From an optimization exercise on the open Yosys and OpenROAD flow, aimed at small area, a short achievable clock period and few clock cycles; shortcuts taken in it are not production practice. RTL that was checked went through simulation tests only; none was proved equivalent to the original. Not every run is shown, and edits may drop behaviour that the tests do not exercise. For runs 1 and 3 to 9, only the layout was checked, not whether the RTL still works.

--- flow/config.mk ---
export PLATFORM = sky130hd
export DESIGN_NAME = cpu_pipeline
export DESIGN_NICKNAME = cpu_pipeline
export VERILOG_FILES = /design/flow/design.v
export SDC_FILE = /design/flow/constraint.sdc
export NUM_CORES = 8
export LEC_CHECK = 0
export CAP_MARGIN = 30
export CORE_MARGIN = 2
export CORE_UTILIZATION = 40
export SETUP_SLACK_MARGIN = 3.0
export SLEW_MARGIN = 20
export SYNTH_HIERARCHICAL = 1
export SYNTH_MINIMUM_KEEP_SIZE = 0
--- flow/constraint.sdc ---
create_clock -name core_clock -period 8.0 [get_ports {clk}]
set_input_delay 1.6000 -clock core_clock [delete_from_list [all_inputs] [get_ports {clk}]]
set_output_delay 1.6000 -clock core_clock [all_outputs]
set_load 0.01 [all_outputs]
--- flow/design.v ---
module cg_inv(input wire a, output wire y);
    assign y = ~a;
endmodule
module cg_xor2(input wire a, input wire b, output wire y);
    assign y = a ^ b;
endmodule
module cg_xnor2(input wire a, input wire b, output wire y);
    assign y = ~(a ^ b);
endmodule
module cg_and2(input wire a, input wire b, output wire y);
    assign y = a & b;
endmodule
module cg_nand2(input wire a, input wire b, output wire y);
    assign y = ~(a & b);
endmodule
module cg_nor2(input wire a, input wire b, output wire y);
    assign y = ~(a | b);
endmodule
module cg_nor2b(input wire a, input wire bn, output wire y);   
    assign y = ~(a | ~bn);
endmodule
module cg_a21oi(input wire a1, input wire a2, input wire b1, output wire y);
    assign y = ~((a1 & a2) | b1);
endmodule
module cg_o21ai(input wire a1, input wire a2, input wire b1, output wire y);
    assign y = ~((a1 | a2) & b1);
endmodule
module add32(
    input wire [31:0] a,
    input wire [31:0] b,
    input wire cin,
    output wire [31:0] sum,
    output wire cout,
    output wire [31:0] p,     
    output wire [31:0] g      
);
    cg_xor2 px0(.a(a[0]), .b(b[0]), .y(p[0]));
    cg_and2 gx0(.a(a[0]), .b(b[0]), .y(g[0]));
    cg_xor2 px1(.a(a[1]), .b(b[1]), .y(p[1]));
    cg_and2 gx1(.a(a[1]), .b(b[1]), .y(g[1]));
    cg_xor2 px2(.a(a[2]), .b(b[2]), .y(p[2]));
    cg_and2 gx2(.a(a[2]), .b(b[2]), .y(g[2]));
    cg_xor2 px3(.a(a[3]), .b(b[3]), .y(p[3]));
    cg_and2 gx3(.a(a[3]), .b(b[3]), .y(g[3]));
    cg_xor2 px4(.a(a[4]), .b(b[4]), .y(p[4]));
    cg_and2 gx4(.a(a[4]), .b(b[4]), .y(g[4]));
    cg_xor2 px5(.a(a[5]), .b(b[5]), .y(p[5]));
    cg_and2 gx5(.a(a[5]), .b(b[5]), .y(g[5]));
    cg_xor2 px6(.a(a[6]), .b(b[6]), .y(p[6]));
    cg_and2 gx6(.a(a[6]), .b(b[6]), .y(g[6]));
    cg_xor2 px7(.a(a[7]), .b(b[7]), .y(p[7]));
    cg_and2 gx7(.a(a[7]), .b(b[7]), .y(g[7]));
    cg_xor2 px8(.a(a[8]), .b(b[8]), .y(p[8]));
    cg_and2 gx8(.a(a[8]), .b(b[8]), .y(g[8]));
    cg_xor2 px9(.a(a[9]), .b(b[9]), .y(p[9]));
    cg_and2 gx9(.a(a[9]), .b(b[9]), .y(g[9]));
    cg_xor2 px10(.a(a[10]), .b(b[10]), .y(p[10]));
    cg_and2 gx10(.a(a[10]), .b(b[10]), .y(g[10]));
    cg_xor2 px11(.a(a[11]), .b(b[11]), .y(p[11]));
    cg_and2 gx11(.a(a[11]), .b(b[11]), .y(g[11]));
    cg_xor2 px12(.a(a[12]), .b(b[12]), .y(p[12]));
    cg_and2 gx12(.a(a[12]), .b(b[12]), .y(g[12]));
    cg_xor2 px13(.a(a[13]), .b(b[13]), .y(p[13]));
    cg_and2 gx13(.a(a[13]), .b(b[13]), .y(g[13]));
    cg_xor2 px14(.a(a[14]), .b(b[14]), .y(p[14]));
    cg_and2 gx14(.a(a[14]), .b(b[14]), .y(g[14]));
    cg_xor2 px15(.a(a[15]), .b(b[15]), .y(p[15]));
    cg_and2 gx15(.a(a[15]), .b(b[15]), .y(g[15]));
    cg_xor2 px16(.a(a[16]), .b(b[16]), .y(p[16]));
    cg_and2 gx16(.a(a[16]), .b(b[16]), .y(g[16]));
    cg_xor2 px17(.a(a[17]), .b(b[17]), .y(p[17]));
    cg_and2 gx17(.a(a[17]), .b(b[17]), .y(g[17]));
    cg_xor2 px18(.a(a[18]), .b(b[18]), .y(p[18]));
    cg_and2 gx18(.a(a[18]), .b(b[18]), .y(g[18]));
    cg_xor2 px19(.a(a[19]), .b(b[19]), .y(p[19]));
    cg_and2 gx19(.a(a[19]), .b(b[19]), .y(g[19]));
    cg_xor2 px20(.a(a[20]), .b(b[20]), .y(p[20]));
    cg_and2 gx20(.a(a[20]), .b(b[20]), .y(g[20]));
    cg_xor2 px21(.a(a[21]), .b(b[21]), .y(p[21]));
    cg_and2 gx21(.a(a[21]), .b(b[21]), .y(g[21]));
    cg_xor2 px22(.a(a[22]), .b(b[22]), .y(p[22]));
    cg_and2 gx22(.a(a[22]), .b(b[22]), .y(g[22]));
    cg_xor2 px23(.a(a[23]), .b(b[23]), .y(p[23]));
    cg_and2 gx23(.a(a[23]), .b(b[23]), .y(g[23]));
    cg_xor2 px24(.a(a[24]), .b(b[24]), .y(p[24]));
    cg_and2 gx24(.a(a[24]), .b(b[24]), .y(g[24]));
    cg_xor2 px25(.a(a[25]), .b(b[25]), .y(p[25]));
    cg_and2 gx25(.a(a[25]), .b(b[25]), .y(g[25]));
    cg_xor2 px26(.a(a[26]), .b(b[26]), .y(p[26]));
    cg_and2 gx26(.a(a[26]), .b(b[26]), .y(g[26]));
    cg_xor2 px27(.a(a[27]), .b(b[27]), .y(p[27]));
    cg_and2 gx27(.a(a[27]), .b(b[27]), .y(g[27]));
    cg_xor2 px28(.a(a[28]), .b(b[28]), .y(p[28]));
    cg_and2 gx28(.a(a[28]), .b(b[28]), .y(g[28]));
    cg_xor2 px29(.a(a[29]), .b(b[29]), .y(p[29]));
    cg_and2 gx29(.a(a[29]), .b(b[29]), .y(g[29]));
    cg_xor2 px30(.a(a[30]), .b(b[30]), .y(p[30]));
    cg_and2 gx30(.a(a[30]), .b(b[30]), .y(g[30]));
    cg_xor2 px31(.a(a[31]), .b(b[31]), .y(p[31]));
    cg_and2 gx31(.a(a[31]), .b(b[31]), .y(g[31]));
    wire n1;
    cg_a21oi u1(.a1(p[0]), .a2(cin), .b1(g[0]), .y(n1));
    wire n2;
    cg_a21oi u2(.a1(p[1]), .a2(g[0]), .b1(g[1]), .y(n2));
    wire n3;
    cg_nand2 u3(.a(p[1]), .b(p[0]), .y(n3));
    wire n4;
    cg_a21oi u4(.a1(p[2]), .a2(g[1]), .b1(g[2]), .y(n4));
    wire n5;
    cg_nand2 u5(.a(p[2]), .b(p[1]), .y(n5));
    wire n6;
    cg_a21oi u6(.a1(p[3]), .a2(g[2]), .b1(g[3]), .y(n6));
    wire n7;
    cg_nand2 u7(.a(p[3]), .b(p[2]), .y(n7));
    wire n8;
    cg_a21oi u8(.a1(p[4]), .a2(g[3]), .b1(g[4]), .y(n8));
    wire n9;
    cg_nand2 u9(.a(p[4]), .b(p[3]), .y(n9));
    wire n10;
    cg_a21oi u10(.a1(p[5]), .a2(g[4]), .b1(g[5]), .y(n10));
    wire n11;
    cg_nand2 u11(.a(p[5]), .b(p[4]), .y(n11));
    wire n12;
    cg_a21oi u12(.a1(p[6]), .a2(g[5]), .b1(g[6]), .y(n12));
    wire n13;
    cg_nand2 u13(.a(p[6]), .b(p[5]), .y(n13));
    wire n14;
    cg_a21oi u14(.a1(p[7]), .a2(g[6]), .b1(g[7]), .y(n14));
    wire n15;
    cg_nand2 u15(.a(p[7]), .b(p[6]), .y(n15));
    wire n16;
    cg_a21oi u16(.a1(p[8]), .a2(g[7]), .b1(g[8]), .y(n16));
    wire n17;
    cg_nand2 u17(.a(p[8]), .b(p[7]), .y(n17));
    wire n18;
    cg_a21oi u18(.a1(p[9]), .a2(g[8]), .b1(g[9]), .y(n18));
    wire n19;
    cg_nand2 u19(.a(p[9]), .b(p[8]), .y(n19));
    wire n20;
    cg_a21oi u20(.a1(p[10]), .a2(g[9]), .b1(g[10]), .y(n20));
    wire n21;
    cg_nand2 u21(.a(p[10]), .b(p[9]), .y(n21));
    wire n22;
    cg_a21oi u22(.a1(p[11]), .a2(g[10]), .b1(g[11]), .y(n22));
    wire n23;
    cg_nand2 u23(.a(p[11]), .b(p[10]), .y(n23));
    wire n24;
    cg_a21oi u24(.a1(p[12]), .a2(g[11]), .b1(g[12]), .y(n24));
    wire n25;
    cg_nand2 u25(.a(p[12]), .b(p[11]), .y(n25));
    wire n26;
    cg_a21oi u26(.a1(p[13]), .a2(g[12]), .b1(g[13]), .y(n26));
    wire n27;
    cg_nand2 u27(.a(p[13]), .b(p[12]), .y(n27));
    wire n28;
    cg_a21oi u28(.a1(p[14]), .a2(g[13]), .b1(g[14]), .y(n28));
    wire n29;
    cg_nand2 u29(.a(p[14]), .b(p[13]), .y(n29));
    wire n30;
    cg_a21oi u30(.a1(p[15]), .a2(g[14]), .b1(g[15]), .y(n30));
    wire n31;
    cg_nand2 u31(.a(p[15]), .b(p[14]), .y(n31));
    wire n32;
    cg_a21oi u32(.a1(p[16]), .a2(g[15]), .b1(g[16]), .y(n32));
    wire n33;
    cg_nand2 u33(.a(p[16]), .b(p[15]), .y(n33));
    wire n34;
    cg_a21oi u34(.a1(p[17]), .a2(g[16]), .b1(g[17]), .y(n34));
    wire n35;
    cg_nand2 u35(.a(p[17]), .b(p[16]), .y(n35));
    wire n36;
    cg_a21oi u36(.a1(p[18]), .a2(g[17]), .b1(g[18]), .y(n36));
    wire n37;
    cg_nand2 u37(.a(p[18]), .b(p[17]), .y(n37));
    wire n38;
    cg_a21oi u38(.a1(p[19]), .a2(g[18]), .b1(g[19]), .y(n38));
    wire n39;
    cg_nand2 u39(.a(p[19]), .b(p[18]), .y(n39));
    wire n40;
    cg_a21oi u40(.a1(p[20]), .a2(g[19]), .b1(g[20]), .y(n40));
    wire n41;
    cg_nand2 u41(.a(p[20]), .b(p[19]), .y(n41));
    wire n42;
    cg_a21oi u42(.a1(p[21]), .a2(g[20]), .b1(g[21]), .y(n42));
    wire n43;
    cg_nand2 u43(.a(p[21]), .b(p[20]), .y(n43));
    wire n44;
    cg_a21oi u44(.a1(p[22]), .a2(g[21]), .b1(g[22]), .y(n44));
    wire n45;
    cg_nand2 u45(.a(p[22]), .b(p[21]), .y(n45));
    wire n46;
    cg_a21oi u46(.a1(p[23]), .a2(g[22]), .b1(g[23]), .y(n46));
    wire n47;
    cg_nand2 u47(.a(p[23]), .b(p[22]), .y(n47));
    wire n48;
    cg_a21oi u48(.a1(p[24]), .a2(g[23]), .b1(g[24]), .y(n48));
    wire n49;
    cg_nand2 u49(.a(p[24]), .b(p[23]), .y(n49));
    wire n50;
    cg_a21oi u50(.a1(p[25]), .a2(g[24]), .b1(g[25]), .y(n50));
    wire n51;
    cg_nand2 u51(.a(p[25]), .b(p[24]), .y(n51));
    wire n52;
    cg_a21oi u52(.a1(p[26]), .a2(g[25]), .b1(g[26]), .y(n52));
    wire n53;
    cg_nand2 u53(.a(p[26]), .b(p[25]), .y(n53));
    wire n54;
    cg_a21oi u54(.a1(p[27]), .a2(g[26]), .b1(g[27]), .y(n54));
    wire n55;
    cg_nand2 u55(.a(p[27]), .b(p[26]), .y(n55));
    wire n56;
    cg_a21oi u56(.a1(p[28]), .a2(g[27]), .b1(g[28]), .y(n56));
    wire n57;
    cg_nand2 u57(.a(p[28]), .b(p[27]), .y(n57));
    wire n58;
    cg_a21oi u58(.a1(p[29]), .a2(g[28]), .b1(g[29]), .y(n58));
    wire n59;
    cg_nand2 u59(.a(p[29]), .b(p[28]), .y(n59));
    wire n60;
    cg_a21oi u60(.a1(p[30]), .a2(g[29]), .b1(g[30]), .y(n60));
    wire n61;
    cg_nand2 u61(.a(p[30]), .b(p[29]), .y(n61));
    wire n62;
    cg_a21oi u62(.a1(p[31]), .a2(g[30]), .b1(g[31]), .y(n62));
    wire n63;
    cg_nand2 u63(.a(p[31]), .b(p[30]), .y(n63));
    wire n64;
    cg_inv u64(.a(cin), .y(n64));
    wire n65;
    cg_o21ai u65(.a1(n3), .a2(n64), .b1(n2), .y(n65));
    wire n66;
    cg_o21ai u66(.a1(n5), .a2(n1), .b1(n4), .y(n66));
    wire n67;
    cg_o21ai u67(.a1(n7), .a2(n2), .b1(n6), .y(n67));
    wire n68;
    cg_nor2 u68(.a(n7), .b(n3), .y(n68));
    wire n69;
    cg_o21ai u69(.a1(n9), .a2(n4), .b1(n8), .y(n69));
    wire n70;
    cg_nor2 u70(.a(n9), .b(n5), .y(n70));
    wire n71;
    cg_o21ai u71(.a1(n11), .a2(n6), .b1(n10), .y(n71));
    wire n72;
    cg_nor2 u72(.a(n11), .b(n7), .y(n72));
    wire n73;
    cg_o21ai u73(.a1(n13), .a2(n8), .b1(n12), .y(n73));
    wire n74;
    cg_nor2 u74(.a(n13), .b(n9), .y(n74));
    wire n75;
    cg_o21ai u75(.a1(n15), .a2(n10), .b1(n14), .y(n75));
    wire n76;
    cg_nor2 u76(.a(n15), .b(n11), .y(n76));
    wire n77;
    cg_o21ai u77(.a1(n17), .a2(n12), .b1(n16), .y(n77));
    wire n78;
    cg_nor2 u78(.a(n17), .b(n13), .y(n78));
    wire n79;
    cg_o21ai u79(.a1(n19), .a2(n14), .b1(n18), .y(n79));
    wire n80;
    cg_nor2 u80(.a(n19), .b(n15), .y(n80));
    wire n81;
    cg_o21ai u81(.a1(n21), .a2(n16), .b1(n20), .y(n81));
    wire n82;
    cg_nor2 u82(.a(n21), .b(n17), .y(n82));
    wire n83;
    cg_o21ai u83(.a1(n23), .a2(n18), .b1(n22), .y(n83));
    wire n84;
    cg_nor2 u84(.a(n23), .b(n19), .y(n84));
    wire n85;
    cg_o21ai u85(.a1(n25), .a2(n20), .b1(n24), .y(n85));
    wire n86;
    cg_nor2 u86(.a(n25), .b(n21), .y(n86));
    wire n87;
    cg_o21ai u87(.a1(n27), .a2(n22), .b1(n26), .y(n87));
    wire n88;
    cg_nor2 u88(.a(n27), .b(n23), .y(n88));
    wire n89;
    cg_o21ai u89(.a1(n29), .a2(n24), .b1(n28), .y(n89));
    wire n90;
    cg_nor2 u90(.a(n29), .b(n25), .y(n90));
    wire n91;
    cg_o21ai u91(.a1(n31), .a2(n26), .b1(n30), .y(n91));
    wire n92;
    cg_nor2 u92(.a(n31), .b(n27), .y(n92));
    wire n93;
    cg_o21ai u93(.a1(n33), .a2(n28), .b1(n32), .y(n93));
    wire n94;
    cg_nor2 u94(.a(n33), .b(n29), .y(n94));
    wire n95;
    cg_o21ai u95(.a1(n35), .a2(n30), .b1(n34), .y(n95));
    wire n96;
    cg_nor2 u96(.a(n35), .b(n31), .y(n96));
    wire n97;
    cg_o21ai u97(.a1(n37), .a2(n32), .b1(n36), .y(n97));
    wire n98;
    cg_nor2 u98(.a(n37), .b(n33), .y(n98));
    wire n99;
    cg_o21ai u99(.a1(n39), .a2(n34), .b1(n38), .y(n99));
    wire n100;
    cg_nor2 u100(.a(n39), .b(n35), .y(n100));
    wire n101;
    cg_o21ai u101(.a1(n41), .a2(n36), .b1(n40), .y(n101));
    wire n102;
    cg_nor2 u102(.a(n41), .b(n37), .y(n102));
    wire n103;
    cg_o21ai u103(.a1(n43), .a2(n38), .b1(n42), .y(n103));
    wire n104;
    cg_nor2 u104(.a(n43), .b(n39), .y(n104));
    wire n105;
    cg_o21ai u105(.a1(n45), .a2(n40), .b1(n44), .y(n105));
    wire n106;
    cg_nor2 u106(.a(n45), .b(n41), .y(n106));
    wire n107;
    cg_o21ai u107(.a1(n47), .a2(n42), .b1(n46), .y(n107));
    wire n108;
    cg_nor2 u108(.a(n47), .b(n43), .y(n108));
    wire n109;
    cg_o21ai u109(.a1(n49), .a2(n44), .b1(n48), .y(n109));
    wire n110;
    cg_nor2 u110(.a(n49), .b(n45), .y(n110));
    wire n111;
    cg_o21ai u111(.a1(n51), .a2(n46), .b1(n50), .y(n111));
    wire n112;
    cg_nor2 u112(.a(n51), .b(n47), .y(n112));
    wire n113;
    cg_o21ai u113(.a1(n53), .a2(n48), .b1(n52), .y(n113));
    wire n114;
    cg_nor2 u114(.a(n53), .b(n49), .y(n114));
    wire n115;
    cg_o21ai u115(.a1(n55), .a2(n50), .b1(n54), .y(n115));
    wire n116;
    cg_nor2 u116(.a(n55), .b(n51), .y(n116));
    wire n117;
    cg_o21ai u117(.a1(n57), .a2(n52), .b1(n56), .y(n117));
    wire n118;
    cg_nor2 u118(.a(n57), .b(n53), .y(n118));
    wire n119;
    cg_o21ai u119(.a1(n59), .a2(n54), .b1(n58), .y(n119));
    wire n120;
    cg_nor2 u120(.a(n59), .b(n55), .y(n120));
    wire n121;
    cg_o21ai u121(.a1(n61), .a2(n56), .b1(n60), .y(n121));
    wire n122;
    cg_nor2 u122(.a(n61), .b(n57), .y(n122));
    wire n123;
    cg_o21ai u123(.a1(n63), .a2(n58), .b1(n62), .y(n123));
    wire n124;
    cg_nor2 u124(.a(n63), .b(n59), .y(n124));
    wire n125;
    cg_a21oi u125(.a1(n68), .a2(cin), .b1(n67), .y(n125));
    wire n126;
    cg_inv u126(.a(n1), .y(n126));
    wire n127;
    cg_a21oi u127(.a1(n70), .a2(n126), .b1(n69), .y(n127));
    wire n128;
    cg_a21oi u128(.a1(n72), .a2(n65), .b1(n71), .y(n128));
    wire n129;
    cg_a21oi u129(.a1(n74), .a2(n66), .b1(n73), .y(n129));
    wire n130;
    cg_a21oi u130(.a1(n76), .a2(n67), .b1(n75), .y(n130));
    wire n131;
    cg_nand2 u131(.a(n76), .b(n68), .y(n131));
    wire n132;
    cg_a21oi u132(.a1(n78), .a2(n69), .b1(n77), .y(n132));
    wire n133;
    cg_nand2 u133(.a(n78), .b(n70), .y(n133));
    wire n134;
    cg_a21oi u134(.a1(n80), .a2(n71), .b1(n79), .y(n134));
    wire n135;
    cg_nand2 u135(.a(n80), .b(n72), .y(n135));
    wire n136;
    cg_a21oi u136(.a1(n82), .a2(n73), .b1(n81), .y(n136));
    wire n137;
    cg_nand2 u137(.a(n82), .b(n74), .y(n137));
    wire n138;
    cg_a21oi u138(.a1(n84), .a2(n75), .b1(n83), .y(n138));
    wire n139;
    cg_nand2 u139(.a(n84), .b(n76), .y(n139));
    wire n140;
    cg_a21oi u140(.a1(n86), .a2(n77), .b1(n85), .y(n140));
    wire n141;
    cg_nand2 u141(.a(n86), .b(n78), .y(n141));
    wire n142;
    cg_a21oi u142(.a1(n88), .a2(n79), .b1(n87), .y(n142));
    wire n143;
    cg_nand2 u143(.a(n88), .b(n80), .y(n143));
    wire n144;
    cg_a21oi u144(.a1(n90), .a2(n81), .b1(n89), .y(n144));
    wire n145;
    cg_nand2 u145(.a(n90), .b(n82), .y(n145));
    wire n146;
    cg_a21oi u146(.a1(n92), .a2(n83), .b1(n91), .y(n146));
    wire n147;
    cg_nand2 u147(.a(n92), .b(n84), .y(n147));
    wire n148;
    cg_a21oi u148(.a1(n94), .a2(n85), .b1(n93), .y(n148));
    wire n149;
    cg_nand2 u149(.a(n94), .b(n86), .y(n149));
    wire n150;
    cg_a21oi u150(.a1(n96), .a2(n87), .b1(n95), .y(n150));
    wire n151;
    cg_nand2 u151(.a(n96), .b(n88), .y(n151));
    wire n152;
    cg_a21oi u152(.a1(n98), .a2(n89), .b1(n97), .y(n152));
    wire n153;
    cg_nand2 u153(.a(n98), .b(n90), .y(n153));
    wire n154;
    cg_a21oi u154(.a1(n100), .a2(n91), .b1(n99), .y(n154));
    wire n155;
    cg_nand2 u155(.a(n100), .b(n92), .y(n155));
    wire n156;
    cg_a21oi u156(.a1(n102), .a2(n93), .b1(n101), .y(n156));
    wire n157;
    cg_nand2 u157(.a(n102), .b(n94), .y(n157));
    wire n158;
    cg_a21oi u158(.a1(n104), .a2(n95), .b1(n103), .y(n158));
    wire n159;
    cg_nand2 u159(.a(n104), .b(n96), .y(n159));
    wire n160;
    cg_a21oi u160(.a1(n106), .a2(n97), .b1(n105), .y(n160));
    wire n161;
    cg_nand2 u161(.a(n106), .b(n98), .y(n161));
    wire n162;
    cg_a21oi u162(.a1(n108), .a2(n99), .b1(n107), .y(n162));
    wire n163;
    cg_nand2 u163(.a(n108), .b(n100), .y(n163));
    wire n164;
    cg_a21oi u164(.a1(n110), .a2(n101), .b1(n109), .y(n164));
    wire n165;
    cg_nand2 u165(.a(n110), .b(n102), .y(n165));
    wire n166;
    cg_a21oi u166(.a1(n112), .a2(n103), .b1(n111), .y(n166));
    wire n167;
    cg_nand2 u167(.a(n112), .b(n104), .y(n167));
    wire n168;
    cg_a21oi u168(.a1(n114), .a2(n105), .b1(n113), .y(n168));
    wire n169;
    cg_nand2 u169(.a(n114), .b(n106), .y(n169));
    wire n170;
    cg_a21oi u170(.a1(n116), .a2(n107), .b1(n115), .y(n170));
    wire n171;
    cg_nand2 u171(.a(n116), .b(n108), .y(n171));
    wire n172;
    cg_a21oi u172(.a1(n118), .a2(n109), .b1(n117), .y(n172));
    wire n173;
    cg_nand2 u173(.a(n118), .b(n110), .y(n173));
    wire n174;
    cg_a21oi u174(.a1(n120), .a2(n111), .b1(n119), .y(n174));
    wire n175;
    cg_nand2 u175(.a(n120), .b(n112), .y(n175));
    wire n176;
    cg_a21oi u176(.a1(n122), .a2(n113), .b1(n121), .y(n176));
    wire n177;
    cg_nand2 u177(.a(n122), .b(n114), .y(n177));
    wire n178;
    cg_a21oi u178(.a1(n124), .a2(n115), .b1(n123), .y(n178));
    wire n179;
    cg_nand2 u179(.a(n124), .b(n116), .y(n179));
    wire n180;
    cg_o21ai u180(.a1(n131), .a2(n64), .b1(n130), .y(n180));
    wire n181;
    cg_o21ai u181(.a1(n133), .a2(n1), .b1(n132), .y(n181));
    wire n182;
    cg_inv u182(.a(n65), .y(n182));
    wire n183;
    cg_o21ai u183(.a1(n135), .a2(n182), .b1(n134), .y(n183));
    wire n184;
    cg_inv u184(.a(n66), .y(n184));
    wire n185;
    cg_o21ai u185(.a1(n137), .a2(n184), .b1(n136), .y(n185));
    wire n186;
    cg_o21ai u186(.a1(n139), .a2(n125), .b1(n138), .y(n186));
    wire n187;
    cg_o21ai u187(.a1(n141), .a2(n127), .b1(n140), .y(n187));
    wire n188;
    cg_o21ai u188(.a1(n143), .a2(n128), .b1(n142), .y(n188));
    wire n189;
    cg_o21ai u189(.a1(n145), .a2(n129), .b1(n144), .y(n189));
    wire n190;
    cg_o21ai u190(.a1(n147), .a2(n130), .b1(n146), .y(n190));
    wire n191;
    cg_nor2 u191(.a(n147), .b(n131), .y(n191));
    wire n192;
    cg_o21ai u192(.a1(n149), .a2(n132), .b1(n148), .y(n192));
    wire n193;
    cg_nor2 u193(.a(n149), .b(n133), .y(n193));
    wire n194;
    cg_o21ai u194(.a1(n151), .a2(n134), .b1(n150), .y(n194));
    wire n195;
    cg_nor2 u195(.a(n151), .b(n135), .y(n195));
    wire n196;
    cg_o21ai u196(.a1(n153), .a2(n136), .b1(n152), .y(n196));
    wire n197;
    cg_nor2 u197(.a(n153), .b(n137), .y(n197));
    wire n198;
    cg_o21ai u198(.a1(n155), .a2(n138), .b1(n154), .y(n198));
    wire n199;
    cg_nor2 u199(.a(n155), .b(n139), .y(n199));
    wire n200;
    cg_o21ai u200(.a1(n157), .a2(n140), .b1(n156), .y(n200));
    wire n201;
    cg_nor2 u201(.a(n157), .b(n141), .y(n201));
    wire n202;
    cg_o21ai u202(.a1(n159), .a2(n142), .b1(n158), .y(n202));
    wire n203;
    cg_nor2 u203(.a(n159), .b(n143), .y(n203));
    wire n204;
    cg_o21ai u204(.a1(n161), .a2(n144), .b1(n160), .y(n204));
    wire n205;
    cg_nor2 u205(.a(n161), .b(n145), .y(n205));
    wire n206;
    cg_o21ai u206(.a1(n163), .a2(n146), .b1(n162), .y(n206));
    wire n207;
    cg_nor2 u207(.a(n163), .b(n147), .y(n207));
    wire n208;
    cg_o21ai u208(.a1(n165), .a2(n148), .b1(n164), .y(n208));
    wire n209;
    cg_nor2 u209(.a(n165), .b(n149), .y(n209));
    wire n210;
    cg_o21ai u210(.a1(n167), .a2(n150), .b1(n166), .y(n210));
    wire n211;
    cg_nor2 u211(.a(n167), .b(n151), .y(n211));
    wire n212;
    cg_o21ai u212(.a1(n169), .a2(n152), .b1(n168), .y(n212));
    wire n213;
    cg_nor2 u213(.a(n169), .b(n153), .y(n213));
    wire n214;
    cg_o21ai u214(.a1(n171), .a2(n154), .b1(n170), .y(n214));
    wire n215;
    cg_nor2 u215(.a(n171), .b(n155), .y(n215));
    wire n216;
    cg_o21ai u216(.a1(n173), .a2(n156), .b1(n172), .y(n216));
    wire n217;
    cg_nor2 u217(.a(n173), .b(n157), .y(n217));
    wire n218;
    cg_o21ai u218(.a1(n175), .a2(n158), .b1(n174), .y(n218));
    wire n219;
    cg_nor2 u219(.a(n175), .b(n159), .y(n219));
    wire n220;
    cg_o21ai u220(.a1(n177), .a2(n160), .b1(n176), .y(n220));
    wire n221;
    cg_nor2 u221(.a(n177), .b(n161), .y(n221));
    wire n222;
    cg_o21ai u222(.a1(n179), .a2(n162), .b1(n178), .y(n222));
    wire n223;
    cg_nor2 u223(.a(n179), .b(n163), .y(n223));
    wire n224;
    cg_a21oi u224(.a1(n191), .a2(cin), .b1(n190), .y(n224));
    wire n225;
    cg_a21oi u225(.a1(n193), .a2(n126), .b1(n192), .y(n225));
    wire n226;
    cg_a21oi u226(.a1(n195), .a2(n65), .b1(n194), .y(n226));
    wire n227;
    cg_a21oi u227(.a1(n197), .a2(n66), .b1(n196), .y(n227));
    wire n228;
    cg_inv u228(.a(n125), .y(n228));
    wire n229;
    cg_a21oi u229(.a1(n199), .a2(n228), .b1(n198), .y(n229));
    wire n230;
    cg_inv u230(.a(n127), .y(n230));
    wire n231;
    cg_a21oi u231(.a1(n201), .a2(n230), .b1(n200), .y(n231));
    wire n232;
    cg_inv u232(.a(n128), .y(n232));
    wire n233;
    cg_a21oi u233(.a1(n203), .a2(n232), .b1(n202), .y(n233));
    wire n234;
    cg_inv u234(.a(n129), .y(n234));
    wire n235;
    cg_a21oi u235(.a1(n205), .a2(n234), .b1(n204), .y(n235));
    wire n236;
    cg_a21oi u236(.a1(n207), .a2(n180), .b1(n206), .y(n236));
    wire n237;
    cg_a21oi u237(.a1(n209), .a2(n181), .b1(n208), .y(n237));
    wire n238;
    cg_a21oi u238(.a1(n211), .a2(n183), .b1(n210), .y(n238));
    wire n239;
    cg_a21oi u239(.a1(n213), .a2(n185), .b1(n212), .y(n239));
    wire n240;
    cg_a21oi u240(.a1(n215), .a2(n186), .b1(n214), .y(n240));
    wire n241;
    cg_a21oi u241(.a1(n217), .a2(n187), .b1(n216), .y(n241));
    wire n242;
    cg_a21oi u242(.a1(n219), .a2(n188), .b1(n218), .y(n242));
    wire n243;
    cg_a21oi u243(.a1(n221), .a2(n189), .b1(n220), .y(n243));
    wire n244;
    cg_a21oi u244(.a1(n223), .a2(n190), .b1(n222), .y(n244));
    wire n245;
    cg_nand2 u245(.a(n223), .b(n191), .y(n245));
    wire n246;
    cg_o21ai u246(.a1(n245), .a2(n64), .b1(n244), .y(n246));
    cg_xor2 sx0(.a(p[0]), .b(cin), .y(sum[0]));
    cg_xnor2 sx1(.a(p[1]), .b(n1), .y(sum[1]));
    cg_xor2 sx2(.a(p[2]), .b(n65), .y(sum[2]));
    cg_xor2 sx3(.a(p[3]), .b(n66), .y(sum[3]));
    cg_xnor2 sx4(.a(p[4]), .b(n125), .y(sum[4]));
    cg_xnor2 sx5(.a(p[5]), .b(n127), .y(sum[5]));
    cg_xnor2 sx6(.a(p[6]), .b(n128), .y(sum[6]));
    cg_xnor2 sx7(.a(p[7]), .b(n129), .y(sum[7]));
    cg_xor2 sx8(.a(p[8]), .b(n180), .y(sum[8]));
    cg_xor2 sx9(.a(p[9]), .b(n181), .y(sum[9]));
    cg_xor2 sx10(.a(p[10]), .b(n183), .y(sum[10]));
    cg_xor2 sx11(.a(p[11]), .b(n185), .y(sum[11]));
    cg_xor2 sx12(.a(p[12]), .b(n186), .y(sum[12]));
    cg_xor2 sx13(.a(p[13]), .b(n187), .y(sum[13]));
    cg_xor2 sx14(.a(p[14]), .b(n188), .y(sum[14]));
    cg_xor2 sx15(.a(p[15]), .b(n189), .y(sum[15]));
    cg_xnor2 sx16(.a(p[16]), .b(n224), .y(sum[16]));
    cg_xnor2 sx17(.a(p[17]), .b(n225), .y(sum[17]));
    cg_xnor2 sx18(.a(p[18]), .b(n226), .y(sum[18]));
    cg_xnor2 sx19(.a(p[19]), .b(n227), .y(sum[19]));
    cg_xnor2 sx20(.a(p[20]), .b(n229), .y(sum[20]));
    cg_xnor2 sx21(.a(p[21]), .b(n231), .y(sum[21]));
    cg_xnor2 sx22(.a(p[22]), .b(n233), .y(sum[22]));
    cg_xnor2 sx23(.a(p[23]), .b(n235), .y(sum[23]));
    cg_xnor2 sx24(.a(p[24]), .b(n236), .y(sum[24]));
    cg_xnor2 sx25(.a(p[25]), .b(n237), .y(sum[25]));
    cg_xnor2 sx26(.a(p[26]), .b(n238), .y(sum[26]));
    cg_xnor2 sx27(.a(p[27]), .b(n239), .y(sum[27]));
    cg_xnor2 sx28(.a(p[28]), .b(n240), .y(sum[28]));
    cg_xnor2 sx29(.a(p[29]), .b(n241), .y(sum[29]));
    cg_xnor2 sx30(.a(p[30]), .b(n242), .y(sum[30]));
    cg_xnor2 sx31(.a(p[31]), .b(n243), .y(sum[31]));
    assign cout = n246;
endmodule
module sh_mux2i(input wire s, input wire a1, input wire a0, output wire y);
    assign y = ~(s ? a1 : a0);
endmodule
module sh_right32(
    input wire [31:0] a,
    input wire left,
    input wire fill,         
    input wire [4:0] amt,
    output wire [31:0] y
);
    wire [31:0] st [0:5];
    genvar i, k;
    generate
        for (i = 0; i < 32; i = i + 1) begin : in_
            sh_mux2i m(.s(left), .a1(a[31 - i]), .a0(a[i]), .y(st[0][i]));
        end
        for (k = 0; k < 5; k = k + 1) begin : stage
            wire f = (k % 2 == 0) ? ~fill : fill;
            for (i = 0; i < 32; i = i + 1) begin : b_
                if (i + (1 << k) < 32) begin : m
                    sh_mux2i m(.s(amt[k]), .a1(st[k][i + (1 << k)]), .a0(st[k][i]), .y(st[k+1][i]));
                end else begin : e
                    sh_mux2i m(.s(amt[k]), .a1(f), .a0(st[k][i]), .y(st[k+1][i]));
                end
            end
        end
    endgenerate
    assign y = st[5];
endmodule
module ex_alu(
    input wire [(32-1):0] a,
    input wire [(32-1):0] b,
    input wire sub,           
    input wire arith,         
    input wire left,          
    output wire [(32-1):0] sum,
    output wire [(32-1):0] x,      
    output wire [(32-1):0] n,      
    output wire [(32-1):0] shl,
    output wire [(32-1):0] shr,
    output wire lt_s,         
    output wire lt_u          
);
    wire cout;
    add32 add(.a(a), .b(b), .cin(sub), .sum(sum), .cout(cout), .p(x), .g(n));
    assign lt_u = ~cout;
    assign lt_s = (a[31] ^ b[31]) ? sum[31] : a[31];
    wire [31:0] sh_out;
    sh_right32 sh(.a(a), .left(left), .fill(arith & ~left & a[31]), .amt(b[4:0]), .y(sh_out));
    reg [31:0] sh_rev;
    integer i;
    always @(*) begin
        for (i = 0; i < 32; i = i + 1) sh_rev[i] = sh_out[31 - i];
    end
    assign shl = sh_rev;
    assign shr = sh_out;
endmodule
module br_tree(
    input wire [31:0] a,
    input wire [31:0] b,
    output wire eq_all,
    output wire lt_u,
    output wire lt_s
);
    wire n1;
    cg_xnor2 u1(.a(a[0]), .b(b[0]), .y(n1));
    wire n2;
    cg_nor2b u2(.a(a[0]), .bn(b[0]), .y(n2));
    wire n3;
    cg_xnor2 u3(.a(a[1]), .b(b[1]), .y(n3));
    wire n4;
    cg_nor2b u4(.a(a[1]), .bn(b[1]), .y(n4));
    wire n5;
    cg_xnor2 u5(.a(a[2]), .b(b[2]), .y(n5));
    wire n6;
    cg_nor2b u6(.a(a[2]), .bn(b[2]), .y(n6));
    wire n7;
    cg_xnor2 u7(.a(a[3]), .b(b[3]), .y(n7));
    wire n8;
    cg_nor2b u8(.a(a[3]), .bn(b[3]), .y(n8));
    wire n9;
    cg_xnor2 u9(.a(a[4]), .b(b[4]), .y(n9));
    wire n10;
    cg_nor2b u10(.a(a[4]), .bn(b[4]), .y(n10));
    wire n11;
    cg_xnor2 u11(.a(a[5]), .b(b[5]), .y(n11));
    wire n12;
    cg_nor2b u12(.a(a[5]), .bn(b[5]), .y(n12));
    wire n13;
    cg_xnor2 u13(.a(a[6]), .b(b[6]), .y(n13));
    wire n14;
    cg_nor2b u14(.a(a[6]), .bn(b[6]), .y(n14));
    wire n15;
    cg_xnor2 u15(.a(a[7]), .b(b[7]), .y(n15));
    wire n16;
    cg_nor2b u16(.a(a[7]), .bn(b[7]), .y(n16));
    wire n17;
    cg_xnor2 u17(.a(a[8]), .b(b[8]), .y(n17));
    wire n18;
    cg_nor2b u18(.a(a[8]), .bn(b[8]), .y(n18));
    wire n19;
    cg_xnor2 u19(.a(a[9]), .b(b[9]), .y(n19));
    wire n20;
    cg_nor2b u20(.a(a[9]), .bn(b[9]), .y(n20));
    wire n21;
    cg_xnor2 u21(.a(a[10]), .b(b[10]), .y(n21));
    wire n22;
    cg_nor2b u22(.a(a[10]), .bn(b[10]), .y(n22));
    wire n23;
    cg_xnor2 u23(.a(a[11]), .b(b[11]), .y(n23));
    wire n24;
    cg_nor2b u24(.a(a[11]), .bn(b[11]), .y(n24));
    wire n25;
    cg_xnor2 u25(.a(a[12]), .b(b[12]), .y(n25));
    wire n26;
    cg_nor2b u26(.a(a[12]), .bn(b[12]), .y(n26));
    wire n27;
    cg_xnor2 u27(.a(a[13]), .b(b[13]), .y(n27));
    wire n28;
    cg_nor2b u28(.a(a[13]), .bn(b[13]), .y(n28));
    wire n29;
    cg_xnor2 u29(.a(a[14]), .b(b[14]), .y(n29));
    wire n30;
    cg_nor2b u30(.a(a[14]), .bn(b[14]), .y(n30));
    wire n31;
    cg_xnor2 u31(.a(a[15]), .b(b[15]), .y(n31));
    wire n32;
    cg_nor2b u32(.a(a[15]), .bn(b[15]), .y(n32));
    wire n33;
    cg_xnor2 u33(.a(a[16]), .b(b[16]), .y(n33));
    wire n34;
    cg_nor2b u34(.a(a[16]), .bn(b[16]), .y(n34));
    wire n35;
    cg_xnor2 u35(.a(a[17]), .b(b[17]), .y(n35));
    wire n36;
    cg_nor2b u36(.a(a[17]), .bn(b[17]), .y(n36));
    wire n37;
    cg_xnor2 u37(.a(a[18]), .b(b[18]), .y(n37));
    wire n38;
    cg_nor2b u38(.a(a[18]), .bn(b[18]), .y(n38));
    wire n39;
    cg_xnor2 u39(.a(a[19]), .b(b[19]), .y(n39));
    wire n40;
    cg_nor2b u40(.a(a[19]), .bn(b[19]), .y(n40));
    wire n41;
    cg_xnor2 u41(.a(a[20]), .b(b[20]), .y(n41));
    wire n42;
    cg_nor2b u42(.a(a[20]), .bn(b[20]), .y(n42));
    wire n43;
    cg_xnor2 u43(.a(a[21]), .b(b[21]), .y(n43));
    wire n44;
    cg_nor2b u44(.a(a[21]), .bn(b[21]), .y(n44));
    wire n45;
    cg_xnor2 u45(.a(a[22]), .b(b[22]), .y(n45));
    wire n46;
    cg_nor2b u46(.a(a[22]), .bn(b[22]), .y(n46));
    wire n47;
    cg_xnor2 u47(.a(a[23]), .b(b[23]), .y(n47));
    wire n48;
    cg_nor2b u48(.a(a[23]), .bn(b[23]), .y(n48));
    wire n49;
    cg_xnor2 u49(.a(a[24]), .b(b[24]), .y(n49));
    wire n50;
    cg_nor2b u50(.a(a[24]), .bn(b[24]), .y(n50));
    wire n51;
    cg_xnor2 u51(.a(a[25]), .b(b[25]), .y(n51));
    wire n52;
    cg_nor2b u52(.a(a[25]), .bn(b[25]), .y(n52));
    wire n53;
    cg_xnor2 u53(.a(a[26]), .b(b[26]), .y(n53));
    wire n54;
    cg_nor2b u54(.a(a[26]), .bn(b[26]), .y(n54));
    wire n55;
    cg_xnor2 u55(.a(a[27]), .b(b[27]), .y(n55));
    wire n56;
    cg_nor2b u56(.a(a[27]), .bn(b[27]), .y(n56));
    wire n57;
    cg_xnor2 u57(.a(a[28]), .b(b[28]), .y(n57));
    wire n58;
    cg_nor2b u58(.a(a[28]), .bn(b[28]), .y(n58));
    wire n59;
    cg_xnor2 u59(.a(a[29]), .b(b[29]), .y(n59));
    wire n60;
    cg_nor2b u60(.a(a[29]), .bn(b[29]), .y(n60));
    wire n61;
    cg_xnor2 u61(.a(a[30]), .b(b[30]), .y(n61));
    wire n62;
    cg_nor2b u62(.a(a[30]), .bn(b[30]), .y(n62));
    wire n63;
    cg_a21oi u63(.a1(n3), .a2(n2), .b1(n4), .y(n63));
    wire n64;
    cg_nand2 u64(.a(n3), .b(n1), .y(n64));
    wire n65;
    cg_a21oi u65(.a1(n7), .a2(n6), .b1(n8), .y(n65));
    wire n66;
    cg_nand2 u66(.a(n7), .b(n5), .y(n66));
    wire n67;
    cg_a21oi u67(.a1(n11), .a2(n10), .b1(n12), .y(n67));
    wire n68;
    cg_nand2 u68(.a(n11), .b(n9), .y(n68));
    wire n69;
    cg_a21oi u69(.a1(n15), .a2(n14), .b1(n16), .y(n69));
    wire n70;
    cg_nand2 u70(.a(n15), .b(n13), .y(n70));
    wire n71;
    cg_a21oi u71(.a1(n19), .a2(n18), .b1(n20), .y(n71));
    wire n72;
    cg_nand2 u72(.a(n19), .b(n17), .y(n72));
    wire n73;
    cg_a21oi u73(.a1(n23), .a2(n22), .b1(n24), .y(n73));
    wire n74;
    cg_nand2 u74(.a(n23), .b(n21), .y(n74));
    wire n75;
    cg_a21oi u75(.a1(n27), .a2(n26), .b1(n28), .y(n75));
    wire n76;
    cg_nand2 u76(.a(n27), .b(n25), .y(n76));
    wire n77;
    cg_a21oi u77(.a1(n31), .a2(n30), .b1(n32), .y(n77));
    wire n78;
    cg_nand2 u78(.a(n31), .b(n29), .y(n78));
    wire n79;
    cg_a21oi u79(.a1(n35), .a2(n34), .b1(n36), .y(n79));
    wire n80;
    cg_nand2 u80(.a(n35), .b(n33), .y(n80));
    wire n81;
    cg_a21oi u81(.a1(n39), .a2(n38), .b1(n40), .y(n81));
    wire n82;
    cg_nand2 u82(.a(n39), .b(n37), .y(n82));
    wire n83;
    cg_a21oi u83(.a1(n43), .a2(n42), .b1(n44), .y(n83));
    wire n84;
    cg_nand2 u84(.a(n43), .b(n41), .y(n84));
    wire n85;
    cg_a21oi u85(.a1(n47), .a2(n46), .b1(n48), .y(n85));
    wire n86;
    cg_nand2 u86(.a(n47), .b(n45), .y(n86));
    wire n87;
    cg_a21oi u87(.a1(n51), .a2(n50), .b1(n52), .y(n87));
    wire n88;
    cg_nand2 u88(.a(n51), .b(n49), .y(n88));
    wire n89;
    cg_a21oi u89(.a1(n55), .a2(n54), .b1(n56), .y(n89));
    wire n90;
    cg_nand2 u90(.a(n55), .b(n53), .y(n90));
    wire n91;
    cg_a21oi u91(.a1(n59), .a2(n58), .b1(n60), .y(n91));
    wire n92;
    cg_nand2 u92(.a(n59), .b(n57), .y(n92));
    wire n93;
    cg_inv u93(.a(n62), .y(n93));
    wire n94;
    cg_inv u94(.a(n61), .y(n94));
    wire n95;
    cg_o21ai u95(.a1(n66), .a2(n63), .b1(n65), .y(n95));
    wire n96;
    cg_nor2 u96(.a(n66), .b(n64), .y(n96));
    wire n97;
    cg_o21ai u97(.a1(n70), .a2(n67), .b1(n69), .y(n97));
    wire n98;
    cg_nor2 u98(.a(n70), .b(n68), .y(n98));
    wire n99;
    cg_o21ai u99(.a1(n74), .a2(n71), .b1(n73), .y(n99));
    wire n100;
    cg_nor2 u100(.a(n74), .b(n72), .y(n100));
    wire n101;
    cg_o21ai u101(.a1(n78), .a2(n75), .b1(n77), .y(n101));
    wire n102;
    cg_nor2 u102(.a(n78), .b(n76), .y(n102));
    wire n103;
    cg_o21ai u103(.a1(n82), .a2(n79), .b1(n81), .y(n103));
    wire n104;
    cg_nor2 u104(.a(n82), .b(n80), .y(n104));
    wire n105;
    cg_o21ai u105(.a1(n86), .a2(n83), .b1(n85), .y(n105));
    wire n106;
    cg_nor2 u106(.a(n86), .b(n84), .y(n106));
    wire n107;
    cg_o21ai u107(.a1(n90), .a2(n87), .b1(n89), .y(n107));
    wire n108;
    cg_nor2 u108(.a(n90), .b(n88), .y(n108));
    wire n109;
    cg_o21ai u109(.a1(n94), .a2(n91), .b1(n93), .y(n109));
    wire n110;
    cg_nor2 u110(.a(n94), .b(n92), .y(n110));
    wire n111;
    cg_a21oi u111(.a1(n98), .a2(n95), .b1(n97), .y(n111));
    wire n112;
    cg_nand2 u112(.a(n98), .b(n96), .y(n112));
    wire n113;
    cg_a21oi u113(.a1(n102), .a2(n99), .b1(n101), .y(n113));
    wire n114;
    cg_nand2 u114(.a(n102), .b(n100), .y(n114));
    wire n115;
    cg_a21oi u115(.a1(n106), .a2(n103), .b1(n105), .y(n115));
    wire n116;
    cg_nand2 u116(.a(n106), .b(n104), .y(n116));
    wire n117;
    cg_a21oi u117(.a1(n110), .a2(n107), .b1(n109), .y(n117));
    wire n118;
    cg_nand2 u118(.a(n110), .b(n108), .y(n118));
    wire n119;
    cg_o21ai u119(.a1(n114), .a2(n111), .b1(n113), .y(n119));
    wire n120;
    cg_nor2 u120(.a(n114), .b(n112), .y(n120));
    wire n121;
    cg_o21ai u121(.a1(n118), .a2(n115), .b1(n117), .y(n121));
    wire n122;
    cg_nor2 u122(.a(n118), .b(n116), .y(n122));
    wire n123;
    cg_a21oi u123(.a1(n122), .a2(n119), .b1(n121), .y(n123));
    wire n124;
    cg_nand2 u124(.a(n122), .b(n120), .y(n124));
    wire n125;
    cg_inv u125(.a(n123), .y(n125));
    wire n126;
    cg_inv u126(.a(n124), .y(n126));
    wire l_low = n125;    
    wire e_low = n126;    
    wire e31 = ~(a[31] ^ b[31]);
    assign eq_all = e31 & e_low;
    assign lt_u = (~a[31] & b[31]) | (e31 & l_low);
    assign lt_s = (a[31] & ~b[31]) | (e31 & l_low);
endmodule
module ex_branch(
    input wire [(32-1):0] a,
    input wire [(32-1):0] b,
    output wire eq,
    output wire lt_u,
    output wire lt_s
);
    br_tree t(.a(a), .b(b), .eq_all(eq), .lt_u(lt_u), .lt_s(lt_s));
endmodule
module rf_aoi222(input wire a1, a2, b1, b2, c1, c2, output wire y);
    assign y = ~((a1 & a2) | (b1 & b2) | (c1 & c2));
endmodule
module rf_nand2(input wire a, b, output wire y);
    assign y = ~(a & b);
endmodule
module rf_or11n(input wire [10:0] a, output wire y);
    assign y = ~&a;
endmodule
module rf_wmux(input wire s, sn, a, b, output wire y);
    assign y = (s & a) | (sn & b);
endmodule
module rf_read(input wire [31:1] sel, input wire [32*31-1:0] q, output wire [31:0] y);
    genvar b, g;
    generate for (b = 0; b < 32; b = b + 1) begin : bit_
        wire [10:0] t;
        for (g = 0; g < 10; g = g + 1) begin : grp
            rf_aoi222 u(.a1(sel[3*g+1]), .a2(q[32*(3*g+0) + b]),
                        .b1(sel[3*g+2]), .b2(q[32*(3*g+1) + b]),
                        .c1(sel[3*g+3]), .c2(q[32*(3*g+2) + b]),
                        .y(t[g]));
        end
        rf_nand2 u31(.a(sel[31]), .b(q[32*30 + b]), .y(t[10]));
        rf_or11n o(.a(t), .y(y[b]));
    end endgenerate
endmodule
module registers(
    input wire clk,
    input wire [4:0] rs1_addr,
    input wire [4:0] rs2_addr,
    input wire [4:0] rd_addr,
    input wire [(32-1):0] rd_data,
    input wire rd_en,
    output wire [(32-1):0] rs1_out,
    output wire [(32-1):0] rs2_out
);
    reg [32*31-1:0] q;      
    wire [32*31-1:0] d;
    wire [31:1] sel1, sel2, we;
    genvar i, b;
    generate for (i = 1; i < 32; i = i + 1) begin : reg_
        assign sel1[i] = (rs1_addr == i);
        assign sel2[i] = (rs2_addr == i);
        assign we[i] = rd_en & (rd_addr == i);
        for (b = 0; b < 32; b = b + 1) begin : bit_
            rf_wmux m(.s(we[i]), .sn(~we[i]), .a(rd_data[b]), .b(q[32*(i-1) + b]), .y(d[32*(i-1) + b]));
        end
    end endgenerate
    always @(posedge clk)
        q <= d;
    rf_read p1(.sel(sel1), .q(q), .y(rs1_out));
    rf_read p2(.sel(sel2), .q(q), .y(rs2_out));
endmodule
module inst_fetch #(parameter W = 8) (
    input wire jump,           
    input wire c_beq, c_bne, c_blt, c_bge, c_bltu, c_bgeu,   
    input wire eq, lt_s, lt_u,
    input wire [W-1:0] target,
    input wire [W-1:0] seq,
    output wire [W-1:0] pc
);
    wire taken = jump |
                 (eq ? c_beq : c_bne) |
                 (lt_s ? c_blt : c_bge) |
                 (lt_u ? c_bltu : c_bgeu);
    assign pc = taken ? target : seq;
endmodule
module cpu_pipeline(
    input wire clk,
    input wire rst_n,
    output wire ibus_req,
    output wire [(32-1):0] ibus_addr,
    input wire [(32-1):0] ibus_rdata,
    input wire ibus_ready,
    output wire dbus_req,
    output wire dbus_we,
    output wire [(32-1):0] dbus_addr,
    output wire [(32-1):0] dbus_wdata,
    output wire [1:0] dbus_size,
    input wire [(32-1):0] dbus_rdata,
    input wire dbus_ready
);
    reg ex_valid;
    reg [31:0] ex_rs1;
    reg [31:0] ex_b;     
    reg ex_sub;
    reg [31:0] ex_imm;
    reg [4:0] ex_rd;
    reg [2:0] ex_f3;
    reg ex_f7;           
    reg ex_wr;           
    reg ex_lui, ex_auipc, ex_jal, ex_jalr, ex_br, ex_ld, ex_st, ex_opimm, ex_op;
    reg [31:2] fetch_q;
    wire [31:2] seq_pc = fetch_q + {29'd0, ex_valid};
    wire [31:0] wb_data;
    wire [31:2] fetch_pc;
    wire ex_mem = ex_ld | ex_st;
    wire replay = ex_valid & ex_mem & ~dbus_ready;
    wire accept = ibus_ready & ~replay;
    assign ibus_addr = {fetch_pc, 2'b00};
    assign ibus_req = ~replay;
    always @(posedge clk or negedge rst_n) begin
        if (!rst_n)
            fetch_q <= 30'd0;
        else if (!replay)
            fetch_q <= fetch_pc;
    end
    wire [31:0] inst = ibus_rdata;
    wire [6:0] opc = inst[6:0];
    wire d_lui   = (opc == 7'b0110111);
    wire d_auipc = (opc == 7'b0010111);
    wire d_jal   = (opc == 7'b1101111);
    wire d_jalr  = (opc == 7'b1100111);
    wire d_br    = (opc == 7'b1100011);
    wire d_ld    = (opc == 7'b0000011);
    wire d_st    = (opc == 7'b0100011);
    wire d_opimm = (opc == 7'b0010011);
    wire d_op    = (opc == 7'b0110011);
    wire d_wr = (d_lui | d_auipc | d_jal | d_jalr | d_ld | d_opimm | d_op) & (inst[11:7] != 5'd0);
    wire d_sub = ((d_op | d_opimm) & (inst[14:13] == 2'b01)) |
                 (d_op & inst[30] & (inst[14:12] == 3'b000));
    wire [31:0] imm_i = {{20{inst[31]}}, inst[31:20]};
    wire [31:0] imm_s = {{20{inst[31]}}, inst[31:25], inst[11:7]};
    wire [31:0] imm_b = {{19{inst[31]}}, inst[31], inst[7], inst[30:25], inst[11:8], 1'b0};
    wire [31:0] imm_j = {{11{inst[31]}}, inst[31], inst[19:12], inst[20], inst[30:21], 1'b0};
    wire [31:0] imm_u = {inst[31:12], 12'd0};
    wire [31:0] imm = d_st ? imm_s :
                      d_br ? imm_b :
                      d_jal ? imm_j :
                      (d_lui | d_auipc) ? imm_u : imm_i;
    wire [4:0] rs1 = inst[19:15];
    wire [4:0] rs2 = inst[24:20];
    wire [31:0] rf_rs1, rf_rs2;
    wire wb_en = ex_valid & ex_wr;
    registers registers(
        .clk(clk),
        .rs1_addr(rs1),
        .rs2_addr(rs2),
        .rd_addr(ex_rd),
        .rd_data(wb_data),
        .rd_en(wb_en & ~replay),
        .rs1_out(rf_rs1),
        .rs2_out(rf_rs2)
    );
    wire fwd1 = wb_en & (ex_rd == rs1);
    wire fwd2 = wb_en & (ex_rd == rs2);
    wire [31:0] rs1v = fwd1 ? wb_data : rf_rs1;
    wire [31:0] rs2v = fwd2 ? wb_data : rf_rs2;
    always @(posedge clk or negedge rst_n) begin
        if (!rst_n)
            ex_valid <= 1'b0;
        else
            ex_valid <= accept;
    end
    always @(posedge clk) begin
        ex_rs1 <= rs1v;
        ex_b <= {32{d_sub}} ^ (d_opimm ? imm_i : rs2v);
        ex_sub <= d_sub;
        ex_imm <= imm;
        ex_rd <= inst[11:7];
        ex_f3 <= inst[14:12];
        ex_f7 <= inst[30];
        ex_wr <= d_wr;
        ex_lui <= d_lui;
        ex_auipc <= d_auipc;
        ex_jal <= d_jal;
        ex_jalr <= d_jalr;
        ex_br <= d_br;
        ex_ld <= d_ld;
        ex_st <= d_st;
        ex_opimm <= d_opimm;
        ex_op <= d_op;
    end
    wire [31:0] sum, x, n, shl, shr;
    wire alu_lts, alu_ltu;
    ex_alu alu(
        .a(ex_rs1),
        .b(ex_b),
        .sub(ex_sub),
        .arith(ex_f7),
        .left(ex_f3 == 3'b001),
        .sum(sum),
        .x(x),
        .n(n),
        .shl(shl),
        .shr(shr),
        .lt_s(alu_lts),
        .lt_u(alu_ltu)
    );
    wire base_pc = ex_br | ex_jal | ex_auipc;
    wire base_rs = ex_ld | ex_st | ex_jalr;
    wire [31:0] base = ({32{base_pc}} & {fetch_q, 2'b00}) | ({32{base_rs}} & ex_rs1);
    wire [31:0] agu;
    add32 agu_add(.a(base), .b(ex_imm), .cin(1'b0), .sum(agu), .cout(), .p(), .g());
    wire eq, lt_u, lt_s;
    ex_branch ex_branch(
        .a(ex_rs1),
        .b(ex_b),
        .eq(eq),
        .lt_u(lt_u),
        .lt_s(lt_s)
    );
    wire exb = ex_valid & ex_br;
    wire c_beq  = exb & (ex_f3 == 3'b000);
    wire c_bne  = exb & (ex_f3 == 3'b001);
    wire c_blt  = exb & (ex_f3 == 3'b100);
    wire c_bge  = exb & (ex_f3 == 3'b101);
    wire c_bltu = exb & (ex_f3 == 3'b110);
    wire c_bgeu = exb & (ex_f3 == 3'b111);
    wire jump = ex_valid & (ex_jal | ex_jalr);
    genvar gs;
    generate for (gs = 0; gs < 4; gs = gs + 1) begin : fsel
        localparam integer LO = 2 + 8 * gs;
        localparam integer W = (gs == 3) ? 6 : 8;
        inst_fetch #(.W(W)) f(
            .jump(jump),
            .c_beq(c_beq), .c_bne(c_bne), .c_blt(c_blt), .c_bge(c_bge),
            .c_bltu(c_bltu), .c_bgeu(c_bgeu),
            .eq(eq), .lt_s(lt_s), .lt_u(lt_u),
            .target(agu[LO+W-1:LO]),
            .seq(seq_pc[LO+W-1:LO]),
            .pc(fetch_pc[LO+W-1:LO])
        );
    end endgenerate
    wire [31:0] ld_data;
    assign ld_data[7:0] = dbus_rdata[7:0];
    assign ld_data[15:8] = (ex_f3 == 3'b000) ? {8{dbus_rdata[7]}} : dbus_rdata[15:8];
    assign ld_data[31:16] = (ex_f3 == 3'b000) ? {16{dbus_rdata[7]}} :
                            (ex_f3 == 3'b001) ? {16{dbus_rdata[15]}} : dbus_rdata[31:16];
    wire ex_alu_op = ex_opimm | ex_op;
    wire s_sum  = ex_alu_op & (ex_f3 == 3'b000);
    wire s_sll  = ex_alu_op & (ex_f3 == 3'b001);
    wire s_slt  = ex_alu_op & (ex_f3 == 3'b010);
    wire s_sltu = ex_alu_op & (ex_f3 == 3'b011);
    wire s_sr   = ex_alu_op & (ex_f3 == 3'b101);
    wire s_x    = ex_alu_op & ((ex_f3 == 3'b100) | (ex_f3 == 3'b110));   
    wire s_n    = ex_alu_op & ((ex_f3 == 3'b110) | (ex_f3 == 3'b111));   
    wire s_link = ex_jal | ex_jalr;
    assign wb_data = ({32{s_sum}} & sum) |
                     ({32{s_sll}} & shl) |
                     ({32{s_sr}} & shr) |
                     ({32{s_x}} & x) |
                     ({32{s_n}} & n) |
                     {31'd0, (s_slt & alu_lts) | (s_sltu & alu_ltu)} |
                     ({32{ex_ld}} & ld_data) |
                     ({32{s_link}} & {seq_pc, 2'b00}) |
                     ({32{ex_lui}} & ex_imm) |
                     ({32{ex_auipc}} & agu);
    assign dbus_req = ex_valid & ex_mem;
    assign dbus_we = ex_st;
    assign dbus_addr = agu;
    assign dbus_wdata = ex_b;
    assign dbus_size = {~ex_f3[1] & ex_f3[0], ~ex_f3[1] & ~ex_f3[0]};
endmodule
--- flow/run.sh ---
#!/bin/bash
# synth_recipe.tcl (not shown) runs the flow's synth.tcl, then flattens the netlist and writes it again
# the make line also repeats each setting of config.mk as NAME=value (left out here)
make -C /OpenROAD-flow-scripts/flow DESIGN_CONFIG=/design/flow/config.mk WORK_HOME=/design/flow/orfs CLKGATE_MAP_FILE= SYNTH_SCRIPT=/design/flow/synth_recipe.tcl finish
Fig. 1: run 1, finished layout with every layer on
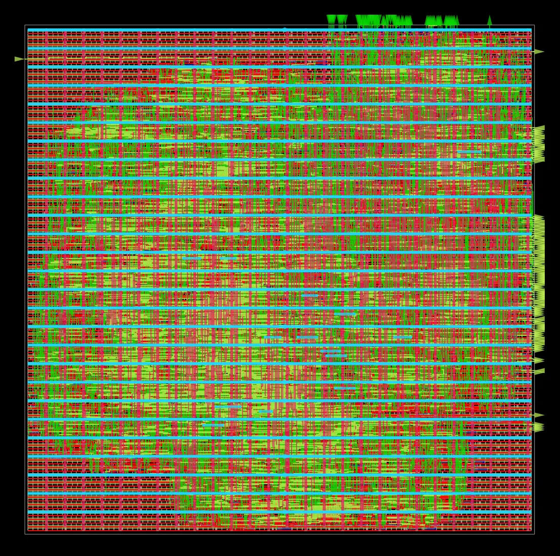
row count: 135
I/O pin cnt: 169
die height: 374 um
Post-Route WL: 301000 um

Fig. 2: run 1, cells colored by class
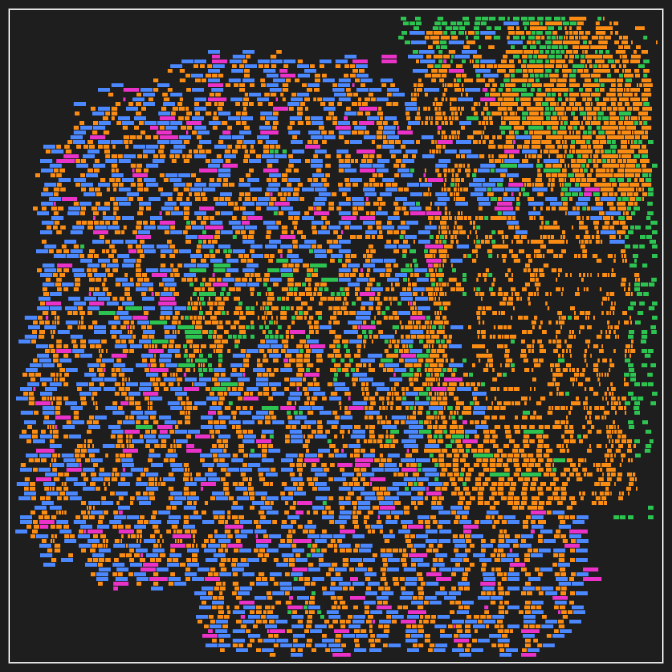
remaining logic cells: in orange, cells 3949, share of their area 51%. remaining buffers and delay cells: in green, cells 571, share of their area 8.3%. clock drivers and dummy loads: in magenta, cells 223, share of their area 6.3%. registers: in blue, cells 1139, share of their area 34%.

==> out/qor.csv, run 1 <==
metric,value,unit
total global routing overflow,0,
status,timing/DRC/antenna clean,
Mapped Cells,5212,
unrepaired setup endpoints after global routing,true,
synth warn,10,
utilization after layout,51.2,%
drt first pass iters,13,
crit path buf inv count,5,
CTS tree,built,
met3 GRT Util,12.9,%
"delay-heaviest family, CP",compound AO/OA/AOI/OAI gates,
Max-Cap Viols,0,
Final GP Congestion,1.08,
CP Data Required Time,6.40,ns
via-per-instance ratio,7.56,
post-route cell area,69400,sq um
clock-pin slew on the worst setup and hold paths,0.07,ns
Chip Width,374,um
final setup margin,2.46,ns
worst skew pair latency,0.82,ns
top layer in use,met5,
critical path peak fanout,5,
Routed Antenna Nets,0,
pin count of the biggest net entering global routing,47,
# DRC,0,
pre-CTS setup slack,1.98,ns
share of cells above drive strength 1,24.2,%
critical path class,flop to output port,
fin crit share,69.3,%
Worst Skew,0.0627,ns
WHS Endpoint,registers.q[977]$_DFF_P_,
Starting Density,40.3,%
Setup crit end,ibus_addr[8],
CP Launch Point,ex_st$_DFF_P_,
post-CTS sizing,570,
initial antenna violation count,31,
met2 wire length,124000,um
r2r startpoint,ex_st$_DFF_P_,
most flop-heavy register,registers.q,
worst slew pin tran,1.24,ns
total number of vias,58000,
met2 Use GR,59.7,%
Layout Nets,5851,
number of global-route vias before repair,52800,
Hold Crit Start,registers.q[977]$_DFF_P_,
Routed met1 length,109000,um
min-delay worst type,flop to flop,
crit path time final,5.54,ns
H-tree levels,3,
Root Buffer,clkbuf_16,
Final Non-Filler Cells,7677,
Syn Std Cell Area,54600,sq um
critical path arrival,3.94,ns
Fig. 3: run 1, placement view
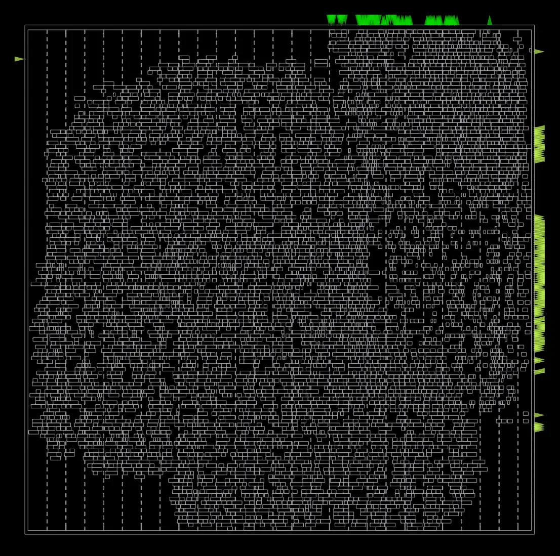
fill count: 12000
seq_cells: 1139

run 1: placed cells by master (no fill, tap or decap), types with 30 or more instances in the layout:
| cell type | n |
|---|---|
| a21o_1 | 30 |
| a21oi_2 | 135 |
| a21oi_4 | 39 |
| a222oi_1 | 666 |
| a22o_1 | 1017 |
| and2_1 | 63 |
| buf_4 | 326 |
| buf_6 | 74 |
| clkbuf_1 | 33 |
| clkbuf_16 | 122 |
| clkdlybuf4s50_1 | 104 |
| dfrtp_1 | 31 |
| dfxtp_1 | 1043 |
| dfxtp_4 | 41 |
| inv_1 | 49 |
| mux2_2 | 77 |
| mux2i_1 | 227 |
| nand2_1 | 252 |
| nand3_1 | 96 |
| nand4_1 | 143 |
| nor2_1 | 109 |
| nor2_4 | 105 |
| nor2b_4 | 31 |
| o21ai_0 | 32 |
| o21ai_1 | 73 |
| o21ai_2 | 32 |
| or3_1 | 72 |
| xnor2_1 | 85 |
| xor2_1 | 57 |
run 1: final cells by class:
class                      instances  area [sq um]
fill                           12000         66100
multi-input combinational       3895         34000
sequential                      1139         23100
timing repair buffer             571          5580
clock buffer                     167          3310
tap                             1781          2230
clock inverter                    56           947
inverter                          54           205
antenna                           14          35.0
Fig. 4: run 1, routed metal, one color a layer
Scale bar: 100 um. Only two layers are drawn.
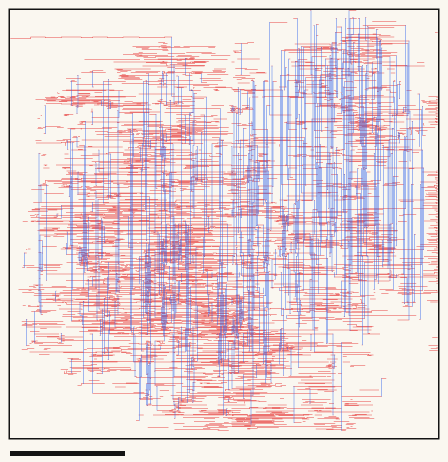

==> run 2, diff against run 1 <==
--- a/flow/design.v
+++ b/flow/design.v
@@ -1048,6 +1048,8 @@
     reg ex_f7;           
     reg ex_wr;           
     reg ex_lui, ex_auipc, ex_jal, ex_jalr, ex_br, ex_ld, ex_st, ex_opimm, ex_op;
+    reg ex_base_pc;      
+    reg ex_base_rs;      
     reg [31:2] fetch_q;
     wire [31:2] seq_pc = fetch_q + {29'd0, ex_valid};
     wire [31:0] wb_data;
@@ -1128,6 +1130,8 @@
         ex_st <= d_st;
         ex_opimm <= d_opimm;
         ex_op <= d_op;
+        ex_base_pc <= d_br | d_jal | d_auipc;
+        ex_base_rs <= d_ld | d_st | d_jalr;
     end
     wire [31:0] sum, x, n, shl, shr;
     wire alu_lts, alu_ltu;
@@ -1145,9 +1149,7 @@
         .lt_s(alu_lts),
         .lt_u(alu_ltu)
     );
-    wire base_pc = ex_br | ex_jal | ex_auipc;
-    wire base_rs = ex_ld | ex_st | ex_jalr;
-    wire [31:0] base = ({32{base_pc}} & {fetch_q, 2'b00}) | ({32{base_rs}} & ex_rs1);
+    wire [31:0] base = ({32{ex_base_pc}} & {fetch_q, 2'b00}) | ({32{ex_base_rs}} & ex_rs1);
     wire [31:0] agu;
     add32 agu_add(.a(base), .b(ex_imm), .cin(1'b0), .sum(agu), .cout(), .p(), .g());
     wire eq, lt_u, lt_s;
==> flow/flow/run.sh (new file) <==
#!/bin/bash
# Layout flow: the standard flow (standard.sh), with every input and
# output port buffered by buf_4 cells instead of the buffer cell that
# buffer_ports picks by default. Its full output goes to standard.log.
set -e
export BUFFER_PORTS_ARGS="-buffer_cell sky130_fd_sc_hd__buf_4"
bash standard.sh > standard.log 2>&1
==> flow/standard.sh (new file) <==
#!/bin/bash
# synth_recipe.tcl (not shown) runs the flow's synth.tcl, then flattens the netlist and writes it again
# the make line also repeats each setting of config.mk as NAME=value (left out here)
make -C /OpenROAD-flow-scripts/flow DESIGN_CONFIG=/design/flow/config.mk WORK_HOME=/design/flow/orfs CLKGATE_MAP_FILE= SYNTH_SCRIPT=/design/flow/synth_recipe.tcl "${@:-finish}"
removed: flow/run.sh
Fig. 5: run 2, routed metal, one color a layer
Scale bar: 100 um. Only two layers are drawn.
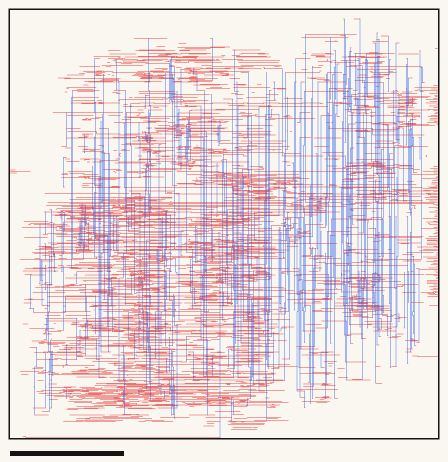
M3: in red, wire length 39.2 mm. M4: in blue, wire length 27.1 mm.

Fig. 6: run 2, cells colored by class
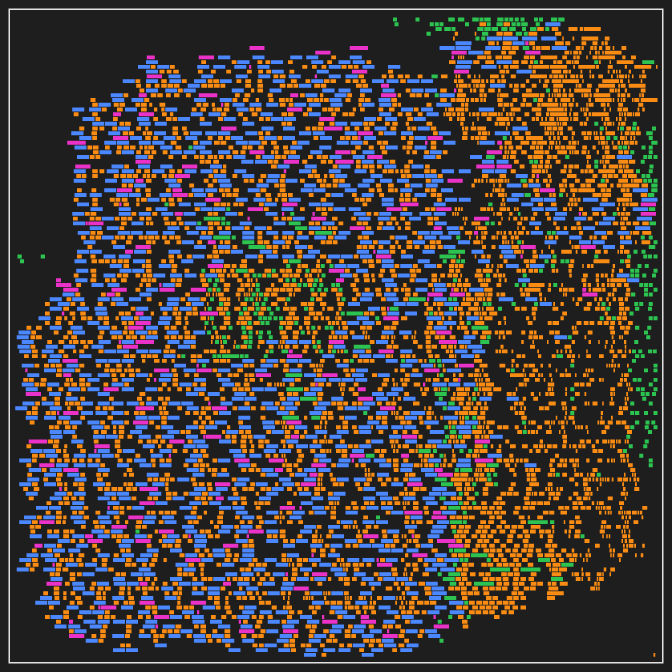
registers: in blue, cells 1141, share of their area 36%. remaining logic cells: in orange, cells 3970, share of their area 51%. remaining buffers and delay cells: in green, cells 448, share of their area 6.5%. clock drivers and dummy loads: in magenta, cells 226, share of their area 6.5%.

==> run 2 against run 1 <==
Compared with the run above:
- maximum frequency grew 4.7%
- global-route usage fell by 0.27 points
- critical endpoint is now ibus_addr[16]
- highest routed layer unchanged
- cell area is 3.7% lower
- core utilization is 2.0 points lower
- hold slack gained 0.0015 ns
- area after synthesis grew 0.26%
- final cell count fell by 1.2%
==> out/qor.csv, run 2 <==
metric,value,unit,change
post-route cell area,66800,sq um,-3.7%
met2 wire length,126000,um,+1.8%
Slew headroom,24.8,%,
CP Launch Point,ex_b[19]$_DFF_P_,,
WHS Endpoint,registers.q[540]$_DFF_P_,,
CTS tree,built,,
synth warn,10,,unchanged
utilization after layout,49.3,%,-2.0 points
Hold Crit Start,registers.q[540]$_DFF_P_,,
min-delay worst type,flop to flop,,
fill count,12400,,+2.9%
critical path arrival,3.69,ns,-0.25 ns
Routed met1 length,105000,um,-3.1%
Root Buffer,clkbuf_16,,
post-CTS sizing,272,,-52%
Max-Cap Viols,0,,unchanged
"delay-heaviest family, CP",compound AO/OA/AOI/OAI gates,,
most flop-heavy register,registers.q,,
Starting Density,40.4,%,+0.055 points
pre-CTS setup slack,2.21,ns,+0.230 ns
final setup margin,2.71,ns,+0.249 ns
drt first pass iters,12,,-1
Chip Width,374,um,+0.13%
"most common cell after layout, fill and taps aside",dfxtp_1,,
worst skew pair latency,0.81,ns,about the same
Layout Nets,5754,,-1.7%
I/O pin cnt,169,,unchanged
Final GP Congestion,1.07,,-1.3%
CP Data Required Time,6.40,ns,about the same
die height,374,um,+0.13%
met3 GRT Util,12.2,%,-0.68 points
critical path class,flop to output port,,
unrepaired setup endpoints after global routing,true,,
initial antenna violation count,26,,-16%
total number of vias,56700,,-2.3%
Worst Skew,0.0835,ns,+0.0208 ns
pin count of the biggest net entering global routing,52,,+11%
clock-pin slew on the worst setup and hold paths,0.06,ns,about the same
crit path time final,5.29,ns,-0.249 ns
number of global-route vias before repair,52400,,-0.76%
"commonest cells after routing, fill and taps aside","dfxtp_1 (1059), a22o_1 (1027), a222oi_1 (666)",,
crit path buf inv count,2,,-3
H-tree levels,3,,unchanged
status,timing/DRC/antenna clean,,
fin crit share,66.2,%,-3.1 points
r2r startpoint,ex_rs1[7]$_DFF_P_,,
critical path peak fanout,8,,+3
worst slew pin tran,1.13,ns,-0.113 ns
Testbench counts for the RTL of run 2, summed over its fixed seeds: cycles 77,558.
Fig. 7: run 2, finished layout with every layer on
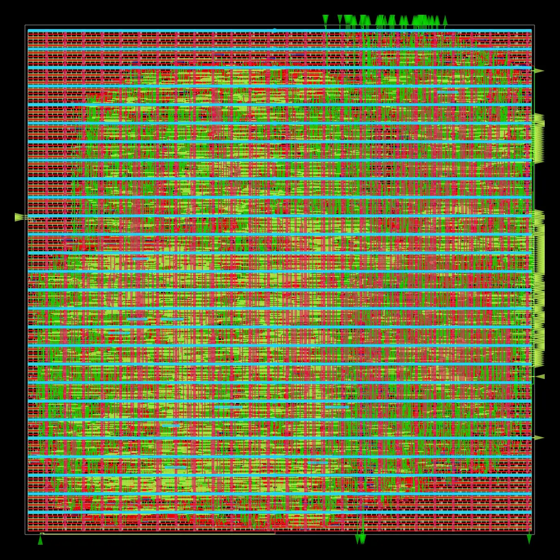
Final Non-Filler Cells: 7582
Post-Route WL: 298000 um

run 2: layout make-up:
class                      instances  area (sq um)  share of cell area (%)
antenna                           16          40.0                  0.0599
timing repair buffer             448          4230                    6.33
multi-input combinational       3912         32800                    49.0
timing repair inverter             1          5.00                 0.00749
tap                             1781          2230                    3.33
clock inverter                    40           631                   0.944
sequential                      1141         23100                    34.6
clock buffer                     186          3580                    5.36
inverter                          57           218                   0.326
run 2: worst max-delay path by stage:
stage                          to  slack (ns)  depth (start not counted)
2_1_floorplan     ex_b[0]$_DFF_P_        3.00                         18
3_3_place_gp   ex_rs1[12]$_DFF_P_        1.94                         15
3_5_place_dp     ex_b[12]$_DFF_P_        2.21                         17
4_1_cts              ibus_addr[8]        2.78                         13
5_1_grt              ibus_addr[8]        2.66                         12
6_report            ibus_addr[16]        2.71                         12
Fig. 8: run 2, clock distribution
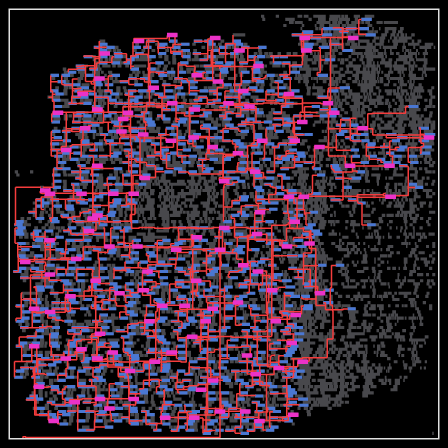

==> run 3, diff against run 2 <==
--- a/flow/design.v
+++ b/flow/design.v
@@ -624,337 +624,354 @@
     cg_xnor2 sx31(.a(p[31]), .b(n243), .y(sum[31]));
     assign cout = n246;
 endmodule
-module sh_mux2i(input wire s, input wire a1, input wire a0, output wire y);
-    assign y = ~(s ? a1 : a0);
-endmodule
-module sh_right32(
-    input wire [31:0] a,
-    input wire left,
-    input wire fill,         
-    input wire [4:0] amt,
-    output wire [31:0] y
-);
-    wire [31:0] st [0:5];
-    genvar i, k;
-    generate
-        for (i = 0; i < 32; i = i + 1) begin : in_
-            sh_mux2i m(.s(left), .a1(a[31 - i]), .a0(a[i]), .y(st[0][i]));
-        end
-        for (k = 0; k < 5; k = k + 1) begin : stage
-            wire f = (k % 2 == 0) ? ~fill : fill;
-            for (i = 0; i < 32; i = i + 1) begin : b_
-                if (i + (1 << k) < 32) begin : m
-                    sh_mux2i m(.s(amt[k]), .a1(st[k][i + (1 << k)]), .a0(st[k][i]), .y(st[k+1][i]));
-                end else begin : e
-                    sh_mux2i m(.s(amt[k]), .a1(f), .a0(st[k][i]), .y(st[k+1][i]));
-                end
-            end
-        end
-    endgenerate
-    assign y = st[5];
-endmodule
-module ex_alu(
-    input wire [(32-1):0] a,
-    input wire [(32-1):0] b,
-    input wire sub,           
-    input wire arith,         
-    input wire left,          
-    output wire [(32-1):0] sum,
-    output wire [(32-1):0] x,      
-    output wire [(32-1):0] n,      
-    output wire [(32-1):0] shl,
-    output wire [(32-1):0] shr,
-    output wire lt_s,         
-    output wire lt_u          
-);
-    wire cout;
-    add32 add(.a(a), .b(b), .cin(sub), .sum(sum), .cout(cout), .p(x), .g(n));
-    assign lt_u = ~cout;
-    assign lt_s = (a[31] ^ b[31]) ? sum[31] : a[31];
-    wire [31:0] sh_out;
-    sh_right32 sh(.a(a), .left(left), .fill(arith & ~left & a[31]), .amt(b[4:0]), .y(sh_out));
-    reg [31:0] sh_rev;
-    integer i;
-    always @(*) begin
-        for (i = 0; i < 32; i = i + 1) sh_rev[i] = sh_out[31 - i];
-    end
-    assign shl = sh_rev;
-    assign shr = sh_out;
-endmodule
-module br_tree(
-    input wire [31:0] a,
-    input wire [31:0] b,
-    output wire eq_all,
-    output wire lt_u,
-    output wire lt_s
+module add16(
+    input wire [15:0] a,
+    input wire [15:0] b,
+    input wire cin,
+    output wire [15:0] sum,
+    output wire cout,
+    output wire [15:0] p,     
+    output wire [15:0] g      
 );
+    cg_xor2 px0(.a(a[0]), .b(b[0]), .y(p[0]));
+    cg_and2 gx0(.a(a[0]), .b(b[0]), .y(g[0]));
+    cg_xor2 px1(.a(a[1]), .b(b[1]), .y(p[1]));
+    cg_and2 gx1(.a(a[1]), .b(b[1]), .y(g[1]));
+    cg_xor2 px2(.a(a[2]), .b(b[2]), .y(p[2]));
+    cg_and2 gx2(.a(a[2]), .b(b[2]), .y(g[2]));
+    cg_xor2 px3(.a(a[3]), .b(b[3]), .y(p[3]));
+    cg_and2 gx3(.a(a[3]), .b(b[3]), .y(g[3]));
+    cg_xor2 px4(.a(a[4]), .b(b[4]), .y(p[4]));
+    cg_and2 gx4(.a(a[4]), .b(b[4]), .y(g[4]));
+    cg_xor2 px5(.a(a[5]), .b(b[5]), .y(p[5]));
+    cg_and2 gx5(.a(a[5]), .b(b[5]), .y(g[5]));
+    cg_xor2 px6(.a(a[6]), .b(b[6]), .y(p[6]));
+    cg_and2 gx6(.a(a[6]), .b(b[6]), .y(g[6]));
+    cg_xor2 px7(.a(a[7]), .b(b[7]), .y(p[7]));
+    cg_and2 gx7(.a(a[7]), .b(b[7]), .y(g[7]));
+    cg_xor2 px8(.a(a[8]), .b(b[8]), .y(p[8]));
+    cg_and2 gx8(.a(a[8]), .b(b[8]), .y(g[8]));
+    cg_xor2 px9(.a(a[9]), .b(b[9]), .y(p[9]));
+    cg_and2 gx9(.a(a[9]), .b(b[9]), .y(g[9]));
+    cg_xor2 px10(.a(a[10]), .b(b[10]), .y(p[10]));
+    cg_and2 gx10(.a(a[10]), .b(b[10]), .y(g[10]));
+    cg_xor2 px11(.a(a[11]), .b(b[11]), .y(p[11]));
+    cg_and2 gx11(.a(a[11]), .b(b[11]), .y(g[11]));
+    cg_xor2 px12(.a(a[12]), .b(b[12]), .y(p[12]));
+    cg_and2 gx12(.a(a[12]), .b(b[12]), .y(g[12]));
+    cg_xor2 px13(.a(a[13]), .b(b[13]), .y(p[13]));
+    cg_and2 gx13(.a(a[13]), .b(b[13]), .y(g[13]));
+    cg_xor2 px14(.a(a[14]), .b(b[14]), .y(p[14]));
+    cg_and2 gx14(.a(a[14]), .b(b[14]), .y(g[14]));
+    cg_xor2 px15(.a(a[15]), .b(b[15]), .y(p[15]));
+    cg_and2 gx15(.a(a[15]), .b(b[15]), .y(g[15]));
     wire n1;
-    cg_xnor2 u1(.a(a[0]), .b(b[0]), .y(n1));
+    cg_a21oi u1(.a1(p[0]), .a2(cin), .b1(g[0]), .y(n1));
     wire n2;
-    cg_nor2b u2(.a(a[0]), .bn(b[0]), .y(n2));
+    cg_a21oi u2(.a1(p[1]), .a2(g[0]), .b1(g[1]), .y(n2));
     wire n3;
-    cg_xnor2 u3(.a(a[1]), .b(b[1]), .y(n3));
+    cg_nand2 u3(.a(p[1]), .b(p[0]), .y(n3));
     wire n4;
-    cg_nor2b u4(.a(a[1]), .bn(b[1]), .y(n4));
+    cg_a21oi u4(.a1(p[2]), .a2(g[1]), .b1(g[2]), .y(n4));
     wire n5;
-    cg_xnor2 u5(.a(a[2]), .b(b[2]), .y(n5));
+    cg_nand2 u5(.a(p[2]), .b(p[1]), .y(n5));
     wire n6;
-    cg_nor2b u6(.a(a[2]), .bn(b[2]), .y(n6));
+    cg_a21oi u6(.a1(p[3]), .a2(g[2]), .b1(g[3]), .y(n6));
     wire n7;
-    cg_xnor2 u7(.a(a[3]), .b(b[3]), .y(n7));
+    cg_nand2 u7(.a(p[3]), .b(p[2]), .y(n7));
     wire n8;
-    cg_nor2b u8(.a(a[3]), .bn(b[3]), .y(n8));
+    cg_a21oi u8(.a1(p[4]), .a2(g[3]), .b1(g[4]), .y(n8));
     wire n9;
-    cg_xnor2 u9(.a(a[4]), .b(b[4]), .y(n9));
+    cg_nand2 u9(.a(p[4]), .b(p[3]), .y(n9));
     wire n10;
-    cg_nor2b u10(.a(a[4]), .bn(b[4]), .y(n10));
+    cg_a21oi u10(.a1(p[5]), .a2(g[4]), .b1(g[5]), .y(n10));
     wire n11;
-    cg_xnor2 u11(.a(a[5]), .b(b[5]), .y(n11));
+    cg_nand2 u11(.a(p[5]), .b(p[4]), .y(n11));
     wire n12;
-    cg_nor2b u12(.a(a[5]), .bn(b[5]), .y(n12));
+    cg_a21oi u12(.a1(p[6]), .a2(g[5]), .b1(g[6]), .y(n12));
     wire n13;
-    cg_xnor2 u13(.a(a[6]), .b(b[6]), .y(n13));
+    cg_nand2 u13(.a(p[6]), .b(p[5]), .y(n13));
     wire n14;
-    cg_nor2b u14(.a(a[6]), .bn(b[6]), .y(n14));
+    cg_a21oi u14(.a1(p[7]), .a2(g[6]), .b1(g[7]), .y(n14));
     wire n15;
-    cg_xnor2 u15(.a(a[7]), .b(b[7]), .y(n15));
+    cg_nand2 u15(.a(p[7]), .b(p[6]), .y(n15));
     wire n16;
-    cg_nor2b u16(.a(a[7]), .bn(b[7]), .y(n16));
+    cg_a21oi u16(.a1(p[8]), .a2(g[7]), .b1(g[8]), .y(n16));
     wire n17;
-    cg_xnor2 u17(.a(a[8]), .b(b[8]), .y(n17));
+    cg_nand2 u17(.a(p[8]), .b(p[7]), .y(n17));
     wire n18;
-    cg_nor2b u18(.a(a[8]), .bn(b[8]), .y(n18));
+    cg_a21oi u18(.a1(p[9]), .a2(g[8]), .b1(g[9]), .y(n18));
     wire n19;
-    cg_xnor2 u19(.a(a[9]), .b(b[9]), .y(n19));
+    cg_nand2 u19(.a(p[9]), .b(p[8]), .y(n19));
     wire n20;
-    cg_nor2b u20(.a(a[9]), .bn(b[9]), .y(n20));
+    cg_a21oi u20(.a1(p[10]), .a2(g[9]), .b1(g[10]), .y(n20));
     wire n21;
-    cg_xnor2 u21(.a(a[10]), .b(b[10]), .y(n21));
+    cg_nand2 u21(.a(p[10]), .b(p[9]), .y(n21));
     wire n22;
-    cg_nor2b u22(.a(a[10]), .bn(b[10]), .y(n22));
+    cg_a21oi u22(.a1(p[11]), .a2(g[10]), .b1(g[11]), .y(n22));
     wire n23;
-    cg_xnor2 u23(.a(a[11]), .b(b[11]), .y(n23));
+    cg_nand2 u23(.a(p[11]), .b(p[10]), .y(n23));
     wire n24;
-    cg_nor2b u24(.a(a[11]), .bn(b[11]), .y(n24));
+    cg_a21oi u24(.a1(p[12]), .a2(g[11]), .b1(g[12]), .y(n24));
     wire n25;
-    cg_xnor2 u25(.a(a[12]), .b(b[12]), .y(n25));
+    cg_nand2 u25(.a(p[12]), .b(p[11]), .y(n25));
     wire n26;
-    cg_nor2b u26(.a(a[12]), .bn(b[12]), .y(n26));
+    cg_a21oi u26(.a1(p[13]), .a2(g[12]), .b1(g[13]), .y(n26));
     wire n27;
-    cg_xnor2 u27(.a(a[13]), .b(b[13]), .y(n27));
+    cg_nand2 u27(.a(p[13]), .b(p[12]), .y(n27));
     wire n28;
-    cg_nor2b u28(.a(a[13]), .bn(b[13]), .y(n28));
+    cg_a21oi u28(.a1(p[14]), .a2(g[13]), .b1(g[14]), .y(n28));
     wire n29;
-    cg_xnor2 u29(.a(a[14]), .b(b[14]), .y(n29));
+    cg_nand2 u29(.a(p[14]), .b(p[13]), .y(n29));
     wire n30;
-    cg_nor2b u30(.a(a[14]), .bn(b[14]), .y(n30));
+    cg_a21oi u30(.a1(p[15]), .a2(g[14]), .b1(g[15]), .y(n30));
     wire n31;
-    cg_xnor2 u31(.a(a[15]), .b(b[15]), .y(n31));
+    cg_nand2 u31(.a(p[15]), .b(p[14]), .y(n31));
     wire n32;
-    cg_nor2b u32(.a(a[15]), .bn(b[15]), .y(n32));
+    cg_inv u32(.a(cin), .y(n32));
     wire n33;
-    cg_xnor2 u33(.a(a[16]), .b(b[16]), .y(n33));
+    cg_o21ai u33(.a1(n3), .a2(n32), .b1(n2), .y(n33));
     wire n34;
-    cg_nor2b u34(.a(a[16]), .bn(b[16]), .y(n34));
+    cg_o21ai u34(.a1(n5), .a2(n1), .b1(n4), .y(n34));
     wire n35;
-    cg_xnor2 u35(.a(a[17]), .b(b[17]), .y(n35));
+    cg_o21ai u35(.a1(n7), .a2(n2), .b1(n6), .y(n35));
     wire n36;
-    cg_nor2b u36(.a(a[17]), .bn(b[17]), .y(n36));
+    cg_nor2 u36(.a(n7), .b(n3), .y(n36));
     wire n37;
-    cg_xnor2 u37(.a(a[18]), .b(b[18]), .y(n37));
+    cg_o21ai u37(.a1(n9), .a2(n4), .b1(n8), .y(n37));
     wire n38;
-    cg_nor2b u38(.a(a[18]), .bn(b[18]), .y(n38));
+    cg_nor2 u38(.a(n9), .b(n5), .y(n38));
     wire n39;
-    cg_xnor2 u39(.a(a[19]), .b(b[19]), .y(n39));
+    cg_o21ai u39(.a1(n11), .a2(n6), .b1(n10), .y(n39));
     wire n40;
-    cg_nor2b u40(.a(a[19]), .bn(b[19]), .y(n40));
+    cg_nor2 u40(.a(n11), .b(n7), .y(n40));
     wire n41;
-    cg_xnor2 u41(.a(a[20]), .b(b[20]), .y(n41));
+    cg_o21ai u41(.a1(n13), .a2(n8), .b1(n12), .y(n41));
     wire n42;
-    cg_nor2b u42(.a(a[20]), .bn(b[20]), .y(n42));
+    cg_nor2 u42(.a(n13), .b(n9), .y(n42));
     wire n43;
-    cg_xnor2 u43(.a(a[21]), .b(b[21]), .y(n43));
+    cg_o21ai u43(.a1(n15), .a2(n10), .b1(n14), .y(n43));
     wire n44;
-    cg_nor2b u44(.a(a[21]), .bn(b[21]), .y(n44));
+    cg_nor2 u44(.a(n15), .b(n11), .y(n44));
     wire n45;
-    cg_xnor2 u45(.a(a[22]), .b(b[22]), .y(n45));
+    cg_o21ai u45(.a1(n17), .a2(n12), .b1(n16), .y(n45));
     wire n46;
-    cg_nor2b u46(.a(a[22]), .bn(b[22]), .y(n46));
+    cg_nor2 u46(.a(n17), .b(n13), .y(n46));
     wire n47;
-    cg_xnor2 u47(.a(a[23]), .b(b[23]), .y(n47));
+    cg_o21ai u47(.a1(n19), .a2(n14), .b1(n18), .y(n47));
     wire n48;
-    cg_nor2b u48(.a(a[23]), .bn(b[23]), .y(n48));
+    cg_nor2 u48(.a(n19), .b(n15), .y(n48));
     wire n49;
-    cg_xnor2 u49(.a(a[24]), .b(b[24]), .y(n49));
+    cg_o21ai u49(.a1(n21), .a2(n16), .b1(n20), .y(n49));
     wire n50;
-    cg_nor2b u50(.a(a[24]), .bn(b[24]), .y(n50));
+    cg_nor2 u50(.a(n21), .b(n17), .y(n50));
     wire n51;
-    cg_xnor2 u51(.a(a[25]), .b(b[25]), .y(n51));
+    cg_o21ai u51(.a1(n23), .a2(n18), .b1(n22), .y(n51));
     wire n52;
-    cg_nor2b u52(.a(a[25]), .bn(b[25]), .y(n52));
+    cg_nor2 u52(.a(n23), .b(n19), .y(n52));
     wire n53;
-    cg_xnor2 u53(.a(a[26]), .b(b[26]), .y(n53));
+    cg_o21ai u53(.a1(n25), .a2(n20), .b1(n24), .y(n53));
     wire n54;
-    cg_nor2b u54(.a(a[26]), .bn(b[26]), .y(n54));
+    cg_nor2 u54(.a(n25), .b(n21), .y(n54));
     wire n55;
-    cg_xnor2 u55(.a(a[27]), .b(b[27]), .y(n55));
+    cg_o21ai u55(.a1(n27), .a2(n22), .b1(n26), .y(n55));
     wire n56;
-    cg_nor2b u56(.a(a[27]), .bn(b[27]), .y(n56));
+    cg_nor2 u56(.a(n27), .b(n23), .y(n56));
     wire n57;
-    cg_xnor2 u57(.a(a[28]), .b(b[28]), .y(n57));
+    cg_o21ai u57(.a1(n29), .a2(n24), .b1(n28), .y(n57));
     wire n58;
-    cg_nor2b u58(.a(a[28]), .bn(b[28]), .y(n58));
+    cg_nor2 u58(.a(n29), .b(n25), .y(n58));
     wire n59;
-    cg_xnor2 u59(.a(a[29]), .b(b[29]), .y(n59));
+    cg_o21ai u59(.a1(n31), .a2(n26), .b1(n30), .y(n59));
     wire n60;
-    cg_nor2b u60(.a(a[29]), .bn(b[29]), .y(n60));
+    cg_nor2 u60(.a(n31), .b(n27), .y(n60));
     wire n61;
-    cg_xnor2 u61(.a(a[30]), .b(b[30]), .y(n61));
+    cg_a21oi u61(.a1(n36), .a2(cin), .b1(n35), .y(n61));
     wire n62;
-    cg_nor2b u62(.a(a[30]), .bn(b[30]), .y(n62));
+    cg_inv u62(.a(n1), .y(n62));
     wire n63;
-    cg_a21oi u63(.a1(n3), .a2(n2), .b1(n4), .y(n63));
+    cg_a21oi u63(.a1(n38), .a2(n62), .b1(n37), .y(n63));
     wire n64;
-    cg_nand2 u64(.a(n3), .b(n1), .y(n64));
+    cg_a21oi u64(.a1(n40), .a2(n33), .b1(n39), .y(n64));
     wire n65;
-    cg_a21oi u65(.a1(n7), .a2(n6), .b1(n8), .y(n65));
+    cg_a21oi u65(.a1(n42), .a2(n34), .b1(n41), .y(n65));
     wire n66;
-    cg_nand2 u66(.a(n7), .b(n5), .y(n66));
+    cg_a21oi u66(.a1(n44), .a2(n35), .b1(n43), .y(n66));
     wire n67;
-    cg_a21oi u67(.a1(n11), .a2(n10), .b1(n12), .y(n67));
+    cg_nand2 u67(.a(n44), .b(n36), .y(n67));
     wire n68;
-    cg_nand2 u68(.a(n11), .b(n9), .y(n68));
+    cg_a21oi u68(.a1(n46), .a2(n37), .b1(n45), .y(n68));
     wire n69;
-    cg_a21oi u69(.a1(n15), .a2(n14), .b1(n16), .y(n69));
+    cg_nand2 u69(.a(n46), .b(n38), .y(n69));
     wire n70;
-    cg_nand2 u70(.a(n15), .b(n13), .y(n70));
+    cg_a21oi u70(.a1(n48), .a2(n39), .b1(n47), .y(n70));
     wire n71;
-    cg_a21oi u71(.a1(n19), .a2(n18), .b1(n20), .y(n71));
+    cg_nand2 u71(.a(n48), .b(n40), .y(n71));
     wire n72;
-    cg_nand2 u72(.a(n19), .b(n17), .y(n72));
+    cg_a21oi u72(.a1(n50), .a2(n41), .b1(n49), .y(n72));
     wire n73;
-    cg_a21oi u73(.a1(n23), .a2(n22), .b1(n24), .y(n73));
+    cg_nand2 u73(.a(n50), .b(n42), .y(n73));
     wire n74;
-    cg_nand2 u74(.a(n23), .b(n21), .y(n74));
+    cg_a21oi u74(.a1(n52), .a2(n43), .b1(n51), .y(n74));
     wire n75;
-    cg_a21oi u75(.a1(n27), .a2(n26), .b1(n28), .y(n75));
+    cg_nand2 u75(.a(n52), .b(n44), .y(n75));
     wire n76;
-    cg_nand2 u76(.a(n27), .b(n25), .y(n76));
+    cg_a21oi u76(.a1(n54), .a2(n45), .b1(n53), .y(n76));
     wire n77;
-    cg_a21oi u77(.a1(n31), .a2(n30), .b1(n32), .y(n77));
+    cg_nand2 u77(.a(n54), .b(n46), .y(n77));
     wire n78;
-    cg_nand2 u78(.a(n31), .b(n29), .y(n78));
+    cg_a21oi u78(.a1(n56), .a2(n47), .b1(n55), .y(n78));
     wire n79;
-    cg_a21oi u79(.a1(n35), .a2(n34), .b1(n36), .y(n79));
+    cg_nand2 u79(.a(n56), .b(n48), .y(n79));
     wire n80;
-    cg_nand2 u80(.a(n35), .b(n33), .y(n80));
+    cg_a21oi u80(.a1(n58), .a2(n49), .b1(n57), .y(n80));
     wire n81;
-    cg_a21oi u81(.a1(n39), .a2(n38), .b1(n40), .y(n81));
+    cg_nand2 u81(.a(n58), .b(n50), .y(n81));
     wire n82;
-    cg_nand2 u82(.a(n39), .b(n37), .y(n82));
+    cg_a21oi u82(.a1(n60), .a2(n51), .b1(n59), .y(n82));
     wire n83;
-    cg_a21oi u83(.a1(n43), .a2(n42), .b1(n44), .y(n83));
+    cg_nand2 u83(.a(n60), .b(n52), .y(n83));
     wire n84;
-    cg_nand2 u84(.a(n43), .b(n41), .y(n84));
+    cg_o21ai u84(.a1(n67), .a2(n32), .b1(n66), .y(n84));
     wire n85;
-    cg_a21oi u85(.a1(n47), .a2(n46), .b1(n48), .y(n85));
+    cg_o21ai u85(.a1(n69), .a2(n1), .b1(n68), .y(n85));
     wire n86;
-    cg_nand2 u86(.a(n47), .b(n45), .y(n86));
+    cg_inv u86(.a(n33), .y(n86));
     wire n87;
-    cg_a21oi u87(.a1(n51), .a2(n50), .b1(n52), .y(n87));
+    cg_o21ai u87(.a1(n71), .a2(n86), .b1(n70), .y(n87));
     wire n88;
-    cg_nand2 u88(.a(n51), .b(n49), .y(n88));
+    cg_inv u88(.a(n34), .y(n88));
     wire n89;
-    cg_a21oi u89(.a1(n55), .a2(n54), .b1(n56), .y(n89));
+    cg_o21ai u89(.a1(n73), .a2(n88), .b1(n72), .y(n89));
     wire n90;
-    cg_nand2 u90(.a(n55), .b(n53), .y(n90));
+    cg_o21ai u90(.a1(n75), .a2(n61), .b1(n74), .y(n90));
     wire n91;
-    cg_a21oi u91(.a1(n59), .a2(n58), .b1(n60), .y(n91));
+    cg_o21ai u91(.a1(n77), .a2(n63), .b1(n76), .y(n91));
     wire n92;
-    cg_nand2 u92(.a(n59), .b(n57), .y(n92));
+    cg_o21ai u92(.a1(n79), .a2(n64), .b1(n78), .y(n92));
     wire n93;
-    cg_inv u93(.a(n62), .y(n93));
+    cg_o21ai u93(.a1(n81), .a2(n65), .b1(n80), .y(n93));
     wire n94;
-    cg_inv u94(.a(n61), .y(n94));
+    cg_o21ai u94(.a1(n83), .a2(n66), .b1(n82), .y(n94));
     wire n95;
-    cg_o21ai u95(.a1(n66), .a2(n63), .b1(n65), .y(n95));
+    cg_nor2 u95(.a(n83), .b(n67), .y(n95));
     wire n96;
-    cg_nor2 u96(.a(n66), .b(n64), .y(n96));
-    wire n97;
-    cg_o21ai u97(.a1(n70), .a2(n67), .b1(n69), .y(n97));
-    wire n98;
-    cg_nor2 u98(.a(n70), .b(n68), .y(n98));
-    wire n99;
-    cg_o21ai u99(.a1(n74), .a2(n71), .b1(n73), .y(n99));
-    wire n100;
-    cg_nor2 u100(.a(n74), .b(n72), .y(n100));
-    wire n101;
-    cg_o21ai u101(.a1(n78), .a2(n75), .b1(n77), .y(n101));
-    wire n102;
-    cg_nor2 u102(.a(n78), .b(n76), .y(n102));
-    wire n103;
-    cg_o21ai u103(.a1(n82), .a2(n79), .b1(n81), .y(n103));
-    wire n104;
-    cg_nor2 u104(.a(n82), .b(n80), .y(n104));
-    wire n105;
-    cg_o21ai u105(.a1(n86), .a2(n83), .b1(n85), .y(n105));
-    wire n106;
-    cg_nor2 u106(.a(n86), .b(n84), .y(n106));
-    wire n107;
-    cg_o21ai u107(.a1(n90), .a2(n87), .b1(n89), .y(n107));
-    wire n108;
-    cg_nor2 u108(.a(n90), .b(n88), .y(n108));
-    wire n109;
-    cg_o21ai u109(.a1(n94), .a2(n91), .b1(n93), .y(n109));
-    wire n110;
-    cg_nor2 u110(.a(n94), .b(n92), .y(n110));
-    wire n111;
-    cg_a21oi u111(.a1(n98), .a2(n95), .b1(n97), .y(n111));
-    wire n112;
-    cg_nand2 u112(.a(n98), .b(n96), .y(n112));
-    wire n113;
-    cg_a21oi u113(.a1(n102), .a2(n99), .b1(n101), .y(n113));
-    wire n114;
-    cg_nand2 u114(.a(n102), .b(n100), .y(n114));
-    wire n115;
-    cg_a21oi u115(.a1(n106), .a2(n103), .b1(n105), .y(n115));
-    wire n116;
-    cg_nand2 u116(.a(n106), .b(n104), .y(n116));
-    wire n117;
-    cg_a21oi u117(.a1(n110), .a2(n107), .b1(n109), .y(n117));
-    wire n118;
-    cg_nand2 u118(.a(n110), .b(n108), .y(n118));
-    wire n119;
-    cg_o21ai u119(.a1(n114), .a2(n111), .b1(n113), .y(n119));
-    wire n120;
-    cg_nor2 u120(.a(n114), .b(n112), .y(n120));
-    wire n121;
-    cg_o21ai u121(.a1(n118), .a2(n115), .b1(n117), .y(n121));
-    wire n122;
-    cg_nor2 u122(.a(n118), .b(n116), .y(n122));
-    wire n123;
-    cg_a21oi u123(.a1(n122), .a2(n119), .b1(n121), .y(n123));
-    wire n124;
-    cg_nand2 u124(.a(n122), .b(n120), .y(n124));
-    wire n125;
-    cg_inv u125(.a(n123), .y(n125));
-    wire n126;
-    cg_inv u126(.a(n124), .y(n126));
-    wire l_low = n125;    
-    wire e_low = n126;    
-    wire e31 = ~(a[31] ^ b[31]);
-    assign eq_all = e31 & e_low;
-    assign lt_u = (~a[31] & b[31]) | (e31 & l_low);
-    assign lt_s = (a[31] & ~b[31]) | (e31 & l_low);
+    cg_a21oi u96(.a1(n95), .a2(cin), .b1(n94), .y(n96));
+    cg_xor2 sx0(.a(p[0]), .b(cin), .y(sum[0]));
+    cg_xnor2 sx1(.a(p[1]), .b(n1), .y(sum[1]));
+    cg_xor2 sx2(.a(p[2]), .b(n33), .y(sum[2]));
+    cg_xor2 sx3(.a(p[3]), .b(n34), .y(sum[3]));
+    cg_xnor2 sx4(.a(p[4]), .b(n61), .y(sum[4]));
+    cg_xnor2 sx5(.a(p[5]), .b(n63), .y(sum[5]));
+    cg_xnor2 sx6(.a(p[6]), .b(n64), .y(sum[6]));
+    cg_xnor2 sx7(.a(p[7]), .b(n65), .y(sum[7]));
+    cg_xor2 sx8(.a(p[8]), .b(n84), .y(sum[8]));
+    cg_xor2 sx9(.a(p[9]), .b(n85), .y(sum[9]));
+    cg_xor2 sx10(.a(p[10]), .b(n87), .y(sum[10]));
+    cg_xor2 sx11(.a(p[11]), .b(n89), .y(sum[11]));
+    cg_xor2 sx12(.a(p[12]), .b(n90), .y(sum[12]));
+    cg_xor2 sx13(.a(p[13]), .b(n91), .y(sum[13]));
+    cg_xor2 sx14(.a(p[14]), .b(n92), .y(sum[14]));
+    cg_xor2 sx15(.a(p[15]), .b(n93), .y(sum[15]));
+    cg_inv co(.a(n96), .y(cout));
 endmodule
-module ex_branch(
+module sh_mux2i(input wire s, input wire a1, input wire a0, output wire y);
+    assign y = ~(s ? a1 : a0);
+endmodule
+module sh_right32(
+    input wire [31:0] a,
+    input wire left,
+    input wire fill,         
+    input wire [4:0] amt,
+    output wire [31:0] y
+);
+    wire [31:0] st [0:5];
+    genvar i, k;
+    generate
+        for (i = 0; i < 32; i = i + 1) begin : in_
+            sh_mux2i m(.s(left), .a1(a[31 - i]), .a0(a[i]), .y(st[0][i]));
+        end
+        for (k = 0; k < 5; k = k + 1) begin : stage
+            wire f = (k % 2 == 0) ? ~fill : fill;
+            for (i = 0; i < 32; i = i + 1) begin : b_
+                if (i + (1 << k) < 32) begin : m
+                    sh_mux2i m(.s(amt[k]), .a1(st[k][i + (1 << k)]), .a0(st[k][i]), .y(st[k+1][i]));
+                end else begin : e
+                    sh_mux2i m(.s(amt[k]), .a1(f), .a0(st[k][i]), .y(st[k+1][i]));
+                end
+            end
+        end
+    endgenerate
+    assign y = st[5];
+endmodule
+module ex_alu(
+    input wire [(32-1):0] a,
+    input wire [(32-1):0] b,
+    input wire sub,           
+    input wire arith,         
+    input wire left,          
+    output wire [(32-1):0] sum,
+    output wire [(32-1):0] x,      
+    output wire [(32-1):0] n,      
+    output wire [(32-1):0] shl,
+    output wire [(32-1):0] shr,
+    output wire lt_s,         
+    output wire lt_u          
+);
+    wire cout;
+    add32 add(.a(a), .b(b), .cin(sub), .sum(sum), .cout(cout), .p(x), .g(n));
+    assign lt_u = ~cout;
+    assign lt_s = (a[31] ^ b[31]) ? sum[31] : a[31];
+    wire [31:0] sh_out;
+    sh_right32 sh(.a(a), .left(left), .fill(arith & ~left & a[31]), .amt(b[4:0]), .y(sh_out));
+    reg [31:0] sh_rev;
+    integer i;
+    always @(*) begin
+        for (i = 0; i < 32; i = i + 1) sh_rev[i] = sh_out[31 - i];
+    end
+    assign shl = sh_rev;
+    assign shr = sh_out;
+endmodule
+module br_group(input wire [3:0] a, input wire [3:0] b, output wire lt, output wire eq);
+    assign eq = (a == b);
+    assign lt = (a < b);
+endmodule
+module br_pre(
     input wire [(32-1):0] a,
     input wire [(32-1):0] b,
-    output wire eq,
+    output wire [7:0] lt,      
+    output wire [7:0] eq,      
+    output wire lt7s           
+);
+    genvar k;
+    generate for (k = 0; k < 8; k = k + 1) begin : g
+        br_group u(.a(a[4*k+3:4*k]), .b(b[4*k+3:4*k]), .lt(lt[k]), .eq(eq[k]));
+    end endgenerate
+    br_group us(.a({~a[31], a[30:28]}), .b({~b[31], b[30:28]}), .lt(lt7s), .eq());
+endmodule
+module br_merge(
+    input wire [7:0] lt,
+    input wire [7:0] eq,
+    input wire lt7s,
+    output wire eq_all,
     output wire lt_u,
     output wire lt_s
 );
-    br_tree t(.a(a), .b(b), .eq_all(eq), .lt_u(lt_u), .lt_s(lt_s));
+    wire l10 = lt[1] | (eq[1] & lt[0]);
+    wire e10 = eq[1] & eq[0];
+    wire l32 = lt[3] | (eq[3] & lt[2]);
+    wire e32 = eq[3] & eq[2];
+    wire l54 = lt[5] | (eq[5] & lt[4]);
+    wire e54 = eq[5] & eq[4];
+    wire l30 = l32 | (e32 & l10);
+    wire e30 = e32 & e10;
+    wire l64 = lt[6] | (eq[6] & l54);
+    wire e64 = eq[6] & e54;
+    wire l60 = l64 | (e64 & l30);
+    wire e60 = e64 & e30;
+    assign eq_all = eq[7] & e60;
+    assign lt_u = lt[7] | (eq[7] & l60);
+    assign lt_s = lt7s | (eq[7] & l60);
 endmodule
 module rf_aoi222(input wire a1, a2, b1, b2, c1, c2, output wire y);
     assign y = ~((a1 & a2) | (b1 & b2) | (c1 & c2));
@@ -1042,12 +1059,16 @@
     reg [31:0] ex_rs1;
     reg [31:0] ex_b;     
     reg ex_sub;
-    reg [31:0] ex_imm;
+    reg [31:16] ex_imm;   
     reg [4:0] ex_rd;
     reg [2:0] ex_f3;
     reg ex_f7;           
     reg ex_wr;           
     reg ex_lui, ex_auipc, ex_jal, ex_jalr, ex_br, ex_ld, ex_st, ex_opimm, ex_op;
+    reg [7:0] ex_clt, ex_ceq;   
+    reg ex_clt7s;
+    reg [15:0] ex_agu_lo;   
+    reg ex_agu_c16;
     reg ex_base_pc;      
     reg ex_base_rs;      
     reg [31:2] fetch_q;
@@ -1106,6 +1127,15 @@
     wire fwd2 = wb_en & (ex_rd == rs2);
     wire [31:0] rs1v = fwd1 ? wb_data : rf_rs1;
     wire [31:0] rs2v = fwd2 ? wb_data : rf_rs2;
+    wire d_base_pc = d_br | d_jal | d_auipc;
+    wire d_base_rs = d_ld | d_st | d_jalr;
+    wire [15:0] base_lo = ({16{d_base_pc}} & {fetch_pc[15:2], 2'b00}) | ({16{d_base_rs}} & rs1v[15:0]);
+    wire [15:0] agu_lo;
+    wire agu_c16;
+    add16 agu_lo_add(.a(base_lo), .b(imm[15:0]), .cin(1'b0), .sum(agu_lo), .cout(agu_c16), .p(), .g());
+    wire [7:0] d_clt, d_ceq;
+    wire d_clt7s;
+    br_pre br_pre(.a(rs1v), .b(rs2v), .lt(d_clt), .eq(d_ceq), .lt7s(d_clt7s));
     always @(posedge clk or negedge rst_n) begin
         if (!rst_n)
             ex_valid <= 1'b0;
@@ -1116,7 +1146,7 @@
         ex_rs1 <= rs1v;
         ex_b <= {32{d_sub}} ^ (d_opimm ? imm_i : rs2v);
         ex_sub <= d_sub;
-        ex_imm <= imm;
+        ex_imm <= imm[31:16];
         ex_rd <= inst[11:7];
         ex_f3 <= inst[14:12];
         ex_f7 <= inst[30];
@@ -1130,8 +1160,13 @@
         ex_st <= d_st;
         ex_opimm <= d_opimm;
         ex_op <= d_op;
-        ex_base_pc <= d_br | d_jal | d_auipc;
-        ex_base_rs <= d_ld | d_st | d_jalr;
+        ex_clt <= d_clt;
+        ex_ceq <= d_ceq;
+        ex_clt7s <= d_clt7s;
+        ex_base_pc <= d_base_pc;
+        ex_base_rs <= d_base_rs;
+        ex_agu_lo <= agu_lo;
+        ex_agu_c16 <= agu_c16;
     end
     wire [31:0] sum, x, n, shl, shr;
     wire alu_lts, alu_ltu;
@@ -1149,14 +1184,16 @@
         .lt_s(alu_lts),
         .lt_u(alu_ltu)
     );
-    wire [31:0] base = ({32{ex_base_pc}} & {fetch_q, 2'b00}) | ({32{ex_base_rs}} & ex_rs1);
-    wire [31:0] agu;
-    add32 agu_add(.a(base), .b(ex_imm), .cin(1'b0), .sum(agu), .cout(), .p(), .g());
+    wire [31:16] base_hi = ({16{ex_base_pc}} & fetch_q[31:16]) | ({16{ex_base_rs}} & ex_rs1[31:16]);
+    wire [31:16] agu_hi;
+    add16 agu_add(.a(base_hi), .b(ex_imm[31:16]), .cin(ex_agu_c16), .sum(agu_hi), .cout(), .p(), .g());
+    wire [31:0] agu = {agu_hi, ex_agu_lo};
     wire eq, lt_u, lt_s;
-    ex_branch ex_branch(
-        .a(ex_rs1),
-        .b(ex_b),
-        .eq(eq),
+    br_merge br_merge(
+        .lt(ex_clt),
+        .eq(ex_ceq),
+        .lt7s(ex_clt7s),
+        .eq_all(eq),
         .lt_u(lt_u),
         .lt_s(lt_s)
     );
@@ -1204,8 +1241,7 @@
                      {31'd0, (s_slt & alu_lts) | (s_sltu & alu_ltu)} |
                      ({32{ex_ld}} & ld_data) |
                      ({32{s_link}} & {seq_pc, 2'b00}) |
-                     ({32{ex_lui}} & ex_imm) |
-                     ({32{ex_auipc}} & agu);
+                     ({32{ex_lui | ex_auipc}} & agu);
     assign dbus_req = ex_valid & ex_mem;
     assign dbus_we = ex_st;
     assign dbus_addr = agu;
Fig. 9: run 3, clock distribution
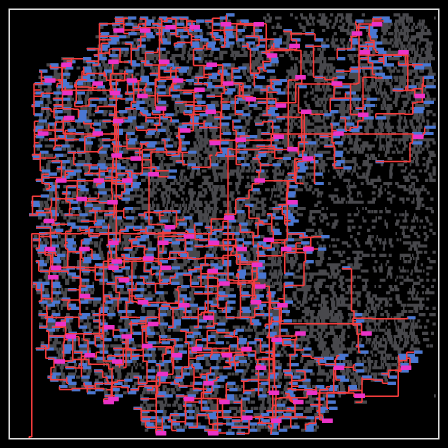
flip-flops: in blue, count 1159. clock wires: in red, length 14900 um. clock-net drivers: in magenta, count 120.
There are 121 routed clock nets.

Fig. 10: run 3, cells colored by class
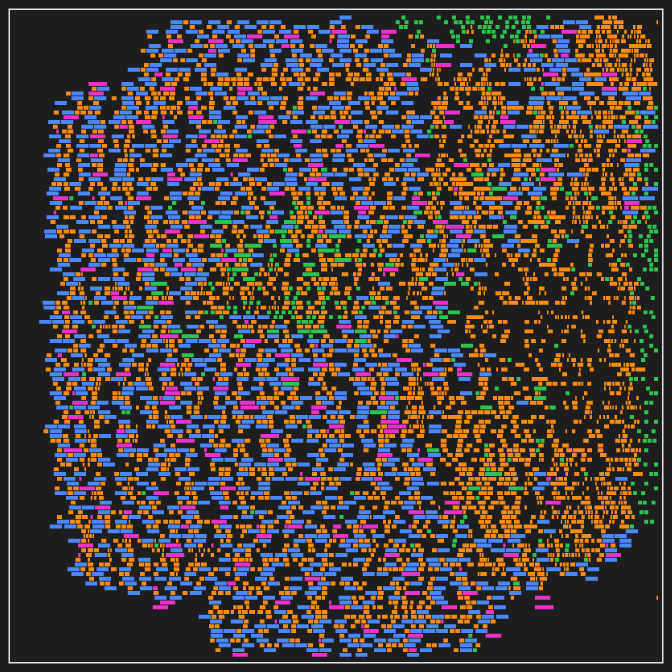
registers: in blue, cells 1159, share of their area 36%. clock drivers and dummy loads: in magenta, cells 225, share of their area 6.8%. remaining logic cells: in orange, cells 3885, share of their area 51%. remaining buffers and delay cells: in green, cells 429, share of their area 6.2%.
post-route cell area: 66500 sq um
Placeable Area: 135000 sq um
utilization after layout: 49.2%
Seq area share: 35.2%

==> run 3 against run 2 <==
Compared with the run above:
- the layout now fails its checks (capacitance limit, slew limit)
- global-route usage is 1.1 points lower
- maximum frequency down 2.2%
- via count fell by 2.1%
- non-clock buffer count down 19
- area after synthesis fell by 0.64%
- hold slack lost 0.0018 ns
- cell area shrank 0.46%
- flip-flop and latch count up 18
- wire length fell by 3.1%
- register-to-register slack worse by 0.26 ns
==> out/qor.csv, run 3 <==
metric,value,unit,change
setup TNS,0,ns,
die height,373,um,-0.31%
min-delay worst type,flop to flop,,
Chip Width,373,um,-0.31%
Root Buffer,clkbuf_16,,
r2r startpoint,ex_f3[1]$_DFF_P_,,
"Slew Viols, Final",4,,
Starting Density,40.2,%,-0.16 points
Worst setup EP type,flop,,
pre-CTS setup slack,1.67,ns,-0.537 ns
CP Data Required Time,8.72,ns,+2.32 ns
fill count,12400,,+0.17%
r2r worst-path depth,23,,
critical path class,input pin to flop,,
pin count of the biggest net entering global routing,51,,-1.9%
max incr delay on CP,0.76,ns,
first-pass GRT wire length,399000,um,
crit path time final,5.41,ns,+0.119 ns
Final Non-Filler Cells,7510,,-0.95%
final setup margin,2.59,ns,-0.119 ns
CTS tree,built,,
Hold Crit Start,registers.q[987]$_DFF_P_,,
"most common cell after layout, fill and taps aside",dfxtp_1,,
Failing Checks,"capacitance limit, slew limit",,
fin crit share,67.6,%,+1.5 points
unrepaired setup endpoints after global routing,true,,
via-per-instance ratio,7.39,,
Max-Cap Viols,1,,+1
status,"complete, but fails checks",,
Post-Route WL,289000,um,-3.1%
Layout Nets,5701,,-0.92%
clock-pin slew on the worst setup and hold paths,0.07,ns,about the same
Setup crit end,ex_agu_lo[14]$_DFF_P_,,
WP depth,15,,+3
WHS Endpoint,registers.q[987]$_DFF_P_,,
H-tree levels,3,,unchanged
initial antenna violation count,40,,+54%
synth warn,10,,unchanged
critical path peak fanout,32,,+24
Slew headroom,-22.7,%,-48 points
"delay-heaviest family, CP",simple AND/OR/NAND/NOR gates,,
Worst Skew,0.0536,ns,-0.0298 ns
I/O pin cnt,169,,unchanged
CP Launch Point,ibus_rdata[17],,
"commonest cells after routing, fill and taps aside","dfxtp_1 (1092), a22o_1 (1025), a222oi_1 (657)",,
most flop-heavy register,registers.q,,
drt first pass iters,17,,+5
worst slew pin tran,1.79,ns,+0.663 ns
worst skew pair latency,0.80,ns,about the same
Fig. 11: run 3, wire density map
Scale bar: 100 um. 37 x 37 tiles, from black (low) to pale yellow (high), scaled to the fullest tile. Values are wire area over tile area, all layers added.
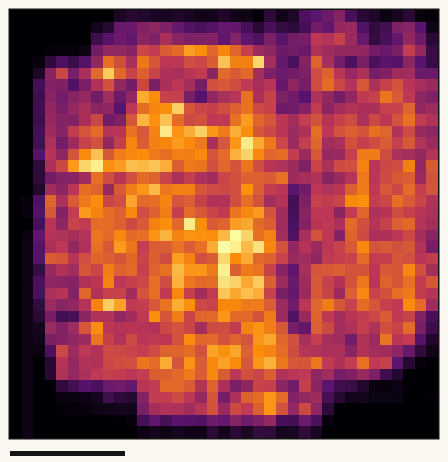
The mean over all tiles is 0.38. The densest ninth of the die: middle. The fullest tile reaches 0.87. 45% of the tiles are over half the peak. 11% of the tiles are nearly empty. The emptiest ninth of the die: bottom left.

run 3: changes by cell type in the layout (fill, tap and decap cells not counted), moves of 22 or more:
cell	previous run	this run
nor2_1	145	123
clkbuf_1	36	13
mux2i_1	238	194
o21ai_1	113	87
xor2_2	19	46
nor2b_4	31	0
nand2_1	283	261
a21oi_1	14	41
dfxtp_1	1059	1092
buf_6	39	10
ha_1	4	38
a21oi_2	175	142
nor2_4	69	92
inv_1	53	95
run 3: what timing repair did:
item,CTS,global route
pin swaps,22,40
endpoints found under the setup margin,332,56
cloned,3,4
buffers inserted,24,43
resized for setup,164,135
hold buffers,0,0
run 3: metal layers:
metal / global-route usage [%] / wire, um
met1: 47.2 / 102000
met2: 60.3 / 124000
met3: 9.84 / 34700
met4: 29.8 / 27200
met5: 0 / 101
run 3: final cells by class:
cell class	count	area, sq um	share of cell area [%]
flip-flops and latches	1159	23400	35.2
clock buffers	166	3530	5.30
inverters	97	368	0.553
diodes	31	77.6	0.117
multi-input cells	3787	32100	48.2
clock inverters	59	827	1.24
repair buffers	429	3960	5.96
well taps	1781	2230	3.35
repair inverters	1	5.00	0.00752
Fig. 12: run 3, placement view
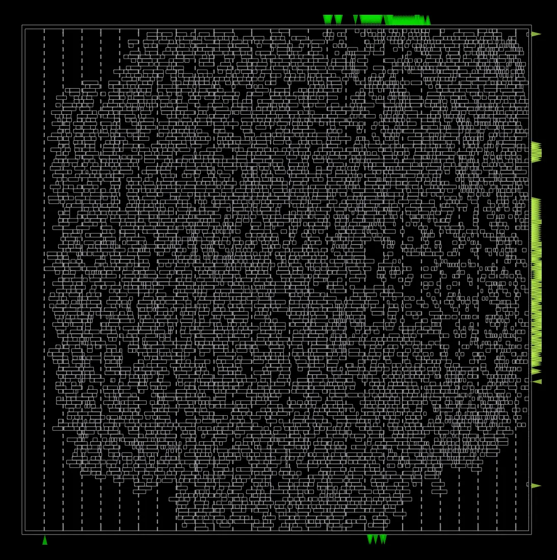

==> run 4, diff against run 3 <==
--- a/flow/config.mk
+++ b/flow/config.mk
@@ -8,7 +8,7 @@
 export CAP_MARGIN = 30
 export CORE_MARGIN = 2
 export CORE_UTILIZATION = 40
-export SETUP_SLACK_MARGIN = 3.0
+export SETUP_SLACK_MARGIN = 3.6
 export SLEW_MARGIN = 20
 export SYNTH_HIERARCHICAL = 1
 export SYNTH_MINIMUM_KEEP_SIZE = 0
Fig. 13: run 4, placement view
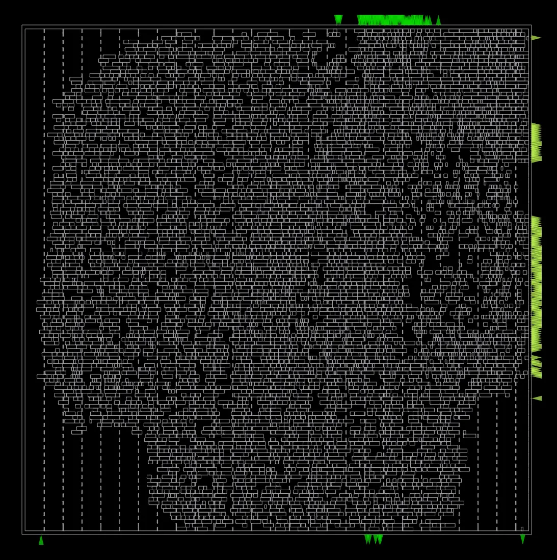
Seq area share: 32.6%
utilization after layout: 53.2%

Fig. 14: run 4, cells colored by class
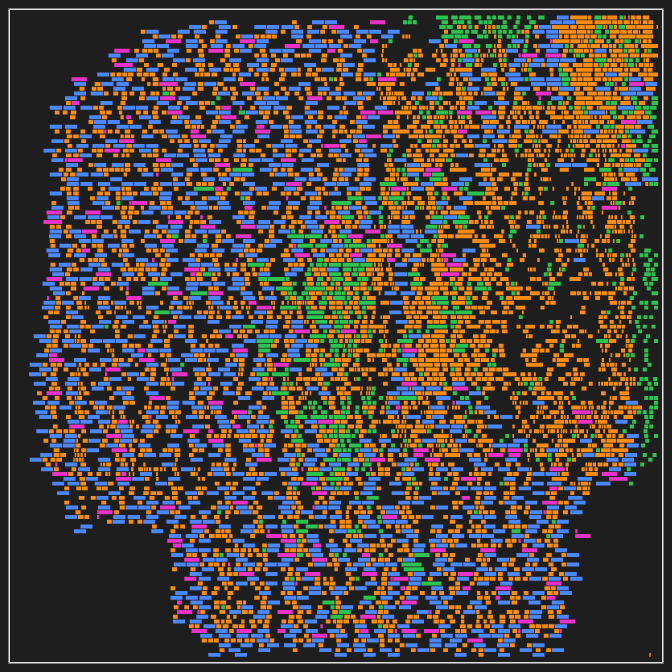
registers: in blue, cells 1159, share of their area 34%. clock drivers and dummy loads: in magenta, cells 232, share of their area 6.2%. remaining logic cells: in orange, cells 3896, share of their area 50%. remaining buffers and delay cells: in green, cells 704, share of their area 11%.

Fig. 15: run 4, wire density map
Scale bar: 100 um. 37 x 37 tiles, from black (low) to pale yellow (high), scaled to the fullest tile. Values are wire area over tile area, all layers added.
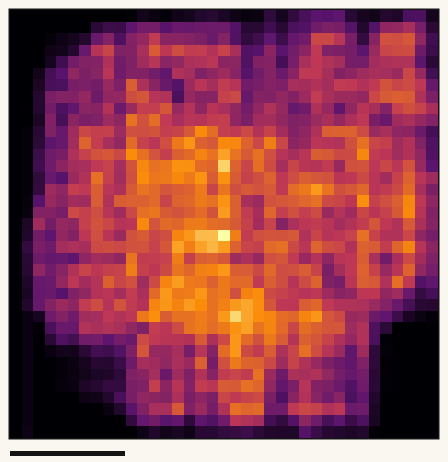
34% of the tiles are over half the peak. The mean over all tiles is 0.42. The fullest tile reaches 1.1.

==> run 4 against run 3 <==
Compared with the run above:
- now clean on timing, DRC and antenna
- worst setup slack improved by 0.36 ns
- sequential share of layout area decreased by 2.6 points
- die area did not move
- maximum frequency rose by 7.1%
- hold slack got worse by 0.0017 ns
- flip-flop and latch count unchanged
==> out/qor.csv, run 4 <==
metric,value,unit,change
status,timing/DRC/antenna clean,,
first-pass GRT wire length,419000,um,+5.1%
met2 wire length,125000,um,+1.1%
r2r startpoint,ex_f3[1]$_DFF_P_,,
pre-CTS setup slack,1.77,ns,+0.0968 ns
inverters,98,,unchanged
fill count,11700,,-5.9%
Inserted Diodes,24,,-23%
most flop-heavy register,registers.q,,
Starting Density,40.2,%,unchanged
"delay-heaviest family, CP",simple AND/OR/NAND/NOR gates,,
die height,373,um,unchanged
hold-fix buffers at CTS,0,,unchanged
busiest layer in global routing,met2,,
critical path class,input pin to flop,,
max incr delay on CP,0.48,ns,-0.28 ns
fin crit share,63.2,%,-4.5 points
CP Data Required Time,8.68,ns,-0.04 ns
post-CTS sizing,579,,+250%
Root Buffer,clkbuf_16,,
Max-Cap Viols,0,,-1
"commonest cells after routing, fill and taps aside","dfxtp_1 (1081), a22o_1 (1012), a222oi_1 (657)",,
pin count of the biggest net entering global routing,51,,unchanged
WHS Endpoint,registers.q[319]$_DFF_P_,,
unrepaired setup endpoints after global routing,true,,
multi-input combinational area share,47.5,%,-0.79 points
met3 WL,46000,um,+33%
run 4: worst max path at each step:
stage                      startpoint               endpoint  depth (start not counted)
global placement       ibus_rdata[16]  ex_agu_lo[14]$_DFF_P_                         16
floorplan            ex_f3[2]$_DFF_P_  ex_agu_lo[14]$_DFF_P_                         21
global route         ex_f3[1]$_DFF_P_  ex_agu_lo[10]$_DFF_P_                         24
CTS                 ex_ceq[5]$_DFF_P_           ibus_addr[8]                          8
finish                 ibus_rdata[15]  ex_agu_lo[10]$_DFF_P_                         20
detailed placement     ibus_rdata[16]     ex_agu_c16$_DFF_P_                         17
run 4: worst reg2reg max path, delay by kind of cell, from the launching register on:
family                    cells  cell delay, ns
AOI/OAI and AO/OA             4            1.07
xor gates and xnor gates      2            0.49
buffers and inverters         6            0.95
DFF                           1            0.34
muxes                         7            1.28
and+or+nand+nor               5            0.70
Fig. 16: run 4, routed metal, one color a layer
Scale bar: 100 um. Only two layers are drawn.
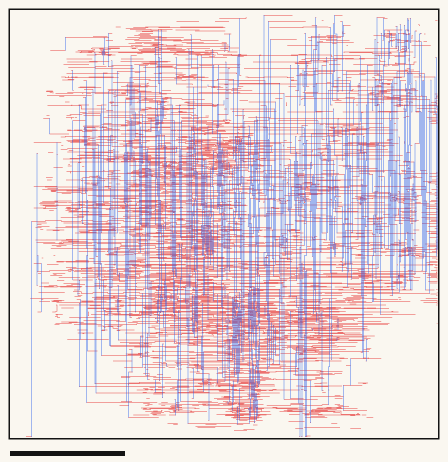

==> run 5, diff against run 4 <==
--- a/flow/design.v
+++ b/flow/design.v
@@ -979,16 +979,17 @@
 module rf_nand2(input wire a, b, output wire y);
     assign y = ~(a & b);
 endmodule
-module rf_or11n(input wire [10:0] a, output wire y);
+module rf_or12n(input wire [11:0] a, output wire y);
     assign y = ~&a;
 endmodule
 module rf_wmux(input wire s, sn, a, b, output wire y);
     assign y = (s & a) | (sn & b);
 endmodule
-module rf_read(input wire [31:1] sel, input wire [32*31-1:0] q, output wire [31:0] y);
+module rf_read(input wire [31:1] sel, input wire [32*31-1:0] q,
+               input wire byp, input wire [31:0] wd, output wire [31:0] y);
     genvar b, g;
     generate for (b = 0; b < 32; b = b + 1) begin : bit_
-        wire [10:0] t;
+        wire [11:0] t;
         for (g = 0; g < 10; g = g + 1) begin : grp
             rf_aoi222 u(.a1(sel[3*g+1]), .a2(q[32*(3*g+0) + b]),
                         .b1(sel[3*g+2]), .b2(q[32*(3*g+1) + b]),
@@ -996,7 +997,8 @@
                         .y(t[g]));
         end
         rf_nand2 u31(.a(sel[31]), .b(q[32*30 + b]), .y(t[10]));
-        rf_or11n o(.a(t), .y(y[b]));
+        rf_nand2 ub(.a(byp), .b(wd[b]), .y(t[11]));
+        rf_or12n o(.a(t), .y(y[b]));
     end endgenerate
 endmodule
 module registers(
@@ -1006,16 +1008,19 @@
     input wire [4:0] rd_addr,
     input wire [(32-1):0] rd_data,
     input wire rd_en,
+    input wire byp_en,       
     output wire [(32-1):0] rs1_out,
     output wire [(32-1):0] rs2_out
 );
     reg [32*31-1:0] q;      
     wire [32*31-1:0] d;
     wire [31:1] sel1, sel2, we;
+    wire byp1 = byp_en & (rd_addr == rs1_addr);
+    wire byp2 = byp_en & (rd_addr == rs2_addr);
     genvar i, b;
     generate for (i = 1; i < 32; i = i + 1) begin : reg_
-        assign sel1[i] = (rs1_addr == i);
-        assign sel2[i] = (rs2_addr == i);
+        assign sel1[i] = (rs1_addr == i) & ~byp1;
+        assign sel2[i] = (rs2_addr == i) & ~byp2;
         assign we[i] = rd_en & (rd_addr == i);
         for (b = 0; b < 32; b = b + 1) begin : bit_
             rf_wmux m(.s(we[i]), .sn(~we[i]), .a(rd_data[b]), .b(q[32*(i-1) + b]), .y(d[32*(i-1) + b]));
@@ -1023,8 +1028,8 @@
     end endgenerate
     always @(posedge clk)
         q <= d;
-    rf_read p1(.sel(sel1), .q(q), .y(rs1_out));
-    rf_read p2(.sel(sel2), .q(q), .y(rs2_out));
+    rf_read p1(.sel(sel1), .q(q), .byp(byp1), .wd(rd_data), .y(rs1_out));
+    rf_read p2(.sel(sel2), .q(q), .byp(byp2), .wd(rd_data), .y(rs2_out));
 endmodule
 module inst_fetch #(parameter W = 8) (
     input wire jump,           
@@ -1120,13 +1125,12 @@
         .rd_addr(ex_rd),
         .rd_data(wb_data),
         .rd_en(wb_en & ~replay),
+        .byp_en(wb_en),
         .rs1_out(rf_rs1),
         .rs2_out(rf_rs2)
     );
-    wire fwd1 = wb_en & (ex_rd == rs1);
-    wire fwd2 = wb_en & (ex_rd == rs2);
-    wire [31:0] rs1v = fwd1 ? wb_data : rf_rs1;
-    wire [31:0] rs2v = fwd2 ? wb_data : rf_rs2;
+    wire [31:0] rs1v = rf_rs1;
+    wire [31:0] rs2v = rf_rs2;
     wire d_base_pc = d_br | d_jal | d_auipc;
     wire d_base_rs = d_ld | d_st | d_jalr;
     wire [15:0] base_lo = ({16{d_base_pc}} & {fetch_pc[15:2], 2'b00}) | ({16{d_base_rs}} & rs1v[15:0]);
--- a/flow/config.mk
+++ b/flow/config.mk
@@ -8,7 +8,7 @@
 export CAP_MARGIN = 30
 export CORE_MARGIN = 2
 export CORE_UTILIZATION = 40
-export SETUP_SLACK_MARGIN = 3.6
+export SETUP_SLACK_MARGIN = 3.0
 export SLEW_MARGIN = 20
 export SYNTH_HIERARCHICAL = 1
 export SYNTH_MINIMUM_KEEP_SIZE = 0
Fig. 17: run 5, routed metal, one color a layer
Scale bar: 100 um. Only two layers are drawn.
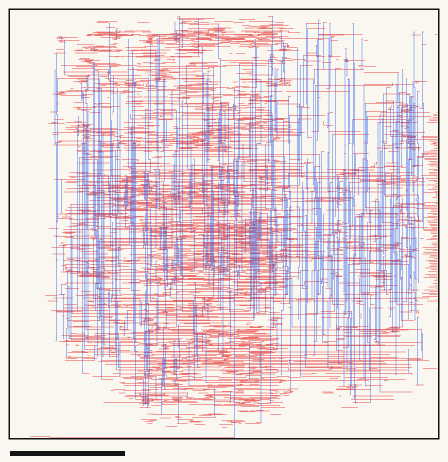
M4: in blue, wire length 28.9 mm. M3: in red, wire length 43.0 mm.

Fig. 18: run 5, clock distribution
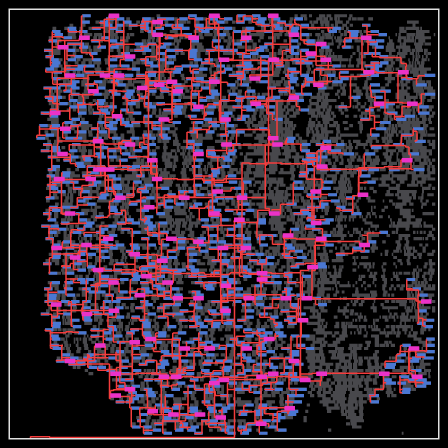
flip-flops: in blue, count 1159. clock wires: in red, length 15000 um. clock-net drivers: in magenta, count 130.
There are 131 routed clock nets.

Fig. 19: run 5, cells colored by class
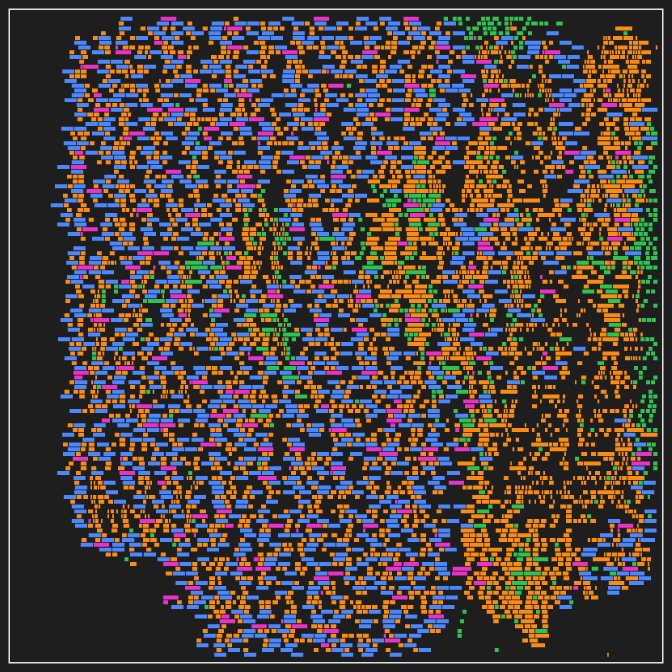
remaining logic cells: in orange, cells 3784, share of their area 50%. remaining buffers and delay cells: in green, cells 518, share of their area 7.4%. registers: in blue, cells 1159, share of their area 36%. clock drivers and dummy loads: in magenta, cells 230, share of their area 6.6%.
Placeable Area: 133000 sq um
Seq area share: 34.5%
row count: 134
utilization after layout: 51.0%

==> run 5 against run 4 <==
Compared with the run above:
- still clean
- final cell count down 4.2%
- critical path type is now flop to flop
- hold slack better by 0.0023 ns
- critical path depth rose by 4
- largest cell class unchanged
- first-iteration DRC count decreased by 2.9%
- non-clock buffer count decreased by 186
- via count down 4.1%
- register-to-register slack got worse by 0.56 ns
- wire length decreased by 4.7%
- synthesized cell count fell by 1.9%
- maximum frequency decreased by 7.5%
==> out/qor.csv, run 5 <==
metric,value,unit,change
status,timing/DRC/antenna clean,,
Final setup violation count,0,,
drt first pass iters,15,,
number of global-route vias before repair,51500,,
setup TNS,0,ns,
Largest regs,"registers.q (992), ex_b (32), ex_rs1 (32)",,
Final Non-Filler Cells,7469,,
GRT Util Overall,40.9,%,
count of buffers from port buffering,166,,
Setup crit end,ex_agu_lo[8]$_DFF_P_,,
pre-CTS setup slack,1.55,ns,-0.217 ns
post-route cell area,68100,sq um,
first-pass GRT wire length,404000,um,-3.5%
WP depth,24,,+20%
Starting Density,40.3,%,+0.12 points
Root Buffer,clkbuf_16,,
Post-Route WL,298000,um,
critical path peak fanout,8,,
most flop-heavy register,registers.q,,
"most common cell after layout, fill and taps aside",dfxtp_1,,
"Slew Viols, Final",0,,
fin crit share,68.3,%,+5.1 points
via-per-instance ratio,7.50,,
CP Launch Point,ex_f3[1]$_DFF_P_,,
post-DP HPWL,191000,um,
Final GP Congestion,1.09,,
r2r startpoint,ex_f3[1]$_DFF_P_,,
clock-pin slew on the worst setup and hold paths,0.06,ns,
max incr delay on CP,0.68,ns,+0.20 ns
CP Data Required Time,8.65,ns,-0.03 ns
Max-Cap Viols,0,,unchanged
die height,371,um,-0.52%
Slew headroom,18.5,%,
Hold Crit Start,registers.q[290]$_DFF_P_,,
WHS Endpoint,registers.q[290]$_DFF_P_,,
CTS tree,built,,
unrepaired setup endpoints after global routing,true,,
"commonest cells after routing, fill and taps aside","dfxtp_1 (1077), a22o_1 (1029), a222oi_1 (681)",,
"delay-heaviest family, CP",compound AO/OA/AOI/OAI gates,,
Reg-to-Reg End,ex_agu_lo[8]$_DFF_P_,,
H-tree levels,4,,
pin count of the biggest net entering global routing,36,,-29%
fill count,11900,,+1.6%
critical path class,flop to flop,,
clock sinks,1159,,
layout overhead on the synthesized area,26.6,%,
CTS Buf Count,130,,
-- run 5: per-layer routing --
| layer | GRT usage, % | up-vias | wire (um) |
|---|---|---|---|
| met4 | 31.3 | 20 | 28900 |
| li1 | - | 22600 | - |
| met3 | 15.5 | 1187 | 43000 |
| met2 | 60.5 | 4924 | 124000 |
| met5 | 0.0350 | - | 168 |
| met1 | 47.9 | 27300 | 102000 |
-- run 5: layout make-up --
cell class	count	area, sq um	share of cell area (%)
diodes	10	25.0	0.0367
clock buffers	195	3880	5.69
clock inverters	35	464	0.681
inverters	98	374	0.549
multi-input cells	3685	32800	48.2
flip-flops and latches	1159	23500	34.5
well taps	1768	2210	3.25
repair buffers	518	4880	7.16
repair inverters	1	5.00	0.00735
-- run 5: timing repair --
action / in CTS / in global routing
buffers inserted: 79 / 57
endpoints found under the hold margin: 0 / 0
hold buffers: 0 / 0
pin swaps: 71 / 75
gates resized for setup: 273 / 220
endpoints found under the setup margin: 365 / 83
cloned: 8 / 5
Fig. 20: run 5, placement view
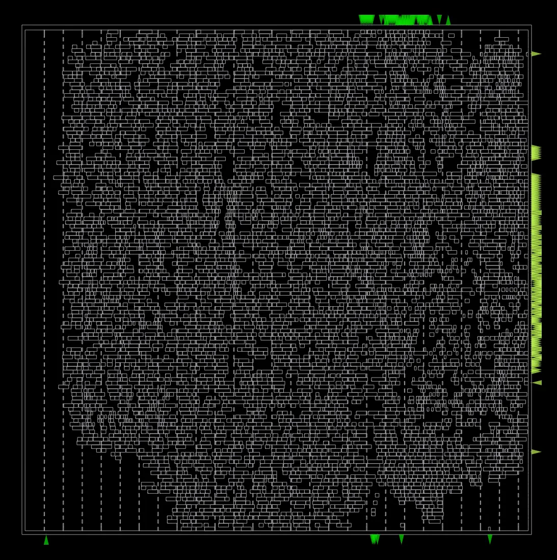

==> run 6, diff against run 5 <==
--- a/flow/design.v
+++ b/flow/design.v
@@ -624,257 +624,6 @@
     cg_xnor2 sx31(.a(p[31]), .b(n243), .y(sum[31]));
     assign cout = n246;
 endmodule
-module add16(
-    input wire [15:0] a,
-    input wire [15:0] b,
-    input wire cin,
-    output wire [15:0] sum,
-    output wire cout,
-    output wire [15:0] p,     
-    output wire [15:0] g      
-);
-    cg_xor2 px0(.a(a[0]), .b(b[0]), .y(p[0]));
-    cg_and2 gx0(.a(a[0]), .b(b[0]), .y(g[0]));
-    cg_xor2 px1(.a(a[1]), .b(b[1]), .y(p[1]));
-    cg_and2 gx1(.a(a[1]), .b(b[1]), .y(g[1]));
-    cg_xor2 px2(.a(a[2]), .b(b[2]), .y(p[2]));
-    cg_and2 gx2(.a(a[2]), .b(b[2]), .y(g[2]));
-    cg_xor2 px3(.a(a[3]), .b(b[3]), .y(p[3]));
-    cg_and2 gx3(.a(a[3]), .b(b[3]), .y(g[3]));
-    cg_xor2 px4(.a(a[4]), .b(b[4]), .y(p[4]));
-    cg_and2 gx4(.a(a[4]), .b(b[4]), .y(g[4]));
-    cg_xor2 px5(.a(a[5]), .b(b[5]), .y(p[5]));
-    cg_and2 gx5(.a(a[5]), .b(b[5]), .y(g[5]));
-    cg_xor2 px6(.a(a[6]), .b(b[6]), .y(p[6]));
-    cg_and2 gx6(.a(a[6]), .b(b[6]), .y(g[6]));
-    cg_xor2 px7(.a(a[7]), .b(b[7]), .y(p[7]));
-    cg_and2 gx7(.a(a[7]), .b(b[7]), .y(g[7]));
-    cg_xor2 px8(.a(a[8]), .b(b[8]), .y(p[8]));
-    cg_and2 gx8(.a(a[8]), .b(b[8]), .y(g[8]));
-    cg_xor2 px9(.a(a[9]), .b(b[9]), .y(p[9]));
-    cg_and2 gx9(.a(a[9]), .b(b[9]), .y(g[9]));
-    cg_xor2 px10(.a(a[10]), .b(b[10]), .y(p[10]));
-    cg_and2 gx10(.a(a[10]), .b(b[10]), .y(g[10]));
-    cg_xor2 px11(.a(a[11]), .b(b[11]), .y(p[11]));
-    cg_and2 gx11(.a(a[11]), .b(b[11]), .y(g[11]));
-    cg_xor2 px12(.a(a[12]), .b(b[12]), .y(p[12]));
-    cg_and2 gx12(.a(a[12]), .b(b[12]), .y(g[12]));
-    cg_xor2 px13(.a(a[13]), .b(b[13]), .y(p[13]));
-    cg_and2 gx13(.a(a[13]), .b(b[13]), .y(g[13]));
-    cg_xor2 px14(.a(a[14]), .b(b[14]), .y(p[14]));
-    cg_and2 gx14(.a(a[14]), .b(b[14]), .y(g[14]));
-    cg_xor2 px15(.a(a[15]), .b(b[15]), .y(p[15]));
-    cg_and2 gx15(.a(a[15]), .b(b[15]), .y(g[15]));
-    wire n1;
-    cg_a21oi u1(.a1(p[0]), .a2(cin), .b1(g[0]), .y(n1));
-    wire n2;
-    cg_a21oi u2(.a1(p[1]), .a2(g[0]), .b1(g[1]), .y(n2));
-    wire n3;
-    cg_nand2 u3(.a(p[1]), .b(p[0]), .y(n3));
-    wire n4;
-    cg_a21oi u4(.a1(p[2]), .a2(g[1]), .b1(g[2]), .y(n4));
-    wire n5;
-    cg_nand2 u5(.a(p[2]), .b(p[1]), .y(n5));
-    wire n6;
-    cg_a21oi u6(.a1(p[3]), .a2(g[2]), .b1(g[3]), .y(n6));
-    wire n7;
-    cg_nand2 u7(.a(p[3]), .b(p[2]), .y(n7));
-    wire n8;
-    cg_a21oi u8(.a1(p[4]), .a2(g[3]), .b1(g[4]), .y(n8));
-    wire n9;
-    cg_nand2 u9(.a(p[4]), .b(p[3]), .y(n9));
-    wire n10;
-    cg_a21oi u10(.a1(p[5]), .a2(g[4]), .b1(g[5]), .y(n10));
-    wire n11;
-    cg_nand2 u11(.a(p[5]), .b(p[4]), .y(n11));
-    wire n12;
-    cg_a21oi u12(.a1(p[6]), .a2(g[5]), .b1(g[6]), .y(n12));
-    wire n13;
-    cg_nand2 u13(.a(p[6]), .b(p[5]), .y(n13));
-    wire n14;
-    cg_a21oi u14(.a1(p[7]), .a2(g[6]), .b1(g[7]), .y(n14));
-    wire n15;
-    cg_nand2 u15(.a(p[7]), .b(p[6]), .y(n15));
-    wire n16;
-    cg_a21oi u16(.a1(p[8]), .a2(g[7]), .b1(g[8]), .y(n16));
-    wire n17;
-    cg_nand2 u17(.a(p[8]), .b(p[7]), .y(n17));
-    wire n18;
-    cg_a21oi u18(.a1(p[9]), .a2(g[8]), .b1(g[9]), .y(n18));
-    wire n19;
-    cg_nand2 u19(.a(p[9]), .b(p[8]), .y(n19));
-    wire n20;
-    cg_a21oi u20(.a1(p[10]), .a2(g[9]), .b1(g[10]), .y(n20));
-    wire n21;
-    cg_nand2 u21(.a(p[10]), .b(p[9]), .y(n21));
-    wire n22;
-    cg_a21oi u22(.a1(p[11]), .a2(g[10]), .b1(g[11]), .y(n22));
-    wire n23;
-    cg_nand2 u23(.a(p[11]), .b(p[10]), .y(n23));
-    wire n24;
-    cg_a21oi u24(.a1(p[12]), .a2(g[11]), .b1(g[12]), .y(n24));
-    wire n25;
-    cg_nand2 u25(.a(p[12]), .b(p[11]), .y(n25));
-    wire n26;
-    cg_a21oi u26(.a1(p[13]), .a2(g[12]), .b1(g[13]), .y(n26));
-    wire n27;
-    cg_nand2 u27(.a(p[13]), .b(p[12]), .y(n27));
-    wire n28;
-    cg_a21oi u28(.a1(p[14]), .a2(g[13]), .b1(g[14]), .y(n28));
-    wire n29;
-    cg_nand2 u29(.a(p[14]), .b(p[13]), .y(n29));
-    wire n30;
-    cg_a21oi u30(.a1(p[15]), .a2(g[14]), .b1(g[15]), .y(n30));
-    wire n31;
-    cg_nand2 u31(.a(p[15]), .b(p[14]), .y(n31));
-    wire n32;
-    cg_inv u32(.a(cin), .y(n32));
-    wire n33;
-    cg_o21ai u33(.a1(n3), .a2(n32), .b1(n2), .y(n33));
-    wire n34;
-    cg_o21ai u34(.a1(n5), .a2(n1), .b1(n4), .y(n34));
-    wire n35;
-    cg_o21ai u35(.a1(n7), .a2(n2), .b1(n6), .y(n35));
-    wire n36;
-    cg_nor2 u36(.a(n7), .b(n3), .y(n36));
-    wire n37;
-    cg_o21ai u37(.a1(n9), .a2(n4), .b1(n8), .y(n37));
-    wire n38;
-    cg_nor2 u38(.a(n9), .b(n5), .y(n38));
-    wire n39;
-    cg_o21ai u39(.a1(n11), .a2(n6), .b1(n10), .y(n39));
-    wire n40;
-    cg_nor2 u40(.a(n11), .b(n7), .y(n40));
-    wire n41;
-    cg_o21ai u41(.a1(n13), .a2(n8), .b1(n12), .y(n41));
-    wire n42;
-    cg_nor2 u42(.a(n13), .b(n9), .y(n42));
-    wire n43;
-    cg_o21ai u43(.a1(n15), .a2(n10), .b1(n14), .y(n43));
-    wire n44;
-    cg_nor2 u44(.a(n15), .b(n11), .y(n44));
-    wire n45;
-    cg_o21ai u45(.a1(n17), .a2(n12), .b1(n16), .y(n45));
-    wire n46;
-    cg_nor2 u46(.a(n17), .b(n13), .y(n46));
-    wire n47;
-    cg_o21ai u47(.a1(n19), .a2(n14), .b1(n18), .y(n47));
-    wire n48;
-    cg_nor2 u48(.a(n19), .b(n15), .y(n48));
-    wire n49;
-    cg_o21ai u49(.a1(n21), .a2(n16), .b1(n20), .y(n49));
-    wire n50;
-    cg_nor2 u50(.a(n21), .b(n17), .y(n50));
-    wire n51;
-    cg_o21ai u51(.a1(n23), .a2(n18), .b1(n22), .y(n51));
-    wire n52;
-    cg_nor2 u52(.a(n23), .b(n19), .y(n52));
-    wire n53;
-    cg_o21ai u53(.a1(n25), .a2(n20), .b1(n24), .y(n53));
-    wire n54;
-    cg_nor2 u54(.a(n25), .b(n21), .y(n54));
-    wire n55;
-    cg_o21ai u55(.a1(n27), .a2(n22), .b1(n26), .y(n55));
-    wire n56;
-    cg_nor2 u56(.a(n27), .b(n23), .y(n56));
-    wire n57;
-    cg_o21ai u57(.a1(n29), .a2(n24), .b1(n28), .y(n57));
-    wire n58;
-    cg_nor2 u58(.a(n29), .b(n25), .y(n58));
-    wire n59;
-    cg_o21ai u59(.a1(n31), .a2(n26), .b1(n30), .y(n59));
-    wire n60;
-    cg_nor2 u60(.a(n31), .b(n27), .y(n60));
-    wire n61;
-    cg_a21oi u61(.a1(n36), .a2(cin), .b1(n35), .y(n61));
-    wire n62;
-    cg_inv u62(.a(n1), .y(n62));
-    wire n63;
-    cg_a21oi u63(.a1(n38), .a2(n62), .b1(n37), .y(n63));
-    wire n64;
-    cg_a21oi u64(.a1(n40), .a2(n33), .b1(n39), .y(n64));
-    wire n65;
-    cg_a21oi u65(.a1(n42), .a2(n34), .b1(n41), .y(n65));
-    wire n66;
-    cg_a21oi u66(.a1(n44), .a2(n35), .b1(n43), .y(n66));
-    wire n67;
-    cg_nand2 u67(.a(n44), .b(n36), .y(n67));
-    wire n68;
-    cg_a21oi u68(.a1(n46), .a2(n37), .b1(n45), .y(n68));
-    wire n69;
-    cg_nand2 u69(.a(n46), .b(n38), .y(n69));
-    wire n70;
-    cg_a21oi u70(.a1(n48), .a2(n39), .b1(n47), .y(n70));
-    wire n71;
-    cg_nand2 u71(.a(n48), .b(n40), .y(n71));
-    wire n72;
-    cg_a21oi u72(.a1(n50), .a2(n41), .b1(n49), .y(n72));
-    wire n73;
-    cg_nand2 u73(.a(n50), .b(n42), .y(n73));
-    wire n74;
-    cg_a21oi u74(.a1(n52), .a2(n43), .b1(n51), .y(n74));
-    wire n75;
-    cg_nand2 u75(.a(n52), .b(n44), .y(n75));
-    wire n76;
-    cg_a21oi u76(.a1(n54), .a2(n45), .b1(n53), .y(n76));
-    wire n77;
-    cg_nand2 u77(.a(n54), .b(n46), .y(n77));
-    wire n78;
-    cg_a21oi u78(.a1(n56), .a2(n47), .b1(n55), .y(n78));
-    wire n79;
-    cg_nand2 u79(.a(n56), .b(n48), .y(n79));
-    wire n80;
-    cg_a21oi u80(.a1(n58), .a2(n49), .b1(n57), .y(n80));
-    wire n81;
-    cg_nand2 u81(.a(n58), .b(n50), .y(n81));
-    wire n82;
-    cg_a21oi u82(.a1(n60), .a2(n51), .b1(n59), .y(n82));
-    wire n83;
-    cg_nand2 u83(.a(n60), .b(n52), .y(n83));
-    wire n84;
-    cg_o21ai u84(.a1(n67), .a2(n32), .b1(n66), .y(n84));
-    wire n85;
-    cg_o21ai u85(.a1(n69), .a2(n1), .b1(n68), .y(n85));
-    wire n86;
-    cg_inv u86(.a(n33), .y(n86));
-    wire n87;
-    cg_o21ai u87(.a1(n71), .a2(n86), .b1(n70), .y(n87));
-    wire n88;
-    cg_inv u88(.a(n34), .y(n88));
-    wire n89;
-    cg_o21ai u89(.a1(n73), .a2(n88), .b1(n72), .y(n89));
-    wire n90;
-    cg_o21ai u90(.a1(n75), .a2(n61), .b1(n74), .y(n90));
-    wire n91;
-    cg_o21ai u91(.a1(n77), .a2(n63), .b1(n76), .y(n91));
-    wire n92;
-    cg_o21ai u92(.a1(n79), .a2(n64), .b1(n78), .y(n92));
-    wire n93;
-    cg_o21ai u93(.a1(n81), .a2(n65), .b1(n80), .y(n93));
-    wire n94;
-    cg_o21ai u94(.a1(n83), .a2(n66), .b1(n82), .y(n94));
-    wire n95;
-    cg_nor2 u95(.a(n83), .b(n67), .y(n95));
-    wire n96;
-    cg_a21oi u96(.a1(n95), .a2(cin), .b1(n94), .y(n96));
-    cg_xor2 sx0(.a(p[0]), .b(cin), .y(sum[0]));
-    cg_xnor2 sx1(.a(p[1]), .b(n1), .y(sum[1]));
-    cg_xor2 sx2(.a(p[2]), .b(n33), .y(sum[2]));
-    cg_xor2 sx3(.a(p[3]), .b(n34), .y(sum[3]));
-    cg_xnor2 sx4(.a(p[4]), .b(n61), .y(sum[4]));
-    cg_xnor2 sx5(.a(p[5]), .b(n63), .y(sum[5]));
-    cg_xnor2 sx6(.a(p[6]), .b(n64), .y(sum[6]));
-    cg_xnor2 sx7(.a(p[7]), .b(n65), .y(sum[7]));
-    cg_xor2 sx8(.a(p[8]), .b(n84), .y(sum[8]));
-    cg_xor2 sx9(.a(p[9]), .b(n85), .y(sum[9]));
-    cg_xor2 sx10(.a(p[10]), .b(n87), .y(sum[10]));
-    cg_xor2 sx11(.a(p[11]), .b(n89), .y(sum[11]));
-    cg_xor2 sx12(.a(p[12]), .b(n90), .y(sum[12]));
-    cg_xor2 sx13(.a(p[13]), .b(n91), .y(sum[13]));
-    cg_xor2 sx14(.a(p[14]), .b(n92), .y(sum[14]));
-    cg_xor2 sx15(.a(p[15]), .b(n93), .y(sum[15]));
-    cg_inv co(.a(n96), .y(cout));
-endmodule
 module sh_mux2i(input wire s, input wire a1, input wire a0, output wire y);
     assign y = ~(s ? a1 : a0);
 endmodule
@@ -1064,7 +813,7 @@
     reg [31:0] ex_rs1;
     reg [31:0] ex_b;     
     reg ex_sub;
-    reg [31:16] ex_imm;   
+    reg [31:0] ex_imm;
     reg [4:0] ex_rd;
     reg [2:0] ex_f3;
     reg ex_f7;           
@@ -1072,8 +821,6 @@
     reg ex_lui, ex_auipc, ex_jal, ex_jalr, ex_br, ex_ld, ex_st, ex_opimm, ex_op;
     reg [7:0] ex_clt, ex_ceq;   
     reg ex_clt7s;
-    reg [15:0] ex_agu_lo;   
-    reg ex_agu_c16;
     reg ex_base_pc;      
     reg ex_base_rs;      
     reg [31:2] fetch_q;
@@ -1131,12 +878,6 @@
     );
     wire [31:0] rs1v = rf_rs1;
     wire [31:0] rs2v = rf_rs2;
-    wire d_base_pc = d_br | d_jal | d_auipc;
-    wire d_base_rs = d_ld | d_st | d_jalr;
-    wire [15:0] base_lo = ({16{d_base_pc}} & {fetch_pc[15:2], 2'b00}) | ({16{d_base_rs}} & rs1v[15:0]);
-    wire [15:0] agu_lo;
-    wire agu_c16;
-    add16 agu_lo_add(.a(base_lo), .b(imm[15:0]), .cin(1'b0), .sum(agu_lo), .cout(agu_c16), .p(), .g());
     wire [7:0] d_clt, d_ceq;
     wire d_clt7s;
     br_pre br_pre(.a(rs1v), .b(rs2v), .lt(d_clt), .eq(d_ceq), .lt7s(d_clt7s));
@@ -1150,7 +891,7 @@
         ex_rs1 <= rs1v;
         ex_b <= {32{d_sub}} ^ (d_opimm ? imm_i : rs2v);
         ex_sub <= d_sub;
-        ex_imm <= imm[31:16];
+        ex_imm <= imm;
         ex_rd <= inst[11:7];
         ex_f3 <= inst[14:12];
         ex_f7 <= inst[30];
@@ -1167,10 +908,8 @@
         ex_clt <= d_clt;
         ex_ceq <= d_ceq;
         ex_clt7s <= d_clt7s;
-        ex_base_pc <= d_base_pc;
-        ex_base_rs <= d_base_rs;
-        ex_agu_lo <= agu_lo;
-        ex_agu_c16 <= agu_c16;
+        ex_base_pc <= d_br | d_jal | d_auipc;
+        ex_base_rs <= d_ld | d_st | d_jalr;
     end
     wire [31:0] sum, x, n, shl, shr;
     wire alu_lts, alu_ltu;
@@ -1188,10 +927,9 @@
         .lt_s(alu_lts),
         .lt_u(alu_ltu)
     );
-    wire [31:16] base_hi = ({16{ex_base_pc}} & fetch_q[31:16]) | ({16{ex_base_rs}} & ex_rs1[31:16]);
-    wire [31:16] agu_hi;
-    add16 agu_add(.a(base_hi), .b(ex_imm[31:16]), .cin(ex_agu_c16), .sum(agu_hi), .cout(), .p(), .g());
-    wire [31:0] agu = {agu_hi, ex_agu_lo};
+    wire [31:0] base = ({32{ex_base_pc}} & {fetch_q, 2'b00}) | ({32{ex_base_rs}} & ex_rs1);
+    wire [31:0] agu;
+    add32 agu_add(.a(base), .b(ex_imm), .cin(1'b0), .sum(agu), .cout(), .p(), .g());
     wire eq, lt_u, lt_s;
     br_merge br_merge(
         .lt(ex_clt),
@@ -1245,7 +983,8 @@
                      {31'd0, (s_slt & alu_lts) | (s_sltu & alu_ltu)} |
                      ({32{ex_ld}} & ld_data) |
                      ({32{s_link}} & {seq_pc, 2'b00}) |
-                     ({32{ex_lui | ex_auipc}} & agu);
+                     ({32{ex_lui}} & ex_imm) |
+                     ({32{ex_auipc}} & agu);
     assign dbus_req = ex_valid & ex_mem;
     assign dbus_we = ex_st;
     assign dbus_addr = agu;
Fig. 21: run 6, placement view
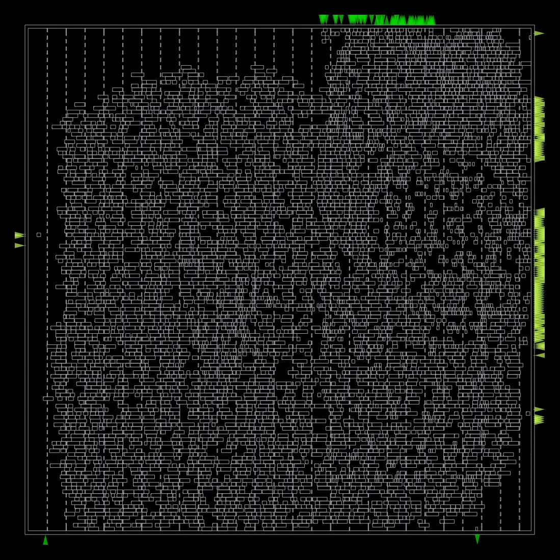
Placeable Area: 135000 sq um
utilization after layout: 50.1%

Fig. 22: run 6, wire density map
Scale bar: 100 um. 37 x 37 tiles, from black (low) to pale yellow (high), scaled to the fullest tile. Values are wire area over tile area, all layers added.
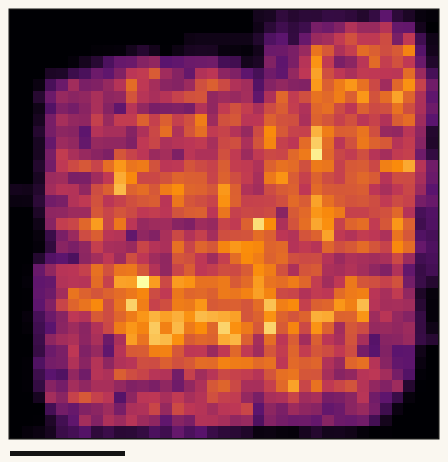
12% of the tiles are nearly empty. The emptiest ninth of the die: top left. 42% of the tiles are over half the peak. The mean over all tiles is 0.41. The fullest tile reaches 1.0.
Post-Route WL: 307000 um
total number of vias: 57200
GRT Util Overall: 41.4%
routed length per instance: 40.7 um

Fig. 23: run 6, finished layout with every layer on
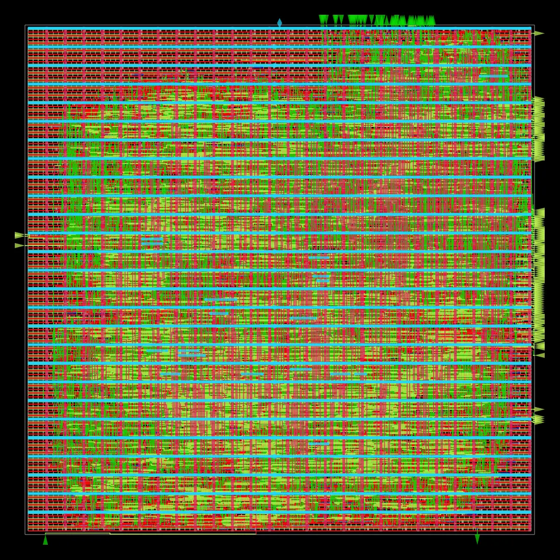
row count: 135
die footprint: 139000 sq um
Chip Width: 372 um
post-route cell area: 67600 sq um
Final Non-Filler Cells: 7527

==> run 6 against run 5 <==
Compared with the run above:
- die area increased by 0.78%
- sequential share of layout area rose by 0.20 points
- synthesized cell count rose by 2.0%
- clock skew is 0.071 ns higher
- highest routed layer unchanged
==> out/qor.csv, run 6 <==
metric,value,unit,change
status,timing/DRC/antenna clean,,
max incr delay on CP,0.49,ns,-0.19 ns
met2 wire length,124000,um,-0.45%
Max-Cap Viols,0,,unchanged
unrepaired setup endpoints after global routing,true,,
WP depth,19,,-21%
H-tree levels,3,,-1
number of global-route vias before repair,51600,,+0.10%
met3 GRT Util,15.7,%,+0.24 points
clock-pin slew on the worst setup and hold paths,0.06,ns,about the same
"delay-heaviest family, CP",simple AND/OR/NAND/NOR gates,,
met1 Use GR,51.3,%,+3.4 points
first-pass GRT wire length,411000,um,+1.7%
setup TNS,0,ns,unchanged
post-DP HPWL,197000,um,+3.0%
drt first pass iters,14,,-1
CP Data Required Time,8.70,ns,+0.05 ns
Starting Density,40.2,%,-0.14 points
layout overhead on the synthesized area,24.5,%,
r2r startpoint,ex_rs1[1]$_DFF_P_,,
"commonest cells after routing, fill and taps aside","dfxtp_1 (1096), a22o_1 (1008), a222oi_1 (679)",,
Final GP Congestion,1.09,,-0.52%
Slew headroom,18.7,%,+0.22 points
multi-input logic area,33000,sq um,+0.43%
Root Buffer,clkbuf_16,,
Reg-to-Reg End,ex_clt[7]$_DFF_P_,,
met3 WL,46300,um,+7.6%
count of buffers from port buffering,166,,unchanged
most flop-heavy register,registers.q,,
fin crit share,64.9,%,-3.4 points
via-per-instance ratio,7.60,,+1.4%
critical path peak fanout,33,,+25
==> run 6: cell count changes in the layout (fill, tap and decap cells not counted), moves of 15 or more <==
cell	before	now
or3_4	47	21
or3_1	21	49
nand3_1	28	44
dfxtp_1	1077	1096
clkbuf_16	142	125
dfxtp_2	33	18
clkbuf_1	35	17
buf_6	43	15
nand2_1	317	362
a22o_1	1029	1008
==> run 6: cell type report <==
class,count,share of cell area (%)
clock inverter,55,1.17
sequential,1158,34.6
timing repair inverter,1,0.00741
inverter,93,0.522
multi-input combinational,3787,48.8
tap,1781,3.30
antenna,11,0.0407
clock buffer,173,5.30
timing repair buffer,468,6.23
==> run 6: stage by stage <==
step	cell area, sq um	cells	hold WS, ns
floorplan	54600	5175	0.460
global placement	59400	7166	0.472
detailed placement	60000	7191	0.475
CTS	65600	7448	0.497
global route	67500	7517	0.506
finish	67600	7527	0.497
==> run 6: what timing repair did <==
action                     4_1_cts  5_1_grt
hold buffers                     0        0
resized for setup              206      265
pin swaps                       27       73
gates cloned                     3        4
setup endpoints to repair      143       77
setup buffers                   26       64
Fig. 24: run 6, clock distribution
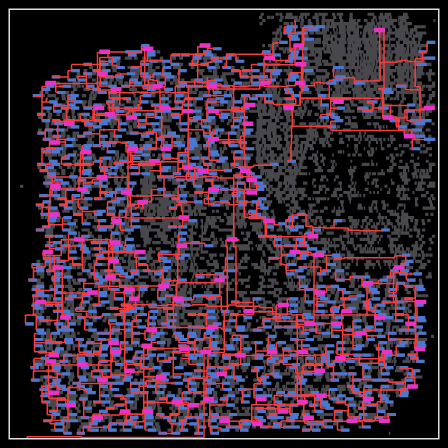

==> run 7, diff against run 6 <==
--- a/flow/design.v
+++ b/flow/design.v
@@ -722,6 +722,26 @@
     assign lt_u = lt[7] | (eq[7] & l60);
     assign lt_s = lt7s | (eq[7] & l60);
 endmodule
+module wb_ao22n(input wire a1, input wire a2, input wire b1, input wire b2, output wire y);
+    assign y = ~((a1 & a2) | (b1 & b2));
+endmodule
+module wb_nand5(input wire [4:0] a, output wire y);
+    assign y = ~&a;
+endmodule
+module ex_mem(
+    input wire [9:0] s,
+    input wire [32*10-1:0] d,    
+    output wire [31:0] y
+);
+    genvar b, k;
+    generate for (b = 0; b < 32; b = b + 1) begin : bit_
+        wire [4:0] t;
+        for (k = 0; k < 5; k = k + 1) begin : pair
+            wb_ao22n u(.a1(s[2*k]), .a2(d[32*(2*k) + b]), .b1(s[2*k+1]), .b2(d[32*(2*k+1) + b]), .y(t[k]));
+        end
+        wb_nand5 o(.a(t), .y(y[b]));
+    end endgenerate
+endmodule
 module rf_aoi222(input wire a1, a2, b1, b2, c1, c2, output wire y);
     assign y = ~((a1 & a2) | (b1 & b2) | (c1 & c2));
 endmodule
@@ -975,16 +995,12 @@
     wire s_x    = ex_alu_op & ((ex_f3 == 3'b100) | (ex_f3 == 3'b110));   
     wire s_n    = ex_alu_op & ((ex_f3 == 3'b110) | (ex_f3 == 3'b111));   
     wire s_link = ex_jal | ex_jalr;
-    assign wb_data = ({32{s_sum}} & sum) |
-                     ({32{s_sll}} & shl) |
-                     ({32{s_sr}} & shr) |
-                     ({32{s_x}} & x) |
-                     ({32{s_n}} & n) |
-                     {31'd0, (s_slt & alu_lts) | (s_sltu & alu_ltu)} |
-                     ({32{ex_ld}} & ld_data) |
-                     ({32{s_link}} & {seq_pc, 2'b00}) |
-                     ({32{ex_lui}} & ex_imm) |
-                     ({32{ex_auipc}} & agu);
+    ex_mem result(
+        .s({ex_lui, s_link, ex_auipc, s_slt | s_sltu, ex_ld, s_n, s_sr, s_sll, s_x, s_sum}),
+        .d({ex_imm, {seq_pc, 2'b00}, agu, {31'd0, (s_slt & alu_lts) | (s_sltu & alu_ltu)},
+            ld_data, n, shr, shl, x, sum}),
+        .y(wb_data)
+    );
     assign dbus_req = ex_valid & ex_mem;
     assign dbus_we = ex_st;
     assign dbus_addr = agu;
Fig. 25: run 7, clock distribution
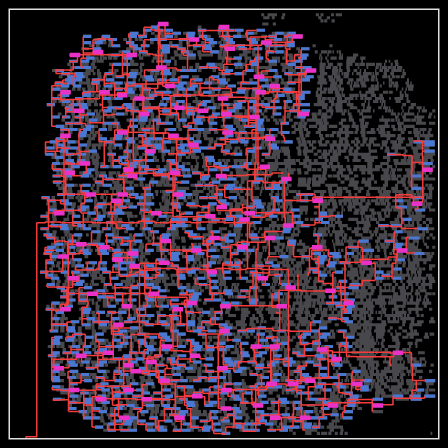
flip-flops: in blue, count 1158. clock-net drivers: in magenta, count 120. clock wires: in red, length 14600 um.
There are 121 routed clock nets.

Fig. 26: run 7, routed metal, one color a layer
Scale bar: 100 um. Only two layers are drawn.
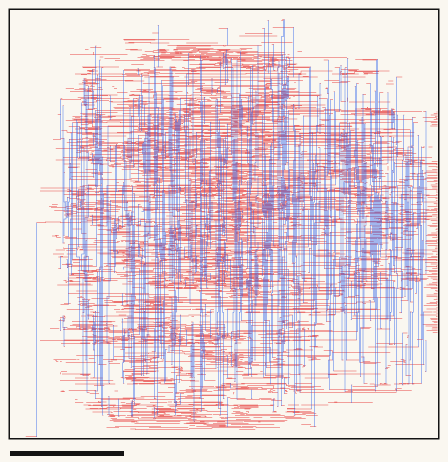
M3: in red, wire length 48.4 mm. M4: in blue, wire length 34.5 mm.

==> run 7 against run 6 <==
Compared with the run above:
- cell area up 1.4%
- core utilization down 0.093 points
- sequential share of layout area down 0.52 points
- final cell count up 1.2%
- count of clock-buffer cells in the layout up 9
- area after synthesis up 1.7%
- flip-flop and latch count unchanged
- worst setup slack better by 0.092 ns
- synthesized cell count down 0.23%
- critical endpoint is now ibus_addr[14]
- highest routed layer unchanged
==> out/qor.csv, run 7 <==
metric,value,unit,change
inverters,94,,unchanged
Max-Cap Viols,0,,unchanged
Root Buffer,clkbuf_16,,
number of multi-input combinational cells,3855,,+1.8%
utilization after layout,50.0,%,-0.093 points
clock-pin slew on the worst setup and hold paths,0.06,ns,about the same
layout overhead on the synthesized area,24.2,%,
routed length per instance,41.0,um,+0.68%
hold slack,0.497,ns,-0.000464 ns
H-tree levels,3,,unchanged
multi-input combinational area share,50.3,%,+1.5 points
"commonest cells after routing, fill and taps aside","dfxtp_1 (1097), a22o_1 (997), a222oi_1 (644)",,
critical path peak fanout,12,,-64%
CP Data Required Time,6.40,ns,-2.30 ns
multi-input logic area,34500,sq um,+4.5%
total number of vias,58100,,+1.6%
row count,136,,+0.74%
setup TNS,0,ns,unchanged
Seq area share,34.1,%,-0.52 points
"Cell Area, Placed",60800,sq um,+1.4%
max incr delay on CP,0.41,ns,-0.08 ns
clock buffer count in the final layout,182,,+5.2%
ClkCell Share,6.09,%,-0.38 points
unrepaired setup endpoints after global routing,true,,
Placeable Area,137000,sq um,+1.6%
Chip Width,375,um,+0.84%
Inserted Diodes,21,,+10
status,timing/DRC/antenna clean,,
Placed Cells,7226,,+0.49%
met3 GRT Util,14.9,%,-0.85 points
Buffers excl. clock,478,,+2.1%
Slew headroom,22.2,%,+3.5 points
first-pass GRT wire length,416000,um,+1.1%
Largest cell class,multi-input gates,,
Fig. 27: run 7, cells colored by class
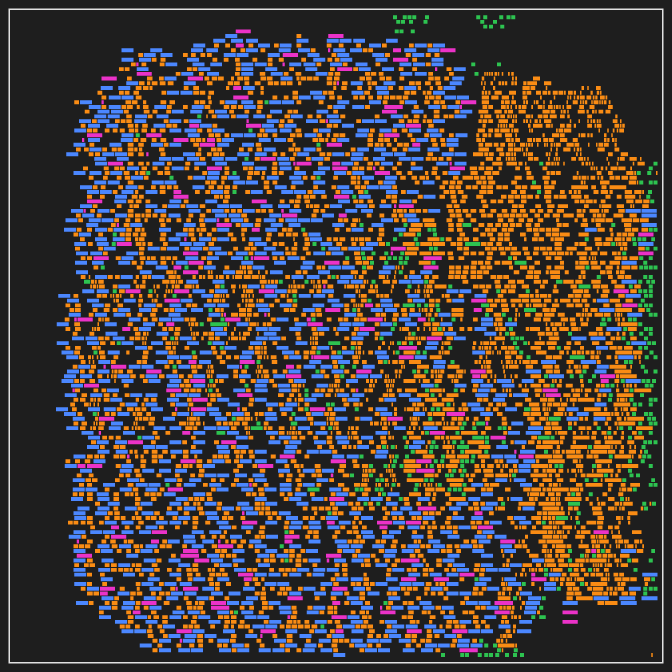
clock drivers and dummy loads: in magenta, cells 221, share of their area 6.3%. registers: in blue, cells 1158, share of their area 35%. remaining buffers and delay cells: in green, cells 478, share of their area 5.8%. remaining logic cells: in orange, cells 3949, share of their area 53%.

[run 7: cell count changes in the layout (fill, tap and decap cells not counted), sizes merged, moves of 17 or more]
cell	previous run	this run
and3	14	38
conb	7	40
a222oi	679	644
nand2	384	319
xnor2	83	100
nand3	49	75
a22oi	28	160
o21ai	140	123
a211o	19	0
xor2	115	98
[run 7: repair_timing]
action	CTS	global route
resized for setup	271	141
buffers inserted	51	76
hold buffers	0	0
pin swaps	32	33
gates cloned	10	15
setup endpoints to repair	137	82
[run 7: path summary, 6_finish.rpt]
path	slack (ns)	startpoint	end	depth (start not counted)
hold reg to reg	0.50	registers.q[322]$_DFF_P_	registers.q[322]$_DFF_P_	1
setup / recovery	2.90	ex_base_pc$_DFF_P_	ibus_addr[14]	10
hold / removal	0.50	registers.q[322]$_DFF_P_	registers.q[322]$_DFF_P_	1
setup reg to reg	3.06	ex_b[7]$_DFF_P_	ex_clt[0]$_DFF_P_	20
max in group asynchronous	6.79	rst_n	ex_valid$_DFF_PN0_	1
min in group asynchronous	0.79	rst_n	fetch_q[26]$_DFFE_PN0N_	1
[run 7: metal layers]
metal	share of wire (%)	up-vias
met3	15	1529
met2	40	5494
met1	33	28000
met4	11	16
li1	-	23000
met5	0.086	-
Fig. 28: run 7, placement view
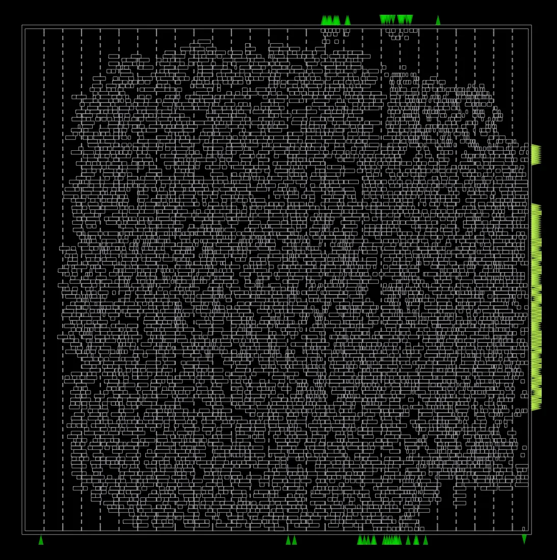

==> run 8, diff against run 7 <==
--- a/flow/design.v
+++ b/flow/design.v
@@ -748,17 +748,16 @@
 module rf_nand2(input wire a, b, output wire y);
     assign y = ~(a & b);
 endmodule
-module rf_or12n(input wire [11:0] a, output wire y);
+module rf_or11n(input wire [10:0] a, output wire y);
     assign y = ~&a;
 endmodule
 module rf_wmux(input wire s, sn, a, b, output wire y);
     assign y = (s & a) | (sn & b);
 endmodule
-module rf_read(input wire [31:1] sel, input wire [32*31-1:0] q,
-               input wire byp, input wire [31:0] wd, output wire [31:0] y);
+module rf_read(input wire [31:1] sel, input wire [32*31-1:0] q, output wire [31:0] y);
     genvar b, g;
     generate for (b = 0; b < 32; b = b + 1) begin : bit_
-        wire [11:0] t;
+        wire [10:0] t;
         for (g = 0; g < 10; g = g + 1) begin : grp
             rf_aoi222 u(.a1(sel[3*g+1]), .a2(q[32*(3*g+0) + b]),
                         .b1(sel[3*g+2]), .b2(q[32*(3*g+1) + b]),
@@ -766,8 +765,7 @@
                         .y(t[g]));
         end
         rf_nand2 u31(.a(sel[31]), .b(q[32*30 + b]), .y(t[10]));
-        rf_nand2 ub(.a(byp), .b(wd[b]), .y(t[11]));
-        rf_or12n o(.a(t), .y(y[b]));
+        rf_or11n o(.a(t), .y(y[b]));
     end endgenerate
 endmodule
 module registers(
@@ -777,19 +775,16 @@
     input wire [4:0] rd_addr,
     input wire [(32-1):0] rd_data,
     input wire rd_en,
-    input wire byp_en,       
     output wire [(32-1):0] rs1_out,
     output wire [(32-1):0] rs2_out
 );
     reg [32*31-1:0] q;      
     wire [32*31-1:0] d;
     wire [31:1] sel1, sel2, we;
-    wire byp1 = byp_en & (rd_addr == rs1_addr);
-    wire byp2 = byp_en & (rd_addr == rs2_addr);
     genvar i, b;
     generate for (i = 1; i < 32; i = i + 1) begin : reg_
-        assign sel1[i] = (rs1_addr == i) & ~byp1;
-        assign sel2[i] = (rs2_addr == i) & ~byp2;
+        assign sel1[i] = (rs1_addr == i);
+        assign sel2[i] = (rs2_addr == i);
         assign we[i] = rd_en & (rd_addr == i);
         for (b = 0; b < 32; b = b + 1) begin : bit_
             rf_wmux m(.s(we[i]), .sn(~we[i]), .a(rd_data[b]), .b(q[32*(i-1) + b]), .y(d[32*(i-1) + b]));
@@ -797,8 +792,8 @@
     end endgenerate
     always @(posedge clk)
         q <= d;
-    rf_read p1(.sel(sel1), .q(q), .byp(byp1), .wd(rd_data), .y(rs1_out));
-    rf_read p2(.sel(sel2), .q(q), .byp(byp2), .wd(rd_data), .y(rs2_out));
+    rf_read p1(.sel(sel1), .q(q), .y(rs1_out));
+    rf_read p2(.sel(sel2), .q(q), .y(rs2_out));
 endmodule
 module inst_fetch #(parameter W = 8) (
     input wire jump,           
@@ -892,12 +887,13 @@
         .rd_addr(ex_rd),
         .rd_data(wb_data),
         .rd_en(wb_en & ~replay),
-        .byp_en(wb_en),
         .rs1_out(rf_rs1),
         .rs2_out(rf_rs2)
     );
-    wire [31:0] rs1v = rf_rs1;
-    wire [31:0] rs2v = rf_rs2;
+    wire fwd1 = wb_en & (ex_rd == rs1);
+    wire fwd2 = wb_en & (ex_rd == rs2);
+    wire [31:0] rs1v = fwd1 ? wb_data : rf_rs1;
+    wire [31:0] rs2v = fwd2 ? wb_data : rf_rs2;
     wire [7:0] d_clt, d_ceq;
     wire d_clt7s;
     br_pre br_pre(.a(rs1v), .b(rs2v), .lt(d_clt), .eq(d_ceq), .lt7s(d_clt7s));
Fig. 29: run 8, placement view
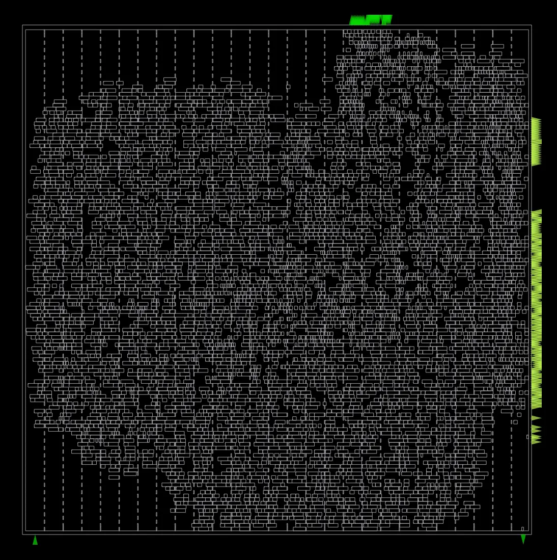
seq_cells: 1158
fill count: 12600
Final Non-Filler Cells: 7618

Fig. 30: run 8, wire density map
Scale bar: 100 um. 38 x 38 tiles, from black (low) to pale yellow (high), scaled to the fullest tile. Values are wire area over tile area, all layers added.
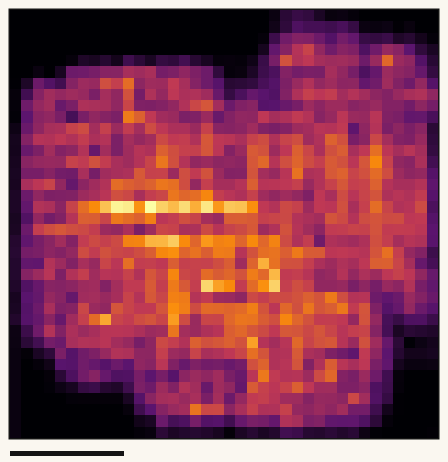
The fullest tile reaches 1.1. 28% of the tiles are over half the peak. 14% of the tiles are nearly empty. The densest ninth of the die: middle. The mean over all tiles is 0.40.
routed length per instance: 40.1 um
total number of vias: 57600
Post-Route WL: 305000 um
GRT Util Overall: 40.9%

==> run 8 against run 7 <==
Compared with the run above:
- count of clock-buffer cells in the layout is 12 lower
- core utilization fell by 1.1 points
- flip-flop and latch count did not move
- wire length decreased by 2.3%
- non-clock buffer count shrank 73
==> out/qor.csv, run 8 <==
metric,value,unit,change
setup TNS,0,ns,unchanged
clock buffer count in the final layout,170,,-6.6%
r2r startpoint,ex_b[0]$_DFF_P_,,
Hold Crit Start,registers.q[288]$_DFF_P_,,
WHS Endpoint,registers.q[288]$_DFF_P_,,
status,timing/DRC/antenna clean,,
multi-input combinational area share,50.3,%,about the same
Reg-to-Reg End,ex_clt[7]$_DFF_P_,,
Placed Cells,7323,,+1.3%
Root Buffer,clkbuf_16,,
unrepaired setup endpoints after global routing,true,,
number of multi-input combinational cells,3934,,+2.0%
"commonest cells after routing, fill and taps aside","dfxtp_1 (1097), a22o_1 (1000), a222oi_1 (644)",,
r2r worst-path depth,18,,-10%
Largest cell class,multi-input gates,,
Max-Cap Viols,0,,unchanged
clock-pin slew on the worst setup and hold paths,0.07,ns,about the same
hold slack,0.496,ns,-0.000998 ns
first-pass GRT wire length,417000,um,+0.39%
Reg2Reg Setup Slack,3.16,ns,+0.10 ns
critical path peak fanout,16,,+4
hold path depth,1,,unchanged
Seq area share,34.8,%,+0.69 points
multi-input logic area,33800,sq um,-2.0%
ClkCell Share,5.99,%,-0.10 points
Fig. 31: run 8, finished layout with every layer on
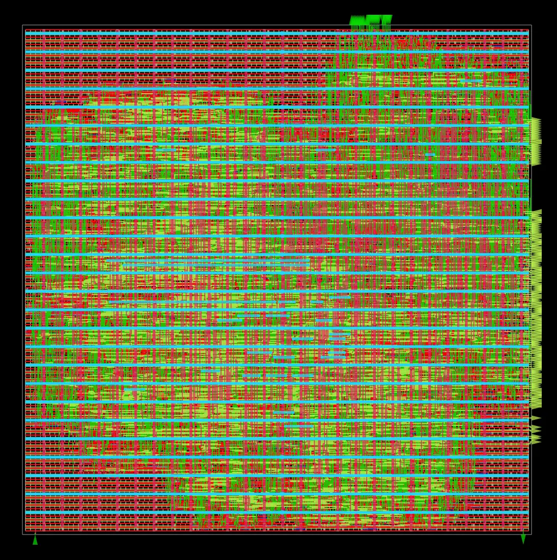
row count: 136
Chip Width: 376 um
utilization after layout: 48.9%

## run 8: what timing repair did
item,CTS,global route
buffers inserted,20,28
gates cloned,5,2
pin swaps,12,19
gates resized for setup,193,104
setup endpoints to repair,662,59
hold buffers,0,0
## run 8: worst max-delay path by stage
stage	from	end	slack, ns	cells after the start
floorplan	ex_f3[0]$_DFF_P_	ex_clt[4]$_DFF_P_	3.00	21
global placement	ex_f3[0]$_DFF_P_	ex_clt7s$_DFF_P_	1.92	17
detailed placement	ex_f3[0]$_DFF_P_	ex_clt[7]$_DFF_P_	1.97	17
CTS	ex_base_rs$_DFF_P_	ibus_addr[30]	2.90	11
global route	ex_base_rs$_DFF_P_	ibus_addr[30]	2.84	11
finish	ex_base_rs$_DFF_P_	ibus_addr[17]	2.88	11
## run 8: metal layers
metal	GRT usage [%]	vias up	wire length [um]
li1	-	23100	-
met1	50.2	28100	109000
met2	59.6	5040	125000
met3	15.0	1246	44800
met4	27.2	56	25700
met5	0.755	-	734
Fig. 32: run 8, cells colored by class
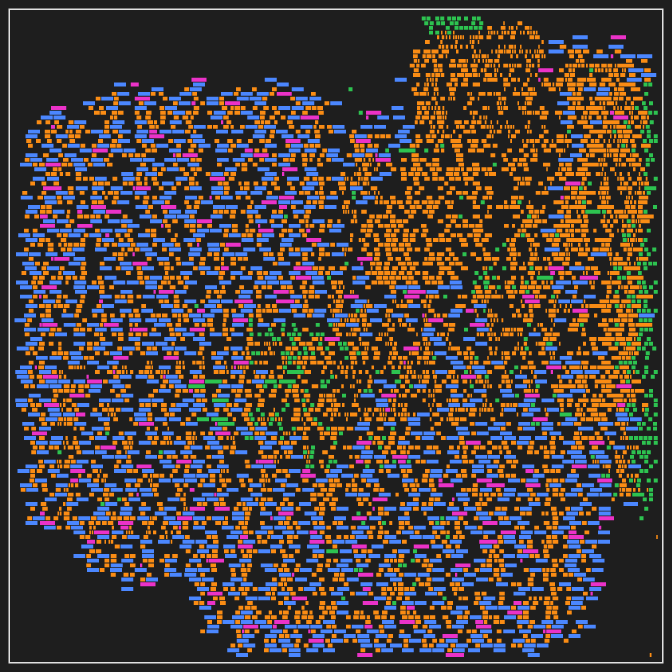

==> run 9, diff against run 8 <==
==> flow/flow/run.sh (replaced) <==
#!/bin/bash
# Layout flow: the standard flow (standard.sh), with every input and
# output port buffered by buf_2 cells instead of the buffer cell that
# buffer_ports picks by default. Its full output goes to standard.log.
set -e
export BUFFER_PORTS_ARGS="-buffer_cell sky130_fd_sc_hd__buf_2"
bash standard.sh > standard.log 2>&1
--- a/flow/config.mk
+++ b/flow/config.mk
@@ -8,6 +8,8 @@
 export CAP_MARGIN = 30
 export CORE_MARGIN = 2
 export CORE_UTILIZATION = 40
+export CTS_CLUSTER_DIAMETER = 120
+export CTS_CLUSTER_SIZE = 22
 export SETUP_SLACK_MARGIN = 3.0
 export SLEW_MARGIN = 20
 export SYNTH_HIERARCHICAL = 1
Fig. 33: run 9, cells colored by class
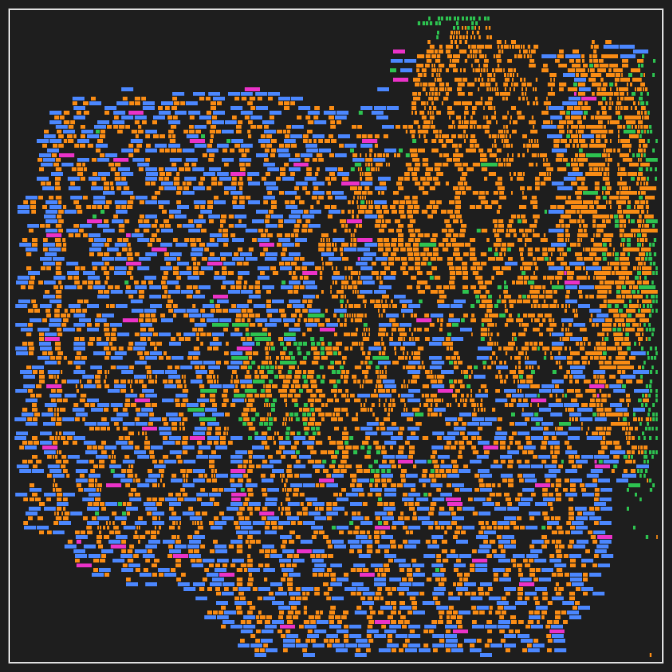
remaining buffers and delay cells: in green, cells 428, share of their area 5.2%. clock drivers and dummy loads: in magenta, cells 69, share of their area 2.5%. remaining logic cells: in orange, cells 4023, share of their area 55%. registers: in blue, cells 1158, share of their area 37%.
Placeable Area: 137000 sq um
post-route cell area: 64800 sq um
utilization after layout: 47.2%
Seq area share: 36.1%

Fig. 34: run 9, routed metal, one color a layer
Scale bar: 100 um. Only two layers are drawn.
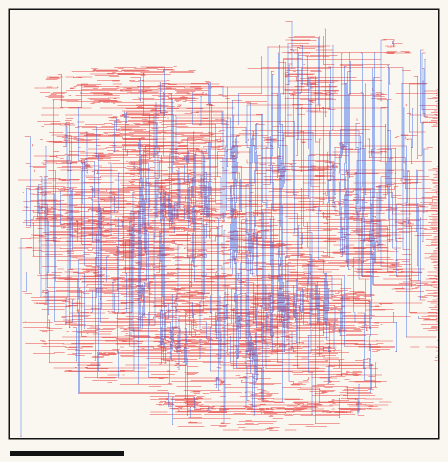
M4: in blue, wire length 26.5 mm. M3: in red, wire length 47.0 mm.

==> run 9 against run 8 <==
Compared with the run above:
- still clean on timing, DRC and antenna
- via count up 0.53%
- register-to-register slack worse by 0.07 ns
- hold slack improved by 0.0075 ns
- count of clock-buffer cells in the layout fell by 107
- synthesized cell count unchanged
- highest routed layer unchanged
==> out/qor.csv, run 9 <==
metric,value,unit,change
Placed Cells,7324,,+0.014%
multi-input logic area,33900,sq um,+0.38%
routed length per instance,40.9,um,+2.1%
met2 Use GR,59.0,%,-0.57 points
hold-fix buffers at CTS,0,,unchanged
CP Data Required Time,6.40,ns,
Starting Density,40.3,%,
total number of vias,57900,,+0.53%
Max-Cap Viols,0,,unchanged
Routed met1 length,109000,um,-0.30%
Chip Width,376,um,unchanged
number of multi-input combinational cells,3935,,+0.025%
clock-pin slew on the worst setup and hold paths,0.10,ns,+0.03 ns
status,timing/DRC/antenna clean,,
met3 GRT Util,15.8,%,+0.77 points
seq_cells,1158,,unchanged
fill count,12700,,+0.82%
CTS Buf Count,59,,
initial drt markers,14300,,
Final Non-Filler Cells,7509,,-1.4%
inverters,88,,
top layer in use,met5,,
unrepaired setup endpoints after global routing,true,,
"commonest cells after routing, fill and taps aside","dfxtp_1 (1088), a22o_1 (1000), a222oi_1 (644)",,
postcts setup bufs,29,,+45%
Reg-to-Reg End,ex_clt[1]$_DFF_P_,,
r2r worst-path depth,17,,-1
post-CTS sizing,186,,-3.6%
first-pass GRT wire length,417000,um,about the same
Reg2Reg Setup Slack,3.09,ns,-0.07 ns
Largest cell class,multi-input gates,,
met1 Use GR,50.1,%,-0.18 points
CP Launch Point,ex_base_pc$_DFF_P_,,
critical path peak fanout,15,,-1
met3 WL,47000,um,+4.9%
ClkCell Share,2.44,%,-3.5 points
row count,136,,unchanged
FF/Latch Area,23400,sq um,
busiest layer in global routing,met2,,
Root Buffer,clkbuf_16,,
setup TNS,0,ns,unchanged
WP depth,12,,+1
"Avg Cell Area, Syn",10.6,sq um,
r2r startpoint,ex_f3[0]$_DFF_P_,,
CTS tree,built,,
GRT Util Overall,40.8,%,-0.078 points
clock buffer count in the final layout,63,,-63%
multi-input combinational area share,52.3,%,+2.0 points
Fig. 35: run 9, finished layout with every layer on
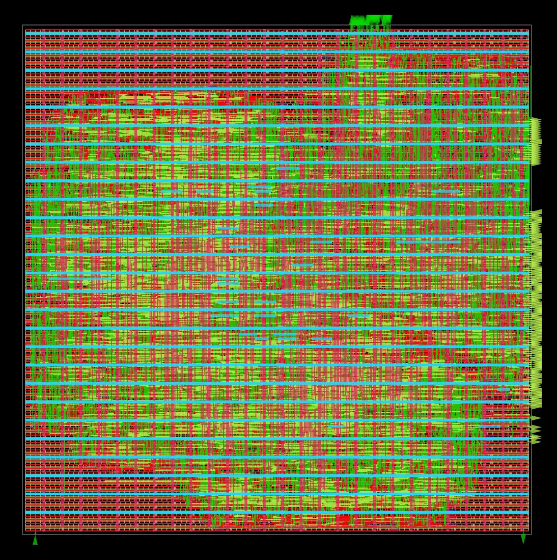
Post-Route WL: 307000 um
die height: 376 um

==> run 9: worst register-to-register path, stage by stage, from the launching register on <==
cell and delay (ns):
dfxtp_4 0.44, inv_2 0.06, or3_4 0.55, inv_16 0.24
and3b_2 0.34, clkinvlp_4 0.24, mux2i_1 0.13, mux2i_1 0.19
mux2i_1 0.12, mux2i_1 0.22, mux2i_1 0.15, a22oi_2 0.28
and3_2 0.40, nand3_4 0.35, mux2_1 0.50, ha_1 0.34
a21oi_1 0.19, o21a_1 0.14
==> run 9: how the worst min path moves through the flow <==
stage | startpoint | cells after the start | endpoint | slack, ns
3_5_place_dp | registers.q[339]$_DFF_P_ | 1 | registers.q[339]$_DFF_P_ | 0.48
5_1_grt | registers.q[416]$_DFF_P_ | 1 | registers.q[416]$_DFF_P_ | 0.51
4_1_cts | registers.q[137]$_DFF_P_ | 1 | registers.q[137]$_DFF_P_ | 0.50
6_report | registers.q[416]$_DFF_P_ | 1 | registers.q[416]$_DFF_P_ | 0.50
3_3_place_gp | registers.q[219]$_DFF_P_ | 1 | registers.q[219]$_DFF_P_ | 0.47
2_1_floorplan | registers.q[0]$_DFF_P_ | 1 | registers.q[0]$_DFF_P_ | 0.46
Fig. 36: run 9, wire density map
Scale bar: 100 um. 38 x 38 tiles, from black (low) to pale yellow (high), scaled to the fullest tile. Values are wire area over tile area, all layers added.
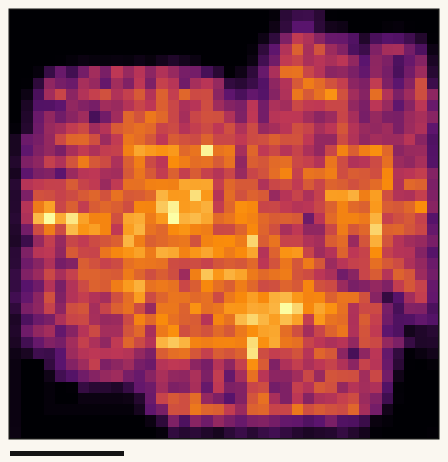

==> run 10, diff against run 9 <==
--- a/flow/design.v
+++ b/flow/design.v
@@ -722,26 +722,6 @@
     assign lt_u = lt[7] | (eq[7] & l60);
     assign lt_s = lt7s | (eq[7] & l60);
 endmodule
-module wb_ao22n(input wire a1, input wire a2, input wire b1, input wire b2, output wire y);
-    assign y = ~((a1 & a2) | (b1 & b2));
-endmodule
-module wb_nand5(input wire [4:0] a, output wire y);
-    assign y = ~&a;
-endmodule
-module ex_mem(
-    input wire [9:0] s,
-    input wire [32*10-1:0] d,    
-    output wire [31:0] y
-);
-    genvar b, k;
-    generate for (b = 0; b < 32; b = b + 1) begin : bit_
-        wire [4:0] t;
-        for (k = 0; k < 5; k = k + 1) begin : pair
-            wb_ao22n u(.a1(s[2*k]), .a2(d[32*(2*k) + b]), .b1(s[2*k+1]), .b2(d[32*(2*k+1) + b]), .y(t[k]));
-        end
-        wb_nand5 o(.a(t), .y(y[b]));
-    end endgenerate
-endmodule
 module rf_aoi222(input wire a1, a2, b1, b2, c1, c2, output wire y);
     assign y = ~((a1 & a2) | (b1 & b2) | (c1 & c2));
 endmodule
@@ -991,12 +971,16 @@
     wire s_x    = ex_alu_op & ((ex_f3 == 3'b100) | (ex_f3 == 3'b110));   
     wire s_n    = ex_alu_op & ((ex_f3 == 3'b110) | (ex_f3 == 3'b111));   
     wire s_link = ex_jal | ex_jalr;
-    ex_mem result(
-        .s({ex_lui, s_link, ex_auipc, s_slt | s_sltu, ex_ld, s_n, s_sr, s_sll, s_x, s_sum}),
-        .d({ex_imm, {seq_pc, 2'b00}, agu, {31'd0, (s_slt & alu_lts) | (s_sltu & alu_ltu)},
-            ld_data, n, shr, shl, x, sum}),
-        .y(wb_data)
-    );
+    assign wb_data = ({32{s_sum}} & sum) |
+                     ({32{s_sll}} & shl) |
+                     ({32{s_sr}} & shr) |
+                     ({32{s_x}} & x) |
+                     ({32{s_n}} & n) |
+                     {31'd0, (s_slt & alu_lts) | (s_sltu & alu_ltu)} |
+                     ({32{ex_ld}} & ld_data) |
+                     ({32{s_link}} & {seq_pc, 2'b00}) |
+                     ({32{ex_lui}} & ex_imm) |
+                     ({32{ex_auipc}} & agu);
     assign dbus_req = ex_valid & ex_mem;
     assign dbus_we = ex_st;
     assign dbus_addr = agu;
==> flow/flow/run.sh (replaced) <==
#!/bin/bash
# Layout flow: the standard flow (standard.sh), with every input and
# output port buffered by buf_4 cells instead of the buffer cell that
# buffer_ports picks by default. Its full output goes to standard.log.
set -e
export BUFFER_PORTS_ARGS="-buffer_cell sky130_fd_sc_hd__buf_4"
bash standard.sh > standard.log 2>&1
--- a/flow/config.mk
+++ b/flow/config.mk
@@ -7,9 +7,7 @@
 export LEC_CHECK = 0
 export CAP_MARGIN = 30
 export CORE_MARGIN = 2
-export CORE_UTILIZATION = 40
-export CTS_CLUSTER_DIAMETER = 120
-export CTS_CLUSTER_SIZE = 22
+export CORE_UTILIZATION = 50
 export SETUP_SLACK_MARGIN = 3.0
 export SLEW_MARGIN = 20
 export SYNTH_HIERARCHICAL = 1
Fig. 37: run 10, wire density map
Scale bar: 100 um. 34 x 34 tiles, from black (low) to pale yellow (high), scaled to the fullest tile. Values are wire area over tile area, all layers added.
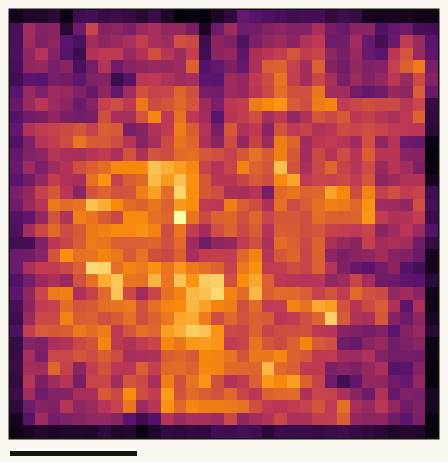
The mean over all tiles is 0.48. 0.20% of the tiles are nearly empty. 49% of the tiles are over half the peak.

Fig. 38: run 10, clock distribution
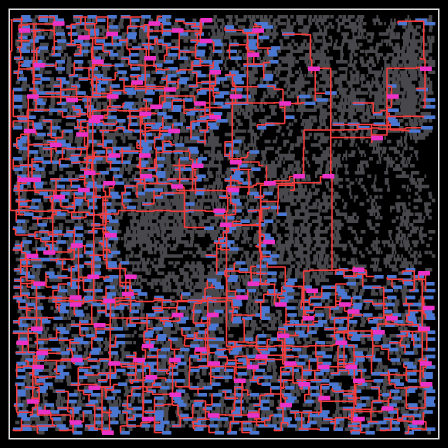
flip-flops: in blue, count 1158. clock wires: in red, length 14200 um. clock-net drivers: in magenta, count 119.
Position of the flops: widely spread. There are 120 routed clock nets.

==> run 10 against run 9 <==
Compared with the run above:
- maximum frequency increased by 1.5%
- global-route usage increased by 8.3 points
- register-to-register slack got worse by 0.10 ns
- hold slack got worse by 0.0070 ns
- still clean on timing, DRC and antenna
- via count decreased by 0.71%
==> out/qor.csv, run 10 <==
metric,value,unit,change
hold-fix buffers at CTS,0,,unchanged
Placeable Area,109000,sq um,-21%
total number of vias,57500,,-0.71%
"commonest cells after routing, fill and taps aside","dfxtp_1 (1092), a22o_1 (1011), a222oi_1 (668)",,
first-pass GRT wire length,401000,um,-4.0%
Routed met1 length,104000,um,-4.7%
Worst setup EP type,output port,,
routed length per instance,40.6,um,-0.75%
Final Hold Viols,0,,
synth warn,10,,
clock-pin slew on the worst setup and hold paths,0.06,ns,-0.04 ns
met1 Use GR,60.9,%,+11 points
final setup margin,2.94,ns,
initial antenna violation count,40,,
r2r startpoint,ex_f3[1]$_DFF_P_,,
unrepaired setup endpoints after global routing,true,,
post-route cell area,66800,sq um,+3.0%
worst-path cell chain,buf_12 > a22o_1 > xor2_2 > nand2_2 > o21ai_2 > a21oi_2 > o21ai_4 > a21oi_4 > xnor2_2 > mux2_4 > buf_4,,
busiest layer in global routing,met2,,
CP Data Required Time,6.40,ns,about the same
met3 WL,45600,um,-3.0%
GRT Util Overall,49.1,%,+8.3 points
CP Launch Point,ex_base_rs$_DFF_P_,,
"Cell Area, Placed",60300,sq um,
initial drt markers,14200,,-0.31%
drt first pass iters,15,,
status,timing/DRC/antenna clean,,
Max-Cap Viols,0,,unchanged
Reg-to-Reg End,ex_clt[1]$_DFF_P_,,
setup TNS,0,ns,unchanged
critical path class,flop to output port,,
hold path depth,1,,unchanged
CTS tree,built,,
Placed Cells,6883,,-6.0%
H-tree levels,3,,
CTS Buf Count,119,,+100%
Reg2Reg Setup Slack,2.99,ns,-0.10 ns
row count,121,,-11%
crit path time final,5.06,ns,
Starting Density,50.5,%,+10 points
r2r worst-path depth,18,,+1
critical path peak fanout,16,,+1
clock sinks,1158,,
met3 GRT Util,19.9,%,+4.1 points
met2 Use GR,69.3,%,+10 points
CTS max path bufs,3,,
Hold Crit Start,registers.q[225]$_DFF_P_,,
Root Buffer,clkbuf_16,,
Worst Skew,0.0683,ns,
CP Launch Type,flop,,
crit path buf inv count,2,,
WP depth,11,,-1
WHS Endpoint,registers.q[225]$_DFF_P_,,
"Avg Cell Area, Syn",10.5,sq um,-0.67%
top layer in use,met5,,
Testbench counts for the RTL of run 10, summed over its fixed seeds: cycles 77,558.
Fig. 39: run 10, finished layout with every layer on
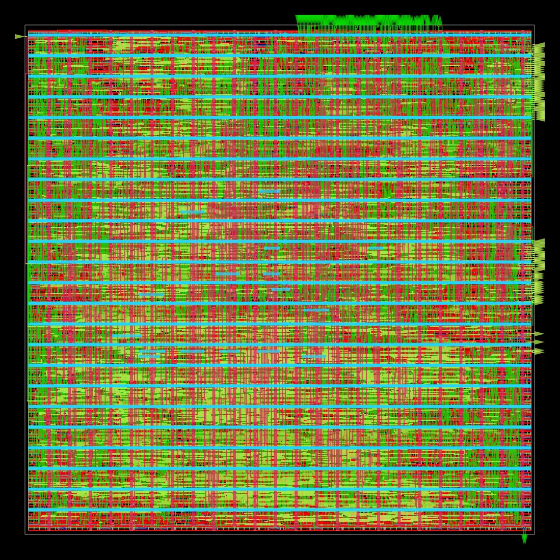
Post-Route WL: 291000 um
utilization after layout: 61.3%
Chip Width: 336 um
Final Non-Filler Cells: 7176
die footprint: 113000 sq um

## run 10: cell count changes in the layout (fill, tap and decap cells not counted), moves of 23 or more
cell	previous run	this run
mux2_2	28	93
clkbuf_8	0	30
mux2_1	54	0
a222oi_1	644	668
nand2_1	283	255
buf_4	227	330
buf_2	167	0
nand3_2	33	9
clkbuf_16	61	125
buf_16	14	37
clkbuf_1	4	30
conb_1	40	7
a22oi_2	160	0
## run 10: layout make-up
type	instances	area, sq um
flip-flops and latches	1158	23400
inverters	100	379
diodes	21	52.6
multi-input cells	3857	33000
fillers	9098	42200
repair inverters	1	5.00
repair buffers	400	4020
clock inverters	44	657
clock buffers	181	3560
well taps	1414	1770
## run 10: timing repair
| item | CTS | global route |
|---|---|---|
| gates resized for setup | 145 | 188 |
| endpoints found under the setup margin | 155 | 57 |
| gates cloned | 3 | 5 |
| pin swaps | 10 | 40 |
| buffers inserted | 13 | 26 |
Fig. 40: run 10, routed metal, one color a layer
Scale bar: 100 um. Only two layers are drawn.
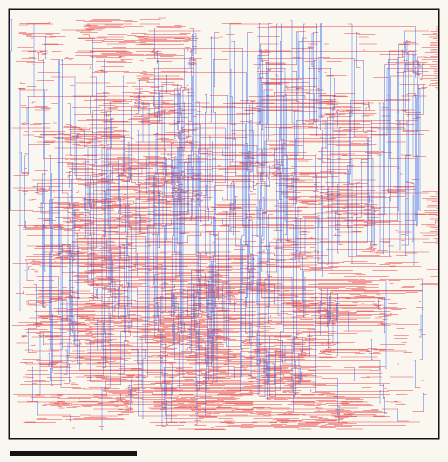

==> run 11, diff against run 10 <==
--- a/flow/config.mk
+++ b/flow/config.mk
@@ -7,7 +7,7 @@
 export LEC_CHECK = 0
 export CAP_MARGIN = 30
 export CORE_MARGIN = 2
-export CORE_UTILIZATION = 50
+export CORE_UTILIZATION = 40
 export SETUP_SLACK_MARGIN = 3.0
 export SLEW_MARGIN = 20
 export SYNTH_HIERARCHICAL = 1
Fig. 41: run 11, routed metal, one color a layer
Scale bar: 100 um. Only two layers are drawn.
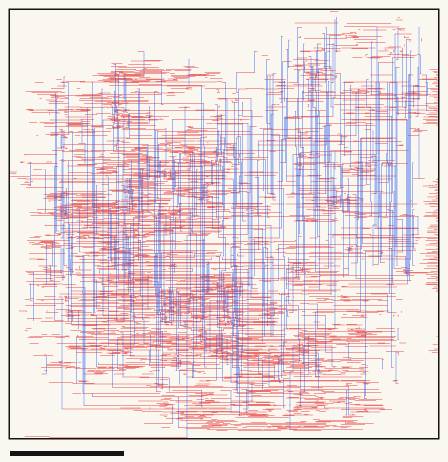
M3: in red, wire length 42.3 mm. M4: in blue, wire length 23.0 mm.

Fig. 42: run 11, finished layout with every layer on
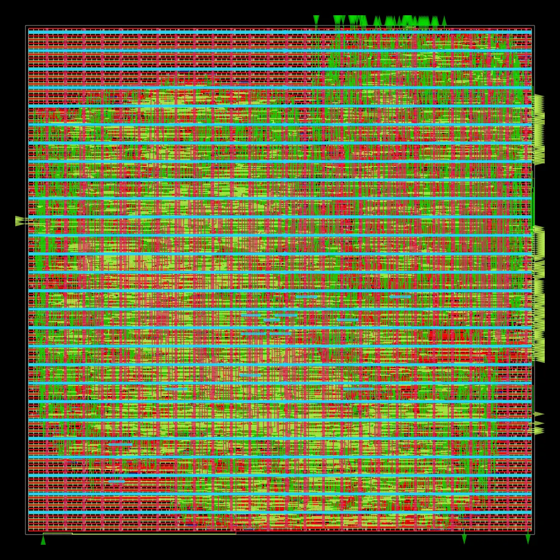
die height: 375 um
die footprint: 141000 sq um
Post-Route WL: 300000 um
utilization after layout: 49.0%

==> run 11 against run 10 <==
Compared with the run above:
- core utilization shrank 12 points
- area after synthesis is the same
- non-clock buffer count grew 21
- worst setup slack lost 0.0083 ns
- flip-flop and latch count is the same
- register-to-register slack is essentially flat
- critical endpoint is now ex_clt[0]$_DFF_P_
- highest routed layer unchanged
==> out/qor.csv, run 11 <==
metric,value,unit,change
crit path buf inv count,3,,+1
setup TNS,0,ns,unchanged
H-tree levels,4,,+1
"Avg Cell Area, Syn",10.5,sq um,unchanged
"commonest cells after routing, fill and taps aside","dfxtp_1 (1092), a22o_1 (1019), a222oi_1 (668)",,
GRT Util Overall,40.5,%,-8.6 points
clock sinks,1158,,unchanged
FF/Latch Area,23400,sq um,about the same
critical path class,input pin to flop,,
unrepaired setup endpoints after global routing,true,,
Root Buffer,clkbuf_16,,
Worst Skew,0.0420,ns,-0.0263 ns
initial drt markers,13700,,-3.4%
Placed Cells,7271,,+5.6%
Starting Density,40.2,%,-10 points
CTS max path bufs,3,,unchanged
CP Data Required Time,8.73,ns,+2.33 ns
CP Launch Type,input pin,,
Worst setup EP type,flop,,
CTS tree,built,,
total number of vias,57000,,-0.81%
clock-pin slew on the worst setup and hold paths,0.06,ns,about the same
crit path time final,5.07,ns,+0.00829 ns
r2r startpoint,ex_f3[1]$_DFF_P_,,
status,timing/DRC/antenna clean,,
first-pass GRT wire length,411000,um,+2.6%
drt first pass iters,14,,-1
routed length per instance,39.6,um,-2.5%
Fig. 43: run 11, placement view
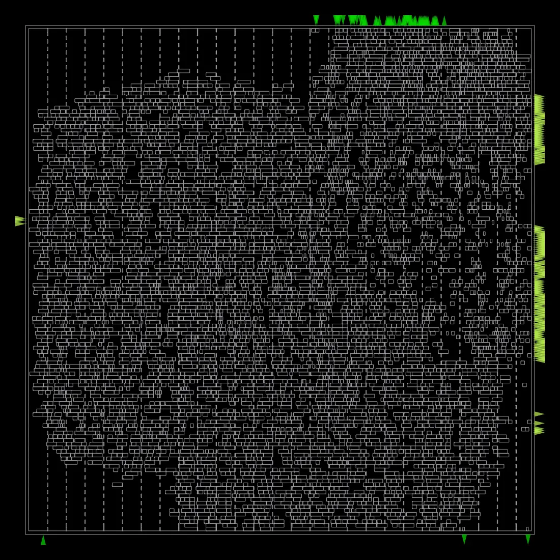
Final Non-Filler Cells: 7575
tap cells: 1794
Placeable Area: 137000 sq um
Seq area share: 34.9%
fill count: 12500

## run 11: layer usage
layer	GRT usage [%]	routed length, um	up-vias
li1	-	-	23000
met1	50.4	110000	28000
met2	58.8	124000	4907
met3	14.9	42300	1021
met4	25.7	23000	26
met5	0	184	-
## run 11: final timing paths
kind | end | slack [ns] | cells after the start
setup / recovery | ex_clt[0]$_DFF_P_ | 2.93 | 12
hold / removal | registers.q[990]$_DFF_P_ | 0.50 | 1
setup reg to reg | ex_clt[1]$_DFF_P_ | 2.98 | 17
hold reg to reg | registers.q[990]$_DFF_P_ | 0.50 | 1
max in group asynchronous | ex_valid$_DFF_PN0_ | 6.83 | 1
min in group asynchronous | fetch_q[8]$_DFFE_PN0N_ | 0.75 | 1
## run 11: final cells by class
cell class,count,share of cell area (%)
tap,1794,3.35
inverter,100,0.565
clock buffer,185,5.72
sequential,1158,34.9
antenna,17,0.0634
timing repair buffer,421,5.57
multi-input combinational,3856,48.9
timing repair inverter,1,0.00746
clock inverter,43,0.919
## run 11: what timing repair did
item	CTS	global route
pin swaps	15	23
cloned	4	1
setup endpoints to repair	257	126
setup buffers	24	29
resized for setup	149	165
Fig. 44: run 11, cells colored by class
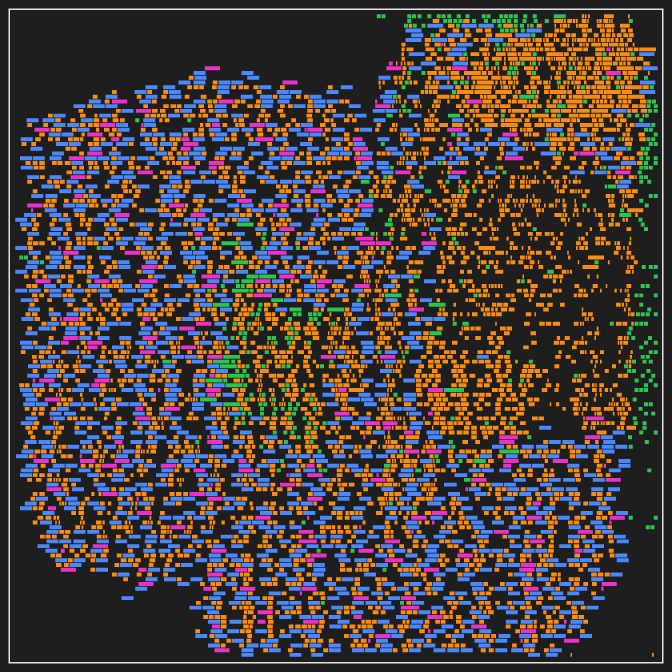

==> run 12, diff against run 11 <==
==> flow/flow/run.sh (replaced) <==
#!/bin/bash
# Layout flow: the standard flow (standard.sh), with every input and
# output port buffered by buf_2 cells instead of the buffer cell that
# buffer_ports picks by default. Its full output goes to standard.log.
set -e
export BUFFER_PORTS_ARGS="-buffer_cell sky130_fd_sc_hd__buf_2"
bash standard.sh > standard.log 2>&1
--- a/flow/config.mk
+++ b/flow/config.mk
@@ -8,6 +8,7 @@
 export CAP_MARGIN = 30
 export CORE_MARGIN = 2
 export CORE_UTILIZATION = 40
+export CTS_CLUSTER_SIZE = 30
 export SETUP_SLACK_MARGIN = 3.0
 export SLEW_MARGIN = 20
 export SYNTH_HIERARCHICAL = 1
Fig. 45: run 12, cells colored by class
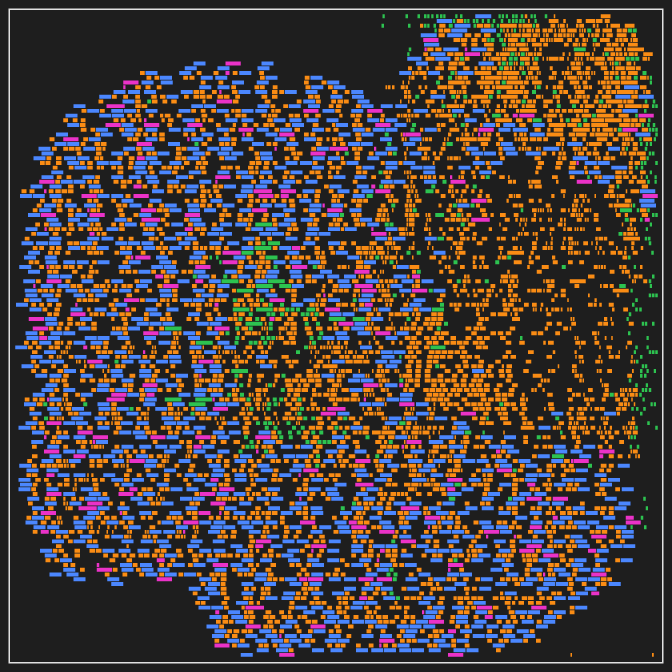
clock drivers and dummy loads: in magenta, cells 231, share of their area 6.6%. registers: in blue, cells 1158, share of their area 37%. remaining buffers and delay cells: in green, cells 424, share of their area 5.1%. remaining logic cells: in orange, cells 3957, share of their area 52%.

Fig. 46: run 12, clock distribution
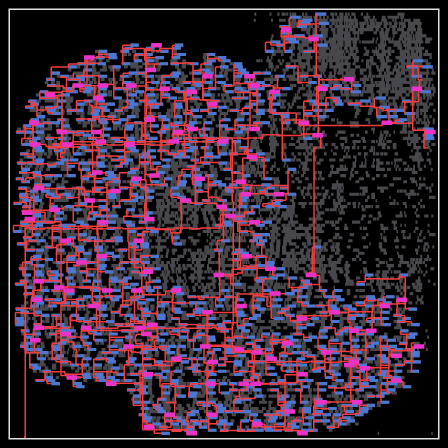
clock wires: in red, length 15000 um. clock-net drivers: in magenta, count 121. flip-flops: in blue, count 1158.
There are 122 routed clock nets.
Worst Skew: 0.0770 ns

==> run 12 against run 11 <==
Compared with the run above:
- core utilization decreased by 0.49 points
- worst setup slack improved by 0.031 ns
- non-clock buffer count increased by 3
- cell area decreased by 1.0%
- flip-flop and latch count unchanged
- sequential share of layout area increased by 0.38 points
- register-to-register slack improved by 0.06 ns
- wire length decreased by 0.63%
- hold slack improved by 0.0020 ns
- critical path depth decreased by 2
- via count about the same
- still clean
==> out/qor.csv, run 12 <==
metric,value,unit,change
postcts setup bufs,35,,+46%
CP Data Required Time,6.40,ns,-2.33 ns
status,timing/DRC/antenna clean,,
clock-pin slew on the worst setup and hold paths,0.06,ns,about the same
WHS Endpoint,registers.q[827]$_DFF_P_,,
drt first pass iters,14,,unchanged
met3 GRT Util,15.6,%,+0.75 points
die footprint,141000,sq um,unchanged
Final Non-Filler Cells,7591,,+0.21%
crit path buf inv count,2,,-1
hold path depth,1,,unchanged
Inserted Diodes,27,,+10
Largest cell class,multi-input gates,,
number of multi-input combinational cells,3856,,unchanged
WP depth,10,,-2
Worst setup EP type,output port,,
inverters,101,,unchanged
total number of vias,57000,,+0.023%
first-pass GRT wire length,410000,um,-0.19%
Routed met1 length,108000,um,-1.4%
FF/Latch Area,23400,sq um,about the same
CP Launch Type,flop,,
initial drt markers,13400,,-2.6%
multi-input combinational area share,49.4,%,+0.45 points
Placed Cells,7266,,-0.069%
crit path time final,5.04,ns,-0.0311 ns
r2r worst-path depth,15,,-2
r2r startpoint,ex_rs1[16]$_DFF_P_,,
Fig. 47: run 12, wire density map
Scale bar: 100 um. 37 x 37 tiles, from black (low) to pale yellow (high), scaled to the fullest tile. Values are wire area over tile area, all layers added.
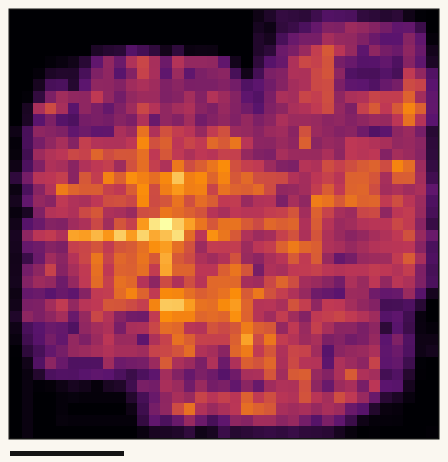
The mean over all tiles is 0.39. The fullest tile reaches 1.1. 28% of the tiles are over half the peak. 12% of the tiles are nearly empty. The densest ninth of the die: middle.
routed length per instance: 39.2 um
Post-Route WL: 298000 um

run 12: cell types whose count changed in the layout (fill, tap and decap cells not counted), sizes merged:
| cell | delta |
|---|---|
| diode | +10 |
| clkinv | +5 |
| buf | +7 |
| inv | +4 |
| bufbuf | -2 |
| clkinvlp | +6 |
| clkbuf | -17 |
| bufinv | +3 |
run 12: how the worst max path moves through the flow:
stage                                   from                end  slack (ns)
after floorplan             ex_f3[2]$_DFF_P_  ex_clt[6]$_DFF_P_        2.93
after global placement    ex_base_rs$_DFF_P_   ex_clt7s$_DFF_P_        2.06
after detailed placement      ibus_rdata[24]  ex_clt[0]$_DFF_P_        2.19
after CTS                 ex_rs1[29]$_DFF_P_      ibus_addr[31]        2.97
after global routing      ex_base_pc$_DFF_P_      ibus_addr[26]        2.92
final                      ex_rs1[6]$_DFF_P_      ibus_addr[14]        2.96
Fig. 48: run 12, placement view
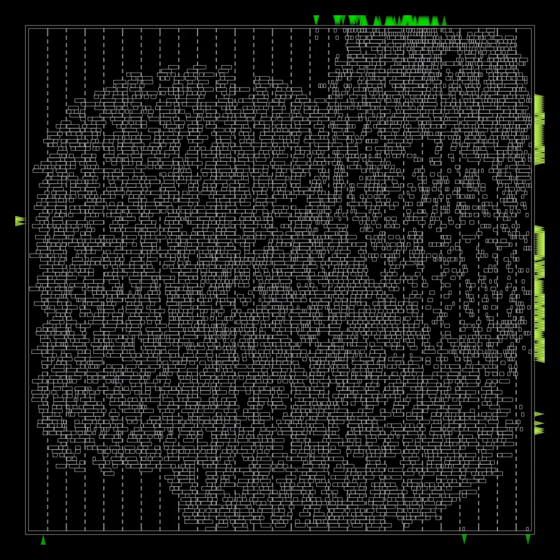

==> run 13, diff against run 12 <==
--- a/flow/config.mk
+++ b/flow/config.mk
@@ -8,7 +8,9 @@
 export CAP_MARGIN = 30
 export CORE_MARGIN = 2
 export CORE_UTILIZATION = 40
-export CTS_CLUSTER_SIZE = 30
+export CTS_CLUSTER_DIAMETER = 120
+export CTS_CLUSTER_SIZE = 22
+export GPL_TIMING_DRIVEN = 0
 export SETUP_SLACK_MARGIN = 3.0
 export SLEW_MARGIN = 20
 export SYNTH_HIERARCHICAL = 1
Fig. 49: run 13, placement view
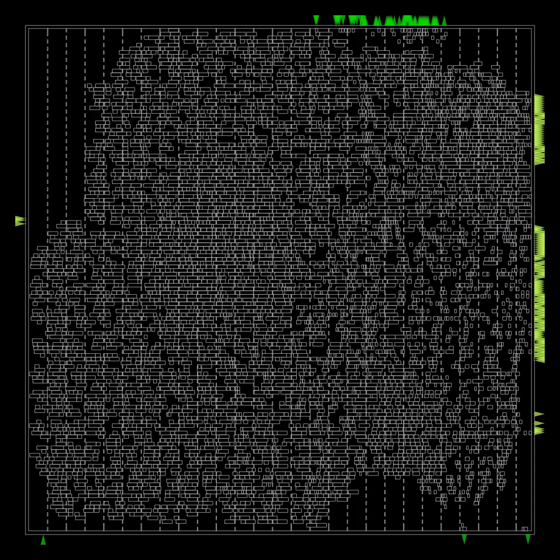
utilization after layout: 49.1%
Seq area share: 34.8%

Fig. 50: run 13, clock distribution
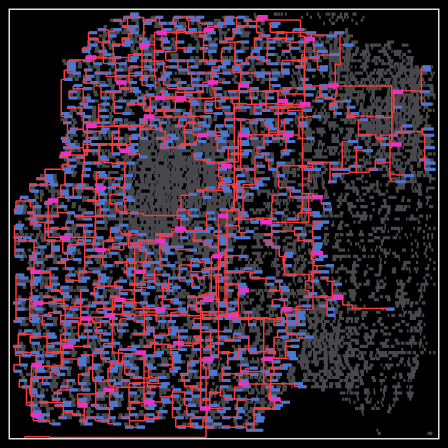
clock wires: in red, length 13400 um. clock-net drivers: in magenta, count 60. flip-flops: in blue, count 1158.
There are 61 routed clock nets.
Worst Skew: 0.0857 ns

==> run 13 against run 12 <==
Compared with the run above:
- still clean on timing, DRC and antenna
- clock skew rose by 0.0086 ns
- cell area rose by 1.2%
- area after synthesis did not move
- global-route usage rose by 0.15 points
- maximum frequency fell by 1.1%
- core utilization rose by 0.57 points
- die area did not move
==> out/qor.csv, run 13 <==
metric,value,unit,change
final setup margin,2.90,ns,
CTS Buf Count,60,,
WHS Endpoint,registers.q[226]$_DFF_P_,,
min-delay worst type,flop to flop,,
Placed Cells,7421,,+2.1%
postcts setup bufs,33,,-5.7%
r2r startpoint,ex_f3[2]$_DFF_P_,,
Slew headroom,23.8,%,
Hold Crit Start,registers.q[226]$_DFF_P_,,
status,timing/DRC/antenna clean,,
total number of vias,56700,,-0.56%
CP Launch Type,input pin,,
crit path time final,5.10,ns,+0.0562 ns
Root Buffer,clkbuf_16,,
r2r worst-path depth,20,,+5
worst-path cell chain,buf_2 > nand3b_1 > nor2_4 > buf_16 > buf_8 > a222oi_1 > nand4_1 > or3_4 > mux2_2 > ha_1 > a21oi_2 > o21a_1,,
hold-fix buffers at CTS,0,,
most flop-heavy register,registers.q,,
CP Data Required Time,8.63,ns,+2.23 ns
Final Non-Filler Cells,7575,,-0.21%
Mapped Cells,5243,,
die footprint,141000,sq um,unchanged
initial drt markers,12000,,-10%
drt first pass iters,13,,-1
first-pass GRT wire length,411000,um,+0.17%
"most common cell after layout, fill and taps aside",dfxtp_1,,
CP Launch Point,ibus_rdata[17],,
GRT Util Overall,40.3,%,
hold path depth,1,,unchanged
Slowest cell on crit path,nand4_1,,
Final setup violation count,0,,
pin count of the biggest net entering global routing,33,,
Setup crit end,ex_clt[5]$_DFF_P_,,
Worst setup EP type,flop,,
"commonest cells after routing, fill and taps aside","dfxtp_1 (1087), a22o_1 (1007), a222oi_1 (668)",,
setup TNS,0,ns,
routed length per instance,39.3,um,+0.28%
hold slack,0.502,ns,
layout overhead on the synthesized area,22.1,%,
"Slew Viols, Final",0,,
clock-pin slew on the worst setup and hold paths,0.09,ns,+0.03 ns
Fig. 51: run 13, finished layout with every layer on
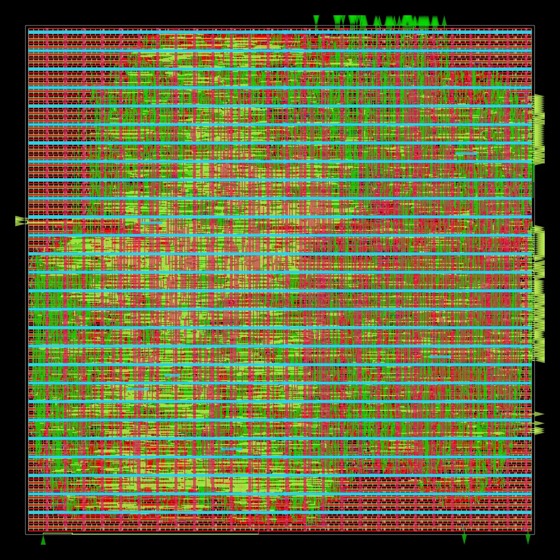
post-route cell area: 67200 sq um
Post-Route WL: 298000 um

-- run 13: worst max-delay path: cells and delay by family --
family	cells	cell delay (ns)
AO/OA/AOI/OAI	3	0.62
adder cells (fa/ha/maj)	1	0.32
buffers and inverters	3	0.66
multiplexers	1	0.32
AND/OR/NAND/NOR	4	2.17
-- run 13: final cells by class --
type | count | area, sq um
fill | 12400 | 69800
multi-input combinational | 3857 | 33100
sequential | 1158 | 23400
timing repair buffer | 441 | 5430
tap | 1794 | 2240
clock buffer | 64 | 1520
buffer | 136 | 896
inverter | 100 | 379
clock inverter | 7 | 155
antenna | 17 | 42.5
timing repair inverter | 1 | 5.00
-- run 13: per-layer routing --
layer,routed length (um),share of wire [%],up-vias,track usage [%]
li1,-,-,23200,-
met1,105000,35,27800,47.5
met2,128000,43,4611,61.7
met3,36300,12,1178,11.9
met4,28700,9.6,12,30.6
met5,78,0.026,-,0.103
Fig. 52: run 13, routed metal, one color a layer
Scale bar: 100 um. Only two layers are drawn.
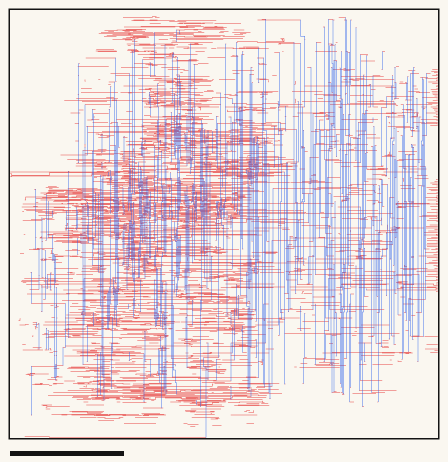

==> run 14, diff against run 13 <==
--- a/flow/config.mk
+++ b/flow/config.mk
@@ -10,7 +10,6 @@
 export CORE_UTILIZATION = 40
 export CTS_CLUSTER_DIAMETER = 120
 export CTS_CLUSTER_SIZE = 22
-export GPL_TIMING_DRIVEN = 0
 export SETUP_SLACK_MARGIN = 3.0
 export SLEW_MARGIN = 20
 export SYNTH_HIERARCHICAL = 1
Fig. 53: run 14, routed metal, one color a layer
Scale bar: 100 um. Only two layers are drawn.
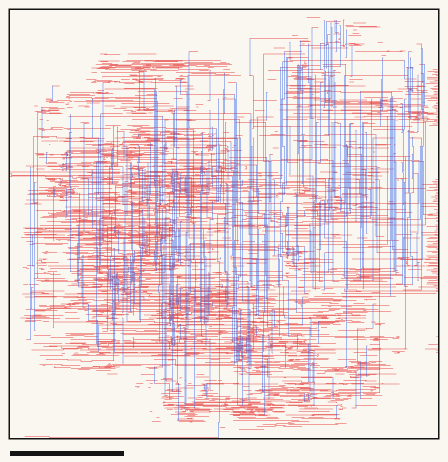
M3: in red, wire length 42.4 mm. M4: in blue, wire length 22.5 mm.

Fig. 54: run 14, placement view
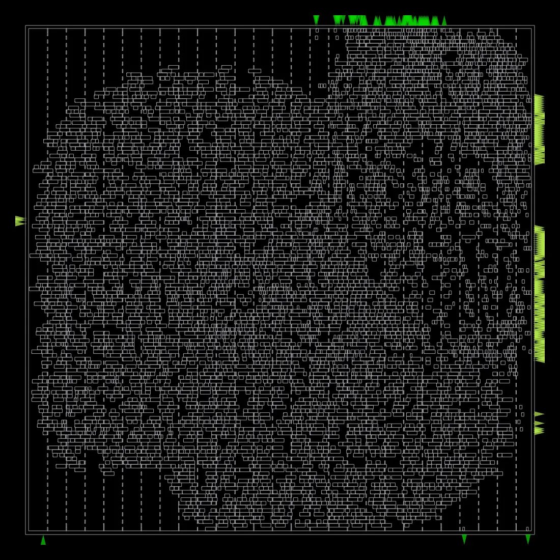
utilization after layout: 46.4%
Final Non-Filler Cells: 7422
Seq area share: 36.8%
fill count: 12800

Fig. 55: run 14, cells colored by class
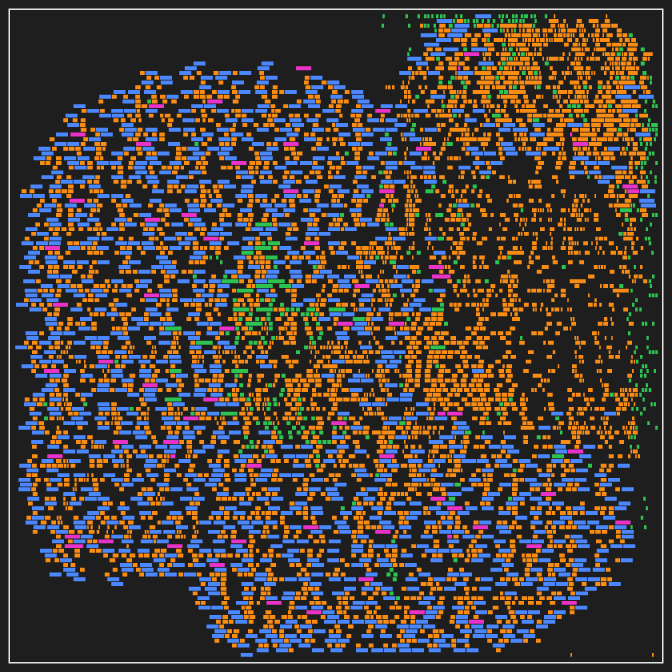
registers: in blue, cells 1158, share of their area 38%. remaining buffers and delay cells: in green, cells 419, share of their area 5.2%. remaining logic cells: in orange, cells 3957, share of their area 54%. clock drivers and dummy loads: in magenta, cells 68, share of their area 2.6%.
post-route cell area: 63600 sq um

==> run 14 against run 13 <==
Compared with the run above:
- highest routed layer unchanged
- maximum frequency increased by 1.1%
- hold slack gained 0.0031 ns
- die area is the same
- area after synthesis stayed put
- first-iteration DRC count is 13% higher
- critical endpoint is now ex_clt[0]$_DFF_P_
==> out/qor.csv, run 14 <==
metric,value,unit,change
crit path time final,5.04,ns,-0.0559 ns
routed length per instance,39.9,um,+1.3%
"Slew Viols, Final",0,,unchanged
first-pass GRT wire length,407000,um,-0.91%
worst-path cell chain,buf_2 > nand2_1 > nor2_4 > buf_4 > a222oi_1 > nand4_1 > or3_1 > mux2_2 > ha_1 > nand2_1 > o21a_1,,
drt first pass iters,13,,unchanged
met3 GRT Util,14.3,%,+2.4 points
total number of vias,56200,,-0.89%
Buffers excl. clock,419,,-27%
busiest layer in global routing,met2,,
initial drt markers,13600,,+13%
hold-fix buffers at CTS,0,,unchanged
min-delay worst type,flop to flop,,
multi-input combinational area share,51.4,%,+2.1 points
postcts setup bufs,31,,-6.1%
Mapped Cells,5243,,unchanged
CP Launch Type,input pin,,
met3 WL,42400,um,+17%
hold slack,0.505,ns,+0.00310 ns
inverters,101,,unchanged
Post-Route WL,296000,um,-0.74%
met2 wire length,122000,um,-4.3%
Non-clock buffer share,5.05,%,-4.4 points
CP Data Required Time,8.63,ns,about the same
Inserted Diodes,26,,+9
status,timing/DRC/antenna clean,,
setup TNS,0,ns,unchanged
number of multi-input combinational cells,3856,,-0.026%
"delay-heaviest family, CP",simple AND/OR/NAND/NOR gates,,
pin count of the biggest net entering global routing,45,,+36%
layout overhead on the synthesized area,15.6,%,
"commonest cells after routing, fill and taps aside","dfxtp_1 (1087), a22o_1 (1020), a222oi_1 (668)",,
seq_cells,1158,,unchanged
crit path buf inv count,2,,-1
Slowest cell on crit path,nand2_1,,
"most common cell after layout, fill and taps aside",dfxtp_1,,
Root Buffer,clkbuf_16,,
die footprint,141000,sq um,unchanged
==> run 14: stage by stage <==
stage	setup WS, ns	area [sq um]	std cells	util [%]
2_1_floorplan	2.93	55100	5249	-
3_3_place_gp	2.06	59500	7245	43.4
3_5_place_dp	2.19	59900	7266	43.8
4_1_cts	2.96	62600	7367	45.7
5_1_grt	2.95	63600	7401	46.4
6_report	2.96	63600	7422	46.4
==> run 14: final timing paths <==
check | startpoint | to | slack (ns) | depth (start not counted)
min in group asynchronous | rst_n | fetch_q[8]$_DFFE_PN0N_ | 0.97 | 1
min reg2reg | registers.q[983]$_DFF_P_ | registers.q[983]$_DFF_P_ | 0.50 | 1
max in group asynchronous | rst_n | fetch_q[21]$_DFFE_PN0N_ | 6.41 | 1
max | ibus_rdata[19] | ex_clt[0]$_DFF_P_ | 2.96 | 11
max reg2reg | ex_f3[1]$_DFF_P_ | ex_clt[4]$_DFF_P_ | 3.02 | 19
min | registers.q[983]$_DFF_P_ | registers.q[983]$_DFF_P_ | 0.50 | 1
Fig. 56: run 14, clock distribution
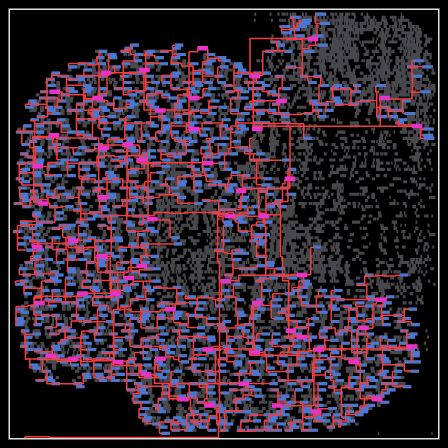

==> run 15, diff against run 14 <==
--- a/flow/config.mk
+++ b/flow/config.mk
@@ -10,7 +10,7 @@
 export CORE_UTILIZATION = 40
 export CTS_CLUSTER_DIAMETER = 120
 export CTS_CLUSTER_SIZE = 22
-export SETUP_SLACK_MARGIN = 3.0
+export SETUP_SLACK_MARGIN = 3.25
 export SLEW_MARGIN = 20
 export SYNTH_HIERARCHICAL = 1
 export SYNTH_MINIMUM_KEEP_SIZE = 0
Fig. 57: run 15, clock distribution
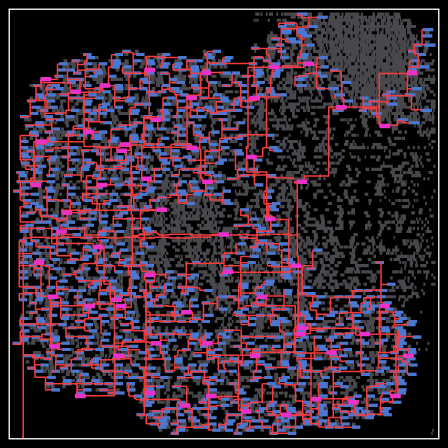
clock-net drivers: in magenta, count 60. flip-flops: in blue, count 1158. clock wires: in red, length 13400 um.
There are 61 routed clock nets. Position of the flops: widely spread.

Fig. 58: run 15, finished layout with every layer on
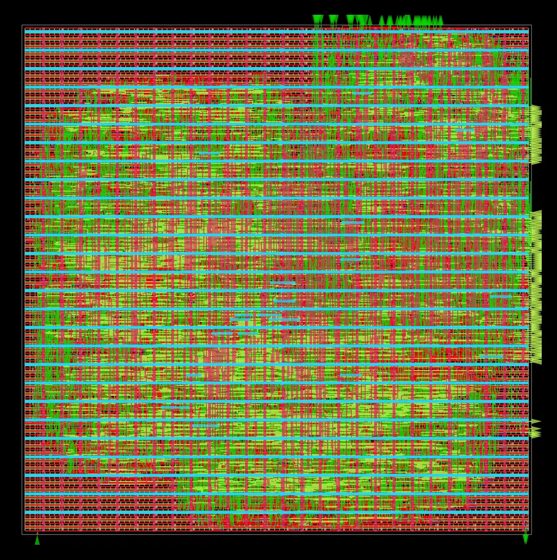
Post-Route WL: 307000 um
utilization after layout: 48.1%
Final Non-Filler Cells: 7517
post-route cell area: 65900 sq um
Chip Width: 375 um

==> run 15 against run 14 <==
Compared with the run above:
- sequential share of layout area is 1.3 points lower
- via count is 2.7% higher
- worst setup slack better by 0.027 ns
- flip-flop and latch count stayed put
- clock skew is 0.0092 ns higher
- wire length is 3.8% higher
- largest cell class unchanged
- highest routed layer unchanged
==> out/qor.csv, run 15 <==
metric,value,unit,change
r2r startpoint,ex_base_pc$_DFF_P_,,
count of buffers from port buffering,166,,
f_max,0.199,GHz,
layout overhead on the synthesized area,19.8,%,
WHS Endpoint,registers.q[974]$_DFF_P_,,
Final setup violation count,0,,
busiest layer in global routing,met2,,
hold-fix buffers at CTS,0,,unchanged
synth warn,10,,
Reg-to-Reg End,ex_clt[4]$_DFF_P_,,
"Slew Viols, Final",0,,unchanged
die footprint,141000,sq um,unchanged
Mapped Cells,5243,,unchanged
final setup margin,2.99,ns,+0.0272 ns
worst-path cell chain,buf_4 > a22o_2 > xor2_4 > nand2_2 > nor2_2 > nand2_1 > nor2_1 > a21oi_2 > xnor2_2 > mux2_4 > buf_6,,
total number of vias,57700,,+2.7%
fin crit share,62.7,%,
met3 GRT Util,13.8,%,-0.41 points
Max-Cap Viols,0,,
hold slack,0.504,ns,-0.000941 ns
Slowest cell on crit path,dfxtp_4,,
unrepaired setup endpoints after global routing,true,,
Layout Nets,5800,,
setup TNS,0,ns,unchanged
first-pass GRT wire length,417000,um,+2.5%
hold path depth,1,,unchanged
status,timing/DRC/antenna clean,,
routed length per instance,40.8,um,+2.5%
crit path time final,5.01,ns,-0.0272 ns
pin count of the biggest net entering global routing,45,,unchanged
pre-CTS setup slack,1.87,ns,-0.320 ns
CP Data Required Time,6.40,ns,-2.23 ns
CP Launch Point,ex_base_pc$_DFF_P_,,
number of global-route vias before repair,51900,,
Reg2Reg Setup Slack,3.15,ns,+0.13 ns
Hold Crit Start,registers.q[974]$_DFF_P_,,
Setup crit end,ibus_addr[21],,
r2r worst-path depth,19,,unchanged
"Cell Area, Placed",60200,sq um,+0.50%
"commonest cells after routing, fill and taps aside","dfxtp_1 (1090), a22o_1 (1009), a222oi_1 (668)",,
drt first pass iters,17,,+4
CP Launch Type,flop,,
"most common cell after layout, fill and taps aside",dfxtp_1,,
Root Buffer,clkbuf_16,,
initial drt markers,14200,,+4.2%
Placed Cells,7281,,+0.21%
min-delay worst type,flop to flop,,
Fig. 59: run 15, placement view
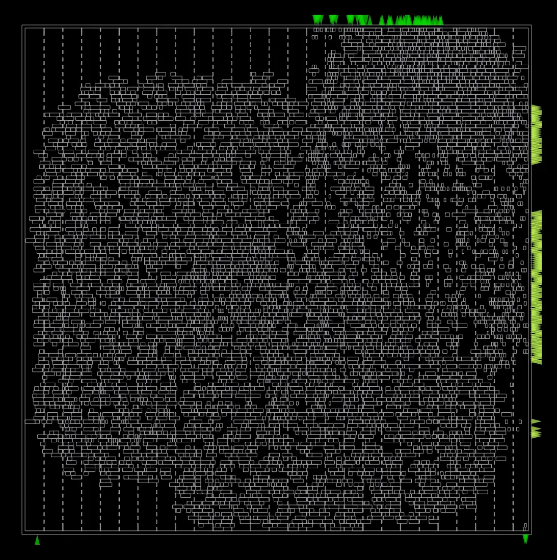
Seq area share: 35.5%
fill count: 12400

[run 15: area by class of cell]
type	count	share of cell area (%)
diodes	20	0.0759
repair inverters	1	0.00759
flip-flops and latches	1158	35.5
repair buffers	513	6.48
clock buffers	64	2.33
well taps	1794	3.40
clock inverters	7	0.180
multi-input cells	3860	51.4
inverters	100	0.575
[run 15: worst max-delay path, delay by kind of cell (launching register included)]
family	cells	cell delay (ns)
AO/OA/AOI/OAI	2	0.44
flip-flops	1	0.40
buffers and inverters	2	0.33
AND/OR/NAND/NOR	4	0.71
XOR/XNOR	2	0.46
multiplexers	1	0.32
[run 15: routing by layer]
layer  vias up  share of wire (%)
met2      5278                 41
met4        38                8.4
li1      23000                  -
met1     28200                 36
met3      1205                 14
met5         -              0.088
[run 15: repair_timing]
action | CTS | global route
buffers inserted | 78 | 54
gates resized for setup | 331 | 229
cloned | 6 | 3
setup endpoints to repair | 788 | 140
pin swaps | 76 | 77
Fig. 60: run 15, routed metal, one color a layer
Scale bar: 100 um. Only two layers are drawn.
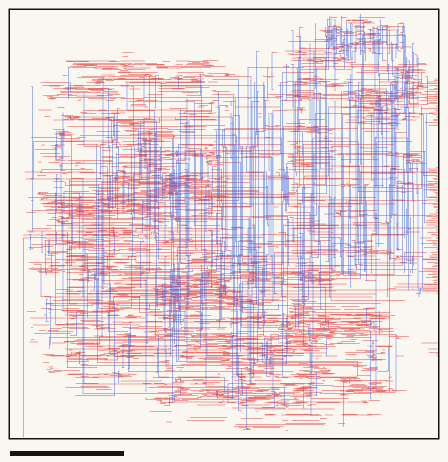

==> run 16, diff against run 15 <==
--- a/flow/config.mk
+++ b/flow/config.mk
@@ -8,9 +8,10 @@
 export CAP_MARGIN = 30
 export CORE_MARGIN = 2
 export CORE_UTILIZATION = 40
-export CTS_CLUSTER_DIAMETER = 120
-export CTS_CLUSTER_SIZE = 22
-export SETUP_SLACK_MARGIN = 3.25
+export CTS_CLUSTER_DIAMETER = 130
+export CTS_CLUSTER_SIZE = 24
+export PLACE_DENSITY = 0.75
+export SETUP_SLACK_MARGIN = 3.0
 export SLEW_MARGIN = 20
 export SYNTH_HIERARCHICAL = 1
 export SYNTH_MINIMUM_KEEP_SIZE = 0
Fig. 61: run 16, routed metal, one color a layer
Scale bar: 100 um. Only two layers are drawn.
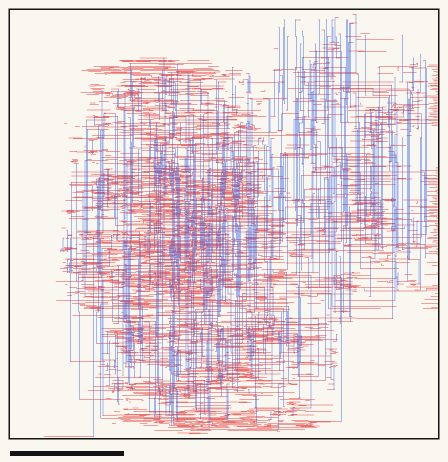
M3: in red, wire length 41.4 mm. M4: in blue, wire length 28.1 mm.
GRT Util Overall: 37.8%
total number of vias: 56700
Post-Route WL: 281000 um

Fig. 62: run 16, placement view
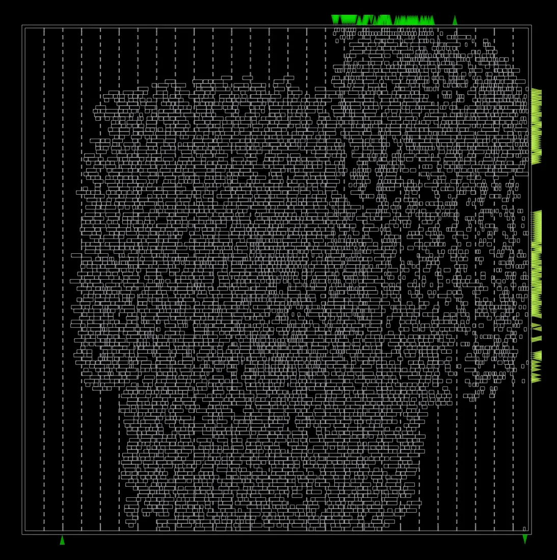
Final Non-Filler Cells: 7388
fill count: 12700
Seq area share: 37.1%
utilization after layout: 46.0%

==> run 16 against run 15 <==
Compared with the run above:
- maximum frequency down 0.24%
- register-to-register slack lost 0.18 ns
- hold slack about the same
- critical path type is now flop to flop
- critical endpoint is now ex_clt[1]$_DFF_P_
- largest cell class unchanged
==> out/qor.csv, run 16 <==
metric,value,unit,change
status,timing/DRC/antenna clean,,
pre-CTS setup slack,2.16,ns,+0.285 ns
"Cell Area, Placed",59700,sq um,-0.96%
"commonest cells after routing, fill and taps aside","dfxtp_1 (1089), a22o_1 (1020), a222oi_1 (668)",,
crit path time final,5.03,ns,+0.0123 ns
routed length per instance,38.0,um,-7.0%
met3 GRT Util,14.2,%,+0.36 points
Root Buffer,clkbuf_16,,
worst-path cell chain,buf_8 > nand2b_2 > nor2_4 > buf_12 > mux2i_1 > mux2i_1 > mux2i_1 > mux2i_1 > mux2i_1 > mux2i_1 > a222oi_1 > o2111ai_4 > mux2_2 > ha_1 > a21oi_1 > o21a_1,,
Reg2Reg Setup Slack,2.97,ns,-0.18 ns
crit path buf inv count,2,,unchanged
die footprint,141000,sq um,unchanged
most flop-heavy register,registers.q,,
top layer in use,met5,,
Routed met1 length,95300,um,-14%
clock-pin slew on the worst setup and hold paths,0.10,ns,
Layout Nets,5662,,-2.4%
hold-fix buffers at CTS,0,,unchanged
Chip Width,375,um,unchanged
setup TNS,0,ns,unchanged
min-delay worst type,flop to flop,,
CP Launch Type,flop,,
Slowest cell on crit path,a222oi_1,,
synth warn,10,,unchanged
Max-Cap Viols,0,,unchanged
Mapped Cells,5243,,unchanged
Placed Cells,7250,,-0.43%
f_max,0.199,GHz,-0.24%
"Slew Viols, Final",0,,unchanged
count of buffers from port buffering,166,,unchanged
met3 WL,41400,um,-6.9%
unrepaired setup endpoints after global routing,true,,
fin crit share,62.8,%,+0.15 points
"most common cell after layout, fill and taps aside",dfxtp_1,,
first-pass GRT wire length,392000,um,-6.0%
CP Data Required Time,8.67,ns,+2.27 ns
Final setup violation count,0,,unchanged
"delay-heaviest family, CP",multiplexers,,
initial drt markers,14400,,+1.4%
met2 Use GR,55.4,%,
layout overhead on the synthesized area,14.5,%,
hold slack,0.504,ns,-0.000338 ns
met2 wire length,116000,um,-8.0%
busiest layer in global routing,met2,,
Fig. 63: run 16, wire density map
Scale bar: 100 um. 37 x 37 tiles, from black (low) to pale yellow (high), scaled to the fullest tile. Values are wire area over tile area, all layers added.
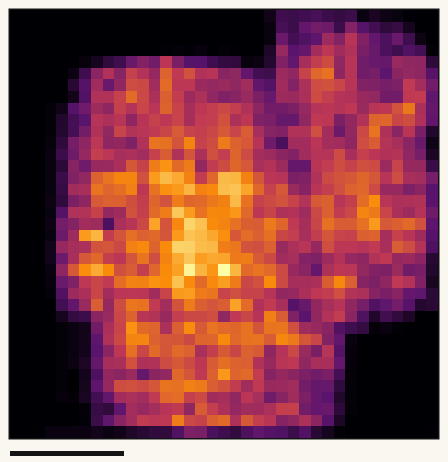
The mean over all tiles is 0.37. The densest ninth of the die: middle. The fullest tile reaches 1.1.

[run 16: area by class of cell]
cell class / instances / area [sq um] / area share (%)
timing repair inverter: 1 / 5.00 / 0.00794
clock inverter: 3 / 56.3 / 0.0894
multi-input combinational: 3858 / 32400 / 51.5
sequential: 1158 / 23400 / 37.1
antenna: 31 / 77.6 / 0.123
clock buffer: 61 / 1480 / 2.36
inverter: 100 / 379 / 0.602
timing repair buffer: 382 / 2930 / 4.65
tap: 1794 / 2240 / 3.56
[run 16: final timing paths]
path	cells after the start	startpoint	end
max in group asynchronous	1	rst_n	ex_valid$_DFF_PN0_
min in group asynchronous	1	rst_n	fetch_q[5]$_DFFE_PN0N_
max reg2reg	16	ex_f3[0]$_DFF_P_	ex_clt[1]$_DFF_P_
max	16	ex_f3[0]$_DFF_P_	ex_clt[1]$_DFF_P_
min	1	registers.q[540]$_DFF_P_	registers.q[540]$_DFF_P_
min reg2reg	1	registers.q[540]$_DFF_P_	registers.q[540]$_DFF_P_
[run 16: what timing repair did]
| item | CTS | global route |
|---|---|---|
| setup buffers | 9 | 26 |
| gates cloned | 4 | 1 |
| setup endpoints to repair | 333 | 56 |
| resized for setup | 144 | 117 |
| pin swaps | 12 | 29 |
Fig. 64: run 16, clock distribution
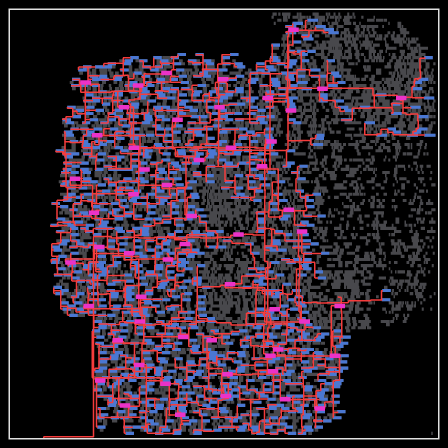

==> run 17, diff against run 16 <==
--- a/flow/config.mk
+++ b/flow/config.mk
@@ -10,7 +10,6 @@
 export CORE_UTILIZATION = 40
 export CTS_CLUSTER_DIAMETER = 130
 export CTS_CLUSTER_SIZE = 24
-export PLACE_DENSITY = 0.75
 export SETUP_SLACK_MARGIN = 3.0
 export SLEW_MARGIN = 20
 export SYNTH_HIERARCHICAL = 1
Fig. 65: run 17, clock distribution
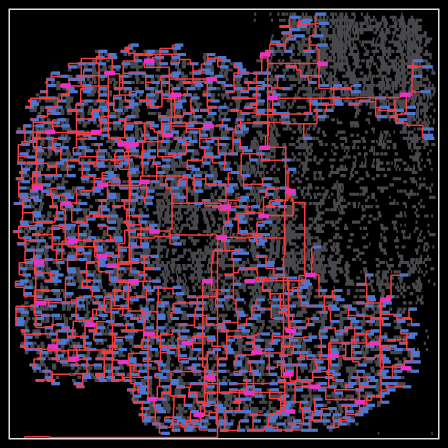
clock wires: in red, length 13300 um. flip-flops: in blue, count 1158. clock-net drivers: in magenta, count 54.
There are 55 routed clock nets. Position of the flops: widely spread.

Fig. 66: run 17, finished layout with every layer on
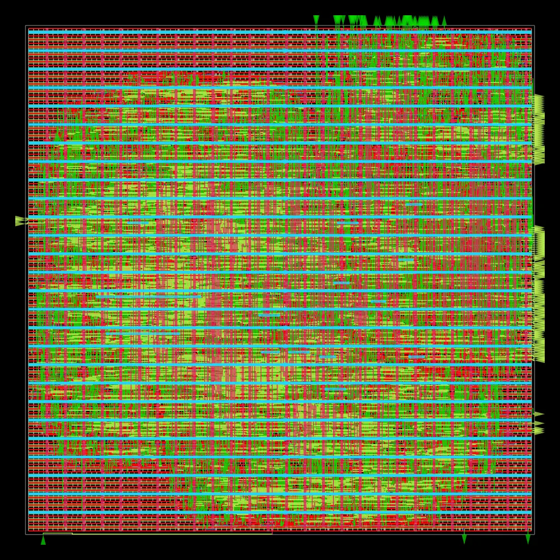
Final Non-Filler Cells: 7425
utilization after layout: 46.4%
Post-Route WL: 296000 um
post-route cell area: 63500 sq um

Fig. 67: run 17, placement view
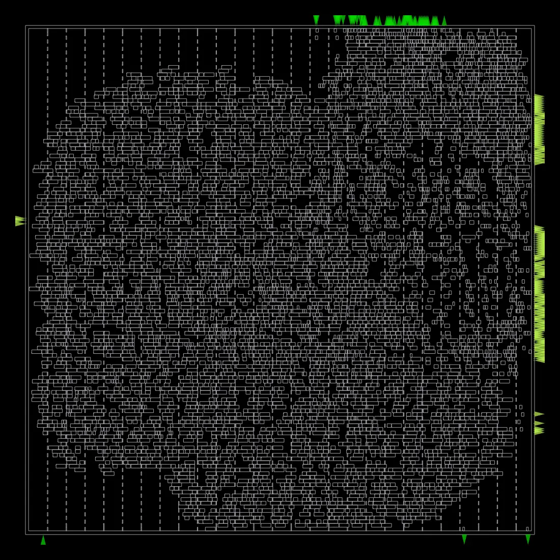
fill count: 12800
Seq area share: 36.9%

==> run 17 against run 16 <==
Compared with the run above:
- still clean
- clock skew up 0.0038 ns
- count of clock-buffer cells in the layout is 2 lower
- hold slack about the same
- first-iteration DRC count decreased by 3.9%
- register-to-register slack gained 0.08 ns
- synthesized cell count stayed put
- global-route usage up 2.0 points
- maximum frequency increased by 0.58%
- largest cell class unchanged
- highest routed layer unchanged
==> out/qor.csv, run 17 <==
metric,value,unit,change
Hold Crit Start,registers.q[983]$_DFF_P_,,
Mapped Cells,5243,,unchanged
top layer in use,met5,,
Reg2Reg Setup Slack,3.05,ns,+0.08 ns
hold-fix buffers at CTS,0,,unchanged
clock-pin slew on the worst setup and hold paths,0.10,ns,about the same
"most common cell after layout, fill and taps aside",dfxtp_1,,
Final setup violation count,0,,unchanged
GRT Util Overall,39.7,%,+2.0 points
pre-CTS setup slack,2.19,ns,+0.0348 ns
setup TNS,0,ns,unchanged
crit path time final,5.00,ns,-0.0289 ns
Routed met1 length,109000,um,+15%
worst-path cell chain,buf_2 > nand2b_1 > buf_8 > nor2_4 > buf_4 > a222oi_1 > nand4_1 > or3_1 > mux2_2 > ha_1 > nand2_1 > o21a_1,,
r2r startpoint,ex_b[13]$_DFF_P_,,
WHS Endpoint,registers.q[983]$_DFF_P_,,
Slowest cell on crit path,nand4_1,,
hold path depth,1,,unchanged
min-delay worst type,flop to flop,,
CP Launch Point,ibus_rdata[16],,
"commonest cells after routing, fill and taps aside","dfxtp_1 (1087), a22o_1 (1022), a222oi_1 (668)",,
met2 wire length,123000,um,+6.1%
Root Buffer,clkbuf_16,,
CP Data Required Time,8.63,ns,-0.04 ns
"Slew Viols, Final",0,,unchanged
most flop-heavy register,registers.q,,
f_max,0.200,GHz,+0.58%
Chip Width,375,um,unchanged
hold slack,0.504,ns,-0.000148 ns
first-pass GRT wire length,407000,um,+3.6%
status,timing/DRC/antenna clean,,
"Cell Area, Placed",59900,sq um,+0.47%
initial drt markers,13800,,-3.9%
die footprint,141000,sq um,unchanged
postcts setup bufs,40,,+31
-- run 17: area by class of cell --
class | instances | area (sq um)
antenna | 30 | 75.1
clock buffer | 59 | 1430
clock inverter | 2 | 46.3
fill | 12800 | 73400
inverter | 100 | 379
multi-input combinational | 3856 | 32700
sequential | 1158 | 23400
tap | 1794 | 2240
timing repair buffer | 425 | 3260
timing repair inverter | 1 | 5.00
-- run 17: worst max-delay path, delay by kind of cell --
family                     cells  cell delay, ns
AOI/OAI and AO/OA              2            0.61
buffers and inverters          3            0.80
and+or+nand+nor                5            1.96
muxes                          1            0.31
adders and majority gates      1            0.31
-- run 17: layer usage --
metal,vias to the layer above,GRT usage [%]
li1,22800,-
met3,935,13.8
met1,27900,49.7
met5,-,0.720
met4,28,25.1
met2,4774,58.1
Fig. 68: run 17, wire density map
Scale bar: 100 um. 37 x 37 tiles, from black (low) to pale yellow (high), scaled to the fullest tile. Values are wire area over tile area, all layers added.
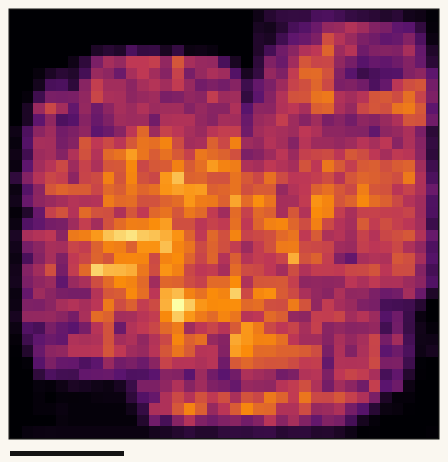

==> run 18, diff against run 17 <==
--- a/flow/config.mk
+++ b/flow/config.mk
@@ -5,12 +5,12 @@
 export SDC_FILE = /design/flow/constraint.sdc
 export NUM_CORES = 8
 export LEC_CHECK = 0
-export CAP_MARGIN = 30
+export CAP_MARGIN = 15
 export CORE_MARGIN = 2
 export CORE_UTILIZATION = 40
 export CTS_CLUSTER_DIAMETER = 130
 export CTS_CLUSTER_SIZE = 24
 export SETUP_SLACK_MARGIN = 3.0
-export SLEW_MARGIN = 20
+export SLEW_MARGIN = 10
 export SYNTH_HIERARCHICAL = 1
 export SYNTH_MINIMUM_KEEP_SIZE = 0
Fig. 69: run 18, wire density map
Scale bar: 100 um. 37 x 37 tiles, from black (low) to pale yellow (high), scaled to the fullest tile. Values are wire area over tile area, all layers added.
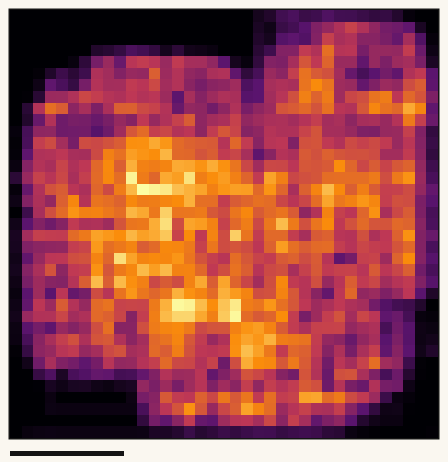
43% of the tiles are over half the peak. The mean over all tiles is 0.38. The densest ninth of the die: middle.
Post-Route WL: 295000 um
GRT Util Overall: 39.7%

Fig. 70: run 18, finished layout with every layer on
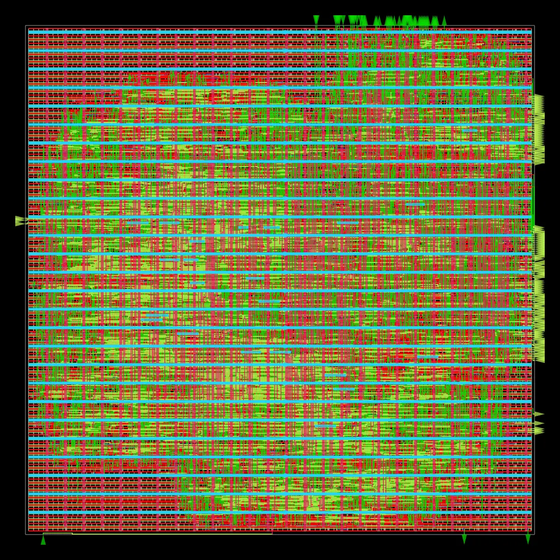
post-route cell area: 62900 sq um
Final Non-Filler Cells: 7385

Fig. 71: run 18, routed metal, one color a layer
Scale bar: 100 um. Only two layers are drawn.
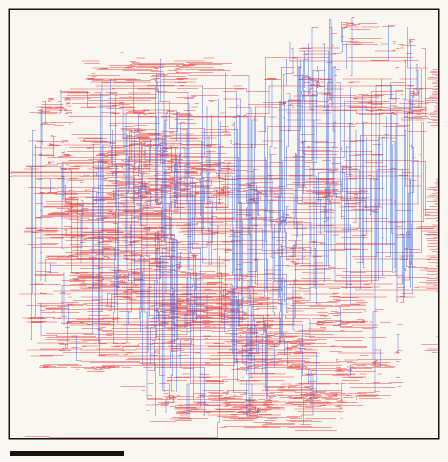
M4: in blue, wire length 23.7 mm. M3: in red, wire length 41.9 mm.
routed length per instance: 39.9 um
total number of vias: 56100

==> run 18 against run 17 <==
Compared with the run above:
- global-route usage about the same
- highest routed layer unchanged
- register-to-register slack about the same
- first-iteration DRC count down 3.6%
- clock skew down 0.0041 ns
- die area unchanged
==> out/qor.csv, run 18 <==
metric,value,unit,change
utilization after layout,45.9,%,-0.45 points
status,timing/DRC/antenna clean,,
clock-pin slew on the worst setup and hold paths,0.10,ns,about the same
"most common cell after layout, fill and taps aside",dfxtp_1,,
crit path time final,5.09,ns,+0.0972 ns
"commonest cells after routing, fill and taps aside","dfxtp_1 (1088), a22o_1 (1023), a222oi_1 (668)",,
drt first pass iters,14,,
Final setup violation count,0,,unchanged
inverters,101,,unchanged
Layout Nets,5673,,
Largest cell class,multi-input gates,,
clock buffer count in the final layout,59,,unchanged
number of multi-input combinational cells,3857,,+0.026%
multi-input logic area,32700,sq um,about the same
setup TNS,0,ns,unchanged
FF/Latch Area,23400,sq um,about the same
Setup crit end,ex_clt[0]$_DFF_P_,,
f_max,0.196,GHz,-1.9%
Mapped Cells,5243,,unchanged
fill count,12800,,+0.23%
"Slew Viols, Final",0,,unchanged
tap cells,1794,,unchanged
critical path peak fanout,23,,
multi-input combinational area share,52.0,%,+0.54 points
hold path depth,1,,unchanged
Hold Crit Start,registers.q[133]$_DFF_P_,,
"Cell Area, Placed",59500,sq um,-0.79%
WHS Endpoint,registers.q[133]$_DFF_P_,,
r2r startpoint,ex_b[4]$_DFF_P_,,
ClkCell Share,2.35,%,+0.017 points
most flop-heavy register,registers.q,,
CP Launch Point,ibus_rdata[21],,
initial antenna violation count,58,,
Chip Width,375,um,unchanged
pre-CTS setup slack,2.08,ns,-0.117 ns
CP Data Required Time,8.67,ns,+0.04 ns
Seq area share,37.2,%,+0.34 points
Inserted Diodes,19,,-37%
Reg2Reg Setup Slack,3.05,ns,about the same
die footprint,141000,sq um,unchanged
Buffers excl. clock,395,,-7.1%
Root Buffer,clkbuf_16,,
min-delay worst type,flop to flop,,
first-pass GRT wire length,406000,um,-0.18%
Non-clock buffer share,4.23,%,-0.90 points
initial drt markers,13300,,-3.6%
seq_cells,1158,,unchanged
run 18: cell count changes in the layout (fill, tap and decap cells not counted), sizes merged:
cell	previous run	this run
clkbuf	62	61
buf	422	393
o211ai	9	10
diode	30	19
run 18: critical path, cell delays in order:
cell,delay (ns)
buf_2,0.24
nand2_1,0.68
nor2_4,0.40
a222oi_1,0.56
nand4_1,0.73
or3_1,0.59
mux2_2,0.28
inv_1,0.06
ha_1,0.24
a21oi_1,0.19
o21a_1,0.14
run 18: per-layer routing:
| metal | up-vias | share of wire (%) | GRT usage (%) |
|---|---|---|---|
| met1 | 27600 | 37 | 50.2 |
| met3 | 1004 | 14 | 13.6 |
| met4 | 44 | 8.0 | 25.0 |
| met5 | - | 0.091 | 0 |
| li1 | 22800 | - | - |
| met2 | 4741 | 41 | 57.7 |
run 18: timing repair:
action	CTS	global route
setup buffers	30	25
endpoints found under the setup margin	276	113
hold endpoints to repair	0	0
gates resized for setup	166	125
pin swaps	18	25
hold buffers	0	0
gates cloned	3	1
Fig. 72: run 18, placement view
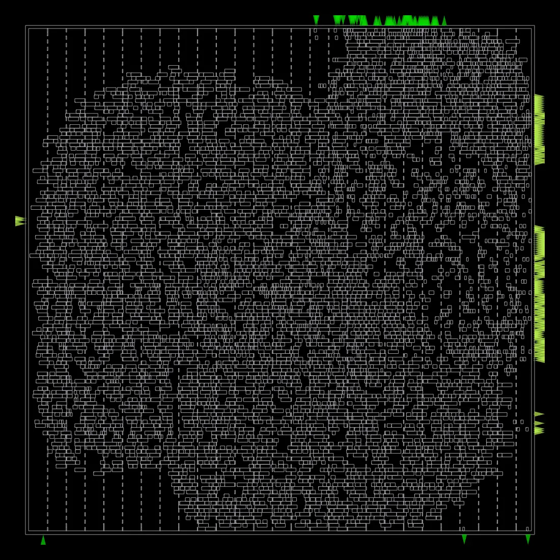

==> run 19, diff against run 18 <==
--- a/flow/design.v
+++ b/flow/design.v
@@ -734,17 +734,21 @@
 module rf_wmux(input wire s, sn, a, b, output wire y);
     assign y = (s & a) | (sn & b);
 endmodule
-module rf_read(input wire [31:1] sel, input wire [32*31-1:0] q, output wire [31:0] y);
-    genvar b, g;
-    generate for (b = 0; b < 32; b = b + 1) begin : bit_
+module rf_read #(parameter W = 16) (input wire [4:0] addr, input wire [W*31-1:0] q, output wire [W-1:0] y);
+    wire [31:1] sel;
+    genvar b, g, i;
+    generate for (i = 1; i < 32; i = i + 1) begin : dec
+        assign sel[i] = (addr == i);
+    end endgenerate
+    generate for (b = 0; b < W; b = b + 1) begin : bit_
         wire [10:0] t;
         for (g = 0; g < 10; g = g + 1) begin : grp
-            rf_aoi222 u(.a1(sel[3*g+1]), .a2(q[32*(3*g+0) + b]),
-                        .b1(sel[3*g+2]), .b2(q[32*(3*g+1) + b]),
-                        .c1(sel[3*g+3]), .c2(q[32*(3*g+2) + b]),
+            rf_aoi222 u(.a1(sel[3*g+1]), .a2(q[W*(3*g+0) + b]),
+                        .b1(sel[3*g+2]), .b2(q[W*(3*g+1) + b]),
+                        .c1(sel[3*g+3]), .c2(q[W*(3*g+2) + b]),
                         .y(t[g]));
         end
-        rf_nand2 u31(.a(sel[31]), .b(q[32*30 + b]), .y(t[10]));
+        rf_nand2 u31(.a(sel[31]), .b(q[W*30 + b]), .y(t[10]));
         rf_or11n o(.a(t), .y(y[b]));
     end endgenerate
 endmodule
@@ -760,11 +764,12 @@
 );
     reg [32*31-1:0] q;      
     wire [32*31-1:0] d;
-    wire [31:1] sel1, sel2, we;
+    wire [31:1] we;
+    wire [16*31-1:0] q_lo, q_hi;
     genvar i, b;
     generate for (i = 1; i < 32; i = i + 1) begin : reg_
-        assign sel1[i] = (rs1_addr == i);
-        assign sel2[i] = (rs2_addr == i);
+        assign q_lo[16*(i-1) +: 16] = q[32*(i-1) +: 16];
+        assign q_hi[16*(i-1) +: 16] = q[32*(i-1) + 16 +: 16];
         assign we[i] = rd_en & (rd_addr == i);
         for (b = 0; b < 32; b = b + 1) begin : bit_
             rf_wmux m(.s(we[i]), .sn(~we[i]), .a(rd_data[b]), .b(q[32*(i-1) + b]), .y(d[32*(i-1) + b]));
@@ -772,8 +777,10 @@
     end endgenerate
     always @(posedge clk)
         q <= d;
-    rf_read p1(.sel(sel1), .q(q), .y(rs1_out));
-    rf_read p2(.sel(sel2), .q(q), .y(rs2_out));
+    rf_read p1l(.addr(rs1_addr), .q(q_lo), .y(rs1_out[15:0]));
+    rf_read p1h(.addr(rs1_addr), .q(q_hi), .y(rs1_out[31:16]));
+    rf_read p2l(.addr(rs2_addr), .q(q_lo), .y(rs2_out[15:0]));
+    rf_read p2h(.addr(rs2_addr), .q(q_hi), .y(rs2_out[31:16]));
 endmodule
 module inst_fetch #(parameter W = 8) (
     input wire jump,           
==> flow/config.mk (replaced) <==
export PLATFORM = sky130hd
export DESIGN_NAME = cpu_pipeline
export DESIGN_NICKNAME = cpu_pipeline
export VERILOG_FILES = /design/flow/design.v
export SDC_FILE = /design/flow/constraint.sdc
export NUM_CORES = 8
export LEC_CHECK = 0
export CAP_MARGIN = 30
export CORE_MARGIN = 2
export CORE_UTILIZATION = 40
export CTS_CLUSTER_DIAMETER = 120
export CTS_CLUSTER_SIZE = 22
export SETUP_SLACK_MARGIN = 3.0
export SLEW_MARGIN = 20
export SYNTH_HIERARCHICAL = 1
export SYNTH_MINIMUM_KEEP_SIZE = 0
Fig. 73: run 19, placement view
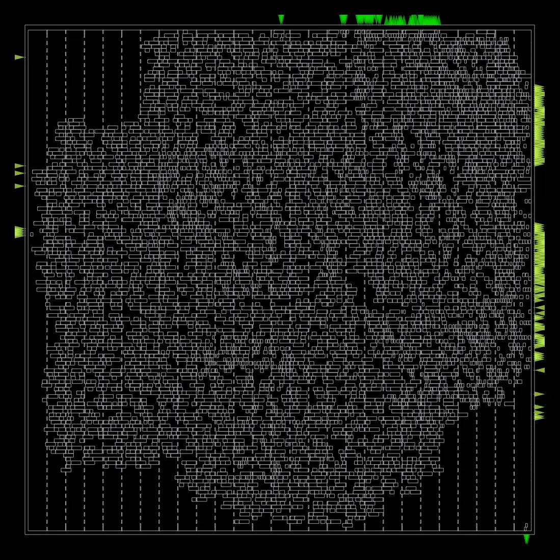
utilization after layout: 46.4%
Final Non-Filler Cells: 7522
Placeable Area: 137000 sq um
fill count: 12800
Seq area share: 36.7%

Fig. 74: run 19, finished layout with every layer on
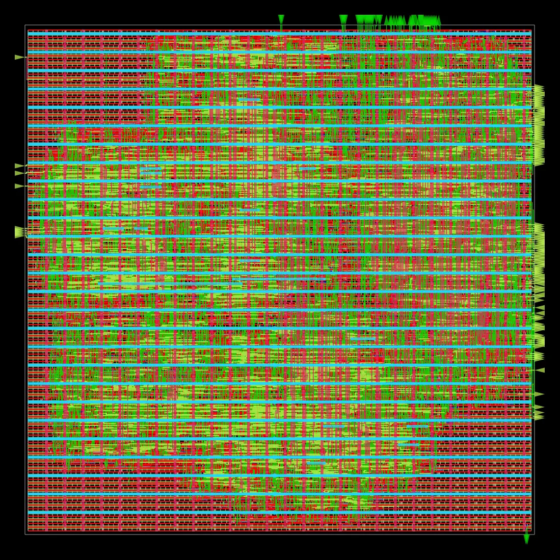
post-route cell area: 63700 sq um
die footprint: 142000 sq um
die height: 376 um
Post-Route WL: 275000 um
Chip Width: 376 um

==> run 19 against run 18 <==
Compared with the run above:
- still clean on timing, DRC and antenna
- non-clock buffer count up 46
- die area up 0.81%
- flip-flop and latch count unchanged
- final cell count up 1.9%
- area after synthesis up 0.82%
- global-route usage down 3.0 points
- highest routed layer unchanged
- first-iteration DRC count down 0.71%
- maximum frequency up 1.3%
- sequential share of layout area down 0.49 points
==> out/qor.csv, run 19 <==
metric,value,unit,change
status,timing/DRC/antenna clean,,
busiest layer in global routing,met2,,
Largest cell class,multi-input gates,,
GRT Util Overall,36.7,%,-3.0 points
ClkCell Share,2.57,%,+0.22 points
multi-input logic area,32800,sq um,+0.38%
number of multi-input combinational cells,3945,,+2.3%
Routed met1 length,104000,um,-4.6%
Routed Antenna Nets,0,,
met3 GRT Util,9.95,%,-3.6 points
crit path time final,5.03,ns,-0.0642 ns
met2 wire length,116000,um,-3.3%
critical path peak fanout,7,,-70%
"most common cell after layout, fill and taps aside",dfxtp_1,,
clock sinks,1158,,
FF/Latch Area,23400,sq um,about the same
met2 Use GR,55.1,%,-2.6 points
total number of vias,56400,,+0.42%
clock buffer count in the final layout,64,,+8.5%
Inserted Diodes,13,,-6
"Cell Area, Placed",60100,sq um,+0.98%
CTS Buf Count,60,,
Layout Nets,5813,,+2.5%
clock-pin slew on the worst setup and hold paths,0.09,ns,about the same
Non-clock buffer share,5.04,%,+0.80 points
"commonest cells after routing, fill and taps aside","dfxtp_1 (1094), a22o_1 (1022), a222oi_1 (668)",,
synth warn,10,,
met3 WL,36700,um,-12%
tap cells,1794,,unchanged
pin count of the biggest net entering global routing,46,,
multi-input combinational area share,51.5,%,-0.47 points
first-pass GRT wire length,385000,um,-5.2%
Root Buffer,clkbuf_16,,
Buffers excl. clock,441,,+12%
setup TNS,0,ns,unchanged
CP Data Required Time,6.40,ns,-2.27 ns
met1 Use GR,47.9,%,-2.2 points
unrepaired setup endpoints after global routing,true,,
inverters,101,,unchanged
routed length per instance,36.6,um,-8.3%
initial drt markers,13200,,-0.71%
Worst setup EP type,output port,,
f_max,0.199,GHz,+1.3%
"Slew Viols, Final",0,,unchanged
seq_cells,1158,,unchanged
top layer in use,met5,,
Testbench counts for the RTL of run 19, summed over its fixed seeds: cycles 77,558.
Fig. 75: run 19, cells colored by class
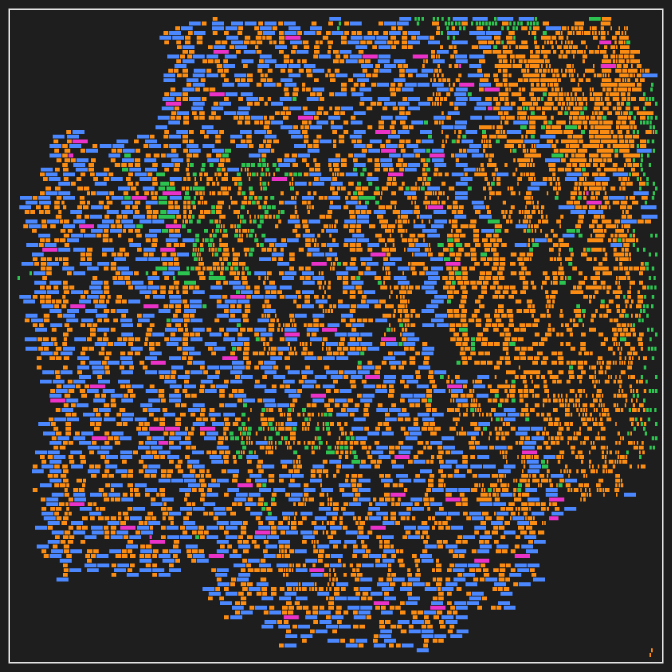
remaining buffers and delay cells: in green, cells 441, share of their area 5.2%. registers: in blue, cells 1158, share of their area 38%. clock drivers and dummy loads: in magenta, cells 70, share of their area 2.7%. remaining logic cells: in orange, cells 4046, share of their area 54%.

run 19: final timing paths:
| path | startpoint | endpoint | slack (ns) | cells past startpoint |
|---|---|---|---|---|
| max | ex_valid$_DFF_PN0_ | ibus_addr[27] | 2.97 | 7 |
| max reg2reg | ex_f3[1]$_DFF_P_ | ex_clt[6]$_DFF_P_ | 3.00 | 19 |
| min | registers.q[899]$_DFF_P_ | registers.q[899]$_DFF_P_ | 0.50 | 1 |
| min in group asynchronous | rst_n | fetch_q[2]$_DFFE_PN0N_ | 0.90 | 1 |
| min reg2reg | registers.q[899]$_DFF_P_ | registers.q[899]$_DFF_P_ | 0.50 | 1 |
| max in group asynchronous | rst_n | fetch_q[22]$_DFFE_PN0N_ | 6.47 | 1 |
run 19: worst max-delay path: stages, from the launching register on:
cell	delay, ns
dfrtp_2	0.49
ha_1	0.27
nand4_1	0.25
nor2_2	0.39
nand4b_1	0.26
xnor2_2	0.59
mux2_4	0.28
buf_2	0.13
run 19: timing repair:
item	in CTS	in global routing
setup buffers	15	27
gates resized for setup	127	165
endpoints found under the setup margin	277	112
pin swaps	13	29
gates cloned	3	2
hold buffers	0	0

-- what the ideal ports hide --
The flow's constraints put no driver on any port. The routed layouts listed below were extracted and timed again, unchanged, in two steps.
Step 1 assumes that a clkbuf_16 drives the clock port and a buf_2 every other input.
Step 2 times the ports against the registers' clock, not the clock port: input delays grow and output delays shrink by t, the midpoint of the rising clock arrivals with the driver on.
Three values: ideal, step 1, step 2; two values: the first two.
run | shift t [ns] | setup WS [ns] | worst slew at a driven data input, ns
run 1 | 0.862 | 2.458 / 2.381 / 2.052 | 0.14
run 2 | 0.844 | 2.707 / 2.631 / 2.296 | 0.15
run 3 | 0.853 | 2.588 / 2.650 / 1.797 | 0.07
run 4 | 0.886 | 2.945 / 2.900 / 2.014 | 0.21
run 5 | 0.851 | 2.537 / 2.537 / 1.768 | 0.08
run 6 | 0.850 | 2.809 / 2.748 / 1.971 | 0.12
run 7 | 0.841 | 2.901 / 2.815 / 2.110 | 0.11
run 8 | 0.848 | 2.884 / 2.797 / 2.170 | 0.06
run 9 | 0.832 | 2.859 / 2.771 / 2.183 | 0.04
run 10 | 0.806 | 2.936 / 2.857 / 2.277 | 0.11
run 11 | 0.862 | 2.928 / 2.873 / 2.011 | 0.16
run 12 | 0.853 | 2.959 / 2.866 / 2.179 | 0.15
run 13 | 0.834 | 2.903 / 2.836 / 2.002 | 0.13
run 14 | 0.806 | 2.959 / 2.944 / 2.153 | 0.15
run 15 | 0.822 | 2.986 / 2.902 / 2.201 | 0.17
run 16 | 0.792 | 2.974 / 2.917 / 2.179 | 0.14
run 17 | 0.786 | 3.003 / 2.952 / 2.191 | 0.15
run 18 | 0.784 | 2.905 / 2.893 / 2.120 | 0.15
run 19 | 0.817 | 2.970 / 2.892 / 2.226 | 0.13
The setup slack of run 4, which loses most, moves by -0.045 ns with the drivers and by -0.931 ns with both steps.
